Context: an optimization exercise on an open-source flow, tuned for small area and a short achievable clock period. The choices shown serve that exercise and are no tape-out recipe. At most, simulation tests tie the RTL to the original design; equivalence was not proved. Not every run is shown, and edits may drop behaviour that the tests do not exercise. The RTL of runs 1, 3 and 6 to 11 was laid out without a check of its function. No driver is modelled on the clock port, so clocking that relies on it looks cheaper here than on a real chip.

Fig. 1: run 1, signal wires on met2
(2 px per um)
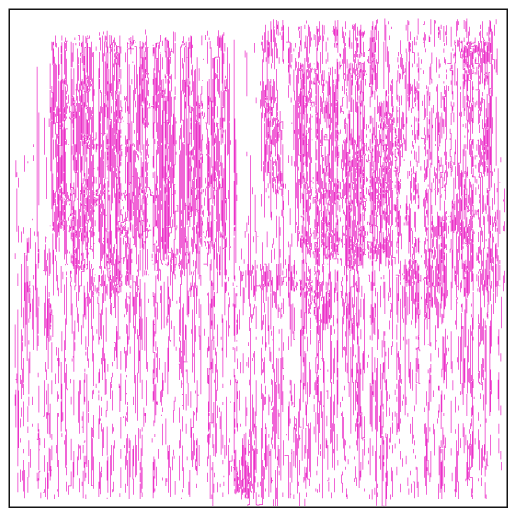
Fig. 2: run 1, wires at chosen ports, followed through buffers
(1.5 px per um)
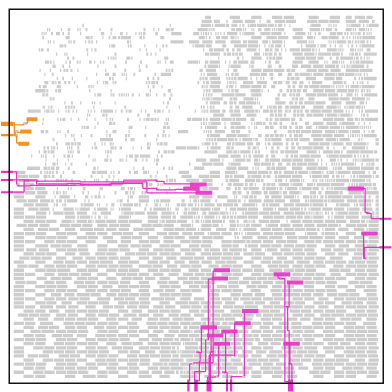
Fig. 3: run 1, cell outlines without signal wires
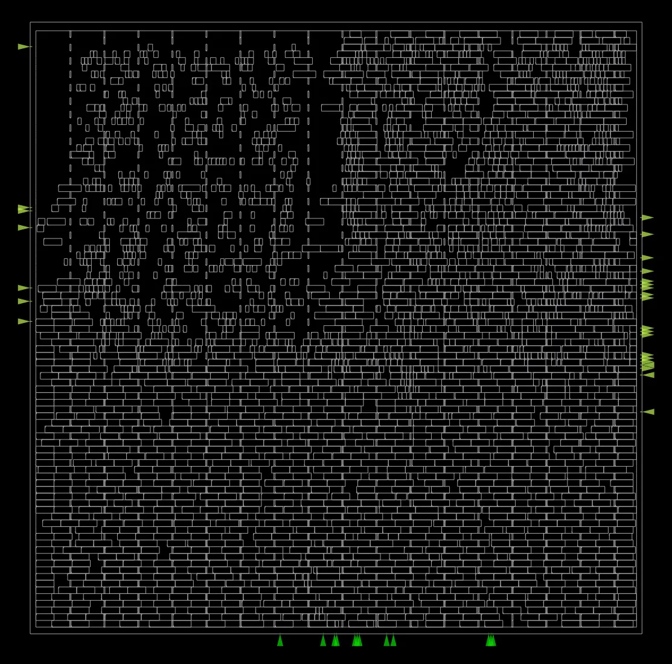
Fig. 4: run 1, close-up of the layout
Window x 104 to 144, y 104 to 144 um. Cells in grey, sequential cells in the stronger grey; small squares are vias.
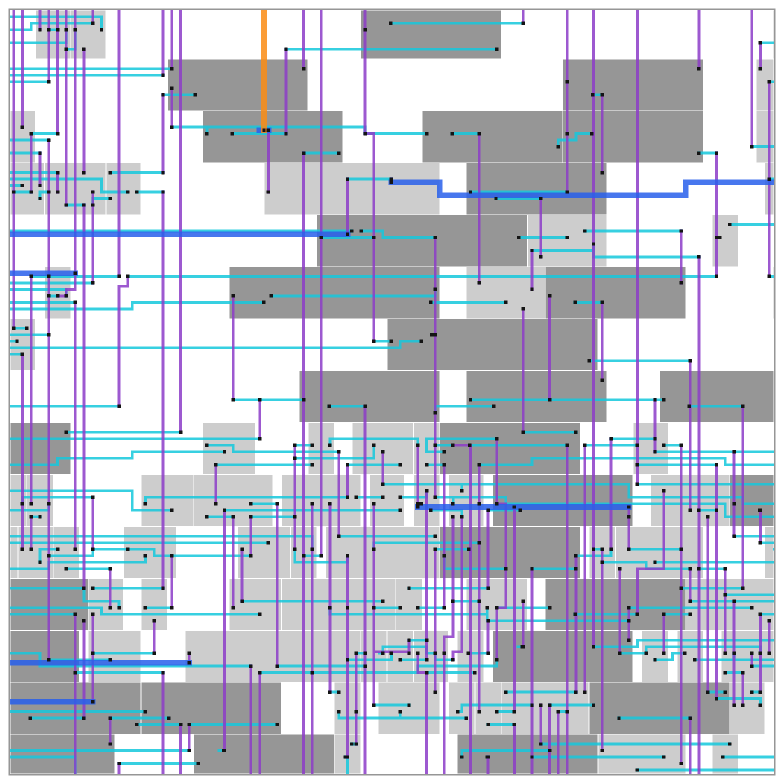
==> design/flow/design.v <==
module counter (
    input clk,
    input rst,
    input clk_enable,
    output phase,
    output reg [5:0] age,
    output reg [6:0] since,
    output reg [5:0] filled
);
  reg [5:0] tap_count;
  reg tap_zero;
  assign phase = clk_enable && tap_zero;
  always @(posedge clk, posedge rst) begin
    if (rst) begin
      tap_count <= 6'd0;
      tap_zero  <= 1'b1;
      since     <= 7'd127;
      filled    <= 6'd0;
    end else begin
      if (clk_enable) begin
        tap_count <= tap_count + 6'd1;
        tap_zero  <= (tap_count == 6'd63);
      end
      if (phase) since <= 7'd1;
      else if (since != 7'd127) since <= since + 7'd1;
      if (phase && filled != 6'd63) filled <= filled + 6'd1;
    end
  end
  wire [5:0] age_flip;
  assign age_flip[0] = 1'b1;
  genvar i;
  generate
    for (i = 1; i < 6; i = i + 1) begin : g_age
      assign age_flip[i] = age_flip[i-1] & ~age[i-1];
    end
  endgenerate
  always @(posedge clk) begin
    age <= age ^ (age_flip & {6{~phase}});
  end
endmodule
module coeff_rom (
    input  [2:0] filter_sel,
    input  [4:0] tap,
    output reg sign,
    output reg [12:0] magnitude
);
  always @(*) begin
    case ({filter_sel, tap})
      8'd0: {sign, magnitude} = {1'b1, 13'd10};
      8'd1: {sign, magnitude} = {1'b1, 13'd31};
      8'd2: {sign, magnitude} = {1'b1, 13'd53};
      8'd3: {sign, magnitude} = {1'b1, 13'd72};
      8'd4: {sign, magnitude} = {1'b1, 13'd87};
      8'd5: {sign, magnitude} = {1'b1, 13'd89};
      8'd6: {sign, magnitude} = {1'b1, 13'd73};
      8'd7: {sign, magnitude} = {1'b1, 13'd31};
      8'd8: {sign, magnitude} = {1'b0, 13'd38};
      8'd9: {sign, magnitude} = {1'b0, 13'd131};
      8'd10: {sign, magnitude} = {1'b0, 13'd235};
      8'd11: {sign, magnitude} = {1'b0, 13'd330};
      8'd12: {sign, magnitude} = {1'b0, 13'd391};
      8'd13: {sign, magnitude} = {1'b0, 13'd391};
      8'd14: {sign, magnitude} = {1'b0, 13'd306};
      8'd15: {sign, magnitude} = {1'b0, 13'd125};
      8'd16: {sign, magnitude} = {1'b1, 13'd145};
      8'd17: {sign, magnitude} = {1'b1, 13'd479};
      8'd18: {sign, magnitude} = {1'b1, 13'd827};
      8'd19: {sign, magnitude} = {1'b1, 13'd1127};
      8'd20: {sign, magnitude} = {1'b1, 13'd1301};
      8'd21: {sign, magnitude} = {1'b1, 13'd1275};
      8'd22: {sign, magnitude} = {1'b1, 13'd989};
      8'd23: {sign, magnitude} = {1'b1, 13'd405};
      8'd24: {sign, magnitude} = {1'b0, 13'd477};
      8'd25: {sign, magnitude} = {1'b0, 13'd1621};
      8'd26: {sign, magnitude} = {1'b0, 13'd2949};
      8'd27: {sign, magnitude} = {1'b0, 13'd4351};
      8'd28: {sign, magnitude} = {1'b0, 13'd5698};
      8'd29: {sign, magnitude} = {1'b0, 13'd6857};
      8'd30: {sign, magnitude} = {1'b0, 13'd7707};
      8'd31: {sign, magnitude} = {1'b0, 13'd8156};
      8'd32: {sign, magnitude} = {1'b1, 13'd10};
      8'd33: {sign, magnitude} = {1'b1, 13'd21};
      8'd34: {sign, magnitude} = {1'b1, 13'd6};
      8'd35: {sign, magnitude} = {1'b0, 13'd44};
      8'd36: {sign, magnitude} = {1'b0, 13'd120};
      8'd37: {sign, magnitude} = {1'b0, 13'd188};
      8'd38: {sign, magnitude} = {1'b0, 13'd194};
      8'd39: {sign, magnitude} = {1'b0, 13'd92};
      8'd40: {sign, magnitude} = {1'b1, 13'd112};
      8'd41: {sign, magnitude} = {1'b1, 13'd347};
      8'd42: {sign, magnitude} = {1'b1, 13'd495};
      8'd43: {sign, magnitude} = {1'b1, 13'd458};
      8'd44: {sign, magnitude} = {1'b1, 13'd238};
      8'd45: {sign, magnitude} = {1'b0, 13'd43};
      8'd46: {sign, magnitude} = {1'b0, 13'd202};
      8'd47: {sign, magnitude} = {1'b0, 13'd120};
      8'd48: {sign, magnitude} = {1'b1, 13'd139};
      8'd49: {sign, magnitude} = {1'b1, 13'd316};
      8'd50: {sign, magnitude} = {1'b1, 13'd92};
      8'd51: {sign, magnitude} = {1'b0, 13'd685};
      8'd52: {sign, magnitude} = {1'b0, 13'd1804};
      8'd53: {sign, magnitude} = {1'b0, 13'd2685};
      8'd54: {sign, magnitude} = {1'b0, 13'd2627};
      8'd55: {sign, magnitude} = {1'b0, 13'd1197};
      8'd56: {sign, magnitude} = {1'b1, 13'd1410};
      8'd57: {sign, magnitude} = {1'b1, 13'd4305};
      8'd58: {sign, magnitude} = {1'b1, 13'd6208};
      8'd59: {sign, magnitude} = {1'b1, 13'd6033};
      8'd60: {sign, magnitude} = {1'b1, 13'd3466};
      8'd61: {sign, magnitude} = {1'b0, 13'd760};
      8'd62: {sign, magnitude} = {1'b0, 13'd5096};
      8'd63: {sign, magnitude} = {1'b0, 13'd7822};
      8'd64: {sign, magnitude} = {1'b1, 13'd9};
      8'd65: {sign, magnitude} = {1'b1, 13'd3};
      8'd66: {sign, magnitude} = {1'b0, 13'd46};
      8'd67: {sign, magnitude} = {1'b0, 13'd89};
      8'd68: {sign, magnitude} = {1'b0, 13'd40};
      8'd69: {sign, magnitude} = {1'b1, 13'd120};
      8'd70: {sign, magnitude} = {1'b1, 13'd249};
      8'd71: {sign, magnitude} = {1'b1, 13'd150};
      8'd72: {sign, magnitude} = {1'b0, 13'd182};
      8'd73: {sign, magnitude} = {1'b0, 13'd447};
      8'd74: {sign, magnitude} = {1'b0, 13'd315};
      8'd75: {sign, magnitude} = {1'b1, 13'd151};
      8'd76: {sign, magnitude} = {1'b1, 13'd483};
      8'd77: {sign, magnitude} = {1'b1, 13'd341};
      8'd78: {sign, magnitude} = {1'b0, 13'd31};
      8'd79: {sign, magnitude} = {1'b0, 13'd111};
      8'd80: {sign, magnitude} = {1'b1, 13'd128};
      8'd81: {sign, magnitude} = {1'b1, 13'd49};
      8'd82: {sign, magnitude} = {1'b0, 13'd723};
      8'd83: {sign, magnitude} = {1'b0, 13'd1391};
      8'd84: {sign, magnitude} = {1'b0, 13'd594};
      8'd85: {sign, magnitude} = {1'b1, 13'd1712};
      8'd86: {sign, magnitude} = {1'b1, 13'd3382};
      8'd87: {sign, magnitude} = {1'b1, 13'd1944};
      8'd88: {sign, magnitude} = {1'b0, 13'd2289};
      8'd89: {sign, magnitude} = {1'b0, 13'd5542};
      8'd90: {sign, magnitude} = {1'b0, 13'd3958};
      8'd91: {sign, magnitude} = {1'b1, 13'd1986};
      8'd92: {sign, magnitude} = {1'b1, 13'd7036};
      8'd93: {sign, magnitude} = {1'b1, 13'd5995};
      8'd94: {sign, magnitude} = {1'b0, 13'd787};
      8'd95: {sign, magnitude} = {1'b0, 13'd7209};
      8'd96: {sign, magnitude} = {1'b1, 13'd8};
      8'd97: {sign, magnitude} = {1'b0, 13'd15};
      8'd98: {sign, magnitude} = {1'b0, 13'd57};
      8'd99: {sign, magnitude} = {1'b1, 13'd9};
      8'd100: {sign, magnitude} = {1'b1, 13'd136};
      8'd101: {sign, magnitude} = {1'b1, 13'd55};
      8'd102: {sign, magnitude} = {1'b0, 13'd221};
      8'd103: {sign, magnitude} = {1'b0, 13'd202};
      8'd104: {sign, magnitude} = {1'b1, 13'd245};
      8'd105: {sign, magnitude} = {1'b1, 13'd396};
      8'd106: {sign, magnitude} = {1'b0, 13'd144};
      8'd107: {sign, magnitude} = {1'b0, 13'd517};
      8'd108: {sign, magnitude} = {1'b0, 13'd49};
      8'd109: {sign, magnitude} = {1'b1, 13'd423};
      8'd110: {sign, magnitude} = {1'b1, 13'd150};
      8'd111: {sign, magnitude} = {1'b0, 13'd97};
      8'd112: {sign, magnitude} = {1'b1, 13'd112};
      8'd113: {sign, magnitude} = {1'b0, 13'd235};
      8'd114: {sign, magnitude} = {1'b0, 13'd896};
      8'd115: {sign, magnitude} = {1'b1, 13'd142};
      8'd116: {sign, magnitude} = {1'b1, 13'd2035};
      8'd117: {sign, magnitude} = {1'b1, 13'd783};
      8'd118: {sign, magnitude} = {1'b0, 13'd2997};
      8'd119: {sign, magnitude} = {1'b0, 13'd2617};
      8'd120: {sign, magnitude} = {1'b1, 13'd3081};
      8'd121: {sign, magnitude} = {1'b1, 13'd4912};
      8'd122: {sign, magnitude} = {1'b0, 13'd1811};
      8'd123: {sign, magnitude} = {1'b0, 13'd6808};
      8'd124: {sign, magnitude} = {1'b0, 13'd721};
      8'd125: {sign, magnitude} = {1'b1, 13'd7421};
      8'd126: {sign, magnitude} = {1'b1, 13'd3787};
      8'd127: {sign, magnitude} = {1'b0, 13'd6319};
      8'd128: {sign, magnitude} = {1'b1, 13'd7};
      8'd129: {sign, magnitude} = {1'b0, 13'd29};
      8'd130: {sign, magnitude} = {1'b0, 13'd17};
      8'd131: {sign, magnitude} = {1'b1, 13'd93};
      8'd132: {sign, magnitude} = {1'b0, 13'd13};
      8'd133: {sign, magnitude} = {1'b0, 13'd181};
      8'd134: {sign, magnitude} = {1'b1, 13'd118};
      8'd135: {sign, magnitude} = {1'b1, 13'd246};
      8'd136: {sign, magnitude} = {1'b0, 13'd299};
      8'd137: {sign, magnitude} = {1'b0, 13'd212};
      8'd138: {sign, magnitude} = {1'b1, 13'd476};
      8'd139: {sign, magnitude} = {1'b1, 13'd51};
      8'd140: {sign, magnitude} = {1'b0, 13'd502};
      8'd141: {sign, magnitude} = {1'b1, 13'd128};
      8'd142: {sign, magnitude} = {1'b1, 13'd281};
      8'd143: {sign, magnitude} = {1'b0, 13'd79};
      8'd144: {sign, magnitude} = {1'b1, 13'd92};
      8'd145: {sign, magnitude} = {1'b0, 13'd440};
      8'd146: {sign, magnitude} = {1'b0, 13'd272};
      8'd147: {sign, magnitude} = {1'b1, 13'd1447};
      8'd148: {sign, magnitude} = {1'b0, 13'd200};
      8'd149: {sign, magnitude} = {1'b0, 13'd2582};
      8'd150: {sign, magnitude} = {1'b1, 13'd1602};
      8'd151: {sign, magnitude} = {1'b1, 13'd3188};
      8'd152: {sign, magnitude} = {1'b0, 13'd3754};
      8'd153: {sign, magnitude} = {1'b0, 13'd2625};
      8'd154: {sign, magnitude} = {1'b1, 13'd5970};
      8'd155: {sign, magnitude} = {1'b1, 13'd670};
      8'd156: {sign, magnitude} = {1'b0, 13'd7317};
      8'd157: {sign, magnitude} = {1'b1, 13'd2251};
      8'd158: {sign, magnitude} = {1'b1, 13'd7084};
      8'd159: {sign, magnitude} = {1'b0, 13'd5186};
      8'd160: {sign, magnitude} = {1'b1, 13'd5};
      8'd161: {sign, magnitude} = {1'b0, 13'd33};
      8'd162: {sign, magnitude} = {1'b1, 13'd38};
      8'd163: {sign, magnitude} = {1'b1, 13'd27};
      8'd164: {sign, magnitude} = {1'b0, 13'd130};
      8'd165: {sign, magnitude} = {1'b1, 13'd146};
      8'd166: {sign, magnitude} = {1'b1, 13'd25};
      8'd167: {sign, magnitude} = {1'b0, 13'd280};
      8'd168: {sign, magnitude} = {1'b1, 13'd341};
      8'd169: {sign, magnitude} = {1'b0, 13'd44};
      8'd170: {sign, magnitude} = {1'b0, 13'd384};
      8'd171: {sign, magnitude} = {1'b1, 13'd497};
      8'd172: {sign, magnitude} = {1'b0, 13'd147};
      8'd173: {sign, magnitude} = {1'b0, 13'd280};
      8'd174: {sign, magnitude} = {1'b1, 13'd317};
      8'd175: {sign, magnitude} = {1'b0, 13'd59};
      8'd176: {sign, magnitude} = {1'b1, 13'd69};
      8'd177: {sign, magnitude} = {1'b0, 13'd496};
      8'd178: {sign, magnitude} = {1'b1, 13'd594};
      8'd179: {sign, magnitude} = {1'b1, 13'd422};
      8'd180: {sign, magnitude} = {1'b0, 13'd1957};
      8'd181: {sign, magnitude} = {1'b1, 13'd2086};
      8'd182: {sign, magnitude} = {1'b1, 13'd333};
      8'd183: {sign, magnitude} = {1'b0, 13'd3638};
      8'd184: {sign, magnitude} = {1'b1, 13'd4283};
      8'd185: {sign, magnitude} = {1'b0, 13'd546};
      8'd186: {sign, magnitude} = {1'b0, 13'd4822};
      8'd187: {sign, magnitude} = {1'b1, 13'd6546};
      8'd188: {sign, magnitude} = {1'b0, 13'd2134};
      8'd189: {sign, magnitude} = {1'b0, 13'd4920};
      8'd190: {sign, magnitude} = {1'b1, 13'd7994};
      8'd191: {sign, magnitude} = {1'b0, 13'd3853};
      8'd192: {sign, magnitude} = {1'b1, 13'd3};
      8'd193: {sign, magnitude} = {1'b0, 13'd25};
      8'd194: {sign, magnitude} = {1'b1, 13'd59};
      8'd195: {sign, magnitude} = {1'b0, 13'd82};
      8'd196: {sign, magnitude} = {1'b1, 13'd64};
      8'd197: {sign, magnitude} = {1'b1, 13'd19};
      8'd198: {sign, magnitude} = {1'b0, 13'd159};
      8'd199: {sign, magnitude} = {1'b1, 13'd304};
      8'd200: {sign, magnitude} = {1'b0, 13'd370};
      8'd201: {sign, magnitude} = {1'b1, 13'd285};
      8'd202: {sign, magnitude} = {1'b0, 13'd49};
      8'd203: {sign, magnitude} = {1'b0, 13'd245};
      8'd204: {sign, magnitude} = {1'b1, 13'd445};
      8'd205: {sign, magnitude} = {1'b0, 13'd440};
      8'd206: {sign, magnitude} = {1'b1, 13'd246};
      8'd207: {sign, magnitude} = {1'b0, 13'd36};
      8'd208: {sign, magnitude} = {1'b1, 13'd42};
      8'd209: {sign, magnitude} = {1'b0, 13'd386};
      8'd210: {sign, magnitude} = {1'b1, 13'd931};
      8'd211: {sign, magnitude} = {1'b0, 13'd1282};
      8'd212: {sign, magnitude} = {1'b1, 13'd964};
      8'd213: {sign, magnitude} = {1'b1, 13'd264};
      8'd214: {sign, magnitude} = {1'b0, 13'd2156};
      8'd215: {sign, magnitude} = {1'b1, 13'd3947};
      8'd216: {sign, magnitude} = {1'b0, 13'd4647};
      8'd217: {sign, magnitude} = {1'b1, 13'd3533};
      8'd218: {sign, magnitude} = {1'b0, 13'd611};
      8'd219: {sign, magnitude} = {1'b0, 13'd3225};
      8'd220: {sign, magnitude} = {1'b1, 13'd6484};
      8'd221: {sign, magnitude} = {1'b0, 13'd7718};
      8'd222: {sign, magnitude} = {1'b1, 13'd6209};
      8'd223: {sign, magnitude} = {1'b0, 13'd2373};
      8'd224: {sign, magnitude} = {1'b0, 13'd10};
      8'd225: {sign, magnitude} = {1'b1, 13'd31};
      8'd226: {sign, magnitude} = {1'b0, 13'd52};
      8'd227: {sign, magnitude} = {1'b1, 13'd72};
      8'd228: {sign, magnitude} = {1'b0, 13'd86};
      8'd229: {sign, magnitude} = {1'b1, 13'd89};
      8'd230: {sign, magnitude} = {1'b0, 13'd73};
      8'd231: {sign, magnitude} = {1'b1, 13'd31};
      8'd232: {sign, magnitude} = {1'b1, 13'd38};
      8'd233: {sign, magnitude} = {1'b0, 13'd130};
      8'd234: {sign, magnitude} = {1'b1, 13'd234};
      8'd235: {sign, magnitude} = {1'b0, 13'd329};
      8'd236: {sign, magnitude} = {1'b1, 13'd390};
      8'd237: {sign, magnitude} = {1'b0, 13'd389};
      8'd238: {sign, magnitude} = {1'b1, 13'd305};
      8'd239: {sign, magnitude} = {1'b0, 13'd125};
      8'd240: {sign, magnitude} = {1'b0, 13'd145};
      8'd241: {sign, magnitude} = {1'b1, 13'd477};
      8'd242: {sign, magnitude} = {1'b0, 13'd825};
      8'd243: {sign, magnitude} = {1'b1, 13'd1124};
      8'd244: {sign, magnitude} = {1'b0, 13'd1297};
      8'd245: {sign, magnitude} = {1'b1, 13'd1272};
      8'd246: {sign, magnitude} = {1'b0, 13'd986};
      8'd247: {sign, magnitude} = {1'b1, 13'd404};
      8'd248: {sign, magnitude} = {1'b1, 13'd476};
      8'd249: {sign, magnitude} = {1'b0, 13'd1617};
      8'd250: {sign, magnitude} = {1'b1, 13'd2941};
      8'd251: {sign, magnitude} = {1'b0, 13'd4340};
      8'd252: {sign, magnitude} = {1'b1, 13'd5684};
      8'd253: {sign, magnitude} = {1'b0, 13'd6839};
      8'd254: {sign, magnitude} = {1'b1, 13'd7687};
      8'd255: {sign, magnitude} = {1'b0, 13'd8135};
      default: {sign, magnitude} = 14'd0;
    endcase
  end
endmodule
module coeffs (
    input clk,
    input [2:0] filter_sel,
    input [5:0] age,
    input [6:0] since,
    input [5:0] filled,
    output reg [6:0] neg_q,
    output reg [6:0] one_q,
    output reg [6:0] two_q,
    output reg win_q,
    output reg [2:0] sel_q
);
  wire rom_sign;
  wire [12:0] rom_magnitude;
  coeff_rom u_coeff_rom (
      .filter_sel(sel_q),
      .tap(age[5] ? ~age[4:0] : age[4:0]),
      .sign(rom_sign),
      .magnitude(rom_magnitude)
  );
  reg [12:0] magnitude_q;
  reg negative_q, use_q, win1;
  always @(posedge clk) begin
    sel_q <= filter_sel;
    magnitude_q <= rom_magnitude;
    negative_q <= rom_sign ^ ((sel_q == 3'd7) && age[5]);
    use_q <= (age <= filled) && (filled != 6'd0) && (since <= 7'd64);
    win1 <= (since <= 7'd64);
  end
  wire [14:0] mx = {1'b0, use_q ? magnitude_q : 13'd0, 1'b0};
  integer j;
  always @(posedge clk) begin
    win_q <= win1;
    for (j = 0; j < 7; j = j + 1) begin
      neg_q[j] <= (mx[2*j+2] ^ negative_q) & win1;
      one_q[j] <= mx[2*j+1] ^ mx[2*j];
      two_q[j] <= (mx[2*j+2] & ~mx[2*j+1] & ~mx[2*j]) | (~mx[2*j+2] & mx[2*j+1] & mx[2*j]);
    end
  end
endmodule
module delay_pipeline (
    input clk,
    input phase,
    input [5:0] age,
    input signed [15:0] filter_in,
    output signed [15:0] sample_q
);
  reg signed [15:0] newest;
  reg signed [15:0] ring[0:63];
  integer i;
  wire signed [15:0] sample = (age[5:1] == 5'd0) ? newest : ring[0];
  assign sample_q = ring[62];
  always @(posedge clk) begin
    if (phase) newest <= filter_in;
    for (i = 0; i < 63; i = i + 1) ring[i] <= ring[i+1];
    ring[63] <= sample;
  end
endmodule
module compute (
    input clk,
    input rst,
    input phase,
    input [6:0] since,
    input [5:0] filled,
    input [2:0] sel_q,
    input signed [15:0] sample_q,
    input [6:0] neg_q,
    input [6:0] one_q,
    input [6:0] two_q,
    input win_q,
    output reg signed [15:0] filter_out
);
  wire [15:0] x = sample_q;
  wire [17:0] pp0;
  wire [17:0] pp1;
  wire [17:0] pp2;
  wire [17:0] pp3;
  wire [17:0] pp4;
  wire [17:0] pp5;
  wire [17:0] pp6;
  genvar g;
  generate
    for (g = 0; g < 7; g = g + 1) begin : g_pp
      wire [16:0] y = ({17{one_q[g]}} & {x[15], x}) | ({17{two_q[g]}} & {x, 1'b0});
      wire [17:0] r = {~(y[16] ^ neg_q[g]) & win_q, y ^ {17{neg_q[g]}}};
    end
  endgenerate
  assign pp0 = g_pp[0].r;
  assign pp1 = g_pp[1].r;
  assign pp2 = g_pp[2].r;
  assign pp3 = g_pp[3].r;
  assign pp4 = g_pp[4].r;
  assign pp5 = g_pp[5].r;
  assign pp6 = g_pp[6].r;
  reg [33:0] acc_s, acc_c;
  reg first;   
  reg [17:0] result;
  reg [33:0] init;
  always @(*) begin
    case (sel_q)
      3'd0: init = 34'd5729550336;
      3'd1: init = 34'd5729550336;
      3'd2: init = 34'd5729550336;
      3'd3: init = 34'd5729550336;
      3'd4: init = 34'd5729550336;
      3'd5: init = 34'd5729550336;
      3'd6: init = 34'd5729550336;
      3'd7: init = 34'd5729550336;
      default: init = 34'd0;
    endcase
  end
  wire [33:0] s_in = first ? init : acc_s;
  wire [33:0] c_in = first ? 34'd0 : acc_c;
  wire [307:0] t;
  csa_ha u0 (neg_q[3], c_in[6], t[0], t[1]);
  csa_ha u1 (c_in[7], s_in[7], t[2], t[3]);
  csa_fa u2 (neg_q[4], c_in[8], s_in[8], t[4], t[5]);
  csa_ha u3 (pp0[8], pp1[6], t[6], t[7]);
  csa_fa u4 (c_in[9], s_in[9], pp0[9], t[8], t[9]);
  csa_ha u5 (pp1[7], pp2[5], t[10], t[11]);
  csa_fa u6 (neg_q[5], c_in[10], s_in[10], t[12], t[13]);
  csa_fa u7 (pp0[10], pp1[8], pp2[6], t[14], t[15]);
  csa_ha u8 (pp3[4], pp4[2], t[16], t[17]);
  csa_fa u9 (c_in[11], s_in[11], pp0[11], t[18], t[19]);
  csa_fa u10 (pp1[9], pp2[7], pp3[5], t[20], t[21]);
  csa_ha u11 (pp4[3], pp5[1], t[22], t[23]);
  csa_fa u12 (c_in[12], s_in[12], pp0[12], t[24], t[25]);
  csa_fa u13 (pp1[10], pp2[8], pp3[6], t[26], t[27]);
  csa_fa u14 (pp4[4], pp5[2], pp6[0], t[28], t[29]);
  csa_fa u15 (c_in[13], s_in[13], pp0[13], t[30], t[31]);
  csa_fa u16 (pp1[11], pp2[9], pp3[7], t[32], t[33]);
  csa_fa u17 (pp4[5], pp5[3], pp6[1], t[34], t[35]);
  csa_fa u18 (c_in[14], s_in[14], pp0[14], t[36], t[37]);
  csa_fa u19 (pp1[12], pp2[10], pp3[8], t[38], t[39]);
  csa_fa u20 (pp4[6], pp5[4], pp6[2], t[40], t[41]);
  csa_fa u21 (c_in[15], s_in[15], pp0[15], t[42], t[43]);
  csa_fa u22 (pp1[13], pp2[11], pp3[9], t[44], t[45]);
  csa_fa u23 (pp4[7], pp5[5], pp6[3], t[46], t[47]);
  csa_fa u24 (c_in[16], s_in[16], pp0[16], t[48], t[49]);
  csa_fa u25 (pp1[14], pp2[12], pp3[10], t[50], t[51]);
  csa_fa u26 (pp4[8], pp5[6], pp6[4], t[52], t[53]);
  csa_fa u27 (c_in[17], s_in[17], pp0[17], t[54], t[55]);
  csa_fa u28 (pp1[15], pp2[13], pp3[11], t[56], t[57]);
  csa_fa u29 (pp4[9], pp5[7], pp6[5], t[58], t[59]);
  csa_fa u30 (c_in[18], s_in[18], pp1[16], t[60], t[61]);
  csa_fa u31 (pp2[14], pp3[12], pp4[10], t[62], t[63]);
  csa_ha u32 (pp5[8], pp6[6], t[64], t[65]);
  csa_fa u33 (c_in[19], s_in[19], pp1[17], t[66], t[67]);
  csa_fa u34 (pp2[15], pp3[13], pp4[11], t[68], t[69]);
  csa_ha u35 (pp5[9], pp6[7], t[70], t[71]);
  csa_fa u36 (c_in[20], s_in[20], pp2[16], t[72], t[73]);
  csa_fa u37 (pp3[14], pp4[12], pp5[10], t[74], t[75]);
  csa_fa u38 (c_in[21], s_in[21], pp2[17], t[76], t[77]);
  csa_ha u39 (pp3[15], pp4[13], t[78], t[79]);
  csa_fa u40 (c_in[22], s_in[22], pp3[16], t[80], t[81]);
  csa_ha u41 (c_in[23], s_in[23], t[82], t[83]);
  csa_ha u42 (neg_q[1], c_in[2], t[84], t[85]);
  csa_ha u43 (c_in[3], s_in[3], t[86], t[87]);
  csa_fa u44 (neg_q[2], c_in[4], s_in[4], t[88], t[89]);
  csa_ha u45 (pp0[4], pp1[2], t[90], t[91]);
  csa_fa u46 (c_in[5], s_in[5], pp0[5], t[92], t[93]);
  csa_ha u47 (pp1[3], pp2[1], t[94], t[95]);
  csa_fa u48 (s_in[6], t[0], pp0[6], t[96], t[97]);
  csa_fa u49 (pp1[4], pp2[2], pp3[0], t[98], t[99]);
  csa_fa u50 (t[1], t[2], pp0[7], t[100], t[101]);
  csa_fa u51 (pp1[5], pp2[3], pp3[1], t[102], t[103]);
  csa_fa u52 (t[3], pp2[4], pp3[2], t[104], t[105]);
  csa_fa u53 (pp4[0], t[4], t[6], t[106], t[107]);
  csa_fa u54 (pp3[3], pp4[1], t[5], t[108], t[109]);
  csa_fa u55 (t[10], t[7], t[8], t[110], t[111]);
  csa_fa u56 (pp5[0], t[12], t[11], t[112], t[113]);
  csa_fa u57 (t[16], t[14], t[9], t[114], t[115]);
  csa_fa u58 (t[13], t[17], t[22], t[116], t[117]);
  csa_fa u59 (t[15], t[18], t[20], t[118], t[119]);
  csa_fa u60 (t[23], t[19], t[21], t[120], t[121]);
  csa_fa u61 (t[24], t[26], t[28], t[122], t[123]);
  csa_fa u62 (t[25], t[27], t[29], t[124], t[125]);
  csa_fa u63 (t[30], t[32], t[34], t[126], t[127]);
  csa_fa u64 (t[31], t[33], t[35], t[128], t[129]);
  csa_fa u65 (t[36], t[38], t[40], t[130], t[131]);
  csa_fa u66 (t[37], t[39], t[41], t[132], t[133]);
  csa_fa u67 (t[42], t[44], t[46], t[134], t[135]);
  csa_fa u68 (t[43], t[45], t[47], t[136], t[137]);
  csa_fa u69 (t[48], t[50], t[52], t[138], t[139]);
  csa_fa u70 (t[49], t[51], t[53], t[140], t[141]);
  csa_fa u71 (t[54], t[56], t[58], t[142], t[143]);
  csa_fa u72 (t[64], t[55], t[57], t[144], t[145]);
  csa_fa u73 (t[59], t[60], t[62], t[146], t[147]);
  csa_fa u74 (t[65], t[70], t[61], t[148], t[149]);
  csa_fa u75 (t[63], t[66], t[68], t[150], t[151]);
  csa_fa u76 (pp6[8], t[71], t[67], t[152], t[153]);
  csa_fa u77 (t[69], t[72], t[74], t[154], t[155]);
  csa_fa u78 (pp5[11], pp6[9], t[78], t[156], t[157]);
  csa_fa u79 (t[73], t[75], t[76], t[158], t[159]);
  csa_fa u80 (pp4[14], pp5[12], pp6[10], t[160], t[161]);
  csa_fa u81 (t[79], t[77], t[80], t[162], t[163]);
  csa_fa u82 (t[82], pp3[17], pp4[15], t[164], t[165]);
  csa_fa u83 (pp5[13], pp6[11], t[81], t[166], t[167]);
  csa_fa u84 (c_in[24], s_in[24], t[83], t[168], t[169]);
  csa_fa u85 (pp4[16], pp5[14], pp6[12], t[170], t[171]);
  csa_fa u86 (c_in[25], s_in[25], pp4[17], t[172], t[173]);
  csa_ha u87 (pp5[15], pp6[13], t[174], t[175]);
  csa_fa u88 (c_in[26], s_in[26], pp5[16], t[176], t[177]);
  csa_ha u89 (c_in[27], s_in[27], t[178], t[179]);
  csa_ha u90 (neg_q[0], c_in[0], t[180], t[181]);
  csa_ha u91 (c_in[1], s_in[1], t[182], t[183]);
  csa_fa u92 (s_in[2], t[84], pp0[2], t[184], t[185]);
  csa_fa u93 (t[85], t[86], pp0[3], t[186], t[187]);
  csa_fa u94 (t[87], pp2[0], t[88], t[188], t[189]);
  csa_fa u95 (t[89], t[91], t[94], t[190], t[191]);
  csa_fa u96 (t[95], t[93], t[96], t[192], t[193]);
  csa_fa u97 (t[100], t[102], t[97], t[194], t[195]);
  csa_fa u98 (t[101], t[103], t[104], t[196], t[197]);
  csa_fa u99 (t[105], t[108], t[107], t[198], t[199]);
  csa_fa u100 (t[109], t[112], t[111], t[200], t[201]);
  csa_fa u101 (t[113], t[116], t[115], t[202], t[203]);
  csa_fa u102 (t[117], t[119], t[120], t[204], t[205]);
  csa_fa u103 (t[121], t[123], t[124], t[206], t[207]);
  csa_fa u104 (t[125], t[127], t[128], t[208], t[209]);
  csa_fa u105 (t[129], t[131], t[132], t[210], t[211]);
  csa_fa u106 (t[133], t[135], t[136], t[212], t[213]);
  csa_fa u107 (t[137], t[139], t[140], t[214], t[215]);
  csa_fa u108 (t[141], t[143], t[144], t[216], t[217]);
  csa_fa u109 (t[145], t[147], t[148], t[218], t[219]);
  csa_fa u110 (t[149], t[151], t[152], t[220], t[221]);
  csa_fa u111 (t[156], t[153], t[155], t[222], t[223]);
  csa_fa u112 (t[160], t[157], t[159], t[224], t[225]);
  csa_fa u113 (t[161], t[164], t[163], t[226], t[227]);
  csa_fa u114 (t[168], t[165], t[170], t[228], t[229]);
  csa_fa u115 (t[169], t[174], t[171], t[230], t[231]);
  csa_fa u116 (pp6[14], t[175], t[173], t[232], t[233]);
  csa_fa u117 (t[178], pp5[17], pp6[15], t[234], t[235]);
  csa_fa u118 (c_in[28], s_in[28], t[179], t[236], t[237]);
  csa_ha u119 (c_in[29], s_in[29], t[238], t[239]);
  csa_ha u120 (s_in[0], t[180], t[240], t[241]);
  csa_fa u121 (t[181], t[182], pp0[1], t[242], t[243]);
  csa_fa u122 (t[183], pp1[0], t[184], t[244], t[245]);
  csa_fa u123 (pp1[1], t[185], t[186], t[246], t[247]);
  csa_fa u124 (t[90], t[187], t[188], t[248], t[249]);
  csa_fa u125 (t[189], t[92], t[190], t[250], t[251]);
  csa_fa u126 (t[98], t[191], t[192], t[252], t[253]);
  csa_fa u127 (t[99], t[193], t[194], t[254], t[255]);
  csa_fa u128 (t[106], t[195], t[196], t[256], t[257]);
  csa_fa u129 (t[110], t[197], t[198], t[258], t[259]);
  csa_fa u130 (t[114], t[199], t[200], t[260], t[261]);
  csa_fa u131 (t[118], t[201], t[202], t[262], t[263]);
  csa_fa u132 (t[122], t[203], t[204], t[264], t[265]);
  csa_fa u133 (t[126], t[205], t[206], t[266], t[267]);
  csa_fa u134 (t[130], t[207], t[208], t[268], t[269]);
  csa_fa u135 (t[134], t[209], t[210], t[270], t[271]);
  csa_fa u136 (t[138], t[211], t[212], t[272], t[273]);
  csa_fa u137 (t[142], t[213], t[214], t[274], t[275]);
  csa_fa u138 (t[146], t[215], t[216], t[276], t[277]);
  csa_fa u139 (t[150], t[217], t[218], t[278], t[279]);
  csa_fa u140 (t[154], t[219], t[220], t[280], t[281]);
  csa_fa u141 (t[158], t[221], t[222], t[282], t[283]);
  csa_fa u142 (t[162], t[223], t[224], t[284], t[285]);
  csa_fa u143 (t[166], t[225], t[226], t[286], t[287]);
  csa_fa u144 (t[167], t[228], t[227], t[288], t[289]);
  csa_fa u145 (t[172], t[229], t[230], t[290], t[291]);
  csa_fa u146 (t[176], t[231], t[232], t[292], t[293]);
  csa_fa u147 (t[177], t[234], t[233], t[294], t[295]);
  csa_fa u148 (pp6[16], t[236], t[235], t[296], t[297]);
  csa_fa u149 (t[238], pp6[17], t[237], t[298], t[299]);
  csa_fa u150 (c_in[30], s_in[30], t[239], t[300], t[301]);
  csa_ha u151 (c_in[31], s_in[31], t[302], t[303]);
  csa_ha u152 (c_in[32], s_in[32], t[304], t[305]);
  csa_ha u153 (c_in[33], s_in[33], t[306], t[307]);
  wire [33:0] s_next = {t[306], t[304], t[302], t[300], t[298], t[296], t[294], t[292], t[290], t[288], t[286], t[284], t[282], t[280], t[278], t[276], t[274], t[272], t[270], t[268], t[266], t[264], t[262], t[260], t[258], t[256], t[254], t[252], t[250], t[248], t[246], t[244], t[242], t[240]};
  wire [33:0] c_next = {t[305], t[303], t[301], t[299], t[297], t[295], t[293], t[291], t[289], t[287], t[285], t[283], t[281], t[279], t[277], t[275], t[273], t[271], t[269], t[267], t[265], t[263], t[261], t[259], t[257], t[255], t[253], t[251], t[249], t[247], t[245], t[243], t[241], pp0[0]};
  wire [33:0] acc = acc_s + acc_c;
  wire [17:0] acc_hi = acc[33:16];
  wire sat_pos = ~result[17] & result[16];
  wire sat_neg = result[17] & ~result[16];
  wire [15:0] result_sat = sat_pos ? 16'h7fff : sat_neg ? 16'h8000 : result[15:0];
  always @(posedge clk) begin
    acc_s <= s_next;
    acc_c <= c_next;
    first <= (since == 7'd2);
  end
  always @(posedge clk, posedge rst) begin
    if (rst) begin
      result <= 18'd0;
      filter_out <= 16'sd0;
    end else begin
      if (first) result <= (filled[5:1] != 5'd0) ? acc_hi : 18'd0;
      if (phase) filter_out <= result_sat;
    end
  end
endmodule
module csa_fa (
    input a,
    input b,
    input c,
    output s,
    output co
);
  assign {co, s} = {1'b0, a} + {1'b0, b} + {1'b0, c};
endmodule
module csa_ha (
    input a,
    input b,
    output s,
    output co
);
  assign {co, s} = {1'b0, a} + {1'b0, b};
endmodule
module fir_filter (
    input clk,
    input rst,
    input clk_enable,
    input [2:0] filter_sel,
    input  signed [15:0] filter_in,
    output signed [15:0] filter_out
);
  wire phase;
  wire [5:0] age;
  wire [6:0] since;
  wire [5:0] filled;
  wire signed [15:0] sample_q;
  wire [6:0] neg_q, one_q, two_q;
  wire win_q;
  wire [2:0] sel_q;
  counter u_counter (
      .clk(clk),
      .rst(rst),
      .clk_enable(clk_enable),
      .phase(phase),
      .age(age),
      .since(since),
      .filled(filled)
  );
  delay_pipeline u_delay_pipeline (
      .clk(clk),
      .phase(phase),
      .age(age),
      .filter_in(filter_in),
      .sample_q(sample_q)
  );
  coeffs u_coeffs (
      .clk(clk),
      .filter_sel(filter_sel),
      .age(age),
      .since(since),
      .filled(filled),
      .neg_q(neg_q),
      .one_q(one_q),
      .two_q(two_q),
      .win_q(win_q),
      .sel_q(sel_q)
  );
  compute u_compute (
      .clk(clk),
      .rst(rst),
      .phase(phase),
      .since(since),
      .filled(filled),
      .sel_q(sel_q),
      .sample_q(sample_q),
      .neg_q(neg_q),
      .one_q(one_q),
      .two_q(two_q),
      .win_q(win_q),
      .filter_out(filter_out)
  );
endmodule
==> design/flow/flow/run.sh <==
#!/bin/bash
# Own layout flow: the standard layout (standard.sh: ORFS synthesis and
# place-and-route with the standard flow's config and constraints), with these changes:
#  - synthesis: synth_recipe.tcl with Yosys's quick ABC pass inside 'synth'
#    skipped (-noabc), so the adders reach extract_fa as written; registers and
#    their names are the same as the standard synthesis's,
#  - ABC maps the logic with flow/abc.script in place of ORFS's script,
#  - the port buffers that ORFS inserts are sky130_fd_sc_hd__buf_4,
#  - clock tree synthesis: clusters of up to 26 sinks within 70 um, clkbuf_16
#    buffers, no dummy loads.
# ORFS's scripts are copied into this folder and only the ABC scripts replaced.
# Every tool's output is in orfs/logs/ (one log per step) and flow_make.log.
set -euo pipefail
W="$(pwd)"
rm -rf "$W/scripts_own"
cp -r "$FLOW_HOME/scripts" "$W/scripts_own"
cp "$W/flow/abc.script" "$W/scripts_own/abc_area.script"
cp "$W/flow/abc.script" "$W/scripts_own/abc_speed.script"
sed 's/yosys synth -nofsm -noshare {\*}\$args/yosys synth -nofsm -noshare -noabc {*}$args/' \
  "$W/synth_recipe.tcl" > "$W/own_synth.tcl"
grep -q -- '-noabc' "$W/own_synth.tcl"
sed "s#synth_recipe\.tcl#own_synth.tcl#g" "$W/standard.sh" > "$W/own_standard.sh"
grep -q own_synth.tcl "$W/own_standard.sh"
export SCRIPTS_DIR="$W/scripts_own"
export BUFFER_PORTS_ARGS="-buffer_cell sky130_fd_sc_hd__buf_4"
export CTS_ARGS="-sink_clustering_enable -repair_clock_nets -dont_use_dummy_load -sink_clustering_size 26 -sink_clustering_max_diameter 70 -buf_list sky130_fd_sc_hd__clkbuf_16"
bash "$W/own_standard.sh" > "$W/flow_make.log" 2>&1
==> design/flow/flow/abc.script <==
strash
dc2
dch -f
map
topo
stime -c
buffer -c
upsize -c
dnsize -c
==> design/flow/standard.sh <==
#!/bin/bash
# synth_recipe.tcl (not shown) runs the flow's synth.tcl, then flattens the netlist and writes it again
# the make line also repeats each setting of config.mk as NAME=value (left out here)
make -C /OpenROAD-flow-scripts/flow DESIGN_CONFIG=/design/flow/config.mk WORK_HOME=/design/flow/orfs CLKGATE_MAP_FILE= SYNTH_SCRIPT=/design/flow/synth_recipe.tcl "${@:-finish}"
==> design/flow/config.mk <==
export PLATFORM = sky130hd
export DESIGN_NAME = fir_filter
export DESIGN_NICKNAME = fir_filter
export VERILOG_FILES = /design/flow/design.v
export SDC_FILE = /design/flow/constraint.sdc
export NUM_CORES = 4
export LEC_CHECK = 0
export ABC_AREA = 1
export CAP_MARGIN = 20
export CORE_MARGIN = 2
export CORE_UTILIZATION = 60
export SETUP_SLACK_MARGIN = 0.2
export SLEW_MARGIN = 20
export SYNTH_MEMORY_MAX_BITS = 65536
==> design/flow/constraint.sdc <==
create_clock -name core_clock -period 13.5 [get_ports {clk}]
set_input_delay 2.7000 -clock core_clock [delete_from_list [all_inputs] [get_ports {clk}]]
set_output_delay 2.7000 -clock core_clock [all_outputs]
set_load 0.01 [all_outputs]
==> results by group, run 1 <==
Status
  – Status: complete, no violations

Setup path
  – WP buf/inv: 3
  – Worst Setup EP: u_compute.filter_out[15]
  – Reg2Reg Setup Slack: 8.99 ns
  – CP max-delay cell: nor2_4
  – Critical Path End Type: flip-flop
  – Crit path kind: input pin to flip-flop
  – Crit path max fanout: 36
  – CP required: 14.06 ns

Drt
  – Met2 routed WL: 41500 um
  – DRT met1 WL: 35000 um
  – Highest metal layer with signal wires: met5
  – Drt wl/cell: 23.1 um
  – Vias per inst: 5.53

Floorplan
  – Die width: 248 um

Yosys
  – Mean Syn Cell Area: 12.4 um2
  – Post-Synth Adder-Cell Area: 9.80%
  – Synth Area in Simple Gates: 5.89%
  – Xor and xnor area share after synthesis: 3.37%
  – Top cell type's share of synthesized area: 63.7%
  – Dominant cell type by area after synthesis: dfxtp_1
  – Seq/Total Area, Yosys: 68.9%
  – Synth unique cells: 54

Finish
  – Top reg by flops: u_delay_pipeline.ring
  – Ant. Diodes: 0
  – Final instance area: 38400 um2
  – Fin util: 65.1%

Clock tree
  – # H-tree levels: 2

Global routing
  – GRT Util Overall: 28.1%
  – GR Util met3: 3.84%
  – Grt peak-use layer: met2

Placement
  – Placed Instance Area: 36900 um2

STA
  – RSZ-0062 raised after global routing: false
  – Final Setup Violations: 0
  – Worst-Margin Slew: 1.22 ns

Min path
  – Worst hold stages: 0
-- Fig. 1 (at the start) --
share of all routed wire: 49%
wire length on this layer: 41.5 mm
nets with wire on the layer: 2782
main direction: vertical
longest straight run: 91.1 um
via count: 20.4k
WL final: 85100 um

-- Fig. 2 (at the start) --
legend:
  filter_in:
    colour: magenta
    bits: 16
    direction: input
    edge: 11 bottom, 3 left, 2 right
    end_cells: 16
    buffers: 16
    wire: 1100 um
  filter_sel:
    colour: orange
    bits: 3
    direction: input
    edge: left
    end_cells: 3
    buffers: 3
    wire: 41.2 um
Top-Level Pins: 38
number of buffers added on ports: 37

-- Fig. 3 (at the start) --
Layout Cells excl Fill: 3690
Core Region: 59000 um2

-- Fig. 4 (at the start) --
legend:
  M3:
    colour: blue
  M4:
    colour: orange
  M1:
    colour: cyan
  M2:
    colour: purple
most frequent: dfxtp_1 (23), inv_1 (8)
cells with their middle in the window: 85
sequential cells in the window: 26
netlist names of flops here include: u_delay_pipeline.ring (18), u_counter.age (4), u_delay_pipeline.newest (3)

-- run 1: placed cells by master, fill, tap and decap left out, drive strengths merged, types with 21 or more instances in the layout --
cell,instances
dfrtp,46
nor2,273
buf,63
o21ai,125
nand3,54
inv,251
ha,71
fa,131
o22ai,113
nand2,141
a31oi,21
xnor2,21
a21oi,110
xor2,116
nor3,21
dfxtp,1140
clkbuf,58
-- run 1: synthesized netlist by cell type, drive strengths merged (2+ instances only) --
cell and instances:
o21a 4, nor4 5, a311oi 7, clkinv 6, nor3 21, a32oi 4, xor2 116, ha 71
a31oi 21, a221oi 4, nand3 54, a32o 3, o211ai 15, o221ai 7, edfxtp 16, o21ai 125
nand4 7, dfstp 8, o311ai 3, nor2 273, dfrtp 46, buf 7, a2111oi 6, and2 2
a41oi 4, clkbuf 87, o22ai 113, or2 11, xnor2 21, fa 131, inv 251, o2111ai 2
o21bai 11, nand2 141, mux2 16, dfxtp 1140, o32ai 3, a211oi 8, o31ai 6, a21oi 110
-- run 1: layout make-up --
type | count | area (um2)
clock buffers | 58 | 1450
fillers | 4183 | 20600
flip-flops and latches | 1210 | 24700
repair buffers | 63 | 473
well taps | 773 | 967
multi-input cells | 1329 | 9870
inverters | 257 | 967
Fig. 5: run 1, clock distribution
(2 px per um)
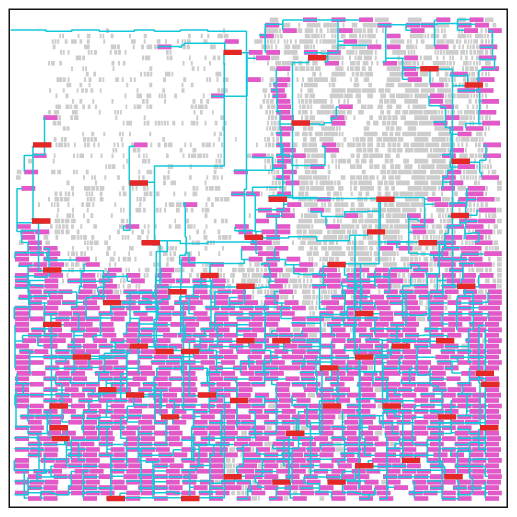

## Run 2: what changed since run 1
--- a/design/flow/design.v
+++ b/design/flow/design.v
@@ -326,21 +326,16 @@
       .sign(rom_sign),
       .magnitude(rom_magnitude)
   );
-  reg [12:0] magnitude_q;
-  reg negative_q, use_q, win1;
-  always @(posedge clk) begin
-    sel_q <= filter_sel;
-    magnitude_q <= rom_magnitude;
-    negative_q <= rom_sign ^ ((sel_q == 3'd7) && age[5]);
-    use_q <= (age <= filled) && (filled != 6'd0) && (since <= 7'd64);
-    win1 <= (since <= 7'd64);
-  end
-  wire [14:0] mx = {1'b0, use_q ? magnitude_q : 13'd0, 1'b0};
+  wire win = (since <= 7'd64);
+  wire use_slot = (age <= filled) && (filled != 6'd0) && win;
+  wire negative = rom_sign ^ ((sel_q == 3'd7) && age[5]);
+  wire [14:0] mx = {1'b0, use_slot ? rom_magnitude : 13'd0, 1'b0};
   integer j;
   always @(posedge clk) begin
-    win_q <= win1;
+    sel_q <= filter_sel;
+    win_q <= win;
     for (j = 0; j < 7; j = j + 1) begin
-      neg_q[j] <= (mx[2*j+2] ^ negative_q) & win1;
+      neg_q[j] <= (mx[2*j+2] ^ negative) & win;
       one_q[j] <= mx[2*j+1] ^ mx[2*j];
       two_q[j] <= (mx[2*j+2] & ~mx[2*j+1] & ~mx[2*j]) | (~mx[2*j+2] & mx[2*j+1] & mx[2*j]);
     end
@@ -357,7 +352,7 @@
   reg signed [15:0] ring[0:63];
   integer i;
   wire signed [15:0] sample = (age[5:1] == 5'd0) ? newest : ring[0];
-  assign sample_q = ring[62];
+  assign sample_q = ring[63];
   always @(posedge clk) begin
     if (phase) newest <= filter_in;
     for (i = 0; i < 63; i = i + 1) ring[i] <= ring[i+1];
@@ -403,6 +398,8 @@
   reg [33:0] acc_s, acc_c;
   reg first;   
   reg [17:0] result;
+  reg first2;   
+  reg signed [15:0] result_sat_q;
   reg [33:0] init;
   always @(*) begin
     case (sel_q)
@@ -584,15 +581,17 @@
   always @(posedge clk) begin
     acc_s <= s_next;
     acc_c <= c_next;
-    first <= (since == 7'd2);
+    first <= (since == 7'd1);
+    first2 <= first;
+    if (first) result <= acc_hi;
   end
   always @(posedge clk, posedge rst) begin
     if (rst) begin
-      result <= 18'd0;
+      result_sat_q <= 16'sd0;
       filter_out <= 16'sd0;
     end else begin
-      if (first) result <= (filled[5:1] != 5'd0) ? acc_hi : 18'd0;
-      if (phase) filter_out <= result_sat;
+      if (first2) result_sat_q <= (filled[5:1] != 5'd0) ? result_sat : 16'd0;
+      if (phase) filter_out <= result_sat_q;
     end
   end
 endmodule
Fig. 6: run 2, clock distribution
(2 px per um)
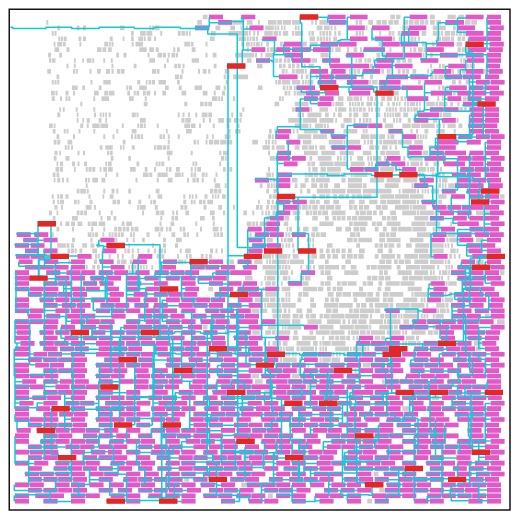
legend:
  clock-net drivers:
    colour: red
    count: 57
  flip-flops:
    colour: magenta
    count: 1211
  clock wires:
    colour: cyan
    length: 10400 um
routed clock nets: 58
flops lie: spread over the die
Skew-Pair Late Insertion Delay: 0.66 ns
Clock Skews: 0.126 ns

Fig. 7: run 2, close-up of the layout
Window x 105 to 145, y 105 to 145 um. Cells in grey, sequential cells in the stronger grey; small squares are vias.
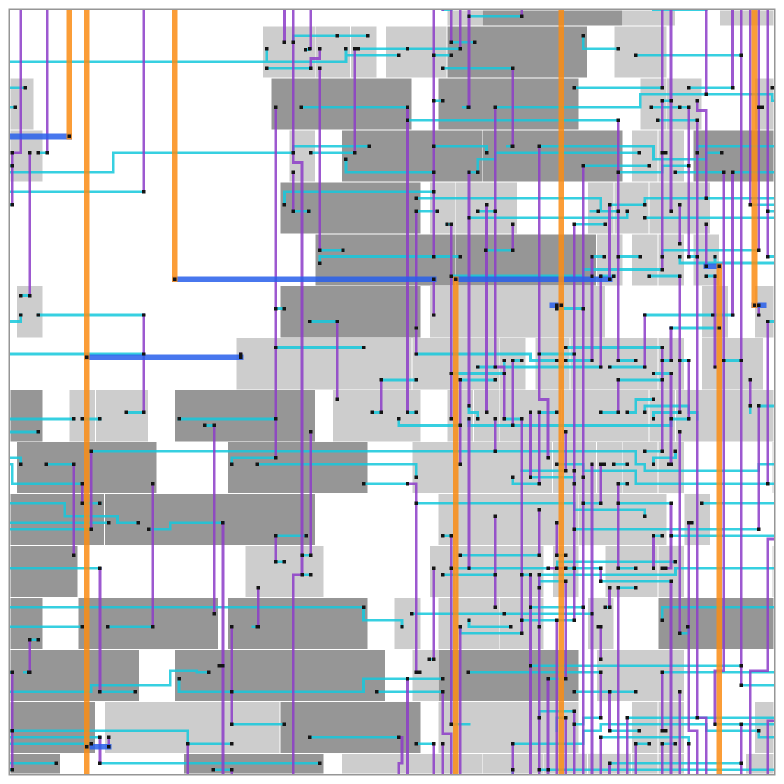
legend:
  M2:
    colour: purple
  M3:
    colour: blue
  M4:
    colour: orange
  M1:
    colour: cyan
most frequent: dfxtp_1 (21), inv_1 (20), nor2_1 (8)
sequential cells in the window: 23
netlist names of flops here include: u_delay_pipeline.ring (8), u_compute.acc_c (4), u_coeffs.two_q (3)
cells with their middle in the window: 88

==> results by group, run 2 <==
Finish
  – Commonest non-fill, non-tap cell in the layout: dfxtp_1
  – Ant. Diodes: 1 (+1)
  – Fraction of area in registers: 64.3% (about the same)
  – Layout clock buffers: 57 (-1.7%)
  – Layout inverter count without the clock tree: 252 (-1.9%)
  – Data buffer area share: 1.14% (-0.087 points)
  – Multi-input logic area: 10000 um2 (+1.6%)
  – Commonest cells after routing, fill and taps aside: 1124 x dfxtp_1, 252 x nor2_1, 230 x inv_1
  – Buffers, non-clock: 59 (-6.3%)
  – Multi-input comb cells: 1325 (-0.30%)
  – Fillers: 4358 (+4.2%)
  – Multi-input gate share of total cell area: 25.9% (+0.21 points)
  – Clk cell area share: 3.69% (-0.093 points)
  – Top reg by flops: u_delay_pipeline.ring
  – Sequential cell count: 1211 (+0.083%)
  – Final instance area: 38700 um2 (+0.75%)
  – Biggest Area Class: registers

Floorplan
  – Core Region: 60000 um2 (+1.7%)
  – Well Taps: 782 (+1.2%)
  – Die width: 250 um (+0.54%)
  – Top-Level Pins: 38 (unchanged)

Setup path
  – CP max-delay cell: dfxtp_1
  – Crit path DAT: 4.45 ns
  – Crit path max fanout: 13 (-64%)
  – Crit path kind: flip-flop to flip-flop
  – WP buf/inv: 2 (-1)
  – Reg2Reg Setup Slack: 9.56 ns (+0.57 ns)
  – Critical Path End Type: flip-flop
  – CP required: 14.01 ns (-0.05 ns)
  – Worst Setup EP: u_coeffs.two_q[4]

Status
  – Status: complete, no violations

Clock tree
  – Hold-fix buffers at CTS: 0
  – # H-tree levels: 2 (unchanged)

Yosys
  – Synth unique cells: 64 (+19%)
  – Top cell type's share of synthesized area: 62.2% (-1.5 points)
  – Seq/Total Area, Yosys: 68.6% (-0.23 points)
  – Dominant cell type by area after synthesis: dfxtp_1
  – Synth cell count leaders: 1125 x dfxtp_1, 255 x nor2_1, 231 x inv_1
  – Mean Syn Cell Area: 12.6 um2 (+1.3%)
  – Most common cell in the netlist: dfxtp_1

Drt
  – Drt wl/cell: 21.1 um (-8.4%)
  – DRT met1 WL: 34700 um (-0.97%)
  – Highest metal layer with signal wires: met5
  – Vias per inst: 5.38 (-2.8%)
  – Via count: 19.8k (-2.8%)
  – WL final: 77900 um (-8.5%)

Placement
  – Placed Instance Area: 37300 um2 (+0.86%)

Global routing
  – GR Util met3: 3.99% (+0.16 points)
  – GRT Util Overall: 25.4% (-2.7 points)
  – Grt peak-use layer: met2

STA
  – Final Setup Violations: 0 (unchanged)
  – Worst-Margin Slew: 1.06 ns (-0.163 ns)
  – RSZ-0062 raised after global routing: false
  – Worst slew margin: 29.3%
run 2: cell count changes after synthesis, sizes merged, moves of 16 or more:
cell / before / now
o21ai: 125 / 96
edfxtp: 16 / 34
nand2: 141 / 118
xor2: 116 / 132
o22ai: 113 / 130
a21oi: 110 / 128
run 2: logic make-up (layout without fill, tap and decap cells):
logic type	count (synthesis)	after routing	share of synthesized area, %
compound gates	449	449	7.46
other cells	0	1	0
mux	16	16	0.498
fa+ha+maj	202	202	9.70
flops	1211	1211	68.6
xor+xnor	154	154	3.83
buf+inv	348	368	3.72
simple gates	504	504	6.15
run 2: stage by stage:
step | util [%] | setup slack, ns | hold slack [ns] | instances
global placement | 62.1 | 9.07 | 0.310 | 3629
global route | 64.4 | 9.30 | 0.262 | 3686
detailed placement | 62.1 | 9.01 | 0.312 | 3629
CTS | 64.4 | 9.57 | 0.259 | 3686
finish | 64.5 | 9.56 | 0.260 | 3687
floorplan | - | 9.02 | 0.310 | 2884
Fig. 8: run 2, cell outlines without signal wires
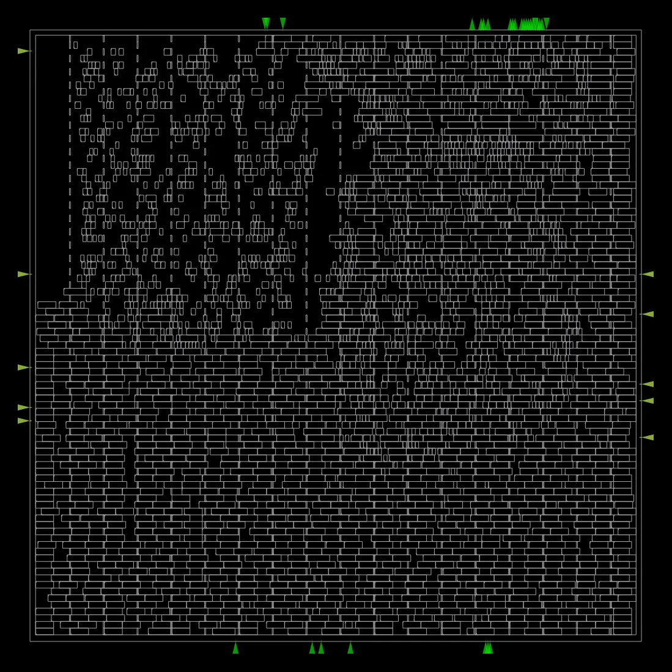

## Run 3: what changed since run 2
--- a/design/flow/design.v
+++ b/design/flow/design.v
@@ -397,9 +397,7 @@
   assign pp6 = g_pp[6].r;
   reg [33:0] acc_s, acc_c;
   reg first;   
-  reg [17:0] result;
-  reg first2;   
-  reg signed [15:0] result_sat_q;
+  reg signed [15:0] result;
   reg [33:0] init;
   always @(*) begin
     case (sel_q)
@@ -575,23 +573,21 @@
   wire [33:0] c_next = {t[305], t[303], t[301], t[299], t[297], t[295], t[293], t[291], t[289], t[287], t[285], t[283], t[281], t[279], t[277], t[275], t[273], t[271], t[269], t[267], t[265], t[263], t[261], t[259], t[257], t[255], t[253], t[251], t[249], t[247], t[245], t[243], t[241], pp0[0]};
   wire [33:0] acc = acc_s + acc_c;
   wire [17:0] acc_hi = acc[33:16];
-  wire sat_pos = ~result[17] & result[16];
-  wire sat_neg = result[17] & ~result[16];
-  wire [15:0] result_sat = sat_pos ? 16'h7fff : sat_neg ? 16'h8000 : result[15:0];
+  wire sat_pos = ~acc_hi[17] & acc_hi[16];
+  wire sat_neg = acc_hi[17] & ~acc_hi[16];
+  wire [15:0] acc_sat = sat_pos ? 16'h7fff : sat_neg ? 16'h8000 : acc_hi[15:0];
   always @(posedge clk) begin
     acc_s <= s_next;
     acc_c <= c_next;
     first <= (since == 7'd1);
-    first2 <= first;
-    if (first) result <= acc_hi;
   end
   always @(posedge clk, posedge rst) begin
     if (rst) begin
-      result_sat_q <= 16'sd0;
+      result <= 16'sd0;
       filter_out <= 16'sd0;
     end else begin
-      if (first2) result_sat_q <= (filled[5:1] != 5'd0) ? result_sat : 16'd0;
-      if (phase) filter_out <= result_sat_q;
+      if (first) result <= (filled[5:1] != 5'd0) ? acc_sat : 16'd0;
+      if (phase) filter_out <= result;
     end
   end
 endmodule
Fig. 9: run 3, cell outlines without signal wires
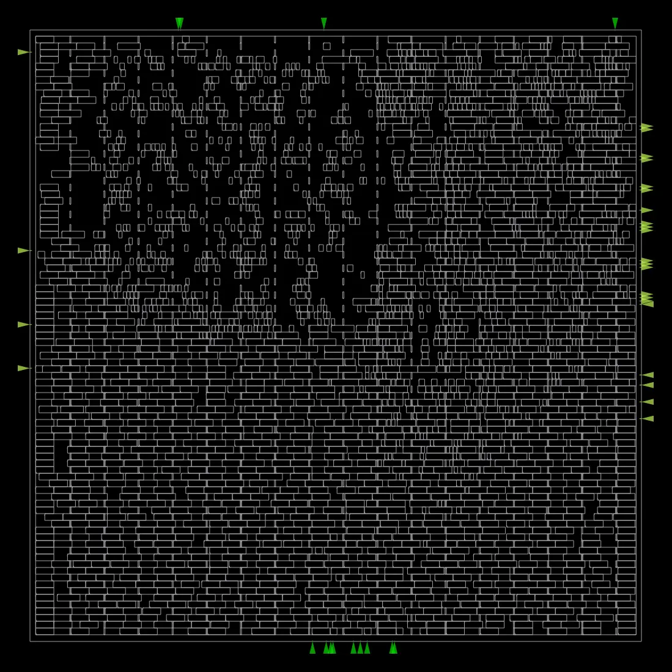
Layout Cells excl Fill: 3640
fin util: 64.8%
Fillers: 4179
fraction of area in registers: 63.7%
Core Region: 58800 um2

==> results by group, run 3 <==
Clock tree
  – Skew-Pair Late Insertion Delay: 0.65 ns (about the same)
  – Hold-fix buffers at CTS: 0 (unchanged)
  – # H-tree levels: 2 (unchanged)

Status
  – Status: complete, no violations

Yosys
  – Largest family of logic cells by synthesized area: adder cells
  – Post-Synth Adder-Cell Area: 9.88% (+0.19 points)
  – Synth Area in Simple Gates: 5.77% (-0.38 points)
  – Xor and xnor area share after synthesis: 3.80% (-0.032 points)
  – Top cell type's share of synthesized area: 63.3% (+1.1 points)
  – Mean Syn Cell Area: 12.5 um2 (-0.13%)
  – Dominant cell type by area after synthesis: dfxtp_1
  – Most common cell in the netlist: dfxtp_1
  – Synth unique cells: 60 (-6.3%)
  – Multiplexer area fraction after synthesis: 0.507% (+0.0096 points)
  – Synth cell count leaders: 1124 x dfxtp_1, 270 x nor2_1, 243 x inv_1

Drt
  – Drt wl/cell: 22.0 um (+4.3%)
  – Highest metal layer with signal wires: met4
  – Vias per inst: 5.42 (+0.75%)

Setup path
  – CP max-delay cell: o21ai_0
  – WP buf/inv: 5 (+3)
  – CP required: 13.96 ns (-0.05 ns)
  – Critical Path End Type: flip-flop
  – Crit path DAT: 4.81 ns (+0.36 ns)

Finish
  – Top reg by flops: u_delay_pipeline.ring
  – Final instance area: 38100 um2 (-1.4%)
  – Commonest non-fill, non-tap cell in the layout: dfxtp_1
  – Commonest cells after routing, fill and taps aside: 1123 x dfxtp_1, 266 x nor2_1, 242 x inv_1

Placement
  – DP Worst Slack: 8.70 ns (-0.311 ns)
  – Placed Instance Area: 36700 um2 (-1.6%)

STA
  – RSZ-0062 raised after global routing: false
  – Final Setup Violations: 0 (unchanged)
  – Worst slew margin: 23.8% (-5.5 points)
  – Clock Skews: 0.125 ns (-0.000254 ns)

Floorplan
  – Die width: 247 um (-0.94%)
Fig. 10: run 3, signal wires on met2
(2 px per um)
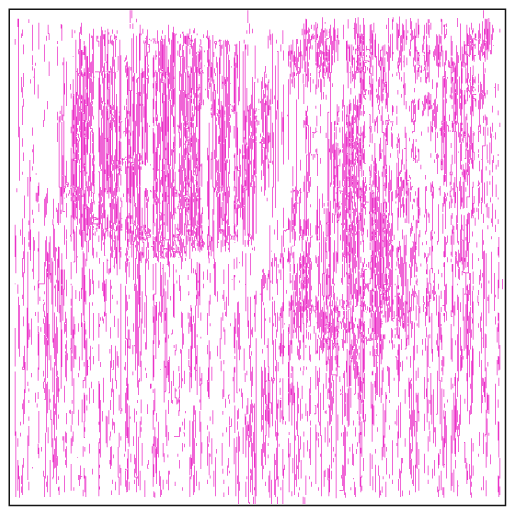
main direction: vertical
longest straight run: 78.9 um
wire length on this layer: 38.1 mm
GR Util met2: 44.5%
WL final: 80200 um
via count: 19.7k

-- run 3: changes by cell type in the layout (fill, tap and decap cells not counted), sizes merged, moves of 8 or more --
cell    delta
o21ai      -8
o221ai    +14
edfxtp    -18
o22ai      -9
a31oi     +14
a21oi     -28
nor2      -12
o31ai      +8
-- run 3: path summary, 6_finish.rpt --
kind | from | end | slack, ns | depth (start not counted)
worst max-delay path | u_counter.age[5] | u_coeffs.neg_q[1] | 9.15 | 15
worst min-delay path | u_delay_pipeline.ring[61][1] | u_delay_pipeline.ring[60][1] | 0.19 | 0
worst max register to register | u_counter.age[5] | u_coeffs.neg_q[1] | 9.15 | 15
worst min register to register | u_delay_pipeline.ring[61][1] | u_delay_pipeline.ring[60][1] | 0.19 | 0
max in group asynchronous | rst | u_counter.tap_count[0] | 10.76 | 3
min in group asynchronous | rst | u_compute.filter_out[4] | 2.26 | 3
-- run 3: cell type report --
cell class                 count  area [um2]  area share [%]
timing repair buffer          66         495            1.30
inverter                     253         950            2.49
tap                          773         967            2.54
multi-input combinational   1296        9960            26.1
clock buffer                  58        1450            3.81
antenna                        2        5.00          0.0131
sequential                  1192       24300            63.7
Fig. 11: run 3, wires at chosen ports, followed through buffers
(1.5 px per um)
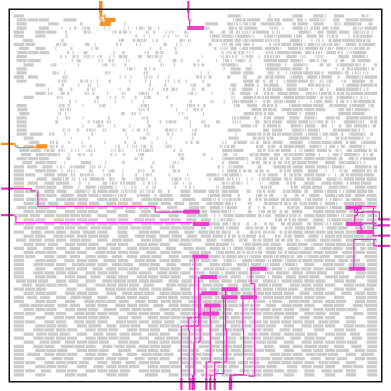

## Run 4: what changed since run 3
--- a/design/flow/design.v
+++ b/design/flow/design.v
@@ -26,16 +26,8 @@
       if (phase && filled != 6'd63) filled <= filled + 6'd1;
     end
   end
-  wire [5:0] age_flip;
-  assign age_flip[0] = 1'b1;
-  genvar i;
-  generate
-    for (i = 1; i < 6; i = i + 1) begin : g_age
-      assign age_flip[i] = age_flip[i-1] & ~age[i-1];
-    end
-  endgenerate
   always @(posedge clk) begin
-    age <= age ^ (age_flip & {6{~phase}});
+    age <= age + {6{~phase}};
   end
 endmodule
 module coeff_rom (
@@ -326,16 +318,21 @@
       .sign(rom_sign),
       .magnitude(rom_magnitude)
   );
-  wire win = (since <= 7'd64);
-  wire use_slot = (age <= filled) && (filled != 6'd0) && win;
-  wire negative = rom_sign ^ ((sel_q == 3'd7) && age[5]);
-  wire [14:0] mx = {1'b0, use_slot ? rom_magnitude : 13'd0, 1'b0};
-  integer j;
+  reg [12:0] magnitude_q;
+  reg negative_q, use_q, win1;
   always @(posedge clk) begin
     sel_q <= filter_sel;
-    win_q <= win;
+    magnitude_q <= rom_magnitude;
+    negative_q <= rom_sign ^ ((sel_q == 3'd7) && age[5]);
+    use_q <= (age <= filled) && (filled != 6'd0) && (since <= 7'd64);
+    win1 <= (since <= 7'd64);
+  end
+  wire [14:0] mx = {1'b0, use_q ? magnitude_q : 13'd0, 1'b0};
+  integer j;
+  always @(posedge clk) begin
+    win_q <= win1;
     for (j = 0; j < 7; j = j + 1) begin
-      neg_q[j] <= (mx[2*j+2] ^ negative) & win;
+      neg_q[j] <= (mx[2*j+2] ^ negative_q) & win1;
       one_q[j] <= mx[2*j+1] ^ mx[2*j];
       two_q[j] <= (mx[2*j+2] & ~mx[2*j+1] & ~mx[2*j]) | (~mx[2*j+2] & mx[2*j+1] & mx[2*j]);
     end
@@ -352,7 +349,7 @@
   reg signed [15:0] ring[0:63];
   integer i;
   wire signed [15:0] sample = (age[5:1] == 5'd0) ? newest : ring[0];
-  assign sample_q = ring[63];
+  assign sample_q = ring[62];
   always @(posedge clk) begin
     if (phase) newest <= filter_in;
     for (i = 0; i < 63; i = i + 1) ring[i] <= ring[i+1];
@@ -572,14 +569,13 @@
   wire [33:0] s_next = {t[306], t[304], t[302], t[300], t[298], t[296], t[294], t[292], t[290], t[288], t[286], t[284], t[282], t[280], t[278], t[276], t[274], t[272], t[270], t[268], t[266], t[264], t[262], t[260], t[258], t[256], t[254], t[252], t[250], t[248], t[246], t[244], t[242], t[240]};
   wire [33:0] c_next = {t[305], t[303], t[301], t[299], t[297], t[295], t[293], t[291], t[289], t[287], t[285], t[283], t[281], t[279], t[277], t[275], t[273], t[271], t[269], t[267], t[265], t[263], t[261], t[259], t[257], t[255], t[253], t[251], t[249], t[247], t[245], t[243], t[241], pp0[0]};
   wire [33:0] acc = acc_s + acc_c;
-  wire [17:0] acc_hi = acc[33:16];
-  wire sat_pos = ~acc_hi[17] & acc_hi[16];
-  wire sat_neg = acc_hi[17] & ~acc_hi[16];
-  wire [15:0] acc_sat = sat_pos ? 16'h7fff : sat_neg ? 16'h8000 : acc_hi[15:0];
+  wire sat_pos = ~acc[33] & acc[32];
+  wire sat_neg = acc[33] & ~acc[32];
+  wire [15:0] acc_sat = sat_pos ? 16'h7fff : sat_neg ? 16'h8000 : acc[31:16];
   always @(posedge clk) begin
     acc_s <= s_next;
     acc_c <= c_next;
-    first <= (since == 7'd1);
+    first <= (since == 7'd2);
   end
   always @(posedge clk, posedge rst) begin
     if (rst) begin
==> design/flow/run.sh (new file) <==
#!/bin/bash
# synth_recipe.tcl (not shown) runs the flow's synth.tcl, then flattens the netlist and writes it again
# the make line also repeats each setting of config.mk as NAME=value (left out here)
make -C /OpenROAD-flow-scripts/flow DESIGN_CONFIG=/design/flow/config.mk WORK_HOME=/design/flow/orfs CLKGATE_MAP_FILE= SYNTH_SCRIPT=/design/flow/synth_recipe.tcl finish
--- a/design/flow/config.mk
+++ b/design/flow/config.mk
@@ -9,6 +9,9 @@
 export CAP_MARGIN = 20
 export CORE_MARGIN = 2
 export CORE_UTILIZATION = 60
+export CTS_BUF_LIST = sky130_fd_sc_hd__clkbuf_16
+export CTS_CLUSTER_DIAMETER = 70
+export CTS_CLUSTER_SIZE = 26
 export SETUP_SLACK_MARGIN = 0.2
 export SLEW_MARGIN = 20
 export SYNTH_MEMORY_MAX_BITS = 65536
removed: design/flow/flow/run.sh
removed: design/flow/flow/abc.script
removed: design/flow/standard.sh
Fig. 12: run 4, wires at chosen ports, followed through buffers
(1.5 px per um)
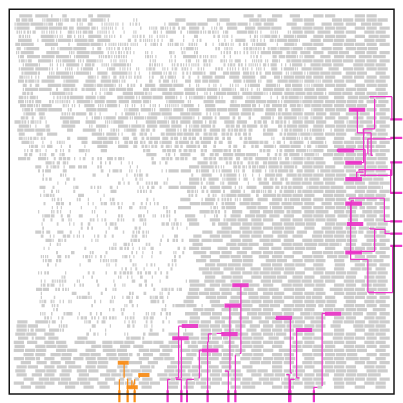
legend:
  filter_sel:
    colour: orange
    bits: 3
    direction: input
    edge: bottom
    end_cells: 3
    buffers: 3
    wire: 50.2 um
  filter_in:
    colour: magenta
    bits: 16
    direction: input
    edge: 9 bottom, 7 right
    end_cells: 16
    buffers: 16
    wire: 1010 um

Fig. 13: run 4, cell outlines without signal wires
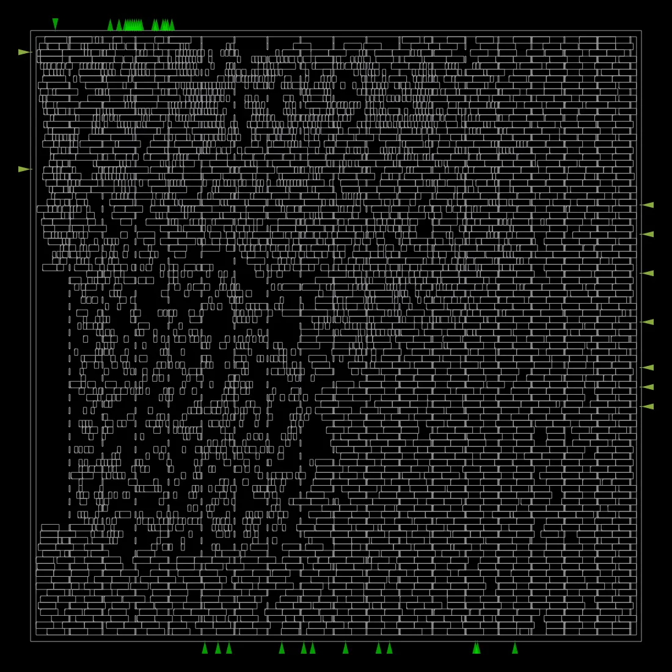
fraction of area in registers: 60.2%
Well Taps: 846
fin util: 65.0%
sequential cell count: 1208
Layout Cells excl Fill: 4274

==> results by group, run 4 <==
Setup path
  – CP required: 14.03 ns (+0.07 ns)
  – WP buf/inv: 3 (-2)
  – Worst Setup EP: u_counter.age[5]
  – R2r startpoint: u_compute.first
  – Critical Path End Type: flip-flop
  – Stages on the worst setup path: 11 (-4)
  – Reg2Reg Setup Slack: 9.21 ns (+0.06 ns)
  – Worst setup path start: clk_enable
  – FF-to-FF End: u_compute.acc_s[23]

Placement
  – Placed Instance Area: 39100 um2 (+6.6%)

Yosys
  – Mean Syn Cell Area: 11.2 um2 (-11%)
  – Xor and xnor area share after synthesis: 3.29% (-0.50 points)
  – Synth cell count leaders: 1140 x dfxtp_1, 499 x nand2_1, 359 x inv_1
  – Dominant cell type by area after synthesis: dfxtp_1
  – Most common cell in the netlist: dfxtp_1
  – Largest family of logic cells by synthesized area: adder cells
  – Synth unique cells: 55 (-8.3%)
  – Post-Synth Adder-Cell Area: 10.0% (+0.14 points)

Finish
  – Fillers: 4641 (+11%)
  – Commonest non-fill, non-tap cell in the layout: dfxtp_1
  – Multi-input logic area: 11500 um2 (+15%)
  – Top reg by flops: u_delay_pipeline.ring
  – Register area: 24600 um2 (+1.3%)
  – Commonest cells after routing, fill and taps aside: 1140 x dfxtp_1, 499 x nand2_1, 368 x inv_1

Drt
  – Via count: 23.3k (+18%)
  – Highest metal layer with signal wires: met4
  – WL final: 90600 um (+13%)

Status
  – Status: complete, no violations

Floorplan
  – Die width: 256 um (+3.3%)
  – Core Region: 62900 um2 (+6.9%)

STA
  – Worst slew margin: 32.6% (+8.7 points)
  – Final Setup Violations: 0 (unchanged)
  – Clock Skews: 0.0712 ns (-0.0542 ns)
  – RSZ-0062 raised after global routing: false

Clock tree
  – # H-tree levels: 2 (unchanged)
  – Skew-Pair Late Insertion Delay: 0.68 ns (+0.03 ns)
  – Hold-fix buffers at CTS: 0 (unchanged)

Min path
  – Worst hold stages: 0 (unchanged)
  – Hold_sp: u_delay_pipeline.ring[40][11]
[run 4: changes by cell type in the layout (fill, tap and decap cells not counted), moves of 9 or more]
| cell | previous run | this run |
|---|---|---|
| buf_4 | 66 | 21 |
| clkdlybuf4s50_1 | 0 | 37 |
| dfxtp_1 | 1123 | 1140 |
| ha_1 | 71 | 93 |
| inv_1 | 242 | 368 |
| nand2_1 | 111 | 499 |
| nand3_1 | 44 | 121 |
| nor2_1 | 266 | 191 |
| o211ai_1 | 12 | 23 |
| o21a_1 | 1 | 10 |
| o21ai_0 | 88 | 118 |
| o21ai_1 | 0 | 12 |
| o221ai_1 | 18 | 6 |
| xnor2_1 | 26 | 7 |
[run 4: cell type report]
type / count / area share (%)
inverters: 372 / 3.43
well taps: 846 / 2.59
clock buffers: 58 / 3.55
repair buffers: 58 / 1.29
flip-flops and latches: 1208 / 60.2
clock inverters: 26 / 0.821
multi-input cells: 1706 / 28.1
[run 4: layer usage]
| metal | GRT usage (%) | up-vias |
|---|---|---|
| li1 | - | 10784 |
| met1 | 38.5 | 11211 |
| met5 | 0 | - |
| met3 | 3.90 | 276 |
| met4 | 12.6 | 0 |
| met2 | 44.2 | 1037 |
Fig. 14: run 4, close-up of the layout
Window x 108 to 148, y 108 to 148 um. Cells in grey, sequential cells in the stronger grey; small squares are vias.
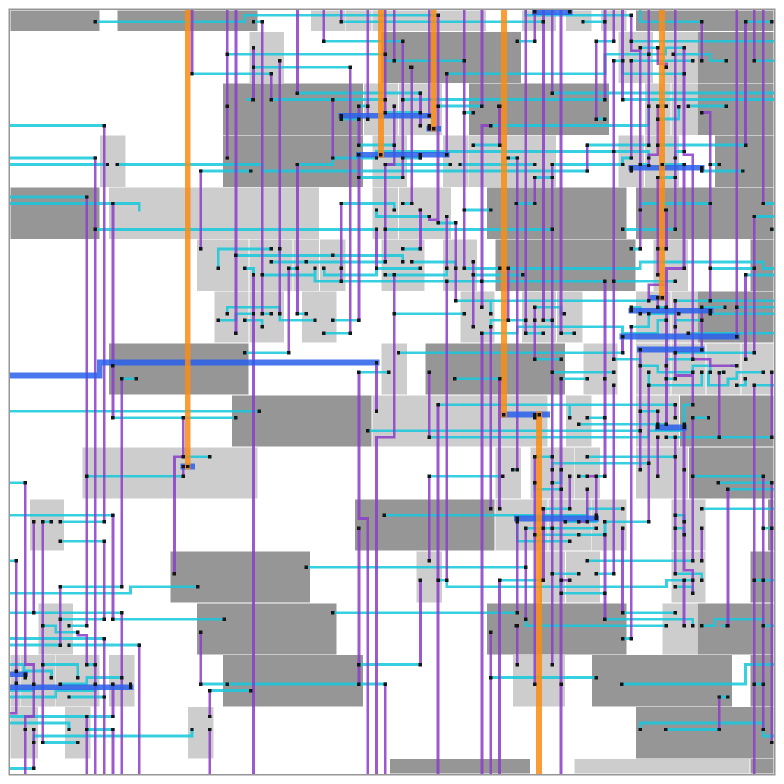

--- run 5 (changed files replaced; the others as in run 4) ---
==> design/flow/design.v <==
module counter (
    input clk,
    input rst,
    input clk_enable,
    output phase,
    output reg [5:0] age,
    output reg [6:0] since,
    output reg [5:0] filled
);
  reg [5:0] tap_count;
  assign phase = clk_enable && (tap_count == 6'd0);
  always @(posedge clk, posedge rst) begin
    if (rst) begin
      tap_count <= 6'd0;
      since     <= 7'd127;
      filled    <= 6'd0;
    end else begin
      if (clk_enable) tap_count <= tap_count + 6'd1;
      if (phase) since <= 7'd1;
      else if (since != 7'd127) since <= since + 7'd1;
      if (phase && filled != 6'd63) filled <= filled + 6'd1;
    end
  end
  always @(posedge clk) begin
    age <= phase ? age : age - 6'd1;
  end
endmodule
module coeff_rom (
    input  [2:0] filter_sel,
    input  [5:0] age,
    output reg signed [13:0] coeff
);
  always @(*) begin
    case ({filter_sel, age})
      9'd0: coeff = 14'sd0;
      9'd1: coeff = -14'sd41;
      9'd2: coeff = -14'sd53;
      9'd3: coeff = -14'sd72;
      9'd4: coeff = -14'sd87;
      9'd5: coeff = -14'sd89;
      9'd6: coeff = -14'sd73;
      9'd7: coeff = -14'sd31;
      9'd8: coeff = 14'sd38;
      9'd9: coeff = 14'sd131;
      9'd10: coeff = 14'sd235;
      9'd11: coeff = 14'sd330;
      9'd12: coeff = 14'sd391;
      9'd13: coeff = 14'sd391;
      9'd14: coeff = 14'sd306;
      9'd15: coeff = 14'sd125;
      9'd16: coeff = -14'sd145;
      9'd17: coeff = -14'sd479;
      9'd18: coeff = -14'sd827;
      9'd19: coeff = -14'sd1127;
      9'd20: coeff = -14'sd1301;
      9'd21: coeff = -14'sd1275;
      9'd22: coeff = -14'sd989;
      9'd23: coeff = -14'sd405;
      9'd24: coeff = 14'sd477;
      9'd25: coeff = 14'sd1621;
      9'd26: coeff = 14'sd2949;
      9'd27: coeff = 14'sd4351;
      9'd28: coeff = 14'sd5698;
      9'd29: coeff = 14'sd6857;
      9'd30: coeff = 14'sd7707;
      9'd31: coeff = 14'sd8156;
      9'd32: coeff = 14'sd8156;
      9'd33: coeff = 14'sd7707;
      9'd34: coeff = 14'sd6857;
      9'd35: coeff = 14'sd5698;
      9'd36: coeff = 14'sd4351;
      9'd37: coeff = 14'sd2949;
      9'd38: coeff = 14'sd1621;
      9'd39: coeff = 14'sd477;
      9'd40: coeff = -14'sd405;
      9'd41: coeff = -14'sd989;
      9'd42: coeff = -14'sd1275;
      9'd43: coeff = -14'sd1301;
      9'd44: coeff = -14'sd1127;
      9'd45: coeff = -14'sd827;
      9'd46: coeff = -14'sd479;
      9'd47: coeff = -14'sd145;
      9'd48: coeff = 14'sd125;
      9'd49: coeff = 14'sd306;
      9'd50: coeff = 14'sd391;
      9'd51: coeff = 14'sd391;
      9'd52: coeff = 14'sd330;
      9'd53: coeff = 14'sd235;
      9'd54: coeff = 14'sd131;
      9'd55: coeff = 14'sd38;
      9'd56: coeff = -14'sd31;
      9'd57: coeff = -14'sd73;
      9'd58: coeff = -14'sd89;
      9'd59: coeff = -14'sd87;
      9'd60: coeff = -14'sd72;
      9'd61: coeff = -14'sd53;
      9'd62: coeff = -14'sd31;
      9'd63: coeff = -14'sd10;
      9'd64: coeff = 14'sd0;
      9'd65: coeff = -14'sd31;
      9'd66: coeff = -14'sd6;
      9'd67: coeff = 14'sd44;
      9'd68: coeff = 14'sd120;
      9'd69: coeff = 14'sd188;
      9'd70: coeff = 14'sd194;
      9'd71: coeff = 14'sd92;
      9'd72: coeff = -14'sd112;
      9'd73: coeff = -14'sd347;
      9'd74: coeff = -14'sd495;
      9'd75: coeff = -14'sd458;
      9'd76: coeff = -14'sd238;
      9'd77: coeff = 14'sd43;
      9'd78: coeff = 14'sd202;
      9'd79: coeff = 14'sd120;
      9'd80: coeff = -14'sd139;
      9'd81: coeff = -14'sd316;
      9'd82: coeff = -14'sd92;
      9'd83: coeff = 14'sd685;
      9'd84: coeff = 14'sd1804;
      9'd85: coeff = 14'sd2685;
      9'd86: coeff = 14'sd2627;
      9'd87: coeff = 14'sd1197;
      9'd88: coeff = -14'sd1410;
      9'd89: coeff = -14'sd4305;
      9'd90: coeff = -14'sd6208;
      9'd91: coeff = -14'sd6033;
      9'd92: coeff = -14'sd3466;
      9'd93: coeff = 14'sd760;
      9'd94: coeff = 14'sd5096;
      9'd95: coeff = 14'sd7822;
      9'd96: coeff = 14'sd7822;
      9'd97: coeff = 14'sd5096;
      9'd98: coeff = 14'sd760;
      9'd99: coeff = -14'sd3466;
      9'd100: coeff = -14'sd6033;
      9'd101: coeff = -14'sd6208;
      9'd102: coeff = -14'sd4305;
      9'd103: coeff = -14'sd1410;
      9'd104: coeff = 14'sd1197;
      9'd105: coeff = 14'sd2627;
      9'd106: coeff = 14'sd2685;
      9'd107: coeff = 14'sd1804;
      9'd108: coeff = 14'sd685;
      9'd109: coeff = -14'sd92;
      9'd110: coeff = -14'sd316;
      9'd111: coeff = -14'sd139;
      9'd112: coeff = 14'sd120;
      9'd113: coeff = 14'sd202;
      9'd114: coeff = 14'sd43;
      9'd115: coeff = -14'sd238;
      9'd116: coeff = -14'sd458;
      9'd117: coeff = -14'sd495;
      9'd118: coeff = -14'sd347;
      9'd119: coeff = -14'sd112;
      9'd120: coeff = 14'sd92;
      9'd121: coeff = 14'sd194;
      9'd122: coeff = 14'sd188;
      9'd123: coeff = 14'sd120;
      9'd124: coeff = 14'sd44;
      9'd125: coeff = -14'sd6;
      9'd126: coeff = -14'sd21;
      9'd127: coeff = -14'sd10;
      9'd128: coeff = 14'sd0;
      9'd129: coeff = -14'sd12;
      9'd130: coeff = 14'sd46;
      9'd131: coeff = 14'sd89;
      9'd132: coeff = 14'sd40;
      9'd133: coeff = -14'sd120;
      9'd134: coeff = -14'sd249;
      9'd135: coeff = -14'sd150;
      9'd136: coeff = 14'sd182;
      9'd137: coeff = 14'sd447;
      9'd138: coeff = 14'sd315;
      9'd139: coeff = -14'sd151;
      9'd140: coeff = -14'sd483;
      9'd141: coeff = -14'sd341;
      9'd142: coeff = 14'sd31;
      9'd143: coeff = 14'sd111;
      9'd144: coeff = -14'sd128;
      9'd145: coeff = -14'sd49;
      9'd146: coeff = 14'sd723;
      9'd147: coeff = 14'sd1391;
      9'd148: coeff = 14'sd594;
      9'd149: coeff = -14'sd1712;
      9'd150: coeff = -14'sd3382;
      9'd151: coeff = -14'sd1944;
      9'd152: coeff = 14'sd2289;
      9'd153: coeff = 14'sd5542;
      9'd154: coeff = 14'sd3958;
      9'd155: coeff = -14'sd1986;
      9'd156: coeff = -14'sd7036;
      9'd157: coeff = -14'sd5995;
      9'd158: coeff = 14'sd787;
      9'd159: coeff = 14'sd7209;
      9'd160: coeff = 14'sd7209;
      9'd161: coeff = 14'sd787;
      9'd162: coeff = -14'sd5995;
      9'd163: coeff = -14'sd7036;
      9'd164: coeff = -14'sd1986;
      9'd165: coeff = 14'sd3958;
      9'd166: coeff = 14'sd5542;
      9'd167: coeff = 14'sd2289;
      9'd168: coeff = -14'sd1944;
      9'd169: coeff = -14'sd3382;
      9'd170: coeff = -14'sd1712;
      9'd171: coeff = 14'sd594;
      9'd172: coeff = 14'sd1391;
      9'd173: coeff = 14'sd723;
      9'd174: coeff = -14'sd49;
      9'd175: coeff = -14'sd128;
      9'd176: coeff = 14'sd111;
      9'd177: coeff = 14'sd31;
      9'd178: coeff = -14'sd341;
      9'd179: coeff = -14'sd483;
      9'd180: coeff = -14'sd151;
      9'd181: coeff = 14'sd315;
      9'd182: coeff = 14'sd447;
      9'd183: coeff = 14'sd182;
      9'd184: coeff = -14'sd150;
      9'd185: coeff = -14'sd249;
      9'd186: coeff = -14'sd120;
      9'd187: coeff = 14'sd40;
      9'd188: coeff = 14'sd89;
      9'd189: coeff = 14'sd46;
      9'd190: coeff = -14'sd3;
      9'd191: coeff = -14'sd9;
      9'd192: coeff = 14'sd0;
      9'd193: coeff = 14'sd7;
      9'd194: coeff = 14'sd57;
      9'd195: coeff = -14'sd9;
      9'd196: coeff = -14'sd136;
      9'd197: coeff = -14'sd55;
      9'd198: coeff = 14'sd221;
      9'd199: coeff = 14'sd202;
      9'd200: coeff = -14'sd245;
      9'd201: coeff = -14'sd396;
      9'd202: coeff = 14'sd144;
      9'd203: coeff = 14'sd517;
      9'd204: coeff = 14'sd49;
      9'd205: coeff = -14'sd423;
      9'd206: coeff = -14'sd150;
      9'd207: coeff = 14'sd97;
      9'd208: coeff = -14'sd112;
      9'd209: coeff = 14'sd235;
      9'd210: coeff = 14'sd896;
      9'd211: coeff = -14'sd142;
      9'd212: coeff = -14'sd2035;
      9'd213: coeff = -14'sd783;
      9'd214: coeff = 14'sd2997;
      9'd215: coeff = 14'sd2617;
      9'd216: coeff = -14'sd3081;
      9'd217: coeff = -14'sd4912;
      9'd218: coeff = 14'sd1811;
      9'd219: coeff = 14'sd6808;
      9'd220: coeff = 14'sd721;
      9'd221: coeff = -14'sd7421;
      9'd222: coeff = -14'sd3787;
      9'd223: coeff = 14'sd6319;
      9'd224: coeff = 14'sd6319;
      9'd225: coeff = -14'sd3787;
      9'd226: coeff = -14'sd7421;
      9'd227: coeff = 14'sd721;
      9'd228: coeff = 14'sd6808;
      9'd229: coeff = 14'sd1811;
      9'd230: coeff = -14'sd4912;
      9'd231: coeff = -14'sd3081;
      9'd232: coeff = 14'sd2617;
      9'd233: coeff = 14'sd2997;
      9'd234: coeff = -14'sd783;
      9'd235: coeff = -14'sd2035;
      9'd236: coeff = -14'sd142;
      9'd237: coeff = 14'sd896;
      9'd238: coeff = 14'sd235;
      9'd239: coeff = -14'sd112;
      9'd240: coeff = 14'sd97;
      9'd241: coeff = -14'sd150;
      9'd242: coeff = -14'sd423;
      9'd243: coeff = 14'sd49;
      9'd244: coeff = 14'sd517;
      9'd245: coeff = 14'sd144;
      9'd246: coeff = -14'sd396;
      9'd247: coeff = -14'sd245;
      9'd248: coeff = 14'sd202;
      9'd249: coeff = 14'sd221;
      9'd250: coeff = -14'sd55;
      9'd251: coeff = -14'sd136;
      9'd252: coeff = -14'sd9;
      9'd253: coeff = 14'sd57;
      9'd254: coeff = 14'sd15;
      9'd255: coeff = -14'sd8;
      9'd256: coeff = 14'sd0;
      9'd257: coeff = 14'sd22;
      9'd258: coeff = 14'sd17;
      9'd259: coeff = -14'sd93;
      9'd260: coeff = 14'sd13;
      9'd261: coeff = 14'sd181;
      9'd262: coeff = -14'sd118;
      9'd263: coeff = -14'sd246;
      9'd264: coeff = 14'sd299;
      9'd265: coeff = 14'sd212;
      9'd266: coeff = -14'sd476;
      9'd267: coeff = -14'sd51;
      9'd268: coeff = 14'sd502;
      9'd269: coeff = -14'sd128;
      9'd270: coeff = -14'sd281;
      9'd271: coeff = 14'sd79;
      9'd272: coeff = -14'sd92;
      9'd273: coeff = 14'sd440;
      9'd274: coeff = 14'sd272;
      9'd275: coeff = -14'sd1447;
      9'd276: coeff = 14'sd200;
      9'd277: coeff = 14'sd2582;
      9'd278: coeff = -14'sd1602;
      9'd279: coeff = -14'sd3188;
      9'd280: coeff = 14'sd3754;
      9'd281: coeff = 14'sd2625;
      9'd282: coeff = -14'sd5970;
      9'd283: coeff = -14'sd670;
      9'd284: coeff = 14'sd7317;
      9'd285: coeff = -14'sd2251;
      9'd286: coeff = -14'sd7084;
      9'd287: coeff = 14'sd5186;
      9'd288: coeff = 14'sd5186;
      9'd289: coeff = -14'sd7084;
      9'd290: coeff = -14'sd2251;
      9'd291: coeff = 14'sd7317;
      9'd292: coeff = -14'sd670;
      9'd293: coeff = -14'sd5970;
      9'd294: coeff = 14'sd2625;
      9'd295: coeff = 14'sd3754;
      9'd296: coeff = -14'sd3188;
      9'd297: coeff = -14'sd1602;
      9'd298: coeff = 14'sd2582;
      9'd299: coeff = 14'sd200;
      9'd300: coeff = -14'sd1447;
      9'd301: coeff = 14'sd272;
      9'd302: coeff = 14'sd440;
      9'd303: coeff = -14'sd92;
      9'd304: coeff = 14'sd79;
      9'd305: coeff = -14'sd281;
      9'd306: coeff = -14'sd128;
      9'd307: coeff = 14'sd502;
      9'd308: coeff = -14'sd51;
      9'd309: coeff = -14'sd476;
      9'd310: coeff = 14'sd212;
      9'd311: coeff = 14'sd299;
      9'd312: coeff = -14'sd246;
      9'd313: coeff = -14'sd118;
      9'd314: coeff = 14'sd181;
      9'd315: coeff = 14'sd13;
      9'd316: coeff = -14'sd93;
      9'd317: coeff = 14'sd17;
      9'd318: coeff = 14'sd29;
      9'd319: coeff = -14'sd7;
      9'd320: coeff = 14'sd0;
      9'd321: coeff = 14'sd28;
      9'd322: coeff = -14'sd38;
      9'd323: coeff = -14'sd27;
      9'd324: coeff = 14'sd130;
      9'd325: coeff = -14'sd146;
      9'd326: coeff = -14'sd25;
      9'd327: coeff = 14'sd280;
      9'd328: coeff = -14'sd341;
      9'd329: coeff = 14'sd44;
      9'd330: coeff = 14'sd384;
      9'd331: coeff = -14'sd497;
      9'd332: coeff = 14'sd147;
      9'd333: coeff = 14'sd280;
      9'd334: coeff = -14'sd317;
      9'd335: coeff = 14'sd59;
      9'd336: coeff = -14'sd69;
      9'd337: coeff = 14'sd496;
      9'd338: coeff = -14'sd594;
      9'd339: coeff = -14'sd422;
      9'd340: coeff = 14'sd1957;
      9'd341: coeff = -14'sd2086;
      9'd342: coeff = -14'sd333;
      9'd343: coeff = 14'sd3638;
      9'd344: coeff = -14'sd4283;
      9'd345: coeff = 14'sd546;
      9'd346: coeff = 14'sd4822;
      9'd347: coeff = -14'sd6546;
      9'd348: coeff = 14'sd2134;
      9'd349: coeff = 14'sd4920;
      9'd350: coeff = -14'sd7994;
      9'd351: coeff = 14'sd3853;
      9'd352: coeff = 14'sd3853;
      9'd353: coeff = -14'sd7994;
      9'd354: coeff = 14'sd4920;
      9'd355: coeff = 14'sd2134;
      9'd356: coeff = -14'sd6546;
      9'd357: coeff = 14'sd4822;
      9'd358: coeff = 14'sd546;
      9'd359: coeff = -14'sd4283;
      9'd360: coeff = 14'sd3638;
      9'd361: coeff = -14'sd333;
      9'd362: coeff = -14'sd2086;
      9'd363: coeff = 14'sd1957;
      9'd364: coeff = -14'sd422;
      9'd365: coeff = -14'sd594;
      9'd366: coeff = 14'sd496;
      9'd367: coeff = -14'sd69;
      9'd368: coeff = 14'sd59;
      9'd369: coeff = -14'sd317;
      9'd370: coeff = 14'sd280;
      9'd371: coeff = 14'sd147;
      9'd372: coeff = -14'sd497;
      9'd373: coeff = 14'sd384;
      9'd374: coeff = 14'sd44;
      9'd375: coeff = -14'sd341;
      9'd376: coeff = 14'sd280;
      9'd377: coeff = -14'sd25;
      9'd378: coeff = -14'sd146;
      9'd379: coeff = 14'sd130;
      9'd380: coeff = -14'sd27;
      9'd381: coeff = -14'sd38;
      9'd382: coeff = 14'sd33;
      9'd383: coeff = -14'sd5;
      9'd384: coeff = 14'sd0;
      9'd385: coeff = 14'sd22;
      9'd386: coeff = -14'sd59;
      9'd387: coeff = 14'sd82;
      9'd388: coeff = -14'sd64;
      9'd389: coeff = -14'sd19;
      9'd390: coeff = 14'sd159;
      9'd391: coeff = -14'sd304;
      9'd392: coeff = 14'sd370;
      9'd393: coeff = -14'sd285;
      9'd394: coeff = 14'sd49;
      9'd395: coeff = 14'sd245;
      9'd396: coeff = -14'sd445;
      9'd397: coeff = 14'sd440;
      9'd398: coeff = -14'sd246;
      9'd399: coeff = 14'sd36;
      9'd400: coeff = -14'sd42;
      9'd401: coeff = 14'sd386;
      9'd402: coeff = -14'sd931;
      9'd403: coeff = 14'sd1282;
      9'd404: coeff = -14'sd964;
      9'd405: coeff = -14'sd264;
      9'd406: coeff = 14'sd2156;
      9'd407: coeff = -14'sd3947;
      9'd408: coeff = 14'sd4647;
      9'd409: coeff = -14'sd3533;
      9'd410: coeff = 14'sd611;
      9'd411: coeff = 14'sd3225;
      9'd412: coeff = -14'sd6484;
      9'd413: coeff = 14'sd7718;
      9'd414: coeff = -14'sd6209;
      9'd415: coeff = 14'sd2373;
      9'd416: coeff = 14'sd2373;
      9'd417: coeff = -14'sd6209;
      9'd418: coeff = 14'sd7718;
      9'd419: coeff = -14'sd6484;
      9'd420: coeff = 14'sd3225;
      9'd421: coeff = 14'sd611;
      9'd422: coeff = -14'sd3533;
      9'd423: coeff = 14'sd4647;
      9'd424: coeff = -14'sd3947;
      9'd425: coeff = 14'sd2156;
      9'd426: coeff = -14'sd264;
      9'd427: coeff = -14'sd964;
      9'd428: coeff = 14'sd1282;
      9'd429: coeff = -14'sd931;
      9'd430: coeff = 14'sd386;
      9'd431: coeff = -14'sd42;
      9'd432: coeff = 14'sd36;
      9'd433: coeff = -14'sd246;
      9'd434: coeff = 14'sd440;
      9'd435: coeff = -14'sd445;
      9'd436: coeff = 14'sd245;
      9'd437: coeff = 14'sd49;
      9'd438: coeff = -14'sd285;
      9'd439: coeff = 14'sd370;
      9'd440: coeff = -14'sd304;
      9'd441: coeff = 14'sd159;
      9'd442: coeff = -14'sd19;
      9'd443: coeff = -14'sd64;
      9'd444: coeff = 14'sd82;
      9'd445: coeff = -14'sd59;
      9'd446: coeff = 14'sd25;
      9'd447: coeff = -14'sd3;
      9'd448: coeff = 14'sd0;
      9'd449: coeff = -14'sd21;
      9'd450: coeff = 14'sd52;
      9'd451: coeff = -14'sd72;
      9'd452: coeff = 14'sd86;
      9'd453: coeff = -14'sd89;
      9'd454: coeff = 14'sd73;
      9'd455: coeff = -14'sd31;
      9'd456: coeff = -14'sd38;
      9'd457: coeff = 14'sd130;
      9'd458: coeff = -14'sd234;
      9'd459: coeff = 14'sd329;
      9'd460: coeff = -14'sd390;
      9'd461: coeff = 14'sd389;
      9'd462: coeff = -14'sd305;
      9'd463: coeff = 14'sd125;
      9'd464: coeff = 14'sd145;
      9'd465: coeff = -14'sd477;
      9'd466: coeff = 14'sd825;
      9'd467: coeff = -14'sd1124;
      9'd468: coeff = 14'sd1297;
      9'd469: coeff = -14'sd1272;
      9'd470: coeff = 14'sd986;
      9'd471: coeff = -14'sd404;
      9'd472: coeff = -14'sd476;
      9'd473: coeff = 14'sd1617;
      9'd474: coeff = -14'sd2941;
      9'd475: coeff = 14'sd4340;
      9'd476: coeff = -14'sd5684;
      9'd477: coeff = 14'sd6839;
      9'd478: coeff = -14'sd7687;
      9'd479: coeff = 14'sd8135;
      9'd480: coeff = -14'sd8135;
      9'd481: coeff = 14'sd7687;
      9'd482: coeff = -14'sd6839;
      9'd483: coeff = 14'sd5684;
      9'd484: coeff = -14'sd4340;
      9'd485: coeff = 14'sd2941;
      9'd486: coeff = -14'sd1617;
      9'd487: coeff = 14'sd476;
      9'd488: coeff = 14'sd404;
      9'd489: coeff = -14'sd986;
      9'd490: coeff = 14'sd1272;
      9'd491: coeff = -14'sd1297;
      9'd492: coeff = 14'sd1124;
      9'd493: coeff = -14'sd825;
      9'd494: coeff = 14'sd477;
      9'd495: coeff = -14'sd145;
      9'd496: coeff = -14'sd125;
      9'd497: coeff = 14'sd305;
      9'd498: coeff = -14'sd389;
      9'd499: coeff = 14'sd390;
      9'd500: coeff = -14'sd329;
      9'd501: coeff = 14'sd234;
      9'd502: coeff = -14'sd130;
      9'd503: coeff = 14'sd38;
      9'd504: coeff = 14'sd31;
      9'd505: coeff = -14'sd73;
      9'd506: coeff = 14'sd89;
      9'd507: coeff = -14'sd86;
      9'd508: coeff = 14'sd72;
      9'd509: coeff = -14'sd52;
      9'd510: coeff = 14'sd31;
      9'd511: coeff = -14'sd10;
      default: coeff = 14'sd0;
    endcase
  end
endmodule
module coeffs (
    input clk,
    input rst,
    input [2:0] filter_sel,
    input [5:0] age,
    input [6:0] since,
    input [5:0] filled,
    output reg signed [13:0] coeff_q
);
  wire signed [13:0] rom_coeff;
  coeff_rom u_coeff_rom (
      .filter_sel(filter_sel),
      .age(age),
      .coeff(rom_coeff)
  );
  wire use_slot = (age <= filled) && (since != 7'd0) && (since <= 7'd64);
  always @(posedge clk, posedge rst) begin
    if (rst) coeff_q <= 14'sd0;
    else coeff_q <= use_slot ? rom_coeff : 14'sd0;
  end
endmodule
module delay_pipeline (
    input clk,
    input phase,
    input [5:0] age,
    input signed [15:0] filter_in,
    output signed [15:0] sample,
    output signed [15:0] sample_q    
);
  reg signed [15:0] newest;
  reg signed [15:0] ring[0:63];
  integer i;
  assign sample = (age == 6'd1) ? newest : ring[0];
  assign sample_q = ring[63];
  always @(posedge clk) begin
    if (phase) newest <= filter_in;
    for (i = 0; i < 63; i = i + 1) ring[i] <= ring[i+1];
    ring[63] <= sample;
  end
endmodule
module compute (
    input clk,
    input rst,
    input phase,
    input [6:0] since,
    input signed [15:0] sample_q,
    input signed [13:0] coeff_q,
    output reg signed [15:0] filter_out
);
  reg signed [29:0] product;
  reg signed [33:0] acc;
  reg signed [15:0] result;
  wire first = (since == 7'd3);
  wire sat_pos = ~acc[33] & acc[32];
  wire sat_neg = acc[33] & ~acc[32];
  wire [15:0] acc_sat = sat_pos ? 16'h7fff : sat_neg ? 16'h8000 : acc[31:16];
  always @(posedge clk, posedge rst) begin
    if (rst) begin
      product <= 30'sd0;
      acc <= 34'sd0;
      result <= 16'sd0;
      filter_out <= 16'sd0;
    end else begin
      product <= sample_q * coeff_q;
      acc <= (first ? 34'sd0 : acc) + {{4{product[29]}}, product};
      if (first) result <= acc_sat;
      if (phase) filter_out <= result;
    end
  end
endmodule
module fir_filter (
    input clk,
    input rst,
    input clk_enable,
    input [2:0] filter_sel,
    input  signed [15:0] filter_in,
    output signed [15:0] filter_out
);
  wire phase;
  wire [5:0] age;
  wire [6:0] since;
  wire [5:0] filled;
  wire signed [15:0] sample, sample_q;
  wire signed [13:0] coeff_q;
  counter u_counter (
      .clk(clk),
      .rst(rst),
      .clk_enable(clk_enable),
      .phase(phase),
      .age(age),
      .since(since),
      .filled(filled)
  );
  delay_pipeline u_delay_pipeline (
      .clk(clk),
      .phase(phase),
      .age(age),
      .filter_in(filter_in),
      .sample(sample),
      .sample_q(sample_q)
  );
  coeffs u_coeffs (
      .clk(clk),
      .rst(rst),
      .filter_sel(filter_sel),
      .age(age),
      .since(since),
      .filled(filled),
      .coeff_q(coeff_q)
  );
  compute u_compute (
      .clk(clk),
      .rst(rst),
      .phase(phase),
      .since(since),
      .sample_q(sample_q),
      .coeff_q(coeff_q),
      .filter_out(filter_out)
  );
endmodule
==> design/flow/config.mk <==
export PLATFORM = sky130hd
export DESIGN_NAME = fir_filter
export DESIGN_NICKNAME = fir_filter
export VERILOG_FILES = /design/flow/design.v
export SDC_FILE = /design/flow/constraint.sdc
export NUM_CORES = 4
export LEC_CHECK = 0
export CAP_MARGIN = 20
export CORE_MARGIN = 2
export CORE_UTILIZATION = 40
export SETUP_SLACK_MARGIN = 0.2
export SLEW_MARGIN = 20
export SYNTH_MEMORY_MAX_BITS = 65536
Fig. 15: run 5, close-up of the layout
Window x 149 to 189, y 149 to 189 um. Cells in grey, sequential cells in the stronger grey; small squares are vias.
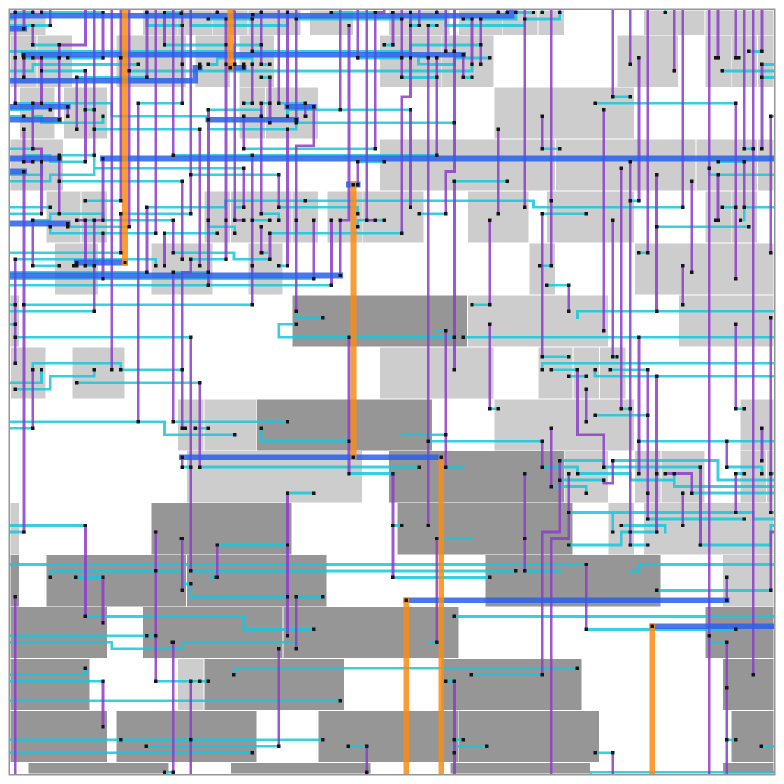
legend:
  M1:
    colour: cyan
  M3:
    colour: blue
  M4:
    colour: orange
  M2:
    colour: purple
most frequent: dfxtp_1 (12), inv_1 (7), fa_1 (7)
sequential cells in the window: 18
cells with their middle in the window: 72
netlist names of flops here include: u_delay_pipeline.ring (12), u_coeffs.coeff_q (6)

==> results by group, run 5 <==
Status
  – Status: complete, no violations

Finish
  – Layout inverter count without the clock tree: 292 (-22%)
  – Data buffer area share: 1.57% (+0.28 points)
  – Multi-input gate share of total cell area: 36.3% (+8.2 points)
  – Register area: 24400 um2 (-0.88%)
  – Multi-input comb cells: 2366 (+39%)
  – Commonest cells after routing, fill and taps aside: 1024 x dfxtp_1, 362 x nand2_1, 283 x inv_1
  – Top reg by flops: u_delay_pipeline.ring
  – Buffers, non-clock: 90 (+55%)
  – Final instance area: 49800 um2
  – Commonest non-fill, non-tap cell in the layout: dfxtp_1
  – Layout clock buffers: 145 (+150%)
  – Biggest Area Class: registers
  – Sequential cell count: 1175 (-2.7%)
  – Fraction of area in registers: 49.0% (-11 points)
  – Layout cells sized above 1: 7.58%
  – Clk cell area share: 7.16% (+2.8 points)
  – Multi-input logic area: 18100 um2 (+58%)

Floorplan
  – Well Taps: 1488 (+76%)
  – Core Region: 111000 um2 (+76%)
  – Die area: 115000 um2
  – Die width: 339 um (+32%)

Setup path
  – R2r startpoint: u_coeffs.coeff_q[2]
  – Critical Path End Type: flip-flop
  – Worst Setup EP: u_compute.product[26]
  – Reg2Reg Setup Slack: 7.06 ns (-2.15 ns)
  – FF-to-FF End: u_compute.product[26]
  – Worst setup path start: u_coeffs.coeff_q[2]

STA
  – RSZ-0062 raised after global routing: false
  – Worst slew margin: 14.9% (-18 points)
  – Final Setup Violations: 0 (unchanged)
  – Clock Skews: 0.0453 ns (-0.0259 ns)

Min path
  – Hold_sp: u_delay_pipeline.ring[51][14]

Yosys
  – Synth cell count leaders: 1024 x dfxtp_1, 362 x nand2_1, 285 x inv_1
  – Most common cell in the netlist: dfxtp_1
  – Synth unique cells: 93 (+69%)
  – Largest family of logic cells by synthesized area: adder cells
  – Mean Syn Cell Area: 11.0 um2 (-1.7%)
  – Post-Synth Adder-Cell Area: 13.8% (+3.8 points)
  – Dominant cell type by area after synthesis: dfxtp_1

Global routing
  – GR Util met3: 6.49% (+2.6 points)
  – Largest net degree at the start of global routing: 150
  – Routing usage on met1: 29.1% (-9.3 points)

Drt
  – Via count: 30.7k (+32%)
  – WL final: 128000 um (+42%)
  – Met2 routed WL: 53700 um
  – Highest metal layer with signal wires: met5
  – Drt wl/cell: 22.9 um

Clock tree
  – Skew-Pair Late Insertion Delay: 0.69 ns (about the same)

Placement
  – Placed Instance Area: 46300 um2 (+18%)
Fig. 16: run 5, signal wires on met2
(1.5 px per um)
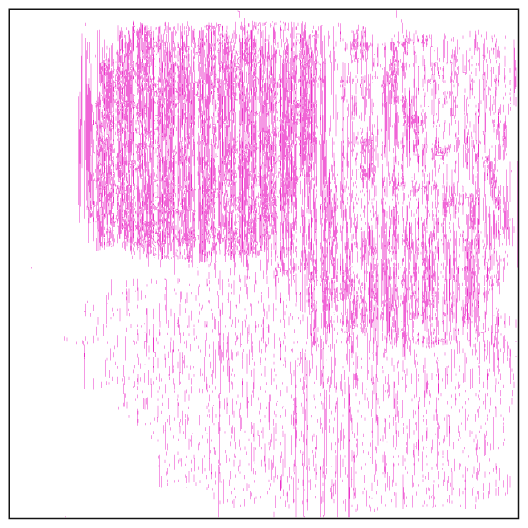
share of all routed wire: 42%
wire length on this layer: 53.7 mm
main direction: vertical

run 5: worst max-delay path, stage by stage, from the launching register on:
cell and delay, ns:
dfrtp_1 0.59, and2_1 0.27, fa_1 0.53, inv_1 0.05, fa_1 0.47, inv_1 0.05, fa_1 0.50, inv_1 0.05
fa_1 0.53, inv_1 0.05, fa_1 0.47, inv_1 0.06, fa_1 0.47, inv_1 0.04, ha_1 0.37, a21o_1 0.21
a21o_1 0.17, o31a_1 0.26, o21ai_1 0.24, o21ai_0 0.29, a41oi_1 0.34, nor2b_1 0.21, xnor2_1 0.14
run 5: stage by stage:
step,instances,utilization [%],setup WS (ns),hold slack [ns]
after floorplan,4070,-,7.37,0.310
after global placement,5411,41.7,7.15,0.310
after detailed placement,5411,41.7,7.10,0.312
after CTS,5603,45.0,7.07,0.284
after global routing,5603,45.0,6.75,0.299
final,5608,45.0,7.06,0.282
Fig. 17: run 5, clock distribution
(1.5 px per um)
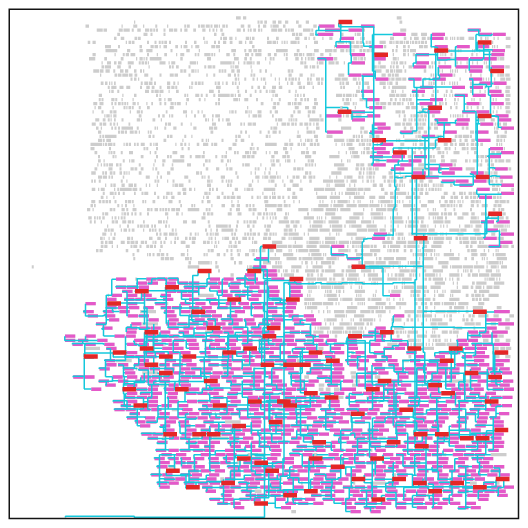

==> run 6: a larger rewrite; changed files in full <==
removed: design/flow/run.sh
==> design/flow/design.v <==
module counter (
    input clk,
    input rst,
    input clk_enable,
    output phase,
    output reg [4:0] tap,
    output reg upper,
    output [5:0] age,
    output reg [6:0] since,
    output reg [5:0] filled
);
  reg [5:0] tap_count;
  reg tap_zero;
  assign phase = clk_enable && tap_zero;
  assign age = upper ? ~{1'b0, tap} : {1'b0, tap};
  wire [5:0] tap_count_inc = tap_count + 6'd1;
  wire [6:0] since_inc = (since == 7'd127) ? since : since + 7'd1;
  wire [5:0] filled_inc = (filled == 6'd63) ? filled : filled + 6'd1;
  always @(posedge clk, posedge rst) begin
    if (rst) begin
      tap_count <= 6'd0;
      tap_zero  <= 1'b1;
      since     <= 7'd127;
      filled    <= 6'd0;
    end else begin
      tap_count <= tap_count ^ ((tap_count ^ tap_count_inc) & {6{clk_enable}});
      tap_zero  <= tap_zero ^ ((tap_zero ^ (tap_count == 6'd63)) & clk_enable);
      since     <= (since_inc & {7{~phase}}) | {6'd0, phase};
      filled    <= filled ^ ((filled ^ filled_inc) & {6{phase}});
    end
  end
  wire [4:0] tap_dec = upper ? ((tap == 5'd31) ? tap : tap + 5'd1) : ((tap == 5'd0) ? tap : tap - 5'd1);
  wire upper_dec = upper ? (tap != 5'd31) : (tap == 5'd0);
  always @(posedge clk) begin
    tap   <= tap ^ ((tap ^ tap_dec) & {5{~phase}});
    upper <= upper ^ ((upper ^ upper_dec) & ~phase);
  end
endmodule
module coeff_rom (
    input  [2:0] filter_sel,
    input  mirror,
    input  [4:0] tap,
    output reg sign,
    output reg [12:0] magnitude
);
  always @(*) begin
    case ({filter_sel, mirror, tap})
      9'd0: {sign, magnitude} = {1'b1, 13'd10};
      9'd1: {sign, magnitude} = {1'b1, 13'd31};
      9'd2: {sign, magnitude} = {1'b1, 13'd53};
      9'd3: {sign, magnitude} = {1'b1, 13'd72};
      9'd4: {sign, magnitude} = {1'b1, 13'd87};
      9'd5: {sign, magnitude} = {1'b1, 13'd89};
      9'd6: {sign, magnitude} = {1'b1, 13'd73};
      9'd7: {sign, magnitude} = {1'b1, 13'd31};
      9'd8: {sign, magnitude} = {1'b0, 13'd38};
      9'd9: {sign, magnitude} = {1'b0, 13'd131};
      9'd10: {sign, magnitude} = {1'b0, 13'd235};
      9'd11: {sign, magnitude} = {1'b0, 13'd330};
      9'd12: {sign, magnitude} = {1'b0, 13'd391};
      9'd13: {sign, magnitude} = {1'b0, 13'd391};
      9'd14: {sign, magnitude} = {1'b0, 13'd306};
      9'd15: {sign, magnitude} = {1'b0, 13'd125};
      9'd16: {sign, magnitude} = {1'b1, 13'd145};
      9'd17: {sign, magnitude} = {1'b1, 13'd479};
      9'd18: {sign, magnitude} = {1'b1, 13'd827};
      9'd19: {sign, magnitude} = {1'b1, 13'd1127};
      9'd20: {sign, magnitude} = {1'b1, 13'd1301};
      9'd21: {sign, magnitude} = {1'b1, 13'd1275};
      9'd22: {sign, magnitude} = {1'b1, 13'd989};
      9'd23: {sign, magnitude} = {1'b1, 13'd405};
      9'd24: {sign, magnitude} = {1'b0, 13'd477};
      9'd25: {sign, magnitude} = {1'b0, 13'd1621};
      9'd26: {sign, magnitude} = {1'b0, 13'd2949};
      9'd27: {sign, magnitude} = {1'b0, 13'd4351};
      9'd28: {sign, magnitude} = {1'b0, 13'd5698};
      9'd29: {sign, magnitude} = {1'b0, 13'd6857};
      9'd30: {sign, magnitude} = {1'b0, 13'd7707};
      9'd31: {sign, magnitude} = {1'b0, 13'd8156};
      9'd32: {sign, magnitude} = {1'b1, 13'd10};
      9'd33: {sign, magnitude} = {1'b1, 13'd31};
      9'd34: {sign, magnitude} = {1'b1, 13'd53};
      9'd35: {sign, magnitude} = {1'b1, 13'd72};
      9'd36: {sign, magnitude} = {1'b1, 13'd87};
      9'd37: {sign, magnitude} = {1'b1, 13'd89};
      9'd38: {sign, magnitude} = {1'b1, 13'd73};
      9'd39: {sign, magnitude} = {1'b1, 13'd31};
      9'd40: {sign, magnitude} = {1'b0, 13'd38};
      9'd41: {sign, magnitude} = {1'b0, 13'd131};
      9'd42: {sign, magnitude} = {1'b0, 13'd235};
      9'd43: {sign, magnitude} = {1'b0, 13'd330};
      9'd44: {sign, magnitude} = {1'b0, 13'd391};
      9'd45: {sign, magnitude} = {1'b0, 13'd391};
      9'd46: {sign, magnitude} = {1'b0, 13'd306};
      9'd47: {sign, magnitude} = {1'b0, 13'd125};
      9'd48: {sign, magnitude} = {1'b1, 13'd145};
      9'd49: {sign, magnitude} = {1'b1, 13'd479};
      9'd50: {sign, magnitude} = {1'b1, 13'd827};
      9'd51: {sign, magnitude} = {1'b1, 13'd1127};
      9'd52: {sign, magnitude} = {1'b1, 13'd1301};
      9'd53: {sign, magnitude} = {1'b1, 13'd1275};
      9'd54: {sign, magnitude} = {1'b1, 13'd989};
      9'd55: {sign, magnitude} = {1'b1, 13'd405};
      9'd56: {sign, magnitude} = {1'b0, 13'd477};
      9'd57: {sign, magnitude} = {1'b0, 13'd1621};
      9'd58: {sign, magnitude} = {1'b0, 13'd2949};
      9'd59: {sign, magnitude} = {1'b0, 13'd4351};
      9'd60: {sign, magnitude} = {1'b0, 13'd5698};
      9'd61: {sign, magnitude} = {1'b0, 13'd6857};
      9'd62: {sign, magnitude} = {1'b0, 13'd7707};
      9'd63: {sign, magnitude} = {1'b0, 13'd8156};
      9'd64: {sign, magnitude} = {1'b1, 13'd10};
      9'd65: {sign, magnitude} = {1'b1, 13'd21};
      9'd66: {sign, magnitude} = {1'b1, 13'd6};
      9'd67: {sign, magnitude} = {1'b0, 13'd44};
      9'd68: {sign, magnitude} = {1'b0, 13'd120};
      9'd69: {sign, magnitude} = {1'b0, 13'd188};
      9'd70: {sign, magnitude} = {1'b0, 13'd194};
      9'd71: {sign, magnitude} = {1'b0, 13'd92};
      9'd72: {sign, magnitude} = {1'b1, 13'd112};
      9'd73: {sign, magnitude} = {1'b1, 13'd347};
      9'd74: {sign, magnitude} = {1'b1, 13'd495};
      9'd75: {sign, magnitude} = {1'b1, 13'd458};
      9'd76: {sign, magnitude} = {1'b1, 13'd238};
      9'd77: {sign, magnitude} = {1'b0, 13'd43};
      9'd78: {sign, magnitude} = {1'b0, 13'd202};
      9'd79: {sign, magnitude} = {1'b0, 13'd120};
      9'd80: {sign, magnitude} = {1'b1, 13'd139};
      9'd81: {sign, magnitude} = {1'b1, 13'd316};
      9'd82: {sign, magnitude} = {1'b1, 13'd92};
      9'd83: {sign, magnitude} = {1'b0, 13'd685};
      9'd84: {sign, magnitude} = {1'b0, 13'd1804};
      9'd85: {sign, magnitude} = {1'b0, 13'd2685};
      9'd86: {sign, magnitude} = {1'b0, 13'd2627};
      9'd87: {sign, magnitude} = {1'b0, 13'd1197};
      9'd88: {sign, magnitude} = {1'b1, 13'd1410};
      9'd89: {sign, magnitude} = {1'b1, 13'd4305};
      9'd90: {sign, magnitude} = {1'b1, 13'd6208};
      9'd91: {sign, magnitude} = {1'b1, 13'd6033};
      9'd92: {sign, magnitude} = {1'b1, 13'd3466};
      9'd93: {sign, magnitude} = {1'b0, 13'd760};
      9'd94: {sign, magnitude} = {1'b0, 13'd5096};
      9'd95: {sign, magnitude} = {1'b0, 13'd7822};
      9'd96: {sign, magnitude} = {1'b1, 13'd10};
      9'd97: {sign, magnitude} = {1'b1, 13'd21};
      9'd98: {sign, magnitude} = {1'b1, 13'd6};
      9'd99: {sign, magnitude} = {1'b0, 13'd44};
      9'd100: {sign, magnitude} = {1'b0, 13'd120};
      9'd101: {sign, magnitude} = {1'b0, 13'd188};
      9'd102: {sign, magnitude} = {1'b0, 13'd194};
      9'd103: {sign, magnitude} = {1'b0, 13'd92};
      9'd104: {sign, magnitude} = {1'b1, 13'd112};
      9'd105: {sign, magnitude} = {1'b1, 13'd347};
      9'd106: {sign, magnitude} = {1'b1, 13'd495};
      9'd107: {sign, magnitude} = {1'b1, 13'd458};
      9'd108: {sign, magnitude} = {1'b1, 13'd238};
      9'd109: {sign, magnitude} = {1'b0, 13'd43};
      9'd110: {sign, magnitude} = {1'b0, 13'd202};
      9'd111: {sign, magnitude} = {1'b0, 13'd120};
      9'd112: {sign, magnitude} = {1'b1, 13'd139};
      9'd113: {sign, magnitude} = {1'b1, 13'd316};
      9'd114: {sign, magnitude} = {1'b1, 13'd92};
      9'd115: {sign, magnitude} = {1'b0, 13'd685};
      9'd116: {sign, magnitude} = {1'b0, 13'd1804};
      9'd117: {sign, magnitude} = {1'b0, 13'd2685};
      9'd118: {sign, magnitude} = {1'b0, 13'd2627};
      9'd119: {sign, magnitude} = {1'b0, 13'd1197};
      9'd120: {sign, magnitude} = {1'b1, 13'd1410};
      9'd121: {sign, magnitude} = {1'b1, 13'd4305};
      9'd122: {sign, magnitude} = {1'b1, 13'd6208};
      9'd123: {sign, magnitude} = {1'b1, 13'd6033};
      9'd124: {sign, magnitude} = {1'b1, 13'd3466};
      9'd125: {sign, magnitude} = {1'b0, 13'd760};
      9'd126: {sign, magnitude} = {1'b0, 13'd5096};
      9'd127: {sign, magnitude} = {1'b0, 13'd7822};
      9'd128: {sign, magnitude} = {1'b1, 13'd9};
      9'd129: {sign, magnitude} = {1'b1, 13'd3};
      9'd130: {sign, magnitude} = {1'b0, 13'd46};
      9'd131: {sign, magnitude} = {1'b0, 13'd89};
      9'd132: {sign, magnitude} = {1'b0, 13'd40};
      9'd133: {sign, magnitude} = {1'b1, 13'd120};
      9'd134: {sign, magnitude} = {1'b1, 13'd249};
      9'd135: {sign, magnitude} = {1'b1, 13'd150};
      9'd136: {sign, magnitude} = {1'b0, 13'd182};
      9'd137: {sign, magnitude} = {1'b0, 13'd447};
      9'd138: {sign, magnitude} = {1'b0, 13'd315};
      9'd139: {sign, magnitude} = {1'b1, 13'd151};
      9'd140: {sign, magnitude} = {1'b1, 13'd483};
      9'd141: {sign, magnitude} = {1'b1, 13'd341};
      9'd142: {sign, magnitude} = {1'b0, 13'd31};
      9'd143: {sign, magnitude} = {1'b0, 13'd111};
      9'd144: {sign, magnitude} = {1'b1, 13'd128};
      9'd145: {sign, magnitude} = {1'b1, 13'd49};
      9'd146: {sign, magnitude} = {1'b0, 13'd723};
      9'd147: {sign, magnitude} = {1'b0, 13'd1391};
      9'd148: {sign, magnitude} = {1'b0, 13'd594};
      9'd149: {sign, magnitude} = {1'b1, 13'd1712};
      9'd150: {sign, magnitude} = {1'b1, 13'd3382};
      9'd151: {sign, magnitude} = {1'b1, 13'd1944};
      9'd152: {sign, magnitude} = {1'b0, 13'd2289};
      9'd153: {sign, magnitude} = {1'b0, 13'd5542};
      9'd154: {sign, magnitude} = {1'b0, 13'd3958};
      9'd155: {sign, magnitude} = {1'b1, 13'd1986};
      9'd156: {sign, magnitude} = {1'b1, 13'd7036};
      9'd157: {sign, magnitude} = {1'b1, 13'd5995};
      9'd158: {sign, magnitude} = {1'b0, 13'd787};
      9'd159: {sign, magnitude} = {1'b0, 13'd7209};
      9'd160: {sign, magnitude} = {1'b1, 13'd9};
      9'd161: {sign, magnitude} = {1'b1, 13'd3};
      9'd162: {sign, magnitude} = {1'b0, 13'd46};
      9'd163: {sign, magnitude} = {1'b0, 13'd89};
      9'd164: {sign, magnitude} = {1'b0, 13'd40};
      9'd165: {sign, magnitude} = {1'b1, 13'd120};
      9'd166: {sign, magnitude} = {1'b1, 13'd249};
      9'd167: {sign, magnitude} = {1'b1, 13'd150};
      9'd168: {sign, magnitude} = {1'b0, 13'd182};
      9'd169: {sign, magnitude} = {1'b0, 13'd447};
      9'd170: {sign, magnitude} = {1'b0, 13'd315};
      9'd171: {sign, magnitude} = {1'b1, 13'd151};
      9'd172: {sign, magnitude} = {1'b1, 13'd483};
      9'd173: {sign, magnitude} = {1'b1, 13'd341};
      9'd174: {sign, magnitude} = {1'b0, 13'd31};
      9'd175: {sign, magnitude} = {1'b0, 13'd111};
      9'd176: {sign, magnitude} = {1'b1, 13'd128};
      9'd177: {sign, magnitude} = {1'b1, 13'd49};
      9'd178: {sign, magnitude} = {1'b0, 13'd723};
      9'd179: {sign, magnitude} = {1'b0, 13'd1391};
      9'd180: {sign, magnitude} = {1'b0, 13'd594};
      9'd181: {sign, magnitude} = {1'b1, 13'd1712};
      9'd182: {sign, magnitude} = {1'b1, 13'd3382};
      9'd183: {sign, magnitude} = {1'b1, 13'd1944};
      9'd184: {sign, magnitude} = {1'b0, 13'd2289};
      9'd185: {sign, magnitude} = {1'b0, 13'd5542};
      9'd186: {sign, magnitude} = {1'b0, 13'd3958};
      9'd187: {sign, magnitude} = {1'b1, 13'd1986};
      9'd188: {sign, magnitude} = {1'b1, 13'd7036};
      9'd189: {sign, magnitude} = {1'b1, 13'd5995};
      9'd190: {sign, magnitude} = {1'b0, 13'd787};
      9'd191: {sign, magnitude} = {1'b0, 13'd7209};
      9'd192: {sign, magnitude} = {1'b1, 13'd8};
      9'd193: {sign, magnitude} = {1'b0, 13'd15};
      9'd194: {sign, magnitude} = {1'b0, 13'd57};
      9'd195: {sign, magnitude} = {1'b1, 13'd9};
      9'd196: {sign, magnitude} = {1'b1, 13'd136};
      9'd197: {sign, magnitude} = {1'b1, 13'd55};
      9'd198: {sign, magnitude} = {1'b0, 13'd221};
      9'd199: {sign, magnitude} = {1'b0, 13'd202};
      9'd200: {sign, magnitude} = {1'b1, 13'd245};
      9'd201: {sign, magnitude} = {1'b1, 13'd396};
      9'd202: {sign, magnitude} = {1'b0, 13'd144};
      9'd203: {sign, magnitude} = {1'b0, 13'd517};
      9'd204: {sign, magnitude} = {1'b0, 13'd49};
      9'd205: {sign, magnitude} = {1'b1, 13'd423};
      9'd206: {sign, magnitude} = {1'b1, 13'd150};
      9'd207: {sign, magnitude} = {1'b0, 13'd97};
      9'd208: {sign, magnitude} = {1'b1, 13'd112};
      9'd209: {sign, magnitude} = {1'b0, 13'd235};
      9'd210: {sign, magnitude} = {1'b0, 13'd896};
      9'd211: {sign, magnitude} = {1'b1, 13'd142};
      9'd212: {sign, magnitude} = {1'b1, 13'd2035};
      9'd213: {sign, magnitude} = {1'b1, 13'd783};
      9'd214: {sign, magnitude} = {1'b0, 13'd2997};
      9'd215: {sign, magnitude} = {1'b0, 13'd2617};
      9'd216: {sign, magnitude} = {1'b1, 13'd3081};
      9'd217: {sign, magnitude} = {1'b1, 13'd4912};
      9'd218: {sign, magnitude} = {1'b0, 13'd1811};
      9'd219: {sign, magnitude} = {1'b0, 13'd6808};
      9'd220: {sign, magnitude} = {1'b0, 13'd721};
      9'd221: {sign, magnitude} = {1'b1, 13'd7421};
      9'd222: {sign, magnitude} = {1'b1, 13'd3787};
      9'd223: {sign, magnitude} = {1'b0, 13'd6319};
      9'd224: {sign, magnitude} = {1'b1, 13'd8};
      9'd225: {sign, magnitude} = {1'b0, 13'd15};
      9'd226: {sign, magnitude} = {1'b0, 13'd57};
      9'd227: {sign, magnitude} = {1'b1, 13'd9};
      9'd228: {sign, magnitude} = {1'b1, 13'd136};
      9'd229: {sign, magnitude} = {1'b1, 13'd55};
      9'd230: {sign, magnitude} = {1'b0, 13'd221};
      9'd231: {sign, magnitude} = {1'b0, 13'd202};
      9'd232: {sign, magnitude} = {1'b1, 13'd245};
      9'd233: {sign, magnitude} = {1'b1, 13'd396};
      9'd234: {sign, magnitude} = {1'b0, 13'd144};
      9'd235: {sign, magnitude} = {1'b0, 13'd517};
      9'd236: {sign, magnitude} = {1'b0, 13'd49};
      9'd237: {sign, magnitude} = {1'b1, 13'd423};
      9'd238: {sign, magnitude} = {1'b1, 13'd150};
      9'd239: {sign, magnitude} = {1'b0, 13'd97};
      9'd240: {sign, magnitude} = {1'b1, 13'd112};
      9'd241: {sign, magnitude} = {1'b0, 13'd235};
      9'd242: {sign, magnitude} = {1'b0, 13'd896};
      9'd243: {sign, magnitude} = {1'b1, 13'd142};
      9'd244: {sign, magnitude} = {1'b1, 13'd2035};
      9'd245: {sign, magnitude} = {1'b1, 13'd783};
      9'd246: {sign, magnitude} = {1'b0, 13'd2997};
      9'd247: {sign, magnitude} = {1'b0, 13'd2617};
      9'd248: {sign, magnitude} = {1'b1, 13'd3081};
      9'd249: {sign, magnitude} = {1'b1, 13'd4912};
      9'd250: {sign, magnitude} = {1'b0, 13'd1811};
      9'd251: {sign, magnitude} = {1'b0, 13'd6808};
      9'd252: {sign, magnitude} = {1'b0, 13'd721};
      9'd253: {sign, magnitude} = {1'b1, 13'd7421};
      9'd254: {sign, magnitude} = {1'b1, 13'd3787};
      9'd255: {sign, magnitude} = {1'b0, 13'd6319};
      9'd256: {sign, magnitude} = {1'b1, 13'd7};
      9'd257: {sign, magnitude} = {1'b0, 13'd29};
      9'd258: {sign, magnitude} = {1'b0, 13'd17};
      9'd259: {sign, magnitude} = {1'b1, 13'd93};
      9'd260: {sign, magnitude} = {1'b0, 13'd13};
      9'd261: {sign, magnitude} = {1'b0, 13'd181};
      9'd262: {sign, magnitude} = {1'b1, 13'd118};
      9'd263: {sign, magnitude} = {1'b1, 13'd246};
      9'd264: {sign, magnitude} = {1'b0, 13'd299};
      9'd265: {sign, magnitude} = {1'b0, 13'd212};
      9'd266: {sign, magnitude} = {1'b1, 13'd476};
      9'd267: {sign, magnitude} = {1'b1, 13'd51};
      9'd268: {sign, magnitude} = {1'b0, 13'd502};
      9'd269: {sign, magnitude} = {1'b1, 13'd128};
      9'd270: {sign, magnitude} = {1'b1, 13'd281};
      9'd271: {sign, magnitude} = {1'b0, 13'd79};
      9'd272: {sign, magnitude} = {1'b1, 13'd92};
      9'd273: {sign, magnitude} = {1'b0, 13'd440};
      9'd274: {sign, magnitude} = {1'b0, 13'd272};
      9'd275: {sign, magnitude} = {1'b1, 13'd1447};
      9'd276: {sign, magnitude} = {1'b0, 13'd200};
      9'd277: {sign, magnitude} = {1'b0, 13'd2582};
      9'd278: {sign, magnitude} = {1'b1, 13'd1602};
      9'd279: {sign, magnitude} = {1'b1, 13'd3188};
      9'd280: {sign, magnitude} = {1'b0, 13'd3754};
      9'd281: {sign, magnitude} = {1'b0, 13'd2625};
      9'd282: {sign, magnitude} = {1'b1, 13'd5970};
      9'd283: {sign, magnitude} = {1'b1, 13'd670};
      9'd284: {sign, magnitude} = {1'b0, 13'd7317};
      9'd285: {sign, magnitude} = {1'b1, 13'd2251};
      9'd286: {sign, magnitude} = {1'b1, 13'd7084};
      9'd287: {sign, magnitude} = {1'b0, 13'd5186};
      9'd288: {sign, magnitude} = {1'b1, 13'd7};
      9'd289: {sign, magnitude} = {1'b0, 13'd29};
      9'd290: {sign, magnitude} = {1'b0, 13'd17};
      9'd291: {sign, magnitude} = {1'b1, 13'd93};
      9'd292: {sign, magnitude} = {1'b0, 13'd13};
      9'd293: {sign, magnitude} = {1'b0, 13'd181};
      9'd294: {sign, magnitude} = {1'b1, 13'd118};
      9'd295: {sign, magnitude} = {1'b1, 13'd246};
      9'd296: {sign, magnitude} = {1'b0, 13'd299};
      9'd297: {sign, magnitude} = {1'b0, 13'd212};
      9'd298: {sign, magnitude} = {1'b1, 13'd476};
      9'd299: {sign, magnitude} = {1'b1, 13'd51};
      9'd300: {sign, magnitude} = {1'b0, 13'd502};
      9'd301: {sign, magnitude} = {1'b1, 13'd128};
      9'd302: {sign, magnitude} = {1'b1, 13'd281};
      9'd303: {sign, magnitude} = {1'b0, 13'd79};
      9'd304: {sign, magnitude} = {1'b1, 13'd92};
      9'd305: {sign, magnitude} = {1'b0, 13'd440};
      9'd306: {sign, magnitude} = {1'b0, 13'd272};
      9'd307: {sign, magnitude} = {1'b1, 13'd1447};
      9'd308: {sign, magnitude} = {1'b0, 13'd200};
      9'd309: {sign, magnitude} = {1'b0, 13'd2582};
      9'd310: {sign, magnitude} = {1'b1, 13'd1602};
      9'd311: {sign, magnitude} = {1'b1, 13'd3188};
      9'd312: {sign, magnitude} = {1'b0, 13'd3754};
      9'd313: {sign, magnitude} = {1'b0, 13'd2625};
      9'd314: {sign, magnitude} = {1'b1, 13'd5970};
      9'd315: {sign, magnitude} = {1'b1, 13'd670};
      9'd316: {sign, magnitude} = {1'b0, 13'd7317};
      9'd317: {sign, magnitude} = {1'b1, 13'd2251};
      9'd318: {sign, magnitude} = {1'b1, 13'd7084};
      9'd319: {sign, magnitude} = {1'b0, 13'd5186};
      9'd320: {sign, magnitude} = {1'b1, 13'd5};
      9'd321: {sign, magnitude} = {1'b0, 13'd33};
      9'd322: {sign, magnitude} = {1'b1, 13'd38};
      9'd323: {sign, magnitude} = {1'b1, 13'd27};
      9'd324: {sign, magnitude} = {1'b0, 13'd130};
      9'd325: {sign, magnitude} = {1'b1, 13'd146};
      9'd326: {sign, magnitude} = {1'b1, 13'd25};
      9'd327: {sign, magnitude} = {1'b0, 13'd280};
      9'd328: {sign, magnitude} = {1'b1, 13'd341};
      9'd329: {sign, magnitude} = {1'b0, 13'd44};
      9'd330: {sign, magnitude} = {1'b0, 13'd384};
      9'd331: {sign, magnitude} = {1'b1, 13'd497};
      9'd332: {sign, magnitude} = {1'b0, 13'd147};
      9'd333: {sign, magnitude} = {1'b0, 13'd280};
      9'd334: {sign, magnitude} = {1'b1, 13'd317};
      9'd335: {sign, magnitude} = {1'b0, 13'd59};
      9'd336: {sign, magnitude} = {1'b1, 13'd69};
      9'd337: {sign, magnitude} = {1'b0, 13'd496};
      9'd338: {sign, magnitude} = {1'b1, 13'd594};
      9'd339: {sign, magnitude} = {1'b1, 13'd422};
      9'd340: {sign, magnitude} = {1'b0, 13'd1957};
      9'd341: {sign, magnitude} = {1'b1, 13'd2086};
      9'd342: {sign, magnitude} = {1'b1, 13'd333};
      9'd343: {sign, magnitude} = {1'b0, 13'd3638};
      9'd344: {sign, magnitude} = {1'b1, 13'd4283};
      9'd345: {sign, magnitude} = {1'b0, 13'd546};
      9'd346: {sign, magnitude} = {1'b0, 13'd4822};
      9'd347: {sign, magnitude} = {1'b1, 13'd6546};
      9'd348: {sign, magnitude} = {1'b0, 13'd2134};
      9'd349: {sign, magnitude} = {1'b0, 13'd4920};
      9'd350: {sign, magnitude} = {1'b1, 13'd7994};
      9'd351: {sign, magnitude} = {1'b0, 13'd3853};
      9'd352: {sign, magnitude} = {1'b1, 13'd5};
      9'd353: {sign, magnitude} = {1'b0, 13'd33};
      9'd354: {sign, magnitude} = {1'b1, 13'd38};
      9'd355: {sign, magnitude} = {1'b1, 13'd27};
      9'd356: {sign, magnitude} = {1'b0, 13'd130};
      9'd357: {sign, magnitude} = {1'b1, 13'd146};
      9'd358: {sign, magnitude} = {1'b1, 13'd25};
      9'd359: {sign, magnitude} = {1'b0, 13'd280};
      9'd360: {sign, magnitude} = {1'b1, 13'd341};
      9'd361: {sign, magnitude} = {1'b0, 13'd44};
      9'd362: {sign, magnitude} = {1'b0, 13'd384};
      9'd363: {sign, magnitude} = {1'b1, 13'd497};
      9'd364: {sign, magnitude} = {1'b0, 13'd147};
      9'd365: {sign, magnitude} = {1'b0, 13'd280};
      9'd366: {sign, magnitude} = {1'b1, 13'd317};
      9'd367: {sign, magnitude} = {1'b0, 13'd59};
      9'd368: {sign, magnitude} = {1'b1, 13'd69};
      9'd369: {sign, magnitude} = {1'b0, 13'd496};
      9'd370: {sign, magnitude} = {1'b1, 13'd594};
      9'd371: {sign, magnitude} = {1'b1, 13'd422};
      9'd372: {sign, magnitude} = {1'b0, 13'd1957};
      9'd373: {sign, magnitude} = {1'b1, 13'd2086};
      9'd374: {sign, magnitude} = {1'b1, 13'd333};
      9'd375: {sign, magnitude} = {1'b0, 13'd3638};
      9'd376: {sign, magnitude} = {1'b1, 13'd4283};
      9'd377: {sign, magnitude} = {1'b0, 13'd546};
      9'd378: {sign, magnitude} = {1'b0, 13'd4822};
      9'd379: {sign, magnitude} = {1'b1, 13'd6546};
      9'd380: {sign, magnitude} = {1'b0, 13'd2134};
      9'd381: {sign, magnitude} = {1'b0, 13'd4920};
      9'd382: {sign, magnitude} = {1'b1, 13'd7994};
      9'd383: {sign, magnitude} = {1'b0, 13'd3853};
      9'd384: {sign, magnitude} = {1'b1, 13'd3};
      9'd385: {sign, magnitude} = {1'b0, 13'd25};
      9'd386: {sign, magnitude} = {1'b1, 13'd59};
      9'd387: {sign, magnitude} = {1'b0, 13'd82};
      9'd388: {sign, magnitude} = {1'b1, 13'd64};
      9'd389: {sign, magnitude} = {1'b1, 13'd19};
      9'd390: {sign, magnitude} = {1'b0, 13'd159};
      9'd391: {sign, magnitude} = {1'b1, 13'd304};
      9'd392: {sign, magnitude} = {1'b0, 13'd370};
      9'd393: {sign, magnitude} = {1'b1, 13'd285};
      9'd394: {sign, magnitude} = {1'b0, 13'd49};
      9'd395: {sign, magnitude} = {1'b0, 13'd245};
      9'd396: {sign, magnitude} = {1'b1, 13'd445};
      9'd397: {sign, magnitude} = {1'b0, 13'd440};
      9'd398: {sign, magnitude} = {1'b1, 13'd246};
      9'd399: {sign, magnitude} = {1'b0, 13'd36};
      9'd400: {sign, magnitude} = {1'b1, 13'd42};
      9'd401: {sign, magnitude} = {1'b0, 13'd386};
      9'd402: {sign, magnitude} = {1'b1, 13'd931};
      9'd403: {sign, magnitude} = {1'b0, 13'd1282};
      9'd404: {sign, magnitude} = {1'b1, 13'd964};
      9'd405: {sign, magnitude} = {1'b1, 13'd264};
      9'd406: {sign, magnitude} = {1'b0, 13'd2156};
      9'd407: {sign, magnitude} = {1'b1, 13'd3947};
      9'd408: {sign, magnitude} = {1'b0, 13'd4647};
      9'd409: {sign, magnitude} = {1'b1, 13'd3533};
      9'd410: {sign, magnitude} = {1'b0, 13'd611};
      9'd411: {sign, magnitude} = {1'b0, 13'd3225};
      9'd412: {sign, magnitude} = {1'b1, 13'd6484};
      9'd413: {sign, magnitude} = {1'b0, 13'd7718};
      9'd414: {sign, magnitude} = {1'b1, 13'd6209};
      9'd415: {sign, magnitude} = {1'b0, 13'd2373};
      9'd416: {sign, magnitude} = {1'b1, 13'd3};
      9'd417: {sign, magnitude} = {1'b0, 13'd25};
      9'd418: {sign, magnitude} = {1'b1, 13'd59};
      9'd419: {sign, magnitude} = {1'b0, 13'd82};
      9'd420: {sign, magnitude} = {1'b1, 13'd64};
      9'd421: {sign, magnitude} = {1'b1, 13'd19};
      9'd422: {sign, magnitude} = {1'b0, 13'd159};
      9'd423: {sign, magnitude} = {1'b1, 13'd304};
      9'd424: {sign, magnitude} = {1'b0, 13'd370};
      9'd425: {sign, magnitude} = {1'b1, 13'd285};
      9'd426: {sign, magnitude} = {1'b0, 13'd49};
      9'd427: {sign, magnitude} = {1'b0, 13'd245};
      9'd428: {sign, magnitude} = {1'b1, 13'd445};
      9'd429: {sign, magnitude} = {1'b0, 13'd440};
      9'd430: {sign, magnitude} = {1'b1, 13'd246};
      9'd431: {sign, magnitude} = {1'b0, 13'd36};
      9'd432: {sign, magnitude} = {1'b1, 13'd42};
      9'd433: {sign, magnitude} = {1'b0, 13'd386};
      9'd434: {sign, magnitude} = {1'b1, 13'd931};
      9'd435: {sign, magnitude} = {1'b0, 13'd1282};
      9'd436: {sign, magnitude} = {1'b1, 13'd964};
      9'd437: {sign, magnitude} = {1'b1, 13'd264};
      9'd438: {sign, magnitude} = {1'b0, 13'd2156};
      9'd439: {sign, magnitude} = {1'b1, 13'd3947};
      9'd440: {sign, magnitude} = {1'b0, 13'd4647};
      9'd441: {sign, magnitude} = {1'b1, 13'd3533};
      9'd442: {sign, magnitude} = {1'b0, 13'd611};
      9'd443: {sign, magnitude} = {1'b0, 13'd3225};
      9'd444: {sign, magnitude} = {1'b1, 13'd6484};
      9'd445: {sign, magnitude} = {1'b0, 13'd7718};
      9'd446: {sign, magnitude} = {1'b1, 13'd6209};
      9'd447: {sign, magnitude} = {1'b0, 13'd2373};
      9'd448: {sign, magnitude} = {1'b0, 13'd10};
      9'd449: {sign, magnitude} = {1'b1, 13'd31};
      9'd450: {sign, magnitude} = {1'b0, 13'd52};
      9'd451: {sign, magnitude} = {1'b1, 13'd72};
      9'd452: {sign, magnitude} = {1'b0, 13'd86};
      9'd453: {sign, magnitude} = {1'b1, 13'd89};
      9'd454: {sign, magnitude} = {1'b0, 13'd73};
      9'd455: {sign, magnitude} = {1'b1, 13'd31};
      9'd456: {sign, magnitude} = {1'b1, 13'd38};
      9'd457: {sign, magnitude} = {1'b0, 13'd130};
      9'd458: {sign, magnitude} = {1'b1, 13'd234};
      9'd459: {sign, magnitude} = {1'b0, 13'd329};
      9'd460: {sign, magnitude} = {1'b1, 13'd390};
      9'd461: {sign, magnitude} = {1'b0, 13'd389};
      9'd462: {sign, magnitude} = {1'b1, 13'd305};
      9'd463: {sign, magnitude} = {1'b0, 13'd125};
      9'd464: {sign, magnitude} = {1'b0, 13'd145};
      9'd465: {sign, magnitude} = {1'b1, 13'd477};
      9'd466: {sign, magnitude} = {1'b0, 13'd825};
      9'd467: {sign, magnitude} = {1'b1, 13'd1124};
      9'd468: {sign, magnitude} = {1'b0, 13'd1297};
      9'd469: {sign, magnitude} = {1'b1, 13'd1272};
      9'd470: {sign, magnitude} = {1'b0, 13'd986};
      9'd471: {sign, magnitude} = {1'b1, 13'd404};
      9'd472: {sign, magnitude} = {1'b1, 13'd476};
      9'd473: {sign, magnitude} = {1'b0, 13'd1617};
      9'd474: {sign, magnitude} = {1'b1, 13'd2941};
      9'd475: {sign, magnitude} = {1'b0, 13'd4340};
      9'd476: {sign, magnitude} = {1'b1, 13'd5684};
      9'd477: {sign, magnitude} = {1'b0, 13'd6839};
      9'd478: {sign, magnitude} = {1'b1, 13'd7687};
      9'd479: {sign, magnitude} = {1'b0, 13'd8135};
      9'd480: {sign, magnitude} = {1'b1, 13'd10};
      9'd481: {sign, magnitude} = {1'b0, 13'd31};
      9'd482: {sign, magnitude} = {1'b1, 13'd52};
      9'd483: {sign, magnitude} = {1'b0, 13'd72};
      9'd484: {sign, magnitude} = {1'b1, 13'd86};
      9'd485: {sign, magnitude} = {1'b0, 13'd89};
      9'd486: {sign, magnitude} = {1'b1, 13'd73};
      9'd487: {sign, magnitude} = {1'b0, 13'd31};
      9'd488: {sign, magnitude} = {1'b0, 13'd38};
      9'd489: {sign, magnitude} = {1'b1, 13'd130};
      9'd490: {sign, magnitude} = {1'b0, 13'd234};
      9'd491: {sign, magnitude} = {1'b1, 13'd329};
      9'd492: {sign, magnitude} = {1'b0, 13'd390};
      9'd493: {sign, magnitude} = {1'b1, 13'd389};
      9'd494: {sign, magnitude} = {1'b0, 13'd305};
      9'd495: {sign, magnitude} = {1'b1, 13'd125};
      9'd496: {sign, magnitude} = {1'b1, 13'd145};
      9'd497: {sign, magnitude} = {1'b0, 13'd477};
      9'd498: {sign, magnitude} = {1'b1, 13'd825};
      9'd499: {sign, magnitude} = {1'b0, 13'd1124};
      9'd500: {sign, magnitude} = {1'b1, 13'd1297};
      9'd501: {sign, magnitude} = {1'b0, 13'd1272};
      9'd502: {sign, magnitude} = {1'b1, 13'd986};
      9'd503: {sign, magnitude} = {1'b0, 13'd404};
      9'd504: {sign, magnitude} = {1'b0, 13'd476};
      9'd505: {sign, magnitude} = {1'b1, 13'd1617};
      9'd506: {sign, magnitude} = {1'b0, 13'd2941};
      9'd507: {sign, magnitude} = {1'b1, 13'd4340};
      9'd508: {sign, magnitude} = {1'b0, 13'd5684};
      9'd509: {sign, magnitude} = {1'b1, 13'd6839};
      9'd510: {sign, magnitude} = {1'b0, 13'd7687};
      9'd511: {sign, magnitude} = {1'b1, 13'd8135};
      default: {sign, magnitude} = 14'd0;
    endcase
  end
endmodule
module coeffs (
    input clk,
    input [2:0] filter_sel,
    input [5:0] age,
    input [4:0] tap,
    input upper,
    input [6:0] since,
    input [5:0] filled,
    output reg [6:0] neg_q,
    output reg [6:0] one_q,
    output reg [6:0] two_q,
    output reg win_q,
    output reg [2:0] sel_q
);
  wire rom_sign;
  wire [12:0] rom_magnitude;
  coeff_rom u_coeff_rom (
      .filter_sel(sel_q),
      .mirror(upper && (sel_q == 3'd7)),
      .tap(tap),
      .sign(rom_sign),
      .magnitude(rom_magnitude)
  );
  reg [12:0] magnitude_q;
  reg negative_q, use_q, win1;
  always @(posedge clk) begin
    sel_q <= filter_sel;
    magnitude_q <= rom_magnitude;
    negative_q <= rom_sign;
    win1 <= (since <= 7'd64);
    use_q <= (age <= filled) && (filled != 6'd0) && (since <= 7'd64);
  end
  wire [14:0] mx = {1'b0, use_q ? magnitude_q : 13'd0, 1'b0};
  integer j;
  always @(posedge clk) begin
    win_q <= win1;
    for (j = 0; j < 7; j = j + 1) begin
      neg_q[j] <= (mx[2*j+2] ^ negative_q) & win1;
      one_q[j] <= mx[2*j+1] ^ mx[2*j];
      two_q[j] <= (mx[2*j+2] & ~mx[2*j+1] & ~mx[2*j]) | (~mx[2*j+2] & mx[2*j+1] & mx[2*j]);
    end
  end
endmodule
module delay_pipeline (
    input clk,
    input phase,
    input [5:0] age,
    input signed [15:0] filter_in,
    output signed [15:0] sample_q
);
  reg signed [15:0] newest;
  reg signed [15:0] ring[0:63];
  integer i;
  wire signed [15:0] sample = (age[5:1] == 5'd0) ? newest : ring[0];
  assign sample_q = ring[62];
  always @(posedge clk) begin
    if (phase) newest <= filter_in;
    for (i = 0; i < 63; i = i + 1) ring[i] <= ring[i+1];
    ring[63] <= sample;
  end
endmodule
module compute (
    input clk,
    input rst,
    input phase,
    input [6:0] since,
    input [5:0] filled,
    input [2:0] sel_q,
    input signed [15:0] sample_q,
    input [6:0] neg_q,
    input [6:0] one_q,
    input [6:0] two_q,
    input win_q,
    output reg signed [15:0] filter_out
);
  wire [15:0] x = sample_q;
  wire [17:0] pp0;
  wire [17:0] pp1;
  wire [17:0] pp2;
  wire [17:0] pp3;
  wire [17:0] pp4;
  wire [17:0] pp5;
  wire [17:0] pp6;
  genvar g;
  generate
    for (g = 0; g < 7; g = g + 1) begin : g_pp
      wire [16:0] y = ({17{one_q[g]}} & {x[15], x}) | ({17{two_q[g]}} & {x, 1'b0});
      wire [17:0] r = {~(y[16] ^ neg_q[g]) & win_q, y ^ {17{neg_q[g]}}};
    end
  endgenerate
  assign pp0 = g_pp[0].r;
  assign pp1 = g_pp[1].r;
  assign pp2 = g_pp[2].r;
  assign pp3 = g_pp[3].r;
  assign pp4 = g_pp[4].r;
  assign pp5 = g_pp[5].r;
  assign pp6 = g_pp[6].r;
  reg [33:0] acc_s, acc_c;
  reg first;   
  reg signed [15:0] result;
  reg [33:0] init;
  always @(*) begin
    case (sel_q)
      3'd0: init = 34'd5729550336;
      3'd1: init = 34'd5729550336;
      3'd2: init = 34'd5729550336;
      3'd3: init = 34'd5729550336;
      3'd4: init = 34'd5729550336;
      3'd5: init = 34'd5729550336;
      3'd6: init = 34'd5729550336;
      3'd7: init = 34'd5729550336;
      default: init = 34'd0;
    endcase
  end
  wire [33:0] s_in = first ? init : acc_s;
  wire [33:0] c_in = first ? 34'd0 : acc_c;
  wire [307:0] t;
  csa_ha u0 (neg_q[3], c_in[6], t[0], t[1]);
  csa_ha u1 (c_in[7], s_in[7], t[2], t[3]);
  csa_fa u2 (neg_q[4], c_in[8], s_in[8], t[4], t[5]);
  csa_ha u3 (pp0[8], pp1[6], t[6], t[7]);
  csa_fa u4 (c_in[9], s_in[9], pp0[9], t[8], t[9]);
  csa_ha u5 (pp1[7], pp2[5], t[10], t[11]);
  csa_fa u6 (neg_q[5], c_in[10], s_in[10], t[12], t[13]);
  csa_fa u7 (pp0[10], pp1[8], pp2[6], t[14], t[15]);
  csa_ha u8 (pp3[4], pp4[2], t[16], t[17]);
  csa_fa u9 (c_in[11], s_in[11], pp0[11], t[18], t[19]);
  csa_fa u10 (pp1[9], pp2[7], pp3[5], t[20], t[21]);
  csa_ha u11 (pp4[3], pp5[1], t[22], t[23]);
  csa_fa u12 (c_in[12], s_in[12], pp0[12], t[24], t[25]);
  csa_fa u13 (pp1[10], pp2[8], pp3[6], t[26], t[27]);
  csa_fa u14 (pp4[4], pp5[2], pp6[0], t[28], t[29]);
  csa_fa u15 (c_in[13], s_in[13], pp0[13], t[30], t[31]);
  csa_fa u16 (pp1[11], pp2[9], pp3[7], t[32], t[33]);
  csa_fa u17 (pp4[5], pp5[3], pp6[1], t[34], t[35]);
  csa_fa u18 (c_in[14], s_in[14], pp0[14], t[36], t[37]);
  csa_fa u19 (pp1[12], pp2[10], pp3[8], t[38], t[39]);
  csa_fa u20 (pp4[6], pp5[4], pp6[2], t[40], t[41]);
  csa_fa u21 (c_in[15], s_in[15], pp0[15], t[42], t[43]);
  csa_fa u22 (pp1[13], pp2[11], pp3[9], t[44], t[45]);
  csa_fa u23 (pp4[7], pp5[5], pp6[3], t[46], t[47]);
  csa_fa u24 (c_in[16], s_in[16], pp0[16], t[48], t[49]);
  csa_fa u25 (pp1[14], pp2[12], pp3[10], t[50], t[51]);
  csa_fa u26 (pp4[8], pp5[6], pp6[4], t[52], t[53]);
  csa_fa u27 (c_in[17], s_in[17], pp0[17], t[54], t[55]);
  csa_fa u28 (pp1[15], pp2[13], pp3[11], t[56], t[57]);
  csa_fa u29 (pp4[9], pp5[7], pp6[5], t[58], t[59]);
  csa_fa u30 (c_in[18], s_in[18], pp1[16], t[60], t[61]);
  csa_fa u31 (pp2[14], pp3[12], pp4[10], t[62], t[63]);
  csa_ha u32 (pp5[8], pp6[6], t[64], t[65]);
  csa_fa u33 (c_in[19], s_in[19], pp1[17], t[66], t[67]);
  csa_fa u34 (pp2[15], pp3[13], pp4[11], t[68], t[69]);
  csa_ha u35 (pp5[9], pp6[7], t[70], t[71]);
  csa_fa u36 (c_in[20], s_in[20], pp2[16], t[72], t[73]);
  csa_fa u37 (pp3[14], pp4[12], pp5[10], t[74], t[75]);
  csa_fa u38 (c_in[21], s_in[21], pp2[17], t[76], t[77]);
  csa_ha u39 (pp3[15], pp4[13], t[78], t[79]);
  csa_fa u40 (c_in[22], s_in[22], pp3[16], t[80], t[81]);
  csa_ha u41 (c_in[23], s_in[23], t[82], t[83]);
  csa_ha u42 (neg_q[1], c_in[2], t[84], t[85]);
  csa_ha u43 (c_in[3], s_in[3], t[86], t[87]);
  csa_fa u44 (neg_q[2], c_in[4], s_in[4], t[88], t[89]);
  csa_ha u45 (pp0[4], pp1[2], t[90], t[91]);
  csa_fa u46 (c_in[5], s_in[5], pp0[5], t[92], t[93]);
  csa_ha u47 (pp1[3], pp2[1], t[94], t[95]);
  csa_fa u48 (s_in[6], t[0], pp0[6], t[96], t[97]);
  csa_fa u49 (pp1[4], pp2[2], pp3[0], t[98], t[99]);
  csa_fa u50 (t[1], t[2], pp0[7], t[100], t[101]);
  csa_fa u51 (pp1[5], pp2[3], pp3[1], t[102], t[103]);
  csa_fa u52 (t[3], pp2[4], pp3[2], t[104], t[105]);
  csa_fa u53 (pp4[0], t[4], t[6], t[106], t[107]);
  csa_fa u54 (pp3[3], pp4[1], t[5], t[108], t[109]);
  csa_fa u55 (t[10], t[7], t[8], t[110], t[111]);
  csa_fa u56 (pp5[0], t[12], t[11], t[112], t[113]);
  csa_fa u57 (t[16], t[14], t[9], t[114], t[115]);
  csa_fa u58 (t[13], t[17], t[22], t[116], t[117]);
  csa_fa u59 (t[15], t[18], t[20], t[118], t[119]);
  csa_fa u60 (t[23], t[19], t[21], t[120], t[121]);
  csa_fa u61 (t[24], t[26], t[28], t[122], t[123]);
  csa_fa u62 (t[25], t[27], t[29], t[124], t[125]);
  csa_fa u63 (t[30], t[32], t[34], t[126], t[127]);
  csa_fa u64 (t[31], t[33], t[35], t[128], t[129]);
  csa_fa u65 (t[36], t[38], t[40], t[130], t[131]);
  csa_fa u66 (t[37], t[39], t[41], t[132], t[133]);
  csa_fa u67 (t[42], t[44], t[46], t[134], t[135]);
  csa_fa u68 (t[43], t[45], t[47], t[136], t[137]);
  csa_fa u69 (t[48], t[50], t[52], t[138], t[139]);
  csa_fa u70 (t[49], t[51], t[53], t[140], t[141]);
  csa_fa u71 (t[54], t[56], t[58], t[142], t[143]);
  csa_fa u72 (t[64], t[55], t[57], t[144], t[145]);
  csa_fa u73 (t[59], t[60], t[62], t[146], t[147]);
  csa_fa u74 (t[65], t[70], t[61], t[148], t[149]);
  csa_fa u75 (t[63], t[66], t[68], t[150], t[151]);
  csa_fa u76 (pp6[8], t[71], t[67], t[152], t[153]);
  csa_fa u77 (t[69], t[72], t[74], t[154], t[155]);
  csa_fa u78 (pp5[11], pp6[9], t[78], t[156], t[157]);
  csa_fa u79 (t[73], t[75], t[76], t[158], t[159]);
  csa_fa u80 (pp4[14], pp5[12], pp6[10], t[160], t[161]);
  csa_fa u81 (t[79], t[77], t[80], t[162], t[163]);
  csa_fa u82 (t[82], pp3[17], pp4[15], t[164], t[165]);
  csa_fa u83 (pp5[13], pp6[11], t[81], t[166], t[167]);
  csa_fa u84 (c_in[24], s_in[24], t[83], t[168], t[169]);
  csa_fa u85 (pp4[16], pp5[14], pp6[12], t[170], t[171]);
  csa_fa u86 (c_in[25], s_in[25], pp4[17], t[172], t[173]);
  csa_ha u87 (pp5[15], pp6[13], t[174], t[175]);
  csa_fa u88 (c_in[26], s_in[26], pp5[16], t[176], t[177]);
  csa_ha u89 (c_in[27], s_in[27], t[178], t[179]);
  csa_ha u90 (neg_q[0], c_in[0], t[180], t[181]);
  csa_ha u91 (c_in[1], s_in[1], t[182], t[183]);
  csa_fa u92 (s_in[2], t[84], pp0[2], t[184], t[185]);
  csa_fa u93 (t[85], t[86], pp0[3], t[186], t[187]);
  csa_fa u94 (t[87], pp2[0], t[88], t[188], t[189]);
  csa_fa u95 (t[89], t[91], t[94], t[190], t[191]);
  csa_fa u96 (t[95], t[93], t[96], t[192], t[193]);
  csa_fa u97 (t[100], t[102], t[97], t[194], t[195]);
  csa_fa u98 (t[101], t[103], t[104], t[196], t[197]);
  csa_fa u99 (t[105], t[108], t[107], t[198], t[199]);
  csa_fa u100 (t[109], t[112], t[111], t[200], t[201]);
  csa_fa u101 (t[113], t[116], t[115], t[202], t[203]);
  csa_fa u102 (t[117], t[119], t[120], t[204], t[205]);
  csa_fa u103 (t[121], t[123], t[124], t[206], t[207]);
  csa_fa u104 (t[125], t[127], t[128], t[208], t[209]);
  csa_fa u105 (t[129], t[131], t[132], t[210], t[211]);
  csa_fa u106 (t[133], t[135], t[136], t[212], t[213]);
  csa_fa u107 (t[137], t[139], t[140], t[214], t[215]);
  csa_fa u108 (t[141], t[143], t[144], t[216], t[217]);
  csa_fa u109 (t[145], t[147], t[148], t[218], t[219]);
  csa_fa u110 (t[149], t[151], t[152], t[220], t[221]);
  csa_fa u111 (t[156], t[153], t[155], t[222], t[223]);
  csa_fa u112 (t[160], t[157], t[159], t[224], t[225]);
  csa_fa u113 (t[161], t[164], t[163], t[226], t[227]);
  csa_fa u114 (t[168], t[165], t[170], t[228], t[229]);
  csa_fa u115 (t[169], t[174], t[171], t[230], t[231]);
  csa_fa u116 (pp6[14], t[175], t[173], t[232], t[233]);
  csa_fa u117 (t[178], pp5[17], pp6[15], t[234], t[235]);
  csa_fa u118 (c_in[28], s_in[28], t[179], t[236], t[237]);
  csa_ha u119 (c_in[29], s_in[29], t[238], t[239]);
  csa_ha u120 (s_in[0], t[180], t[240], t[241]);
  csa_fa u121 (t[181], t[182], pp0[1], t[242], t[243]);
  csa_fa u122 (t[183], pp1[0], t[184], t[244], t[245]);
  csa_fa u123 (pp1[1], t[185], t[186], t[246], t[247]);
  csa_fa u124 (t[90], t[187], t[188], t[248], t[249]);
  csa_fa u125 (t[189], t[92], t[190], t[250], t[251]);
  csa_fa u126 (t[98], t[191], t[192], t[252], t[253]);
  csa_fa u127 (t[99], t[193], t[194], t[254], t[255]);
  csa_fa u128 (t[106], t[195], t[196], t[256], t[257]);
  csa_fa u129 (t[110], t[197], t[198], t[258], t[259]);
  csa_fa u130 (t[114], t[199], t[200], t[260], t[261]);
  csa_fa u131 (t[118], t[201], t[202], t[262], t[263]);
  csa_fa u132 (t[122], t[203], t[204], t[264], t[265]);
  csa_fa u133 (t[126], t[205], t[206], t[266], t[267]);
  csa_fa u134 (t[130], t[207], t[208], t[268], t[269]);
  csa_fa u135 (t[134], t[209], t[210], t[270], t[271]);
  csa_fa u136 (t[138], t[211], t[212], t[272], t[273]);
  csa_fa u137 (t[142], t[213], t[214], t[274], t[275]);
  csa_fa u138 (t[146], t[215], t[216], t[276], t[277]);
  csa_fa u139 (t[150], t[217], t[218], t[278], t[279]);
  csa_fa u140 (t[154], t[219], t[220], t[280], t[281]);
  csa_fa u141 (t[158], t[221], t[222], t[282], t[283]);
  csa_fa u142 (t[162], t[223], t[224], t[284], t[285]);
  csa_fa u143 (t[166], t[225], t[226], t[286], t[287]);
  csa_fa u144 (t[167], t[228], t[227], t[288], t[289]);
  csa_fa u145 (t[172], t[229], t[230], t[290], t[291]);
  csa_fa u146 (t[176], t[231], t[232], t[292], t[293]);
  csa_fa u147 (t[177], t[234], t[233], t[294], t[295]);
  csa_fa u148 (pp6[16], t[236], t[235], t[296], t[297]);
  csa_fa u149 (t[238], pp6[17], t[237], t[298], t[299]);
  csa_fa u150 (c_in[30], s_in[30], t[239], t[300], t[301]);
  csa_ha u151 (c_in[31], s_in[31], t[302], t[303]);
  csa_ha u152 (c_in[32], s_in[32], t[304], t[305]);
  csa_ha u153 (c_in[33], s_in[33], t[306], t[307]);
  wire [33:0] s_next = {t[306], t[304], t[302], t[300], t[298], t[296], t[294], t[292], t[290], t[288], t[286], t[284], t[282], t[280], t[278], t[276], t[274], t[272], t[270], t[268], t[266], t[264], t[262], t[260], t[258], t[256], t[254], t[252], t[250], t[248], t[246], t[244], t[242], t[240]};
  wire [33:0] c_next = {t[305], t[303], t[301], t[299], t[297], t[295], t[293], t[291], t[289], t[287], t[285], t[283], t[281], t[279], t[277], t[275], t[273], t[271], t[269], t[267], t[265], t[263], t[261], t[259], t[257], t[255], t[253], t[251], t[249], t[247], t[245], t[243], t[241], pp0[0]};
  wire [33:0] acc = acc_s + acc_c;
  wire [17:0] acc_hi = acc[33:16];
  wire sat_pos = ~acc_hi[17] & acc_hi[16];
  wire sat_neg = acc_hi[17] & ~acc_hi[16];
  wire [15:0] acc_sat = sat_pos ? 16'h7fff : sat_neg ? 16'h8000 : acc_hi[15:0];
  always @(posedge clk) begin
    acc_s <= s_next;
    acc_c <= c_next;
    first <= (since == 7'd2);
  end
  always @(posedge clk, posedge rst) begin
    if (rst) begin
      result <= 16'sd0;
      filter_out <= 16'sd0;
    end else begin
      if (first) result <= (filled[5:1] != 5'd0) ? acc_sat : 16'd0;
      if (phase) filter_out <= result;
    end
  end
endmodule
module csa_fa (
    input a,
    input b,
    input c,
    output s,
    output co
);
  assign {co, s} = {1'b0, a} + {1'b0, b} + {1'b0, c};
endmodule
module csa_ha (
    input a,
    input b,
    output s,
    output co
);
  assign {co, s} = {1'b0, a} + {1'b0, b};
endmodule
module fir_filter (
    input clk,
    input rst,
    input clk_enable,
    input [2:0] filter_sel,
    input  signed [15:0] filter_in,
    output signed [15:0] filter_out
);
  wire phase;
  wire [5:0] age;
  wire [4:0] tap;
  wire upper;
  wire [6:0] since;
  wire [5:0] filled;
  wire signed [15:0] sample_q;
  wire [6:0] neg_q, one_q, two_q;
  wire win_q;
  wire [2:0] sel_q;
  counter u_counter (
      .clk(clk),
      .rst(rst),
      .clk_enable(clk_enable),
      .phase(phase),
      .tap(tap),
      .upper(upper),
      .age(age),
      .since(since),
      .filled(filled)
  );
  delay_pipeline u_delay_pipeline (
      .clk(clk),
      .phase(phase),
      .age(age),
      .filter_in(filter_in),
      .sample_q(sample_q)
  );
  coeffs u_coeffs (
      .clk(clk),
      .filter_sel(filter_sel),
      .age(age),
      .tap(tap),
      .upper(upper),
      .since(since),
      .filled(filled),
      .neg_q(neg_q),
      .one_q(one_q),
      .two_q(two_q),
      .win_q(win_q),
      .sel_q(sel_q)
  );
  compute u_compute (
      .clk(clk),
      .rst(rst),
      .phase(phase),
      .since(since),
      .filled(filled),
      .sel_q(sel_q),
      .sample_q(sample_q),
      .neg_q(neg_q),
      .one_q(one_q),
      .two_q(two_q),
      .win_q(win_q),
      .filter_out(filter_out)
  );
endmodule
==> design/flow/flow/run.sh <==
#!/bin/bash
# Own layout flow: the standard layout (standard.sh: ORFS synthesis and
# place-and-route with the standard flow's config and constraints), with these changes:
#  - synthesis: synth_recipe.tcl with Yosys's quick ABC pass inside 'synth'
#    skipped (-noabc), so the adders reach extract_fa as written; registers and
#    their names are the same as the standard synthesis's,
#  - ABC maps the logic with flow/abc.script in place of ORFS's script,
#  - the port buffers that ORFS inserts are sky130_fd_sc_hd__buf_4,
#  - clock tree synthesis: clusters of up to 26 sinks within 70 um, clkbuf_16
#    buffers, no dummy loads.
# ORFS's scripts are copied into this folder and only the ABC scripts replaced.
# Every tool's output is in orfs/logs/ (one log per step) and flow_make.log.
set -euo pipefail
W="$(pwd)"
rm -rf "$W/scripts_own"
cp -r "$FLOW_HOME/scripts" "$W/scripts_own"
cp "$W/flow/abc.script" "$W/scripts_own/abc_area.script"
cp "$W/flow/abc.script" "$W/scripts_own/abc_speed.script"
sed 's/yosys synth -nofsm -noshare {\*}\$args/yosys synth -nofsm -noshare -noabc {*}$args/' \
  "$W/synth_recipe.tcl" > "$W/own_synth.tcl"
grep -q -- '-noabc' "$W/own_synth.tcl"
sed "s#synth_recipe\.tcl#own_synth.tcl#g" "$W/standard.sh" > "$W/own_standard.sh"
grep -q own_synth.tcl "$W/own_standard.sh"
export SCRIPTS_DIR="$W/scripts_own"
export BUFFER_PORTS_ARGS="-buffer_cell sky130_fd_sc_hd__buf_4"
export CTS_ARGS="-sink_clustering_enable -repair_clock_nets -dont_use_dummy_load -sink_clustering_size 26 -sink_clustering_max_diameter 70 -buf_list sky130_fd_sc_hd__clkbuf_16"
bash "$W/own_standard.sh" > "$W/flow_make.log" 2>&1
==> design/flow/flow/abc.script <==
strash
dc2
dch -f
map
topo
stime -c
buffer -c
upsize -c
dnsize -c
==> design/flow/standard.sh <==
#!/bin/bash
# synth_recipe.tcl (not shown) runs the flow's synth.tcl, then flattens the netlist and writes it again
# the make line also repeats each setting of config.mk as NAME=value (left out here)
make -C /OpenROAD-flow-scripts/flow DESIGN_CONFIG=/design/flow/config.mk WORK_HOME=/design/flow/orfs CLKGATE_MAP_FILE= SYNTH_SCRIPT=/design/flow/synth_recipe.tcl "${@:-finish}"
==> design/flow/config.mk <==
export PLATFORM = sky130hd
export DESIGN_NAME = fir_filter
export DESIGN_NICKNAME = fir_filter
export VERILOG_FILES = /design/flow/design.v
export SDC_FILE = /design/flow/constraint.sdc
export NUM_CORES = 4
export LEC_CHECK = 0
export ABC_AREA = 1
export CAP_MARGIN = 20
export CORE_MARGIN = 2
export CORE_UTILIZATION = 60
export SETUP_SLACK_MARGIN = 0.2
export SLEW_MARGIN = 20
export SYNTH_MEMORY_MAX_BITS = 65536
Fig. 18: run 6, clock distribution
(2 px per um)
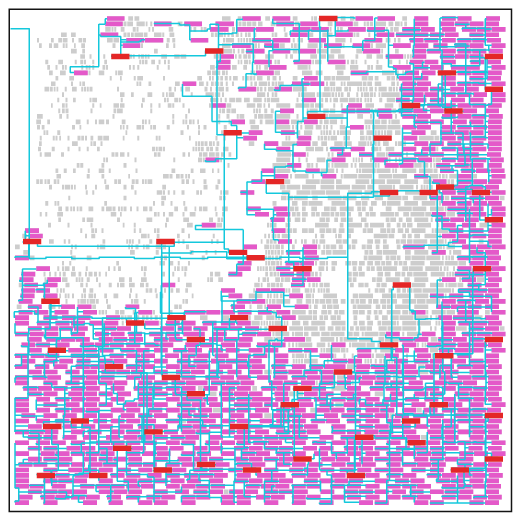
legend:
  flip-flops:
    colour: magenta
    count: 1208
  clock-net drivers:
    colour: red
    count: 59
  clock wires:
    colour: cyan
    length: 10700 um
routed clock nets: 60

Fig. 19: run 6, cell outlines without signal wires
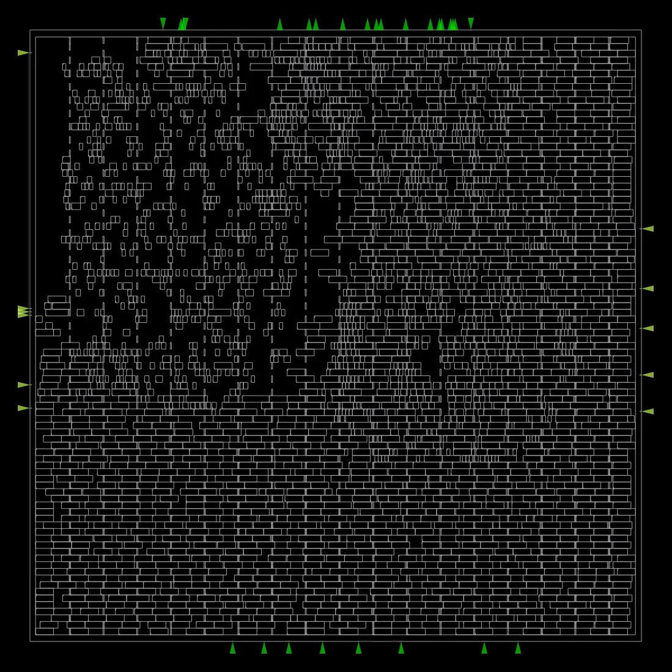
fin util: 64.9%
Fillers: 4387
Layout Cells excl Fill: 3753

==> results by group, run 6 <==
Finish
  – Fraction of area in registers: 63.1% (+14 points)
  – Layout inverter count without the clock tree: 268 (-8.2%)
  – Clk cell area share: 3.78% (-3.4 points)
  – Register area: 24600 um2 (+0.89%)
  – Data buffer area share: 1.33% (-0.24 points)
  – Layout clock buffers: 59 (-59%)
  – Final instance area: 39000 um2 (-22%)
  – Multi-input logic area: 10400 um2 (-42%)
  – Multi-input comb cells: 1367 (-42%)
  – Top reg by flops: u_delay_pipeline.ring
  – Commonest cells after routing, fill and taps aside: 1139 x dfxtp_1, 288 x nor2_1, 260 x inv_1

Yosys
  – Most common cell in the netlist: dfxtp_1
  – Synth unique cells: 67 (-28%)
  – Dominant cell type by area after synthesis: dfxtp_1
  – Mean Syn Cell Area: 12.4 um2 (+13%)

Global routing
  – Largest net degree at the start of global routing: 85 (-43%)
  – Routing usage on met1: 36.6% (+7.4 points)
  – GR Util met3: 3.86% (-2.6 points)

Setup path
  – Top delay family on crit path: buffers and inverters
  – Reg2Reg Setup Slack: 9.56 ns (+2.50 ns)
  – FF-to-FF End: u_compute.result[2]
  – Worst path most repeated cell: inv_1
  – CP max-delay cell: buf_4
  – WP buf/inv: 5 (-1)
  – Critical Path End Type: flip-flop
  – Stages on the worst setup path: 10 (-55%)
  – Worst Setup EP: u_counter.filled[4]
  – R2r startpoint: u_compute.acc_c[1]
  – Worst setup path start: clk_enable
  – Max incr delay on CP: 0.64 ns (+0.05 ns)

Floorplan
  – Well Taps: 782 (-47%)
  – Die width: 250 um (-26%)
  – Die area: 62700 um2 (-45%)

Placement
  – Placed Instance Area: 37500 um2 (-19%)
  – DP Worst Slack: 8.63 ns (+1.53 ns)
  – Post-Place Cells: 3694 (-32%)

Clock tree
  – Skew-Pair Late Insertion Delay: 0.65 ns (-0.04 ns)

Drt
  – Highest metal layer with signal wires: met4
  – Met2 routed WL: 41300 um (-23%)
  – Via count: 20.8k (-32%)
  – Drt wl/cell: 22.9 um (+0.19%)

STA
  – Smallest setup slack after layout: 9.30 ns (+2.24 ns)
  – Worst slew margin: 24.8% (+9.9 points)
  – Final min period: 4.20 ns
  – RSZ-0062 raised after global routing: false

Status
  – Status: complete, no violations

Min path
  – Hold_sp: u_delay_pipeline.ring[2][13]
-- run 6: cell types whose count changed after synthesis, moves of 67 or more --
| cell | previous run | this run |
|---|---|---|
| dfxtp_1 | 1024 | 1140 |
| buf_2 | 77 | 0 |
| o21ai_0 | 223 | 100 |
| ha_1 | 140 | 73 |
| nor2_1 | 170 | 291 |
| o22ai_1 | 24 | 117 |
| a21oi_1 | 196 | 107 |
| nand2_1 | 362 | 112 |
| xor2_1 | 16 | 131 |
| fa_1 | 220 | 131 |
| and2_1 | 170 | 1 |
| dfrtp_1 | 122 | 44 |
-- run 6: logic make-up (layout without fill, tap and decap cells) --
group                      Yosys count  count (layout)  synth area share [%]
AOI/OAI and AO/OA                  468             468                  8.51
DFF                               1208            1208                  67.6
xor gates and xnor gates           148             148                  3.56
and+or+nand+nor                    531             531                  6.31
adders and majority gates          204             204                  9.71
muxes                               16              16                 0.495
buffers and inverters              366             396                  3.85
-- run 6: through the flow --
stage / hold slack (ns) / utilization (%)
floorplan: 0.310 / -
global placement: 0.310 / 62.4
detailed placement: 0.312 / 62.4
CTS: 0.250 / 64.9
global route: 0.257 / 64.9
finish: 0.265 / 64.9
Fig. 20: run 6, wires at chosen ports, followed through buffers
(1.5 px per um)
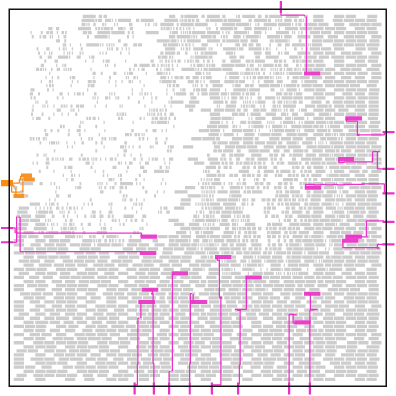

## Run 7: what changed since run 6
--- a/design/flow/design.v
+++ b/design/flow/design.v
@@ -6,6 +6,7 @@
     output reg [4:0] tap,
     output reg upper,
     output [5:0] age,
+    output reg phase_q,
     output reg [6:0] since,
     output reg [5:0] filled
 );
@@ -20,13 +21,15 @@
     if (rst) begin
       tap_count <= 6'd0;
       tap_zero  <= 1'b1;
+      phase_q   <= 1'b0;
       since     <= 7'd127;
       filled    <= 6'd0;
     end else begin
       tap_count <= tap_count ^ ((tap_count ^ tap_count_inc) & {6{clk_enable}});
       tap_zero  <= tap_zero ^ ((tap_zero ^ (tap_count == 6'd63)) & clk_enable);
-      since     <= (since_inc & {7{~phase}}) | {6'd0, phase};
-      filled    <= filled ^ ((filled ^ filled_inc) & {6{phase}});
+      phase_q   <= phase;
+      since     <= phase_q ? 7'd1 : since_inc;
+      if (phase_q) filled <= filled_inc;
     end
   end
   wire [4:0] tap_dec = upper ? ((tap == 5'd31) ? tap : tap + 5'd1) : ((tap == 5'd0) ? tap : tap - 5'd1);
@@ -567,6 +570,7 @@
     input [5:0] age,
     input [4:0] tap,
     input upper,
+    input phase_q,
     input [6:0] since,
     input [5:0] filled,
     output reg [6:0] neg_q,
@@ -584,14 +588,16 @@
       .sign(rom_sign),
       .magnitude(rom_magnitude)
   );
+  wire win = phase_q || (since != 7'd0 && since <= 7'd63);
+  wire age_ok = (age <= filled) && (filled != 6'd0 || phase_q);
   reg [12:0] magnitude_q;
   reg negative_q, use_q, win1;
   always @(posedge clk) begin
     sel_q <= filter_sel;
     magnitude_q <= rom_magnitude;
     negative_q <= rom_sign;
-    win1 <= (since <= 7'd64);
-    use_q <= (age <= filled) && (filled != 6'd0) && (since <= 7'd64);
+    win1 <= win;
+    use_q <= (age_ok || phase_q && age == filled + 6'd1) && win;
   end
   wire [14:0] mx = {1'b0, use_q ? magnitude_q : 13'd0, 1'b0};
   integer j;
@@ -842,7 +848,7 @@
   always @(posedge clk) begin
     acc_s <= s_next;
     acc_c <= c_next;
-    first <= (since == 7'd2);
+    first <= (since == 7'd1);
   end
   always @(posedge clk, posedge rst) begin
     if (rst) begin
@@ -883,6 +889,7 @@
   wire [5:0] age;
   wire [4:0] tap;
   wire upper;
+  wire phase_q;
   wire [6:0] since;
   wire [5:0] filled;
   wire signed [15:0] sample_q;
@@ -897,6 +904,7 @@
       .tap(tap),
       .upper(upper),
       .age(age),
+      .phase_q(phase_q),
       .since(since),
       .filled(filled)
   );
@@ -913,6 +921,7 @@
       .age(age),
       .tap(tap),
       .upper(upper),
+      .phase_q(phase_q),
       .since(since),
       .filled(filled),
       .neg_q(neg_q),
Fig. 21: run 7, wires at chosen ports, followed through buffers
(1.5 px per um)
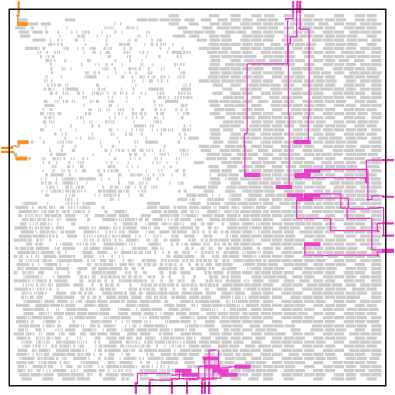
legend:
  filter_sel:
    colour: orange
    bits: 3
    direction: input
    edge: 2 left, 1 top
    end_cells: 3
    buffers: 3
    wire: 26.6 um
  filter_in:
    colour: magenta
    bits: 16
    direction: input
    edge: 7 bottom, 6 right, 3 top
    end_cells: 16
    buffers: 16
    wire: 1120 um

Fig. 22: run 7, close-up of the layout
Window x 105 to 145, y 105 to 145 um. Cells in grey, sequential cells in the stronger grey; small squares are vias.
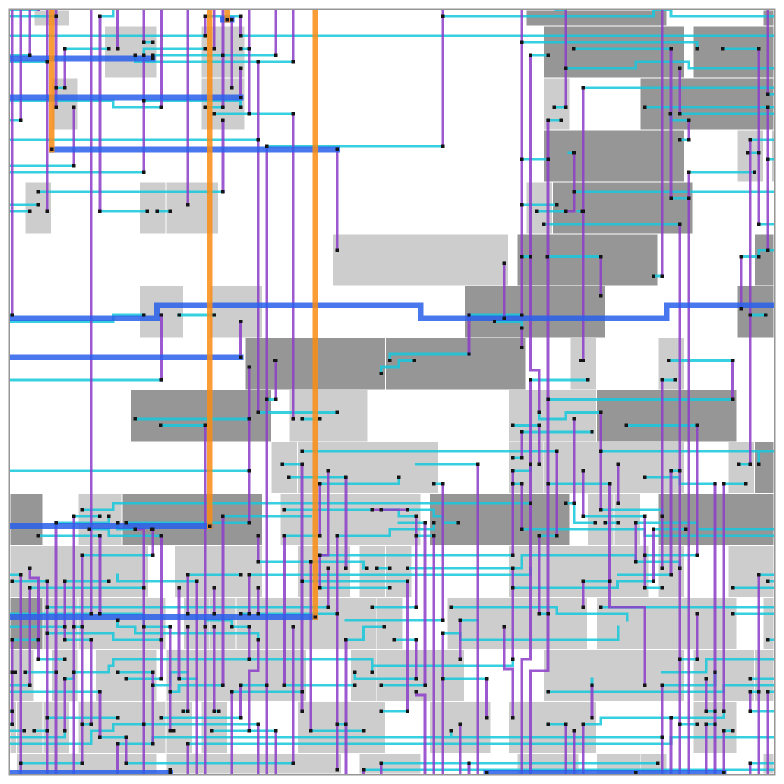
legend:
  M3:
    colour: blue
  M4:
    colour: orange
  M2:
    colour: purple
  M1:
    colour: cyan
sequential cells in the window: 14
cells with their middle in the window: 74
netlist names of flops here include: u_delay_pipeline.ring (10), u_compute.acc_c (3)
most frequent: inv_1 (15), dfxtp_1 (14), fa_1 (10)

==> results by group, run 7 <==
Status
  – Status: complete, no violations

Setup path
  – Worst path most repeated cell: o21bai_1
  – WP buf/inv: 0 (-5)
  – Reg2Reg Setup Slack: 9.57 ns (about the same)

STA
  – RSZ-0062 raised after global routing: false
  – Smallest setup slack after layout: 9.57 ns (+0.266 ns)
  – Hold WS: 0.263 ns (-0.00193 ns)

Drt
  – Drt wl/cell: 22.8 um (-0.65%)
  – Via count: 20.8k (+0.15%)

Finish
  – Multi-input logic area: 10300 um2 (-1.3%)
  – Fillers: 4298 (-2.0%)
  – Fin util: 64.8% (about the same)
  – Register area: 24600 um2 (+0.10%)
  – Final instance area: 39000 um2 (about the same)

Global routing
  – Largest net degree at the start of global routing: 84 (-1.2%)

Yosys
  – Dominant cell type by area after synthesis: dfxtp_1
  – Post-Synth Adder-Cell Area: 9.74% (+0.032 points)
  – Largest family of logic cells by synthesized area: adder cells
  – Mean Syn Cell Area: 12.3 um2 (-0.57%)
  – Synth Area in Compound Gates: 8.47% (-0.034 points)
  – Multiplexer area fraction after synthesis: 0.496% (+0.0017 points)

Placement
  – DP Worst Slack: 9.22 ns (+0.589 ns)

Floorplan
  – Die area: 62500 um2 (-0.33%)
-- run 7: worst max-delay path by stage --
stage	start	end	cells past startpoint
after floorplan	clk_enable	u_delay_pipeline.newest[0]	4
final	u_compute.acc_c[1]	u_compute.result[6]	23
after detailed placement	clk_enable	u_counter.tap[3]	8
after global routing	u_compute.acc_c[1]	u_compute.result[6]	23
after global placement	clk_enable	u_counter.tap[3]	8
after CTS	u_compute.acc_c[1]	u_compute.result[6]	23
-- run 7: layout make-up --
| type | instances | share of cell area (%) |
|---|---|---|
| Clock buffer | 60 | 3.85 |
| Inverter | 272 | 2.62 |
| Multi-Input combinational cell | 1367 | 26.4 |
| Sequential cell | 1209 | 63.2 |
| Tap cell | 782 | 2.51 |
| Timing Repair Buffer | 73 | 1.43 |
-- run 7: metal layers --
metal | share of wire, % | up-vias | global-route usage [%] | routed length (um)
met2 | 46 | 777 | 44.8 | 39500
met3 | 6.1 | 203 | 4.33 | 5260
met5 | 0.013 | - | 0 | 11
met4 | 4.4 | 2 | 11.0 | 3780
met1 | 43 | 10220 | 37.9 | 37100
li1 | - | 9608 | - | -
Fig. 23: run 7, cell outlines without signal wires
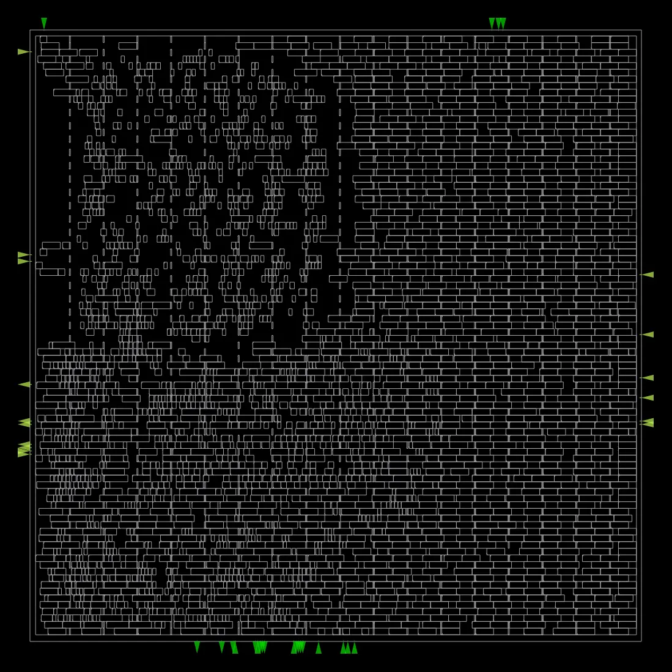

## Run 8: what changed since run 7
--- a/design/flow/design.v
+++ b/design/flow/design.v
@@ -589,22 +589,15 @@
       .magnitude(rom_magnitude)
   );
   wire win = phase_q || (since != 7'd0 && since <= 7'd63);
-  wire age_ok = (age <= filled) && (filled != 6'd0 || phase_q);
-  reg [12:0] magnitude_q;
-  reg negative_q, use_q, win1;
-  always @(posedge clk) begin
-    sel_q <= filter_sel;
-    magnitude_q <= rom_magnitude;
-    negative_q <= rom_sign;
-    win1 <= win;
-    use_q <= (age_ok || phase_q && age == filled + 6'd1) && win;
-  end
-  wire [14:0] mx = {1'b0, use_q ? magnitude_q : 13'd0, 1'b0};
+  wire use_slot = ((age <= filled) || phase_q && age == filled + 6'd1) && (filled != 6'd0 || phase_q) && win;
+  wire negative = rom_sign;
+  wire [14:0] mx = {1'b0, use_slot ? rom_magnitude : 13'd0, 1'b0};
   integer j;
   always @(posedge clk) begin
-    win_q <= win1;
+    sel_q <= filter_sel;
+    win_q <= win;
     for (j = 0; j < 7; j = j + 1) begin
-      neg_q[j] <= (mx[2*j+2] ^ negative_q) & win1;
+      neg_q[j] <= (mx[2*j+2] ^ negative) & win;
       one_q[j] <= mx[2*j+1] ^ mx[2*j];
       two_q[j] <= (mx[2*j+2] & ~mx[2*j+1] & ~mx[2*j]) | (~mx[2*j+2] & mx[2*j+1] & mx[2*j]);
     end
@@ -621,7 +614,7 @@
   reg signed [15:0] ring[0:63];
   integer i;
   wire signed [15:0] sample = (age[5:1] == 5'd0) ? newest : ring[0];
-  assign sample_q = ring[62];
+  assign sample_q = ring[63];
   always @(posedge clk) begin
     if (phase) newest <= filter_in;
     for (i = 0; i < 63; i = i + 1) ring[i] <= ring[i+1];
@@ -632,7 +625,7 @@
     input clk,
     input rst,
     input phase,
-    input [6:0] since,
+    input phase_q,
     input [5:0] filled,
     input [2:0] sel_q,
     input signed [15:0] sample_q,
@@ -848,7 +841,7 @@
   always @(posedge clk) begin
     acc_s <= s_next;
     acc_c <= c_next;
-    first <= (since == 7'd1);
+    first <= phase_q;
   end
   always @(posedge clk, posedge rst) begin
     if (rst) begin
@@ -934,7 +927,7 @@
       .clk(clk),
       .rst(rst),
       .phase(phase),
-      .since(since),
+      .phase_q(phase_q),
       .filled(filled),
       .sel_q(sel_q),
       .sample_q(sample_q),
Fig. 24: run 8, cell outlines without signal wires
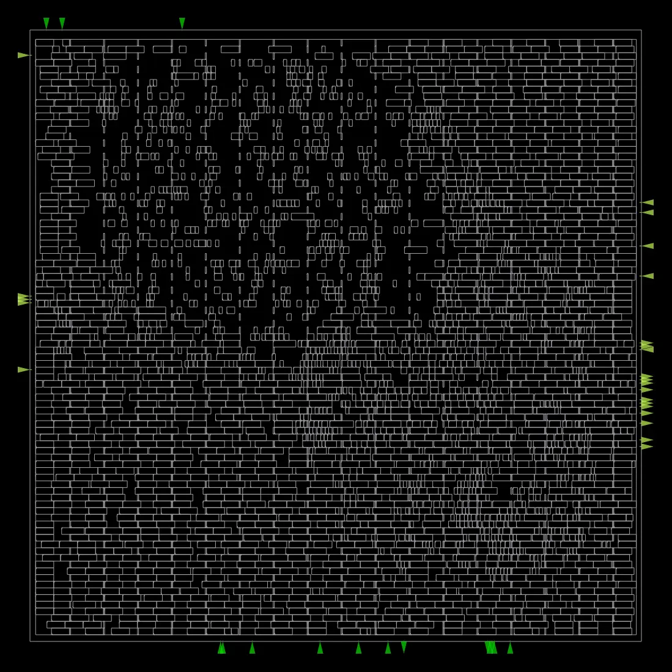
fin util: 65.1%
sequential cell count: 1193

Fig. 25: run 8, signal wires on met2
(2 px per um)
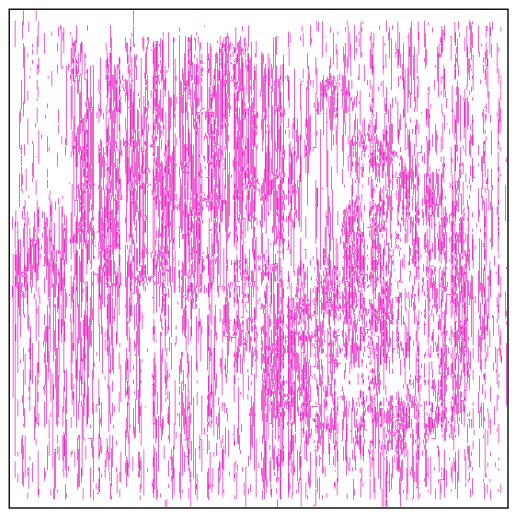
longest straight run: 86.7 um
main direction: vertical
WL final: 91800 um
GR Util met2: 50.1%
via count: 21.1k

==> results by group, run 8 <==
Setup path
  – CP max-delay cell: nor2_1
  – WP buf/inv: 3 (+3)
  – Reg2Reg Setup Slack: 8.85 ns (-0.72 ns)

Yosys
  – Synth Net Count: 3163
  – Mean Syn Cell Area: 12.2 um2 (-0.76%)
  – Dominant cell type by area after synthesis: dfxtp_1
  – Seq/Total Area, Yosys: 67.7%

Drt
  – Drt wl/cell: 24.6 um (+7.8%)
  – Highest metal layer with signal wires: met5
  – Wire length on met3: 5510 um (+4.7%)
  – DRT iter0 DRCs: 1899
  – Met2 routed WL: 43700 um (+10%)
  – DRT met1 WL: 38800 um (+4.5%)

Finish
  – Register area: 24300 um2 (-1.3%)
  – Multi-input comb cells: 1380 (+0.95%)
  – Fillers: 4143 (-3.6%)
  – Data buffer area share: 1.40% (-0.021 points)
  – Biggest Area Class: registers
  – Layout clock buffers: 58 (-3.3%)
  – Clk cell area share: 3.77% (-0.082 points)
  – Fraction of area in registers: 63.2% (about the same)
  – Buffers, non-clock: 72 (-1.4%)
  – Multi-input logic area: 10200 um2 (-0.56%)
  – Final instance area: 38500 um2 (-1.2%)
  – Top reg by flops: u_delay_pipeline.ring
  – Layout inverter count without the clock tree: 265 (-2.6%)
  – Commonest cells after routing, fill and taps aside: 1119 x dfxtp_1, 281 x nor2_1, 259 x inv_1

Global routing
  – First-pass GRT wire length: 139000 um
  – Largest net degree at the start of global routing: 85 (+1.2%)
  – GR Util met3: 4.17% (-0.16 points)
  – Routing usage on met1: 39.8% (+1.8 points)
  – Initial antenna violation count: 2
  – Grt peak-use layer: met2

Placement
  – DP Worst Slack: 9.14 ns (-0.0768 ns)
  – Detailed Place HPWL: 63000 um

Clock tree
  – Clk slew on worst S/H paths: 0.09 ns
  – CTS tree: done

STA
  – RSZ-0062 raised after global routing: false
  – Smallest setup slack after layout: 8.85 ns (-0.716 ns)
  – Hold WS: 0.269 ns (+0.00607 ns)
  – Setup TNS: 0 ns

Status
  – Status: complete, no violations

Floorplan
  – Well Taps: 773 (-1.2%)
  – Top-Level Pins: 38
run 8: changes by cell type after synthesis, moves of 5 or more:
cell,previous run,this run
nand3_1,42,63
nand2_1,129,137
xor2_1,127,132
o311ai_0,5,11
dfxtp_1,1140,1124
a221oi_1,9,4
nor2_1,278,283
o22ai_1,115,124
a21oi_1,113,103
o22ai_2,8,1
a22oi_1,10,4
inv_1,271,260
run 8: logic make-up after synthesis:
group | share of synthesized area (%)
AO/OA/AOI/OAI | 7.97
XOR/XNOR | 3.68
adder cells (fa/ha/maj) | 9.81
buffers and inverters | 3.82
flip-flops | 67.7
multiplexers | 0.502
AND/OR/NAND/NOR | 6.49
run 8: worst max path at each step:
stage / from / to / slack, ns / depth (start not counted)
6_report: u_counter.tap[3] / u_coeffs.two_q[1] / 8.85 / 11
5_1_grt: u_counter.tap[3] / u_coeffs.neg_q[1] / 8.66 / 11
4_1_cts: u_counter.tap[3] / u_coeffs.neg_q[3] / 9.06 / 11
3_5_place_dp: u_counter.tap[3] / u_coeffs.neg_q[3] / 9.14 / 11
3_3_place_gp: u_counter.tap[3] / u_coeffs.two_q[3] / 9.12 / 14
2_1_floorplan: clk_enable / u_delay_pipeline.newest[0] / 8.89 / 5
Fig. 26: run 8, wires at chosen ports, followed through buffers
(1.5 px per um)
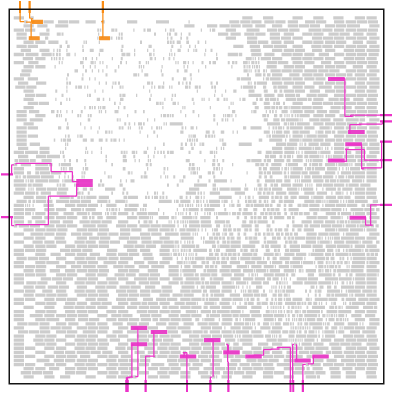

## Run 9: what changed since run 8
--- a/design/flow/design.v
+++ b/design/flow/design.v
@@ -25,8 +25,10 @@
       since     <= 7'd127;
       filled    <= 6'd0;
     end else begin
-      tap_count <= tap_count ^ ((tap_count ^ tap_count_inc) & {6{clk_enable}});
-      tap_zero  <= tap_zero ^ ((tap_zero ^ (tap_count == 6'd63)) & clk_enable);
+      if (clk_enable) begin
+        tap_count <= tap_count_inc;
+        tap_zero  <= (tap_count == 6'd63);
+      end
       phase_q   <= phase;
       since     <= phase_q ? 7'd1 : since_inc;
       if (phase_q) filled <= filled_inc;
@@ -35,8 +37,10 @@
   wire [4:0] tap_dec = upper ? ((tap == 5'd31) ? tap : tap + 5'd1) : ((tap == 5'd0) ? tap : tap - 5'd1);
   wire upper_dec = upper ? (tap != 5'd31) : (tap == 5'd0);
   always @(posedge clk) begin
-    tap   <= tap ^ ((tap ^ tap_dec) & {5{~phase}});
-    upper <= upper ^ ((upper ^ upper_dec) & ~phase);
+    if (!phase) begin
+      tap   <= tap_dec;
+      upper <= upper_dec;
+    end
   end
 endmodule
 module coeff_rom (
@@ -848,7 +852,7 @@
       result <= 16'sd0;
       filter_out <= 16'sd0;
     end else begin
-      if (first) result <= (filled[5:1] != 5'd0) ? acc_sat : 16'd0;
+      if (first && filled[5:1] != 5'd0) result <= acc_sat;
       if (phase) filter_out <= result;
     end
   end
--- a/design/flow/flow/run.sh
+++ b/design/flow/flow/run.sh
@@ -7,7 +7,10 @@
 #  - ABC maps the logic with flow/abc.script in place of ORFS's script,
 #  - the port buffers that ORFS inserts are sky130_fd_sc_hd__buf_4,
 #  - clock tree synthesis: clusters of up to 26 sinks within 70 um, clkbuf_16
-#    buffers, no dummy loads.
+#    buffers, no dummy loads,
+#  - timing repair (ORFS's repair_timing after CTS and global routing) aims for
+#    a setup slack of 9.5 ns against the design's 13.5 ns clock (the SDC is
+#    unchanged), so it also mends paths slower than 4 ns.
 # ORFS's scripts are copied into this folder and only the ABC scripts replaced.
 # Every tool's output is in orfs/logs/ (one log per step) and flow_make.log.
 set -euo pipefail
@@ -22,6 +25,7 @@
 sed "s#synth_recipe\.tcl#own_synth.tcl#g" "$W/standard.sh" > "$W/own_standard.sh"
 grep -q own_synth.tcl "$W/own_standard.sh"
 export SCRIPTS_DIR="$W/scripts_own"
+export SETUP_SLACK_MARGIN=9.5
 export BUFFER_PORTS_ARGS="-buffer_cell sky130_fd_sc_hd__buf_4"
 export CTS_ARGS="-sink_clustering_enable -repair_clock_nets -dont_use_dummy_load -sink_clustering_size 26 -sink_clustering_max_diameter 70 -buf_list sky130_fd_sc_hd__clkbuf_16"
 bash "$W/own_standard.sh" > "$W/flow_make.log" 2>&1
--- a/design/flow/config.mk
+++ b/design/flow/config.mk
@@ -9,6 +9,5 @@
 export CAP_MARGIN = 20
 export CORE_MARGIN = 2
 export CORE_UTILIZATION = 60
-export SETUP_SLACK_MARGIN = 0.2
 export SLEW_MARGIN = 20
 export SYNTH_MEMORY_MAX_BITS = 65536
Fig. 27: run 9, wires at chosen ports, followed through buffers
(1.5 px per um)
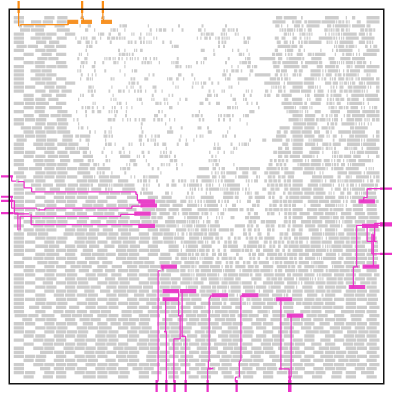
legend:
  filter_in:
    colour: magenta
    bits: 16
    direction: input
    edge: 8 bottom, 4 left, 4 right
    end_cells: 16
    buffers: 16
    wire: 1090 um
  filter_sel:
    colour: orange
    bits: 3
    direction: input
    edge: top
    end_cells: 3
    buffers: 3
    wire: 62.1 um

Fig. 28: run 9, close-up of the layout
Window x 104 to 144, y 104 to 144 um. Cells in grey, sequential cells in the stronger grey; small squares are vias.
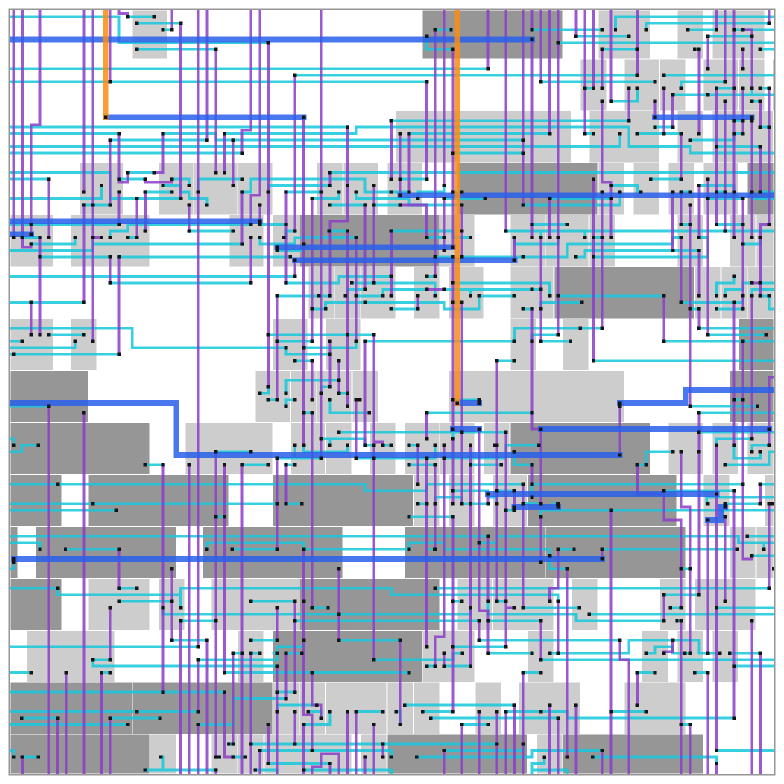
legend:
  M4:
    colour: orange
  M3:
    colour: blue
  M2:
    colour: purple
  M1:
    colour: cyan
cells with their middle in the window: 121
netlist names of flops here include: u_coeffs.one_q (4), u_coeffs.two_q (4), u_compute.acc_c (4)
most frequent: inv_1 (21), dfxtp_1 (19), nor2_1 (16)
sequential cells in the window: 21

==> results by group, run 9 <==
Setup path
  – Top delay family on crit path: compound AO/OA/AOI/OAI gates
  – WP buf/inv: 4 (+1)
  – CP max-delay cell: a311oi_1
  – Worst setup path start: u_counter.tap[0]
  – Reg2Reg Setup Slack: 9.57 ns (+0.72 ns)

Finish
  – Multi-input comb cells: 1360 (-1.4%)
  – Multi-input logic area: 10400 um2 (+1.4%)
  – Fin util: 65.4% (+0.24 points)
  – Fraction of area in registers: 63.1% (-0.082 points)
  – Register area: 24400 um2 (+0.24%)
  – Top reg by flops: u_delay_pipeline.ring
  – Clk cell area share: 3.56% (-0.21 points)
  – Final instance area: 38600 um2 (+0.37%)
  – Biggest Area Class: registers
  – Layout inverter count without the clock tree: 243 (-8.3%)
  – Buffers, non-clock: 80 (+11%)
  – Data buffer area share: 1.64% (+0.24 points)
  – Fillers: 4152 (+0.22%)
  – Layout clock buffers: 55 (-5.2%)
  – Commonest cells after routing, fill and taps aside: 1115 x dfxtp_1, 252 x nor2_1, 234 x inv_1
  – Sequential cell count: 1193 (unchanged)

STA
  – Tcrit/Tclk final: 29.1%
  – RSZ-0062 raised after global routing: false
  – Peak Freq: 254 MHz
  – Setup TNS: 0 ns (unchanged)
  – Hold WS: 0.252 ns (-0.0167 ns)
  – Smallest setup slack after layout: 9.57 ns (+0.715 ns)

Clock tree
  – CTS tree: done
  – Clk slew on worst S/H paths: 0.10 ns (about the same)

Drt
  – DRT iter0 DRCs: 1832 (-3.5%)
  – Drt wl/cell: 23.5 um (-4.2%)
  – WL final: 87200 um (-5.1%)
  – Via count: 20.6k (-2.4%)

Global routing
  – Largest net degree at the start of global routing: 68 (-20%)
  – Initial antenna violation count: 2 (unchanged)
  – First-pass GRT wire length: 132000 um (-5.0%)

Yosys
  – Synth Net Count: 3115 (-1.5%)
  – Seq/Total Area, Yosys: 67.9% (+0.17 points)
  – Number of synthesized flops with an enable pin: 22
  – Dominant cell type by area after synthesis: dfxtp_1
  – Syn. warnings: 6

Status
  – Status: complete, no violations

Floorplan
  – Top-Level Pins: 38 (unchanged)

Placement
  – Detailed Place HPWL: 58100 um (-7.9%)
==> run 9: cell count changes after synthesis, moves of 8 or more <==
cell	before	now
inv_1	260	236
nor2_1	283	259
nand2_1	137	158
a21oi_1	103	118
nand3_1	63	49
o22ai_1	124	112
clkbuf_1	92	81
a2bb2oi_2	0	10
a31oi_1	29	19
a211oi_1	16	8
==> run 9: kinds of logic after synthesis <==
group | count (synthesis) | share of synthesized area [%]
multiplexers | 16 | 0.502
buffers and inverters | 337 | 3.57
AO/OA/AOI/OAI | 465 | 8.52
flip-flops | 1193 | 67.9
adder cells (fa/ha/maj) | 204 | 9.87
AND/OR/NAND/NOR | 520 | 5.89
XOR/XNOR | 154 | 3.76
==> run 9: metal layers <==
layer	track usage [%]	up-vias	part of all wire [%]
met3	3.89	167	6.3
met4	8.29	2	3.0
met1	38.1	10180	42
met5	0	-	0.015
met2	47.6	794	48
li1	-	9456	-
Fig. 29: run 9, clock distribution
(2 px per um)
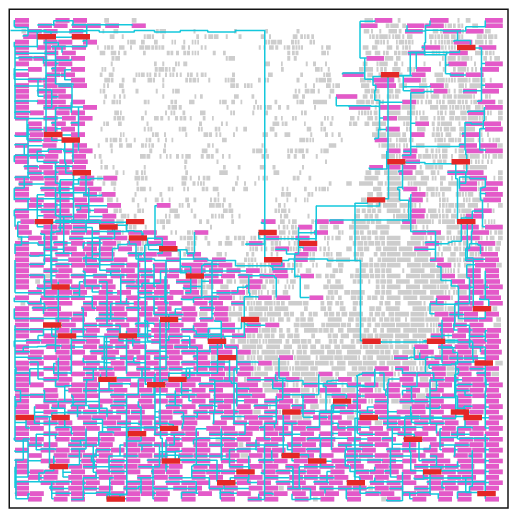

## Run 10: what changed since run 9
--- a/design/flow/design.v
+++ b/design/flow/design.v
@@ -583,25 +583,32 @@
     output reg win_q,
     output reg [2:0] sel_q
 );
+  wire win = phase_q || (since != 7'd0 && since <= 7'd63);
+  wire use_slot = ((age <= filled) || phase_q && age == filled + 6'd1) && (filled != 6'd0 || phase_q) && win;
+  reg [4:0] tap_d;
+  reg upper_d, use_d, win_d;
+  always @(posedge clk) begin
+    sel_q <= filter_sel;
+    tap_d <= tap;
+    upper_d <= upper;
+    use_d <= use_slot;
+    win_d <= win;
+  end
   wire rom_sign;
   wire [12:0] rom_magnitude;
   coeff_rom u_coeff_rom (
       .filter_sel(sel_q),
-      .mirror(upper && (sel_q == 3'd7)),
-      .tap(tap),
+      .mirror(upper_d && (sel_q == 3'd7)),
+      .tap(tap_d),
       .sign(rom_sign),
       .magnitude(rom_magnitude)
   );
-  wire win = phase_q || (since != 7'd0 && since <= 7'd63);
-  wire use_slot = ((age <= filled) || phase_q && age == filled + 6'd1) && (filled != 6'd0 || phase_q) && win;
-  wire negative = rom_sign;
-  wire [14:0] mx = {1'b0, use_slot ? rom_magnitude : 13'd0, 1'b0};
+  wire [14:0] mx = {1'b0, use_d ? rom_magnitude : 13'd0, 1'b0};
   integer j;
   always @(posedge clk) begin
-    sel_q <= filter_sel;
-    win_q <= win;
+    win_q <= win_d;
     for (j = 0; j < 7; j = j + 1) begin
-      neg_q[j] <= (mx[2*j+2] ^ negative) & win;
+      neg_q[j] <= (mx[2*j+2] ^ rom_sign) & win_d;
       one_q[j] <= mx[2*j+1] ^ mx[2*j];
       two_q[j] <= (mx[2*j+2] & ~mx[2*j+1] & ~mx[2*j]) | (~mx[2*j+2] & mx[2*j+1] & mx[2*j]);
     end
@@ -618,7 +625,7 @@
   reg signed [15:0] ring[0:63];
   integer i;
   wire signed [15:0] sample = (age[5:1] == 5'd0) ? newest : ring[0];
-  assign sample_q = ring[63];
+  assign sample_q = ring[62];
   always @(posedge clk) begin
     if (phase) newest <= filter_in;
     for (i = 0; i < 63; i = i + 1) ring[i] <= ring[i+1];
@@ -629,7 +636,7 @@
     input clk,
     input rst,
     input phase,
-    input phase_q,
+    input [6:0] since,
     input [5:0] filled,
     input [2:0] sel_q,
     input signed [15:0] sample_q,
@@ -845,7 +852,7 @@
   always @(posedge clk) begin
     acc_s <= s_next;
     acc_c <= c_next;
-    first <= phase_q;
+    first <= (since == 7'd1);
   end
   always @(posedge clk, posedge rst) begin
     if (rst) begin
@@ -931,7 +938,7 @@
       .clk(clk),
       .rst(rst),
       .phase(phase),
-      .phase_q(phase_q),
+      .since(since),
       .filled(filled),
       .sel_q(sel_q),
       .sample_q(sample_q),
Fig. 30: run 10, clock distribution
(2 px per um)
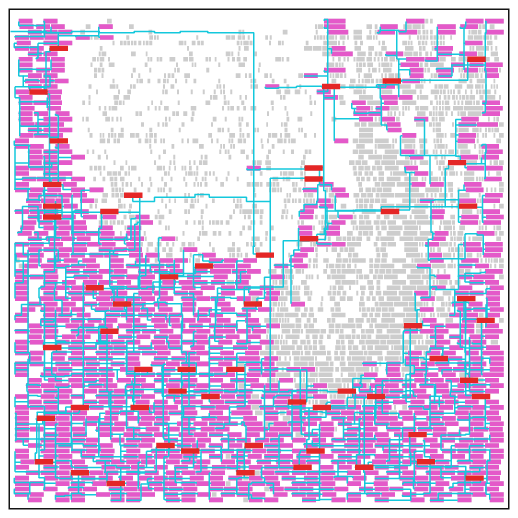
legend:
  clock-net drivers:
    colour: red
    count: 56
  flip-flops:
    colour: magenta
    count: 1201
  clock wires:
    colour: cyan
    length: 10300 um
routed clock nets: 57

Fig. 31: run 10, signal wires on met2
(2 px per um)
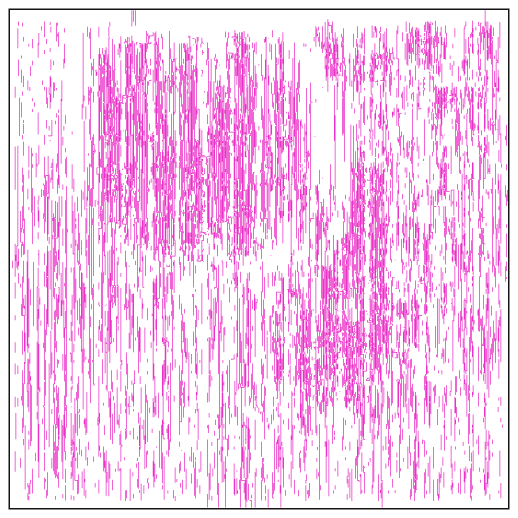
nets with wire on the layer: 2735
wire length on this layer: 38.4 mm

==> results by group, run 10 <==
Status
  – Status: complete, no violations

Drt
  – Wire length on met3: 5380 um (-1.5%)
  – DRT met1 WL: 35400 um (-4.4%)
  – Met2 routed WL: 38400 um (-8.5%)
  – WL final: 82300 um (-5.5%)
  – Highest metal layer with signal wires: met5
  – Via count: 20.3k (-1.5%)
  – DRT iter0 DRCs: 1555 (-15%)

Yosys
  – Xor and xnor area share after synthesis: 3.82% (+0.060 points)
  – Dominant cell type by area after synthesis: dfxtp_1
  – Seq/Total Area, Yosys: 68.1% (+0.21 points)
  – Largest family of logic cells by synthesized area: adder cells
  – Number of synthesized flops with an enable pin: 22 (unchanged)
  – Synth Area in Compound Gates: 7.96% (-0.56 points)

STA
  – Tcrit/Tclk final: 29.6% (+0.45 points)
  – Smallest setup slack after layout: 9.51 ns (-0.0608 ns)
  – RSZ-0062 raised after global routing: true
  – Final min period: 3.99 ns

Global routing
  – Largest net degree at the start of global routing: 69 (+1.5%)
  – Routing usage on met1: 36.1% (-2.0 points)
  – GR Util met3: 4.17% (+0.28 points)
  – GR Util met2: 44.1% (-3.5 points)
  – First-pass GRT wire length: 127000 um (-4.0%)
  – Initial antenna violation count: 3 (+1)
  – Grt peak-use layer: met2

Placement
  – Detailed Place HPWL: 55700 um (-4.1%)

Setup path
  – Worst setup path start: u_coeffs.tap_d[3]
  – WP buf/inv: 5 (+1)
  – Top delay family on crit path: simple AND/OR/NAND/NOR gates
  – Reg2Reg Setup Slack: 9.51 ns (-0.06 ns)
  – CP max-delay cell: nor2_1

Clock tree
  – CTS tree: done
  – Clk slew on worst S/H paths: 0.10 ns (about the same)
  – # H-tree levels: 2
  – Root Driver: clkbuf_16

Finish
  – Commonest cells after routing, fill and taps aside: 1125 x dfxtp_1, 230 x inv_1, 230 x nor2_1
  – Top reg by flops: u_delay_pipeline.ring
==> run 10: changes by cell type after synthesis, moves of 5 or more <==
cell	change
nand3_1	+6
dfxtp_1	+8
a21oi_1	-18
nand2_1	+41
o21ai_0	+8
nor3_1	-13
inv_1	-5
a311oi_1	-6
nor2_1	-24
nand4_1	+11
==> run 10: per-stage QoR <==
stage          util (%)  hold slack, ns  instance area (um2)
2_1_floorplan         -           0.310                36000
3_3_place_gp       62.6           0.310                37100
3_5_place_dp       62.6           0.312                37100
4_1_cts            65.0           0.271                38500
5_1_grt            65.1           0.271                38500
6_report           65.1           0.275                38500
==> run 10: timing repair <==
item,4_1_cts,5_1_grt
buffers inserted,0,1
resized for setup,0,6
setup endpoints to repair,0,25
==> run 10: final cells by class <==
class,instances,area (um2),share of cell area (%)
Timing Repair Buffer,62,478,1.24
Inverter,237,895,2.32
Sequential cell,1201,24500,63.7
Clock buffer,56,1400,3.64
Tap cell,773,967,2.51
Multi-Input combinational cell,1367,10300,26.6
Fig. 32: run 10, close-up of the layout
Window x 105 to 145, y 105 to 145 um. Cells in grey, sequential cells in the stronger grey; small squares are vias.
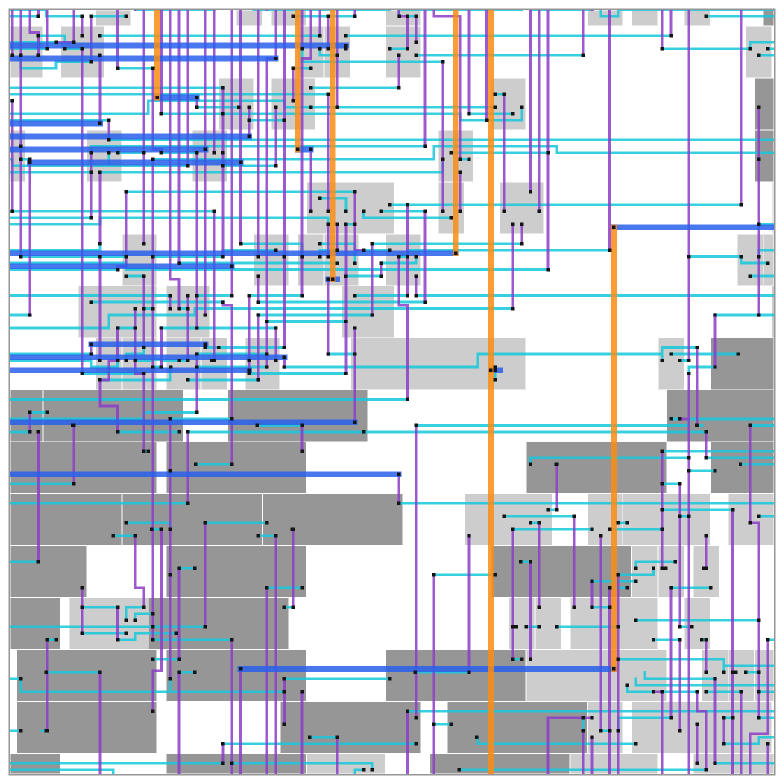

## Run 11: what changed since run 10
--- a/design/flow/design.v
+++ b/design/flow/design.v
@@ -583,32 +583,32 @@
     output reg win_q,
     output reg [2:0] sel_q
 );
-  wire win = phase_q || (since != 7'd0 && since <= 7'd63);
-  wire use_slot = ((age <= filled) || phase_q && age == filled + 6'd1) && (filled != 6'd0 || phase_q) && win;
-  reg [4:0] tap_d;
-  reg upper_d, use_d, win_d;
-  always @(posedge clk) begin
-    sel_q <= filter_sel;
-    tap_d <= tap;
-    upper_d <= upper;
-    use_d <= use_slot;
-    win_d <= win;
-  end
   wire rom_sign;
   wire [12:0] rom_magnitude;
   coeff_rom u_coeff_rom (
       .filter_sel(sel_q),
-      .mirror(upper_d && (sel_q == 3'd7)),
-      .tap(tap_d),
+      .mirror(upper && (sel_q == 3'd7)),
+      .tap(tap),
       .sign(rom_sign),
       .magnitude(rom_magnitude)
   );
-  wire [14:0] mx = {1'b0, use_d ? rom_magnitude : 13'd0, 1'b0};
+  wire win = phase_q || (since != 7'd0 && since <= 7'd63);
+  wire age_ok = (age <= filled) && (filled != 6'd0 || phase_q);
+  reg [12:0] magnitude_q;
+  reg negative_q, use_q, win1;
+  always @(posedge clk) begin
+    sel_q <= filter_sel;
+    magnitude_q <= rom_magnitude;
+    negative_q <= rom_sign;
+    win1 <= win;
+    use_q <= (age_ok || phase_q && age == filled + 6'd1) && win;
+  end
+  wire [14:0] mx = {1'b0, use_q ? magnitude_q : 13'd0, 1'b0};
   integer j;
   always @(posedge clk) begin
-    win_q <= win_d;
+    win_q <= win1;
     for (j = 0; j < 7; j = j + 1) begin
-      neg_q[j] <= (mx[2*j+2] ^ rom_sign) & win_d;
+      neg_q[j] <= (mx[2*j+2] ^ negative_q) & win1;
       one_q[j] <= mx[2*j+1] ^ mx[2*j];
       two_q[j] <= (mx[2*j+2] & ~mx[2*j+1] & ~mx[2*j]) | (~mx[2*j+2] & mx[2*j+1] & mx[2*j]);
     end
Fig. 33: run 11, close-up of the layout
Window x 105 to 145, y 105 to 145 um. Cells in grey, sequential cells in the stronger grey; small squares are vias.
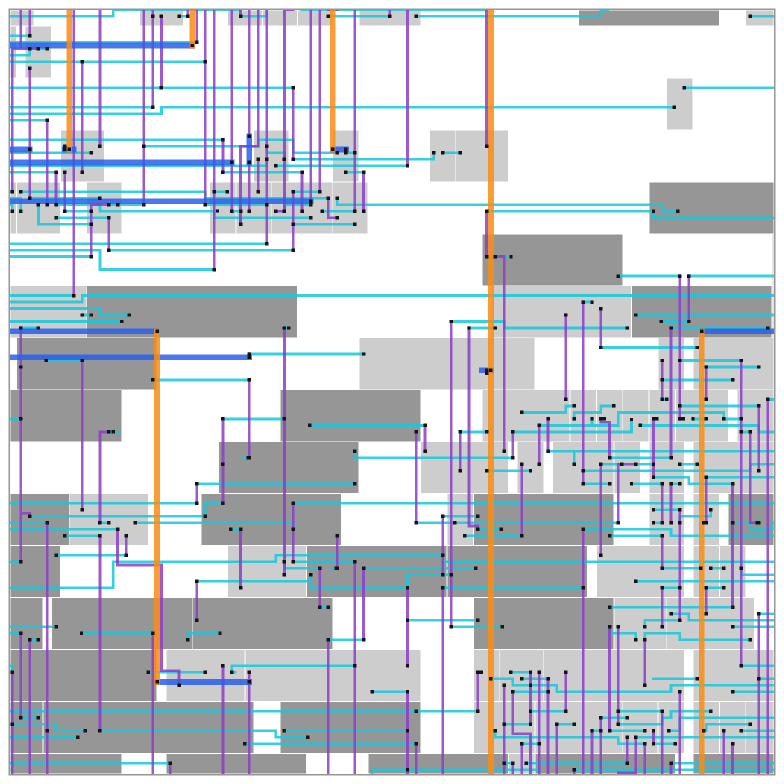
legend:
  M3:
    colour: blue
  M2:
    colour: purple
  M1:
    colour: cyan
  M4:
    colour: orange
most frequent: dfxtp_1 (14), inv_1 (13), ha_1 (8)
netlist names of flops here include: u_delay_pipeline.ring (8), u_delay_pipeline.newest (4), u_compute.acc_c (3)
cells with their middle in the window: 70
sequential cells in the window: 18

==> results by group, run 11 <==
Global routing
  – Routing usage on met1: 36.7% (+0.66 points)
  – Initial antenna violation count: 3 (unchanged)
  – GR Util met3: 4.09% (-0.081 points)
  – Grt peak-use layer: met2
  – First-pass GRT wire length: 129000 um (+1.2%)
  – Largest net degree at the start of global routing: 69 (unchanged)

Drt
  – WL final: 82100 um (-0.29%)
  – Via count: 20.4k (+0.65%)
  – Wire length on met3: 4890 um (-9.1%)
  – DRT iter0 DRCs: 1811 (+16%)

Placement
  – Placed Instance Area: 37300 um2 (+0.49%)

Clock tree
  – CTS tree: done
  – Clk slew on worst S/H paths: 0.09 ns (about the same)
  – Postcts setup bufs: 0 (unchanged)
  – Post-CTS resize count: 0 (unchanged)
  – # H-tree levels: 2 (unchanged)
  – Root Driver: clkbuf_16

Yosys
  – Seq/Total Area, Yosys: 68.3% (+0.14 points)
  – Number of synthesized flops with an enable pin: 22 (unchanged)

Setup path
  – Worst setup path start: u_counter.tap[2]
  – Reg2Reg Setup Slack: 9.46 ns (-0.05 ns)
  – Worst reg2reg path depth: 9

Status
  – Status: complete, no violations

STA
  – RSZ-0062 raised after global routing: false
  – Hold WS: 0.231 ns (-0.0438 ns)
  – Tcrit/Tclk final: 29.9% (+0.34 points)
  – Final min period: 4.04 ns (+0.0463 ns)

Finish
  – Final instance area: 38800 um2 (+0.76%)
  – Top reg by flops: u_delay_pipeline.ring
  – Commonest cells after routing, fill and taps aside: 1132 x dfxtp_1, 277 x nor2_1, 239 x inv_1
Fig. 34: run 11, cell outlines without signal wires
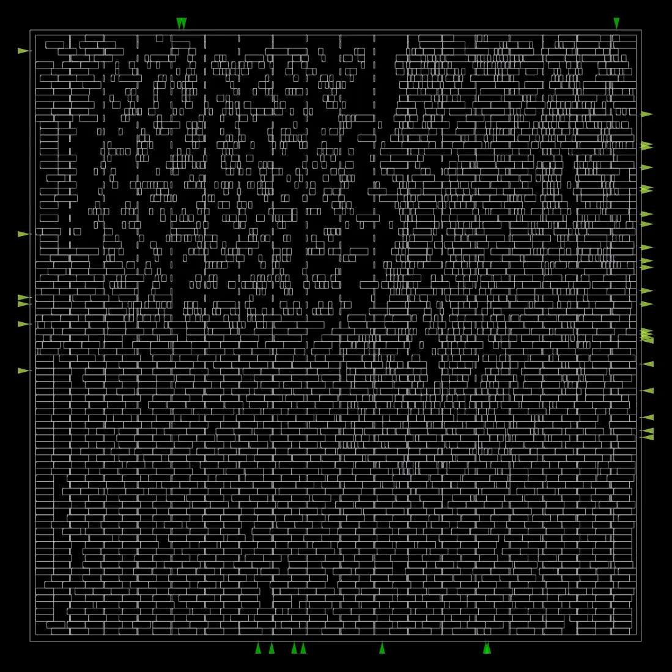
Core Region: 60000 um2
fin util: 64.7%
Rows: 90
Fillers: 4279
sequential cell count: 1209

[run 11: cell types whose count changed after synthesis, moves of 6 or more]
cell,delta
nand3_1,-19
dfxtp_1,+8
a311oi_1,+6
inv_1,+10
nand2_1,-23
nand4_1,-10
nor2_1,+44
nor3_1,+17
a2bb2oi_2,-10
a211oi_1,+8
[run 11: kinds of logic (layout without fill, tap and decap cells)]
group           after synthesis  after routing  share of synthesized area [%]
flops                      1209           1209                           68.3
simple gates                558            558                           6.30
compound gates              447            447                           7.82
buf+inv                     338            371                           3.57
fa+ha+maj                   205            205                           9.83
xor+xnor                    154            154                           3.73
mux                          16             16                          0.498
other cells                   0              1                              0
[run 11: area by class of cell]
type,instances,area [um2]
Clock buffer,60,1500
Inverter,244,917
Multi-Input combinational cell,1380,10200
Tap cell,782,978
Timing Repair Buffer,67,515
Sequential cell,1209,24700
Antenna cell,1,2.50
Fill cell,4279,21200
[run 11: worst max-delay path, stage by stage, from the launching register on]
cell,delay [ns]
edfxtp_1,0.69
nor2_1,0.83
inv_1,0.35
nand2_1,0.40
inv_1,0.11
nor2_1,0.50
nor2_1,0.23
o32ai_1,0.55
nand2_1,0.10
a21oi_1,0.18
Fig. 35: run 11, wires at chosen ports, followed through buffers
(1.5 px per um)
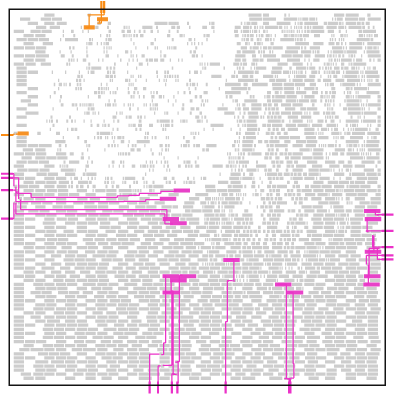

## Run 12: what changed since run 11
--- a/design/flow/design.v
+++ b/design/flow/design.v
@@ -585,10 +585,12 @@
 );
   wire rom_sign;
   wire [12:0] rom_magnitude;
+  reg [4:0] tap_d;
+  reg upper_d, use_d, win_d;
   coeff_rom u_coeff_rom (
       .filter_sel(sel_q),
-      .mirror(upper && (sel_q == 3'd7)),
-      .tap(tap),
+      .mirror(upper_d && (sel_q == 3'd7)),
+      .tap(tap_d),
       .sign(rom_sign),
       .magnitude(rom_magnitude)
   );
@@ -598,10 +600,14 @@
   reg negative_q, use_q, win1;
   always @(posedge clk) begin
     sel_q <= filter_sel;
+    tap_d <= tap;
+    upper_d <= upper;
+    win_d <= win;
+    use_d <= (age_ok || phase_q && age == filled + 6'd1) && win;
     magnitude_q <= rom_magnitude;
     negative_q <= rom_sign;
-    win1 <= win;
-    use_q <= (age_ok || phase_q && age == filled + 6'd1) && win;
+    win1 <= win_d;
+    use_q <= use_d;
   end
   wire [14:0] mx = {1'b0, use_q ? magnitude_q : 13'd0, 1'b0};
   integer j;
@@ -625,7 +631,7 @@
   reg signed [15:0] ring[0:63];
   integer i;
   wire signed [15:0] sample = (age[5:1] == 5'd0) ? newest : ring[0];
-  assign sample_q = ring[62];
+  assign sample_q = ring[61];
   always @(posedge clk) begin
     if (phase) newest <= filter_in;
     for (i = 0; i < 63; i = i + 1) ring[i] <= ring[i+1];
@@ -852,7 +858,7 @@
   always @(posedge clk) begin
     acc_s <= s_next;
     acc_c <= c_next;
-    first <= (since == 7'd1);
+    first <= (since == 7'd2);
   end
   always @(posedge clk, posedge rst) begin
     if (rst) begin
Fig. 36: run 12, wires at chosen ports, followed through buffers
(1.5 px per um)
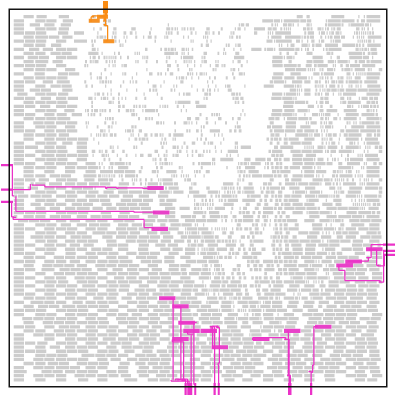
legend:
  filter_sel:
    colour: orange
    bits: 3
    direction: input
    edge: top
    end_cells: 3
    buffers: 3
    wire: 57.0 um
  filter_in:
    colour: magenta
    bits: 16
    direction: input
    edge: 10 bottom, 3 right, 3 left
    end_cells: 16
    buffers: 16
    wire: 1010 um

==> results by group, run 12 <==
Setup path
  – Worst reg2reg path depth: 7 (-2)
  – Max incr delay on CP: 0.42 ns (-0.41 ns)
  – Worst setup path start: u_compute.filter_out[6]
  – Reg2Reg Setup Slack: 9.83 ns (+0.37 ns)
  – Stages on the worst setup path: 1 (-8)
  – Critical-path cell list: buf_4
  – Top delay family on crit path: flip-flops
  – CP max-delay cell: dfrtp_1

Yosys
  – Seq/Total Area, Yosys: 68.1% (-0.13 points)
  – Number of synthesized flops with an enable pin: 22 (unchanged)

Drt
  – Wire length on met3: 5430 um (+11%)
  – WL final: 83500 um (+1.8%)

Finish
  – Data buffer area share: 1.38% (+0.049 points)
  – Multi-input logic area: 10300 um2 (+0.65%)
  – Layout inverter count without the clock tree: 263 (+7.8%)
  – Biggest Area Class: registers
  – Fraction of area in registers: 63.6% (about the same)
  – Commonest cells after routing, fill and taps aside: 1139 x dfxtp_1, 282 x nor2_1, 256 x inv_1
  – Register area: 24900 um2 (+0.65%)
  – Ant. Diodes: 0 (-1)
  – Top reg by flops: u_delay_pipeline.ring
  – Layout clock buffers: 57 (-5.0%)
  – Clk cell area share: 3.65% (-0.22 points)
  – Multi-input comb cells: 1399 (+1.4%)

Status
  – Status: complete, no violations

STA
  – Hold WS: 0.293 ns (+0.0622 ns)
  – RSZ-0062 raised after global routing: false
  – Tcrit/Tclk final: 28.9% (-1.0 points)
  – Final min period: 3.90 ns (-0.141 ns)

Clock tree
  – # H-tree levels: 2 (unchanged)
  – Post-CTS resize count: 0 (unchanged)
  – Clk slew on worst S/H paths: 0.09 ns (about the same)
  – CTS tree: done
  – Root Driver: clkbuf_16

Floorplan
  – Well Taps: 782 (unchanged)
  – Rows: 90 (unchanged)

Global routing
  – Initial antenna violation count: 2 (-1)
Fig. 37: run 12, cell outlines without signal wires
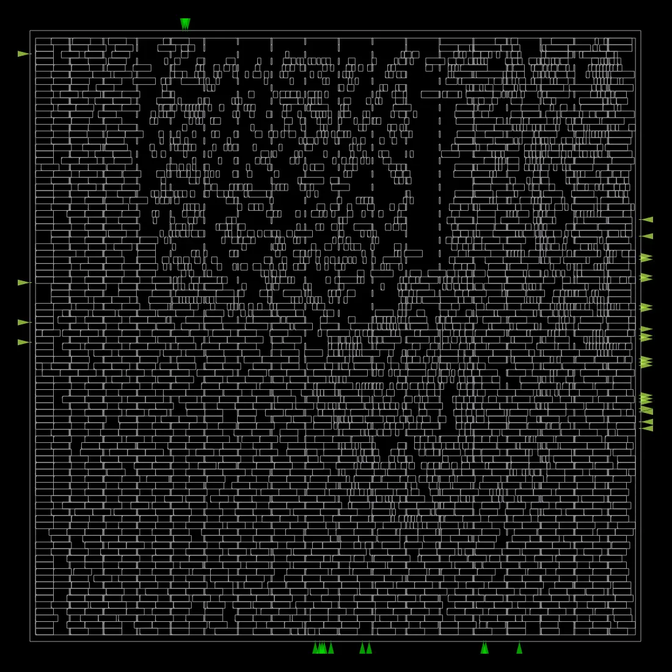
Core Region: 60200 um2
Fillers: 4309
fin util: 64.9%

## run 12: cell types whose count changed after synthesis, moves of 6 or more
cell / change
o21ai_0: +18
dfxtp_1: +8
nand3_1: +10
xor2_1: -6
nand2_1: -9
inv_1: +16
## run 12: metrics by stage
stage	cell area [um2]
2_1_floorplan	36500
3_3_place_gp	37600
3_5_place_dp	37600
4_1_cts	39100
5_1_grt	39100
6_report	39100
## run 12: cells by family (layout without fill, tap and decap cells)
group | after synthesis | in the layout | synth area share [%]
fa+ha+maj | 205 | 205 | 9.74
compound gates | 466 | 466 | 8.03
simple gates | 565 | 565 | 6.36
xor+xnor | 147 | 147 | 3.53
mux | 16 | 16 | 0.494
flops | 1217 | 1217 | 68.1
buf+inv | 358 | 390 | 3.73
## run 12: what timing repair did
action | CTS | global route
buffers inserted | 0 | 1
setup endpoints to repair | 0 | 15
hold endpoints to repair | 0 | 0
## run 12: routing by layer
metal  GRT usage, %  up-vias
met5              0        -
met4           10.3        2
met3           4.23      197
met2           44.2      797
met1           36.2    10136
li1               -     9637
Fig. 38: run 12, signal wires on met2
(2 px per um)
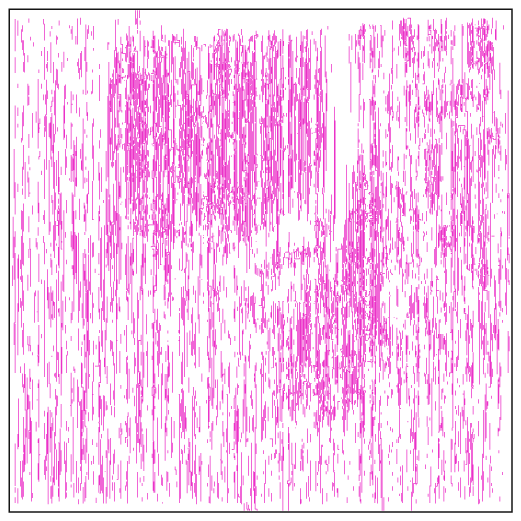

## Run 13: what changed since run 12
--- a/design/flow/flow/run.sh
+++ b/design/flow/flow/run.sh
@@ -6,7 +6,7 @@
 #    their names are the same as the standard synthesis's,
 #  - ABC maps the logic with flow/abc.script in place of ORFS's script,
 #  - the port buffers that ORFS inserts are sky130_fd_sc_hd__buf_4,
-#  - clock tree synthesis: clusters of up to 26 sinks within 70 um, clkbuf_16
+#  - clock tree synthesis: clusters of up to 30 sinks within 90 um, clkbuf_16
 #    buffers, no dummy loads,
 #  - timing repair (ORFS's repair_timing after CTS and global routing) aims for
 #    a setup slack of 9.5 ns against the design's 13.5 ns clock (the SDC is
@@ -27,5 +27,5 @@
 export SCRIPTS_DIR="$W/scripts_own"
 export SETUP_SLACK_MARGIN=9.5
 export BUFFER_PORTS_ARGS="-buffer_cell sky130_fd_sc_hd__buf_4"
-export CTS_ARGS="-sink_clustering_enable -repair_clock_nets -dont_use_dummy_load -sink_clustering_size 26 -sink_clustering_max_diameter 70 -buf_list sky130_fd_sc_hd__clkbuf_16"
+export CTS_ARGS="-sink_clustering_enable -repair_clock_nets -dont_use_dummy_load -sink_clustering_size 30 -sink_clustering_max_diameter 90 -buf_list sky130_fd_sc_hd__clkbuf_16"
 bash "$W/own_standard.sh" > "$W/flow_make.log" 2>&1
==> design/flow/flow/abc.script (replaced) <==
strash
dc2
dch -f
map
Fig. 39: run 13, signal wires on met2
(2 px per um)
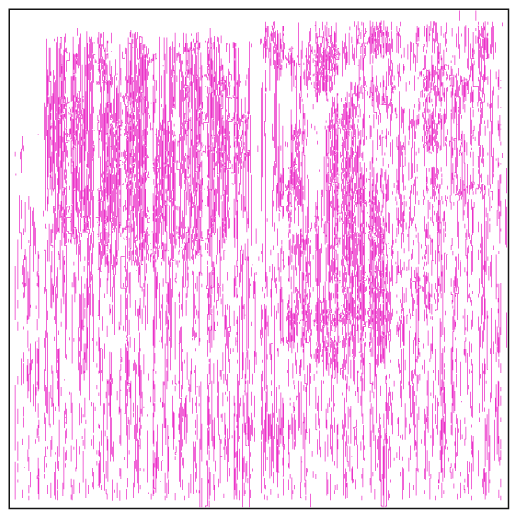
longest straight run: 76.2 um
main direction: vertical
wire length on this layer: 39.8 mm
share of all routed wire: 47%
nets with wire on the layer: 2797
WL final: 83700 um
via count: 20.8k
GR Util met2: 45.5%

Fig. 40: run 13, wires at chosen ports, followed through buffers
(1.5 px per um)
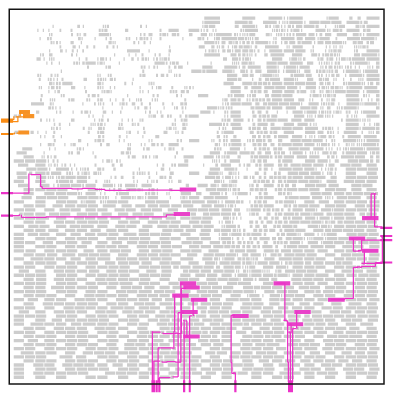
legend:
  filter_in:
    colour: magenta
    bits: 16
    direction: input
    edge: 10 bottom, 4 right, 2 left
    end_cells: 16
    buffers: 16
    wire: 1080 um
  filter_sel:
    colour: orange
    bits: 3
    direction: input
    edge: left
    end_cells: 3
    buffers: 3
    wire: 28.5 um

==> results by group, run 13 <==
Status
  – Status: complete, no violations

Finish
  – Fraction of area in registers: 64.2% (+0.54 points)
  – Layout clock buffers: 50 (-12%)
  – Final instance area: 38800 um2 (-0.85%)
  – Layout inverter count without the clock tree: 263 (unchanged)
  – Fin util: 65.5% (+0.66 points)
  – Clk cell area share: 3.23% (-0.42 points)
  – Commonest cells after routing, fill and taps aside: 1139 x dfxtp_1, 284 x nor2_1, 260 x clkinv_1
  – Multi-input comb cells: 1399 (unchanged)
  – Top reg by flops: u_delay_pipeline.ring
  – Ant. Diodes: 0 (unchanged)
  – Register area: 24900 um2 (unchanged)
  – Biggest Area Class: registers
  – Data buffer area share: 1.32% (-0.059 points)

Setup path
  – Max incr delay on CP: 0.81 ns (+0.39 ns)
  – Worst setup path start: u_coeffs.sel_q[1]
  – Top delay family on crit path: buffers and inverters
  – Worst reg2reg path depth: 11 (+4)
  – CP max-delay cell: dfxtp_1
  – Reg2Reg Setup Slack: 9.52 ns (-0.31 ns)
  – Stages on the worst setup path: 11 (+10)
  – Critical-path cell list: clkinv_1 -> nor2_1 -> buf_4 -> clkinv_1 -> nor2_1 -> nand2_1 -> a21oi_1 -> o21ai_0 -> nand2_1 -> a21oi_1 -> o31ai_1

Yosys
  – Seq/Total Area, Yosys: 69.1% (+0.95 points)
  – Number of synthesized flops with an enable pin: 22 (unchanged)

Floorplan
  – Well Taps: 773 (-1.2%)
  – Rows: 89 (-1.1%)

Clock tree
  – Clk slew on worst S/H paths: 0.10 ns (about the same)
  – Post-CTS resize count: 1 (+1)
  – Postcts setup bufs: 0 (unchanged)
  – CTS tree: done

Placement
  – Placed Instance Area: 37500 um2 (-0.42%)

Global routing
  – Initial antenna violation count: 9 (+7)

STA
  – Final min period: 3.98 ns (+0.0808 ns)
  – RSZ-0062 raised after global routing: false
## run 13: cell types whose count changed after synthesis, sizes merged
cell,delta
clkinv,+258
clkbuf,-85
inv,-258
buf,-10
## run 13: per-layer routing
metal / wire length [um] / global-route usage [%]
met1: 35100 / 36.1
met2: 39800 / 45.5
met3: 5550 / 4.63
met4: 3270 / 9.97
met5: 58 / 0
## run 13: logic make-up after synthesis
group | after synthesis | synth area share [%]
compound gates | 466 | 7.80
xor+xnor | 147 | 3.58
fa+ha+maj | 205 | 9.88
buf+inv | 263 | 2.74
flops | 1217 | 69.1
mux | 16 | 0.501
simple gates | 565 | 6.42
## run 13: worst reg2reg max path, cell delays in order (launching register included)
cell and delay [ns]:
dfxtp_1 0.81, clkinv_1 0.70, nor2_1 0.24, buf_4 0.29, clkinv_1 0.46, nor2_1 0.44, nand2_1 0.13, a21oi_1 0.13
o21ai_0 0.12, nand2_1 0.09, a21oi_1 0.09, o31ai_1 0.40
Fig. 41: run 13, clock distribution
(2 px per um)
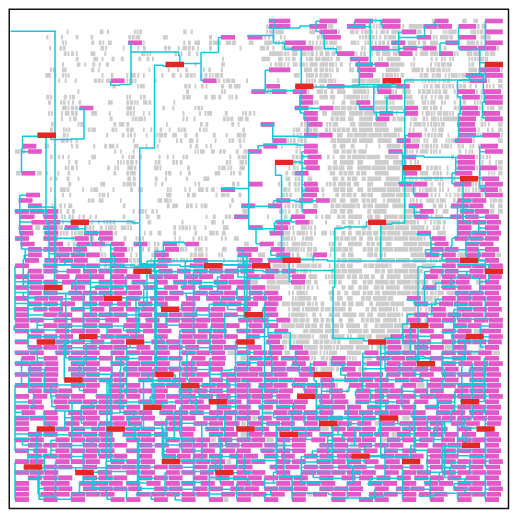

## Run 14: what changed since run 13
==> design/flow/flow/abc.script (replaced) <==
strash
dc2
drw
dch -f
map
topo
stime -c
buffer -c
upsize -c
dnsize -c
Fig. 42: run 14, clock distribution
(2 px per um)
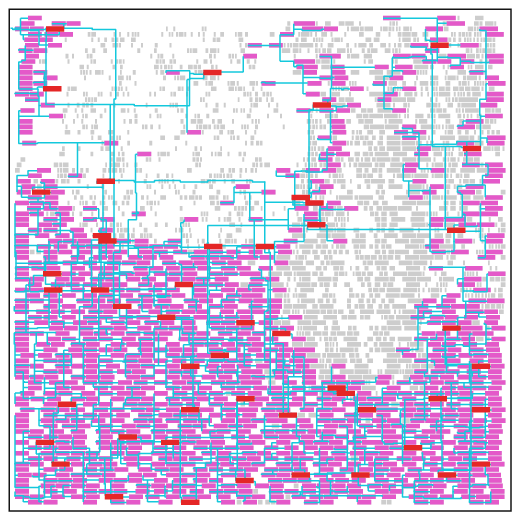
legend:
  flip-flops:
    colour: magenta
    count: 1217
  clock-net drivers:
    colour: red
    count: 49
  clock wires:
    colour: cyan
    length: 10400 um
routed clock nets: 50

Fig. 43: run 14, signal wires on met2
(2 px per um)
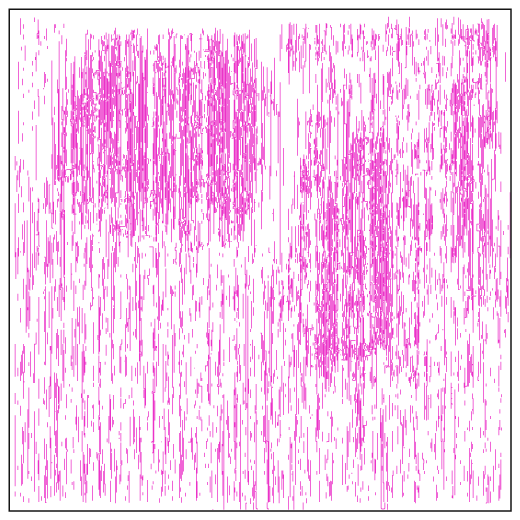
main direction: vertical
nets with wire on the layer: 2739
via count: 20.4k
GR Util met2: 41.9%

==> results by group, run 14 <==
Status
  – Status: complete, no violations

Yosys
  – Largest family of logic cells by synthesized area: adder cells
  – Xor and xnor area share after synthesis: 3.64% (+0.060 points)
  – Post-Synth Adder-Cell Area: 9.78% (-0.10 points)
  – Synth Area in Simple Gates: 5.99% (-0.43 points)
  – Number of synthesized flops with an enable pin: 22 (unchanged)
  – Seq/Total Area, Yosys: 68.4% (-0.71 points)
  – Multiplexer area fraction after synthesis: 0.496% (-0.0051 points)
  – Synth Area in Compound Gates: 8.06% (+0.25 points)

STA
  – RSZ-0062 raised after global routing: false
  – Final min period: 3.88 ns (-0.0953 ns)

Finish
  – Multi-input comb cells: 1356 (-3.1%)
  – Fraction of area in registers: 63.9% (-0.23 points)
  – Commonest cells after routing, fill and taps aside: 1141 x dfxtp_1, 258 x nor2_1, 252 x inv_1
  – Top reg by flops: u_delay_pipeline.ring
  – Nets: 3184
  – Layout clock buffers: 49 (-2.0%)
  – Register area: 24900 um2 (about the same)
  – Data buffer area share: 1.52% (+0.20 points)
  – Clk cell area share: 3.15% (-0.075 points)

Setup path
  – CP max-delay cell: dfrtp_1
  – Max incr delay on CP: 0.41 ns (-0.40 ns)
  – Critical-path cell list: buf_4
  – Top delay family on crit path: flip-flops

Drt
  – WL final: 81000 um (-3.3%)
  – DRT met1 WL: 35500 um (+0.98%)
  – Highest metal layer with signal wires: met5
  – Met2 routed WL: 37500 um (-5.7%)
  – Wire length on met3: 5000 um (-9.9%)

Global routing
  – Initial antenna violation count: 1 (-8)
  – Largest net degree at the start of global routing: 69
  – GRT Util Overall: 26.0%
  – Grt peak-use layer: met2
  – GR Util met3: 3.91% (-0.72 points)
  – Routing usage on met1: 36.1% (-0.057 points)

Clock tree
  – CTS tree: done
  – CTS buffer count: 49
  – Postcts setup bufs: 1 (+1)
  – Clk slew on worst S/H paths: 0.11 ns (about the same)
  – Longest Clk Path Bufs: 3
  – Clock Sinks: 1217

Floorplan
  – Well Taps: 782 (+1.2%)
  – Rows: 90 (+1.1%)

Placement
  – Routability Congestion: 1.00
==> run 14: metrics by stage <==
| stage | utilization (%) | area, um2 |
|---|---|---|
| after floorplan | - | 36400 |
| after global routing | 64.7 | 38900 |
| after detailed placement | 62.4 | 37500 |
| after CTS | 64.4 | 38800 |
| final | 64.7 | 38900 |
| after global placement | 62.4 | 37500 |
==> run 14: final timing paths <==
| check | from | end | slack [ns] | cells past startpoint |
|---|---|---|---|---|
| worst min-delay path | u_delay_pipeline.ring[30][12] | u_delay_pipeline.ring[29][12] | 0.30 | 0 |
| max in group asynchronous | rst | u_compute.result[7] | 10.77 | 3 |
| worst min register to register | u_delay_pipeline.ring[30][12] | u_delay_pipeline.ring[29][12] | 0.30 | 0 |
| min in group asynchronous | rst | u_compute.filter_out[7] | 2.24 | 3 |
| worst max-delay path | u_compute.filter_out[4] | filter_out[4] | 9.62 | 1 |
| worst max register to register | u_coeffs.tap_d[2] | u_coeffs.magnitude_q[6] | 9.69 | 13 |
Fig. 44: run 14, cell outlines without signal wires
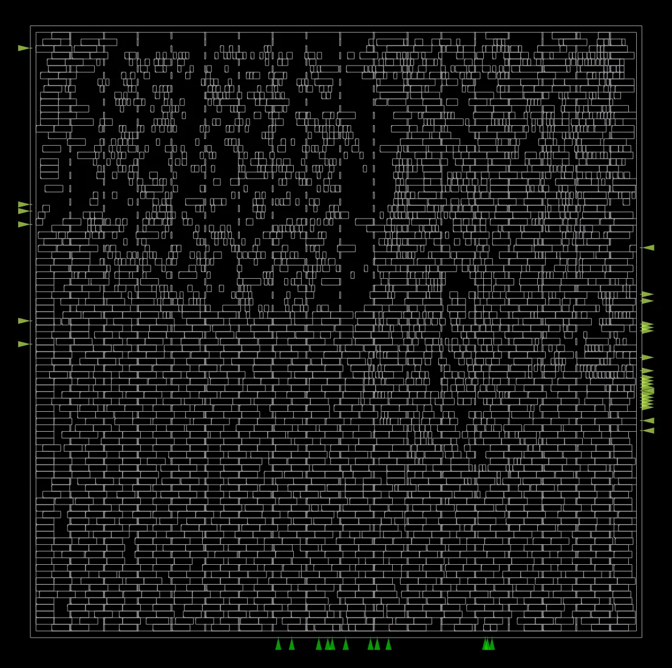

## Run 15: what changed since run 14
==> design/flow/flow/abc.script (replaced) <==
strash
dc2
dch -f
map
topo
stime -c
buffer -c
upsize -c
dnsize -c
Fig. 45: run 15, cell outlines without signal wires
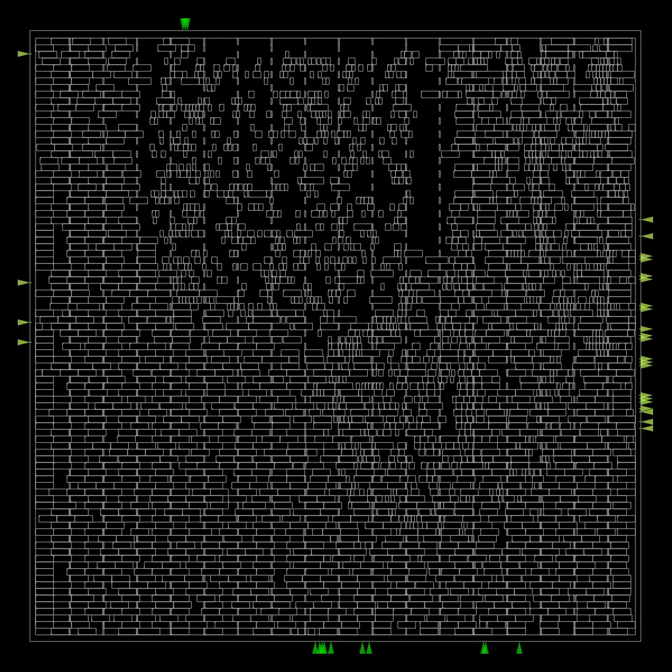
Fillers: 4334
sequential cell count: 1217
Layout Cells excl Fill: 3783
fin util: 64.6%
fraction of area in registers: 63.9%

==> results by group, run 15 <==
Status
  – Status: complete, no violations

Setup path
  – Max incr delay on CP: 0.42 ns (about the same)
  – Stages on the worst setup path: 1 (unchanged)
  – Worst setup path start: u_compute.filter_out[6]
  – Crit path max fanout: 2
  – Critical-path cell list: buf_4
  – Reg2Reg Setup Slack: 9.86 ns (+0.17 ns)
  – Worst Setup EP: filter_out[6]
  – FF-to-FF End: u_compute.acc_s[20]
  – R2r startpoint: u_delay_pipeline.ring[61][15]
  – CP max-delay cell: dfrtp_1
  – Worst reg2reg path depth: 7 (-6)
  – Top delay family on crit path: flip-flops

Finish
  – Top reg by flops: u_delay_pipeline.ring
  – Nets: 3229 (+1.4%)
  – Final instance area: 38900 um2 (+0.13%)
  – Register area: 24900 um2 (about the same)
  – Commonest cells after routing, fill and taps aside: 1139 x dfxtp_1, 282 x nor2_1, 256 x inv_1
  – Layout cells sized above 1: 6.27%

Floorplan
  – Rows: 90 (unchanged)
  – Die width: 251 um

Clock tree
  – Hold-fix buffers at CTS: 0
  – # H-tree levels: 2
  – Postcts setup bufs: 0 (-1)
  – Clock Sinks: 1217 (unchanged)
  – CTS buffer count: 51 (+4.1%)
  – Longest Clk Path Bufs: 3 (unchanged)
  – Clk slew on worst S/H paths: 0.11 ns (about the same)
  – CTS tree: done

STA
  – Final min period: 3.85 ns (-0.0351 ns)
  – RSZ-0062 raised after global routing: false

Yosys
  – Number of synthesized flops with an enable pin: 22 (unchanged)
  – Seq/Total Area, Yosys: 68.1% (-0.25 points)
  – Yosys reg bits: 1217

Placement
  – Placed Instance Area: 37600 um2 (+0.38%)
  – Routability Congestion: 1.03 (+3.0%)

Drt
  – Met2 routed WL: 37900 um (+1.2%)
  – WL final: 82000 um (+1.2%)
  – Via count: 20.6k (+1.0%)
  – DRT met1 WL: 35800 um (+0.91%)
  – Highest metal layer with signal wires: met5
  – Wire length on met3: 5010 um (+0.28%)

Min path
  – Hold_sp: u_delay_pipeline.ring[51][13]
  – Worst hold stages: 0 (unchanged)
  – WHS Endpoint: u_delay_pipeline.ring[50][13]

Global routing
  – GR Util met3: 3.75% (-0.16 points)
  – Routing usage on met1: 36.2% (+0.091 points)
  – GRT Util Overall: 26.4% (+0.44 points)
  – Grt peak-use layer: met2
  – GR Util met2: 43.1% (+1.2 points)
  – Initial antenna violation count: 4 (+3)
  – Largest net degree at the start of global routing: 69 (unchanged)

Flow run
  – Max Cap Viol: 0
Fig. 46: run 15, close-up of the layout
Window x 105 to 145, y 105 to 145 um. Cells in grey, sequential cells in the stronger grey; small squares are vias.
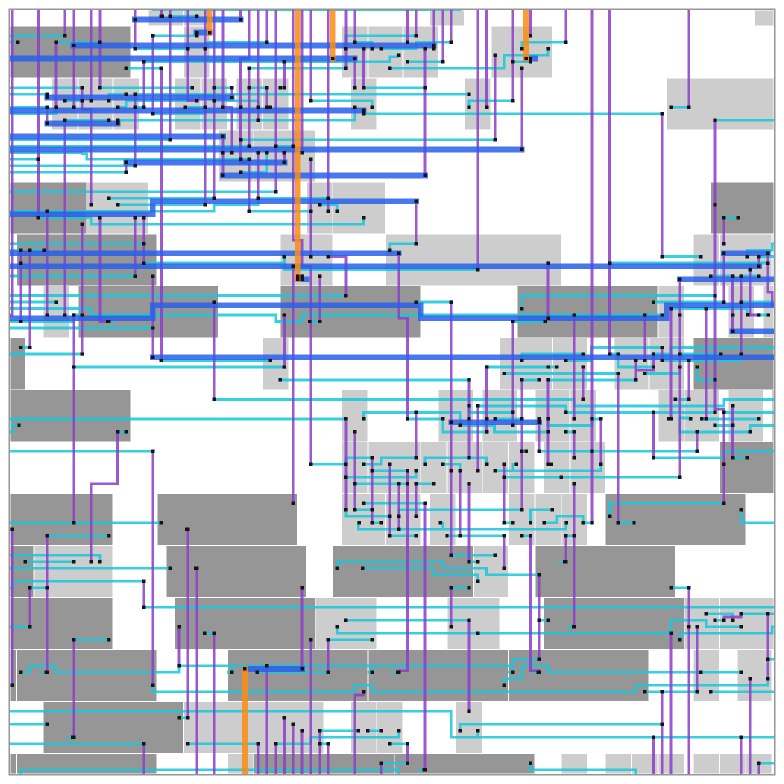
legend:
  M4:
    colour: orange
  M2:
    colour: purple
  M3:
    colour: blue
  M1:
    colour: cyan
sequential cells in the window: 22
cells with their middle in the window: 88
most frequent: dfxtp_1 (22), o21ai_0 (12)
netlist names of flops here include: u_delay_pipeline.ring (9), u_coeffs.one_q (3), u_coeffs.two_q (3)

[run 15: changes by cell type after synthesis, sizes merged, moves of 5 or more]
cell | previous run | this run
a21oi | 99 | 113
a2bb2oi | 15 | 0
a31oi | 18 | 23
nand3 | 41 | 47
nor2 | 259 | 285
nor3 | 25 | 32
o21ai | 108 | 116
o221ai | 5 | 0
[run 15: cell type report]
| class | count | area share [%] |
|---|---|---|
| antenna | 1 | 0.00643 |
| sequential | 1217 | 63.9 |
| inverter | 263 | 2.54 |
| multi-input combinational | 1399 | 26.4 |
| tap | 782 | 2.51 |
| timing repair buffer | 70 | 1.38 |
| clock buffer | 51 | 3.28 |
[run 15: kinds of logic after synthesis]
logic type	count (synthesis)	share of synthesized area, %
flops	1217	68.1
xor+xnor	147	3.53
mux	16	0.494
compound gates	466	8.03
buf+inv	358	3.73
fa+ha+maj	205	9.74
simple gates	565	6.36
Fig. 47: run 15, wires at chosen ports, followed through buffers
(1.5 px per um)
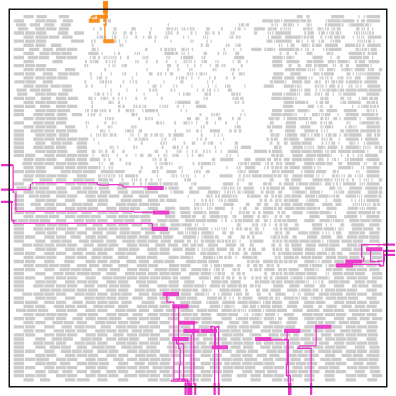

## Run 16: what changed since run 15
--- a/design/flow/config.mk
+++ b/design/flow/config.mk
@@ -8,6 +8,6 @@
 export ABC_AREA = 1
 export CAP_MARGIN = 20
 export CORE_MARGIN = 2
-export CORE_UTILIZATION = 60
+export CORE_UTILIZATION = 64
 export SLEW_MARGIN = 20
 export SYNTH_MEMORY_MAX_BITS = 65536
Fig. 48: run 16, wires at chosen ports, followed through buffers
(1.5 px per um)
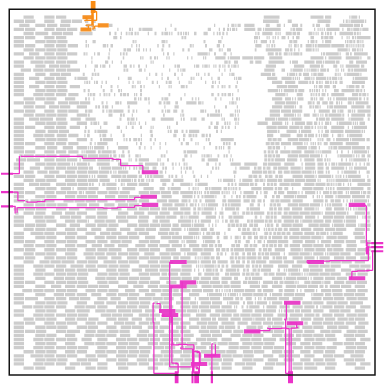
legend:
  filter_sel:
    colour: orange
    bits: 3
    direction: input
    edge: top
    end_cells: 3
    buffers: 3
    wire: 57.2 um
  filter_in:
    colour: magenta
    bits: 16
    direction: input
    edge: 10 bottom, 3 right, 3 left
    end_cells: 16
    buffers: 16
    wire: 1050 um

Fig. 49: run 16, cell outlines without signal wires
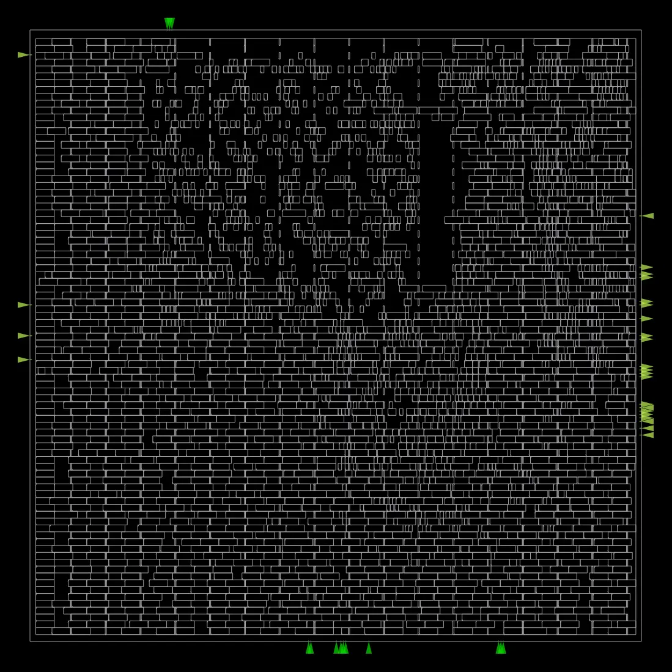
Well Taps: 756
Core Region: 56400 um2
Fillers: 3797

==> results by group, run 16 <==
Status
  – Status: complete, no violations

Placement
  – Routability Congestion: 1.02 (-0.60%)
  – Placed Instance Area: 37600 um2 (about the same)

Flow run
  – Max Cap Viol: 0 (unchanged)

Clock tree
  – # H-tree levels: 2 (unchanged)
  – CTS tree: done
  – Clock Sinks: 1217 (unchanged)
  – CTS buffer count: 51 (unchanged)

Yosys
  – Yosys reg bits: 1217 (unchanged)
  – Number of synthesized flops with an enable pin: 22 (unchanged)
  – Seq/Total Area, Yosys: 68.1% (unchanged)

Global routing
  – GRT Util Overall: 30.6% (+4.2 points)
  – Initial antenna violation count: 6 (+2)

Finish
  – Fraction of area in registers: 63.9% (about the same)
  – Layout cells sized above 1: 6.27% (unchanged)
  – Nets: 3229 (unchanged)
  – Biggest Area Class: registers
  – Final instance area: 38900 um2 (about the same)
  – Register area: 24900 um2 (unchanged)
  – Layout clock buffers: 51 (unchanged)
  – Top reg by flops: u_delay_pipeline.ring
  – Multi-input comb cells: 1399 (unchanged)

Floorplan
  – Rows: 87 (-3.3%)

Setup path
  – Stages on the worst setup path: 1 (unchanged)
  – Worst reg2reg path depth: 20 (+13)

STA
  – RSZ-0062 raised after global routing: false

Drt
  – WL final: 89800 um (+9.6%)
-- run 16: cell counts after synthesis --
No cell type changed its count.
-- run 16: logic make-up (layout without fill, tap and decap cells) --
logic type               after synthesis  count (layout)  synth area share, %
adder cells (fa/ha/maj)              205             205                 9.74
flip-flops                          1217            1217                 68.1
buffers and inverters                358             384                 3.73
AO/OA/AOI/OAI                        466             466                 8.03
multiplexers                          16              16                0.494
AND/OR/NAND/NOR                      565             565                 6.36
XOR/XNOR                             147             147                 3.53
other                                  0               2                    0
-- run 16: worst paths after layout --
kind	start	end	slack (ns)
setup / recovery	u_compute.filter_out[6]	filter_out[6]	9.59
hold / removal	u_delay_pipeline.ring[29][9]	u_delay_pipeline.ring[28][9]	0.28
setup reg to reg	u_compute.acc_c[1]	u_compute.result[4]	9.70
hold reg to reg	u_delay_pipeline.ring[29][9]	u_delay_pipeline.ring[28][9]	0.28
max in group asynchronous	rst	u_counter.filled[4]	10.68
min in group asynchronous	rst	u_compute.filter_out[9]	2.21
-- run 16: layer usage --
layer	part of all wire (%)	track usage [%]	vias up
met5	0.027	0	-
met4	5.1	13.6	4
met3	7.4	5.42	309
met2	48	50.8	1063
met1	40	39.5	10366
li1	-	-	9627
Fig. 50: run 16, signal wires on met2
(2 px per um)
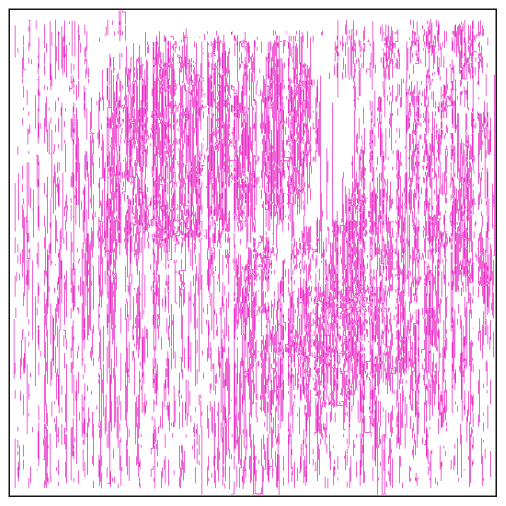

## Run 17: what changed since run 16
--- a/design/flow/flow/run.sh
+++ b/design/flow/flow/run.sh
@@ -27,5 +27,5 @@
 export SCRIPTS_DIR="$W/scripts_own"
 export SETUP_SLACK_MARGIN=9.5
 export BUFFER_PORTS_ARGS="-buffer_cell sky130_fd_sc_hd__buf_4"
-export CTS_ARGS="-sink_clustering_enable -repair_clock_nets -dont_use_dummy_load -sink_clustering_size 30 -sink_clustering_max_diameter 90 -buf_list sky130_fd_sc_hd__clkbuf_16"
+export CTS_ARGS="-sink_clustering_enable -repair_clock_nets -dont_use_dummy_load -sink_clustering_size 34 -sink_clustering_max_diameter 90 -buf_list sky130_fd_sc_hd__clkbuf_16"
 bash "$W/own_standard.sh" > "$W/flow_make.log" 2>&1
--- a/design/flow/config.mk
+++ b/design/flow/config.mk
@@ -8,6 +8,6 @@
 export ABC_AREA = 1
 export CAP_MARGIN = 20
 export CORE_MARGIN = 2
-export CORE_UTILIZATION = 64
+export CORE_UTILIZATION = 60
 export SLEW_MARGIN = 20
 export SYNTH_MEMORY_MAX_BITS = 65536
Fig. 51: run 17, signal wires on met2
(2 px per um)
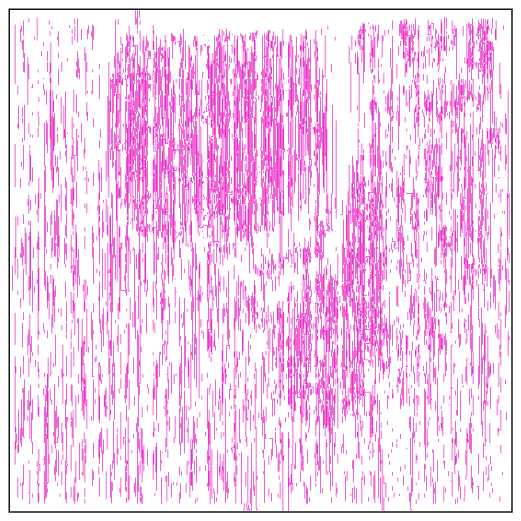
nets with wire on the layer: 2787
main direction: vertical
wire length on this layer: 38.0 mm
share of all routed wire: 47%
longest straight run: 67.7 um
WL final: 81400 um
via count: 20.5k
GR Util met2: 42.8%

==> results by group, run 17 <==
Finish
  – Final instance area: 38800 um2 (-0.24%)
  – Layout cells sized above 1: 6.11% (-0.16 points)
  – Layout clock buffers: 46 (-9.8%)
  – Top reg by flops: u_delay_pipeline.ring
  – Fraction of area in registers: 64.1% (+0.15 points)
  – Multi-input comb cells: 1399 (unchanged)
  – Register area: 24900 um2 (unchanged)
  – Fillers: 4359 (+15%)
  – Nets: 3224 (-0.15%)
  – Biggest Area Class: registers

Min path
  – Hold_sp: u_delay_pipeline.ring[5][0]

Clock tree
  – Skew-Pair Late Insertion Delay: 0.64 ns
  – CTS buffer count: 46 (-9.8%)
  – Clock Sinks: 1217 (unchanged)
  – # H-tree levels: 2 (unchanged)
  – CTS tree: done

Setup path
  – R2r startpoint: u_delay_pipeline.ring[61][15]
  – Top delay family on crit path: flip-flops
  – Worst setup path start: u_compute.filter_out[6]

Yosys
  – Post-Synth Adder-Cell Area: 9.74% (unchanged)
  – Yosys reg bits: 1217 (unchanged)
  – Synth Area in Compound Gates: 8.03% (unchanged)
  – Number of synthesized flops with an enable pin: 22 (unchanged)
  – Largest family of logic cells by synthesized area: adder cells
  – Synth Area in Simple Gates: 6.36% (unchanged)
  – Seq/Total Area, Yosys: 68.1% (unchanged)
  – Xor and xnor area share after synthesis: 3.53% (unchanged)
  – Multiplexer area fraction after synthesis: 0.494% (unchanged)

Global routing
  – Initial antenna violation count: 4 (-2)
  – GRT Util Overall: 26.3% (-4.3 points)

Flow run
  – Max Cap Viol: 0 (unchanged)

Status
  – Status: complete, no violations

Placement
  – Placed Instance Area: 37600 um2 (about the same)

Floorplan
  – Rows: 90 (+3.4%)
  – Well Taps: 782 (+3.4%)
  – Core Region: 60200 um2 (+6.8%)

STA
  – Smallest setup slack after layout: 9.63 ns
  – RSZ-0062 raised after global routing: false
Fig. 52: run 17, clock distribution
(2 px per um)
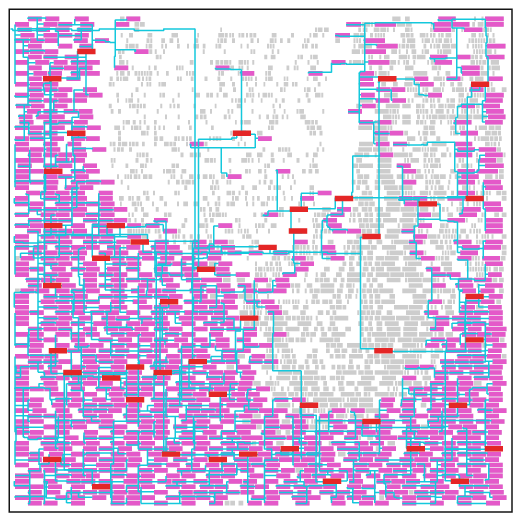
legend:
  clock-net drivers:
    colour: red
    count: 46
  flip-flops:
    colour: magenta
    count: 1217
  clock wires:
    colour: cyan
    length: 10000 um
flops lie: spread over the die

==> run 17: cell counts after synthesis <==
Identical to the previous run, type by type.
==> run 17: worst paths after layout <==
check                                         endpoint  slack, ns  cells past startpoint
max                                      filter_out[6]       9.63                      1
min                        u_delay_pipeline.ring[4][0]       0.29                      0
max reg2reg                        u_compute.acc_s[20]       9.86                      7
min reg2reg                u_delay_pipeline.ring[4][0]       0.29                      0
max in group asynchronous          u_compute.result[3]      10.69                      2
min in group asynchronous      u_compute.filter_out[9]       2.25                      2
==> run 17: per-layer routing <==
layer  vias to the layer above  share of wire [%]  routed length (um)  track usage, %
li1                       9622                  -                   -               -
met1                      9994                 44               35600            36.2
met2                       736                 47               38000            42.8
met3                       162                5.9                4800            3.46
met4                         2                3.8                3080            9.72
met5                         -              0.016                  13               0
==> run 17: what timing repair did <==
action / in CTS / in global routing
endpoints found under the hold margin: 0 / 0
setup endpoints to repair: 0 / 8
buffers inserted: 0 / 1

## what the ideal ports hide
How much do the figures lean on ideal ports? The routed layouts below were timed once more, with nothing changed but the port constraints.
Step 1 assumes that a clkbuf_16 drives the clock port and a buf_2 every other input.
Step 2 times the ports against the registers' clock, not the clock port: input delays grow and output delays shrink by t, the midpoint of the rising clock arrivals with the driver on.
a / b / c = ideal ports / drivers / drivers and shift; a / b = the first two.
run	t, ns	setup slack, ns	worst slew at a driven data input, ns
run 1	0.645	8.824 / 8.838 / 8.193	0.07
run 2	0.662	9.562 / 9.535 / 8.921	0.13
run 3	0.657	9.150 / 9.150 / 8.712	0.05
run 4	0.708	9.190 / 9.153 / 8.524	0.06
run 5	0.726	7.059 / 7.059 / 7.059	0.11
run 6	0.660	9.303 / 9.333 / 8.673	0.06
run 7	0.672	9.568 / 9.568 / 9.206	0.06
run 8	0.672	8.852 / 8.852 / 8.852	0.05
run 9	0.661	9.567 / 9.567 / 9.047	0.07
run 10	0.658	9.506 / 9.506 / 9.285	0.06
run 11	0.685	9.460 / 9.460 / 9.084	0.07
run 12	0.665	9.601 / 9.539 / 9.266	0.05
run 13	0.652	9.520 / 9.520 / 9.139	0.05
run 14	0.661	9.615 / 9.551 / 9.228	0.06
run 15	0.654	9.650 / 9.587 / 9.240	0.05
run 16	0.640	9.586 / 9.522 / 9.095	0.05
run 17	0.636	9.633 / 9.570 / 9.236	0.05
After both steps setup and hold are still met in every run listed. For run 4, which loses most, drivers alone change the setup slack by -0.037 ns; drivers and shift together by -0.666 ns.
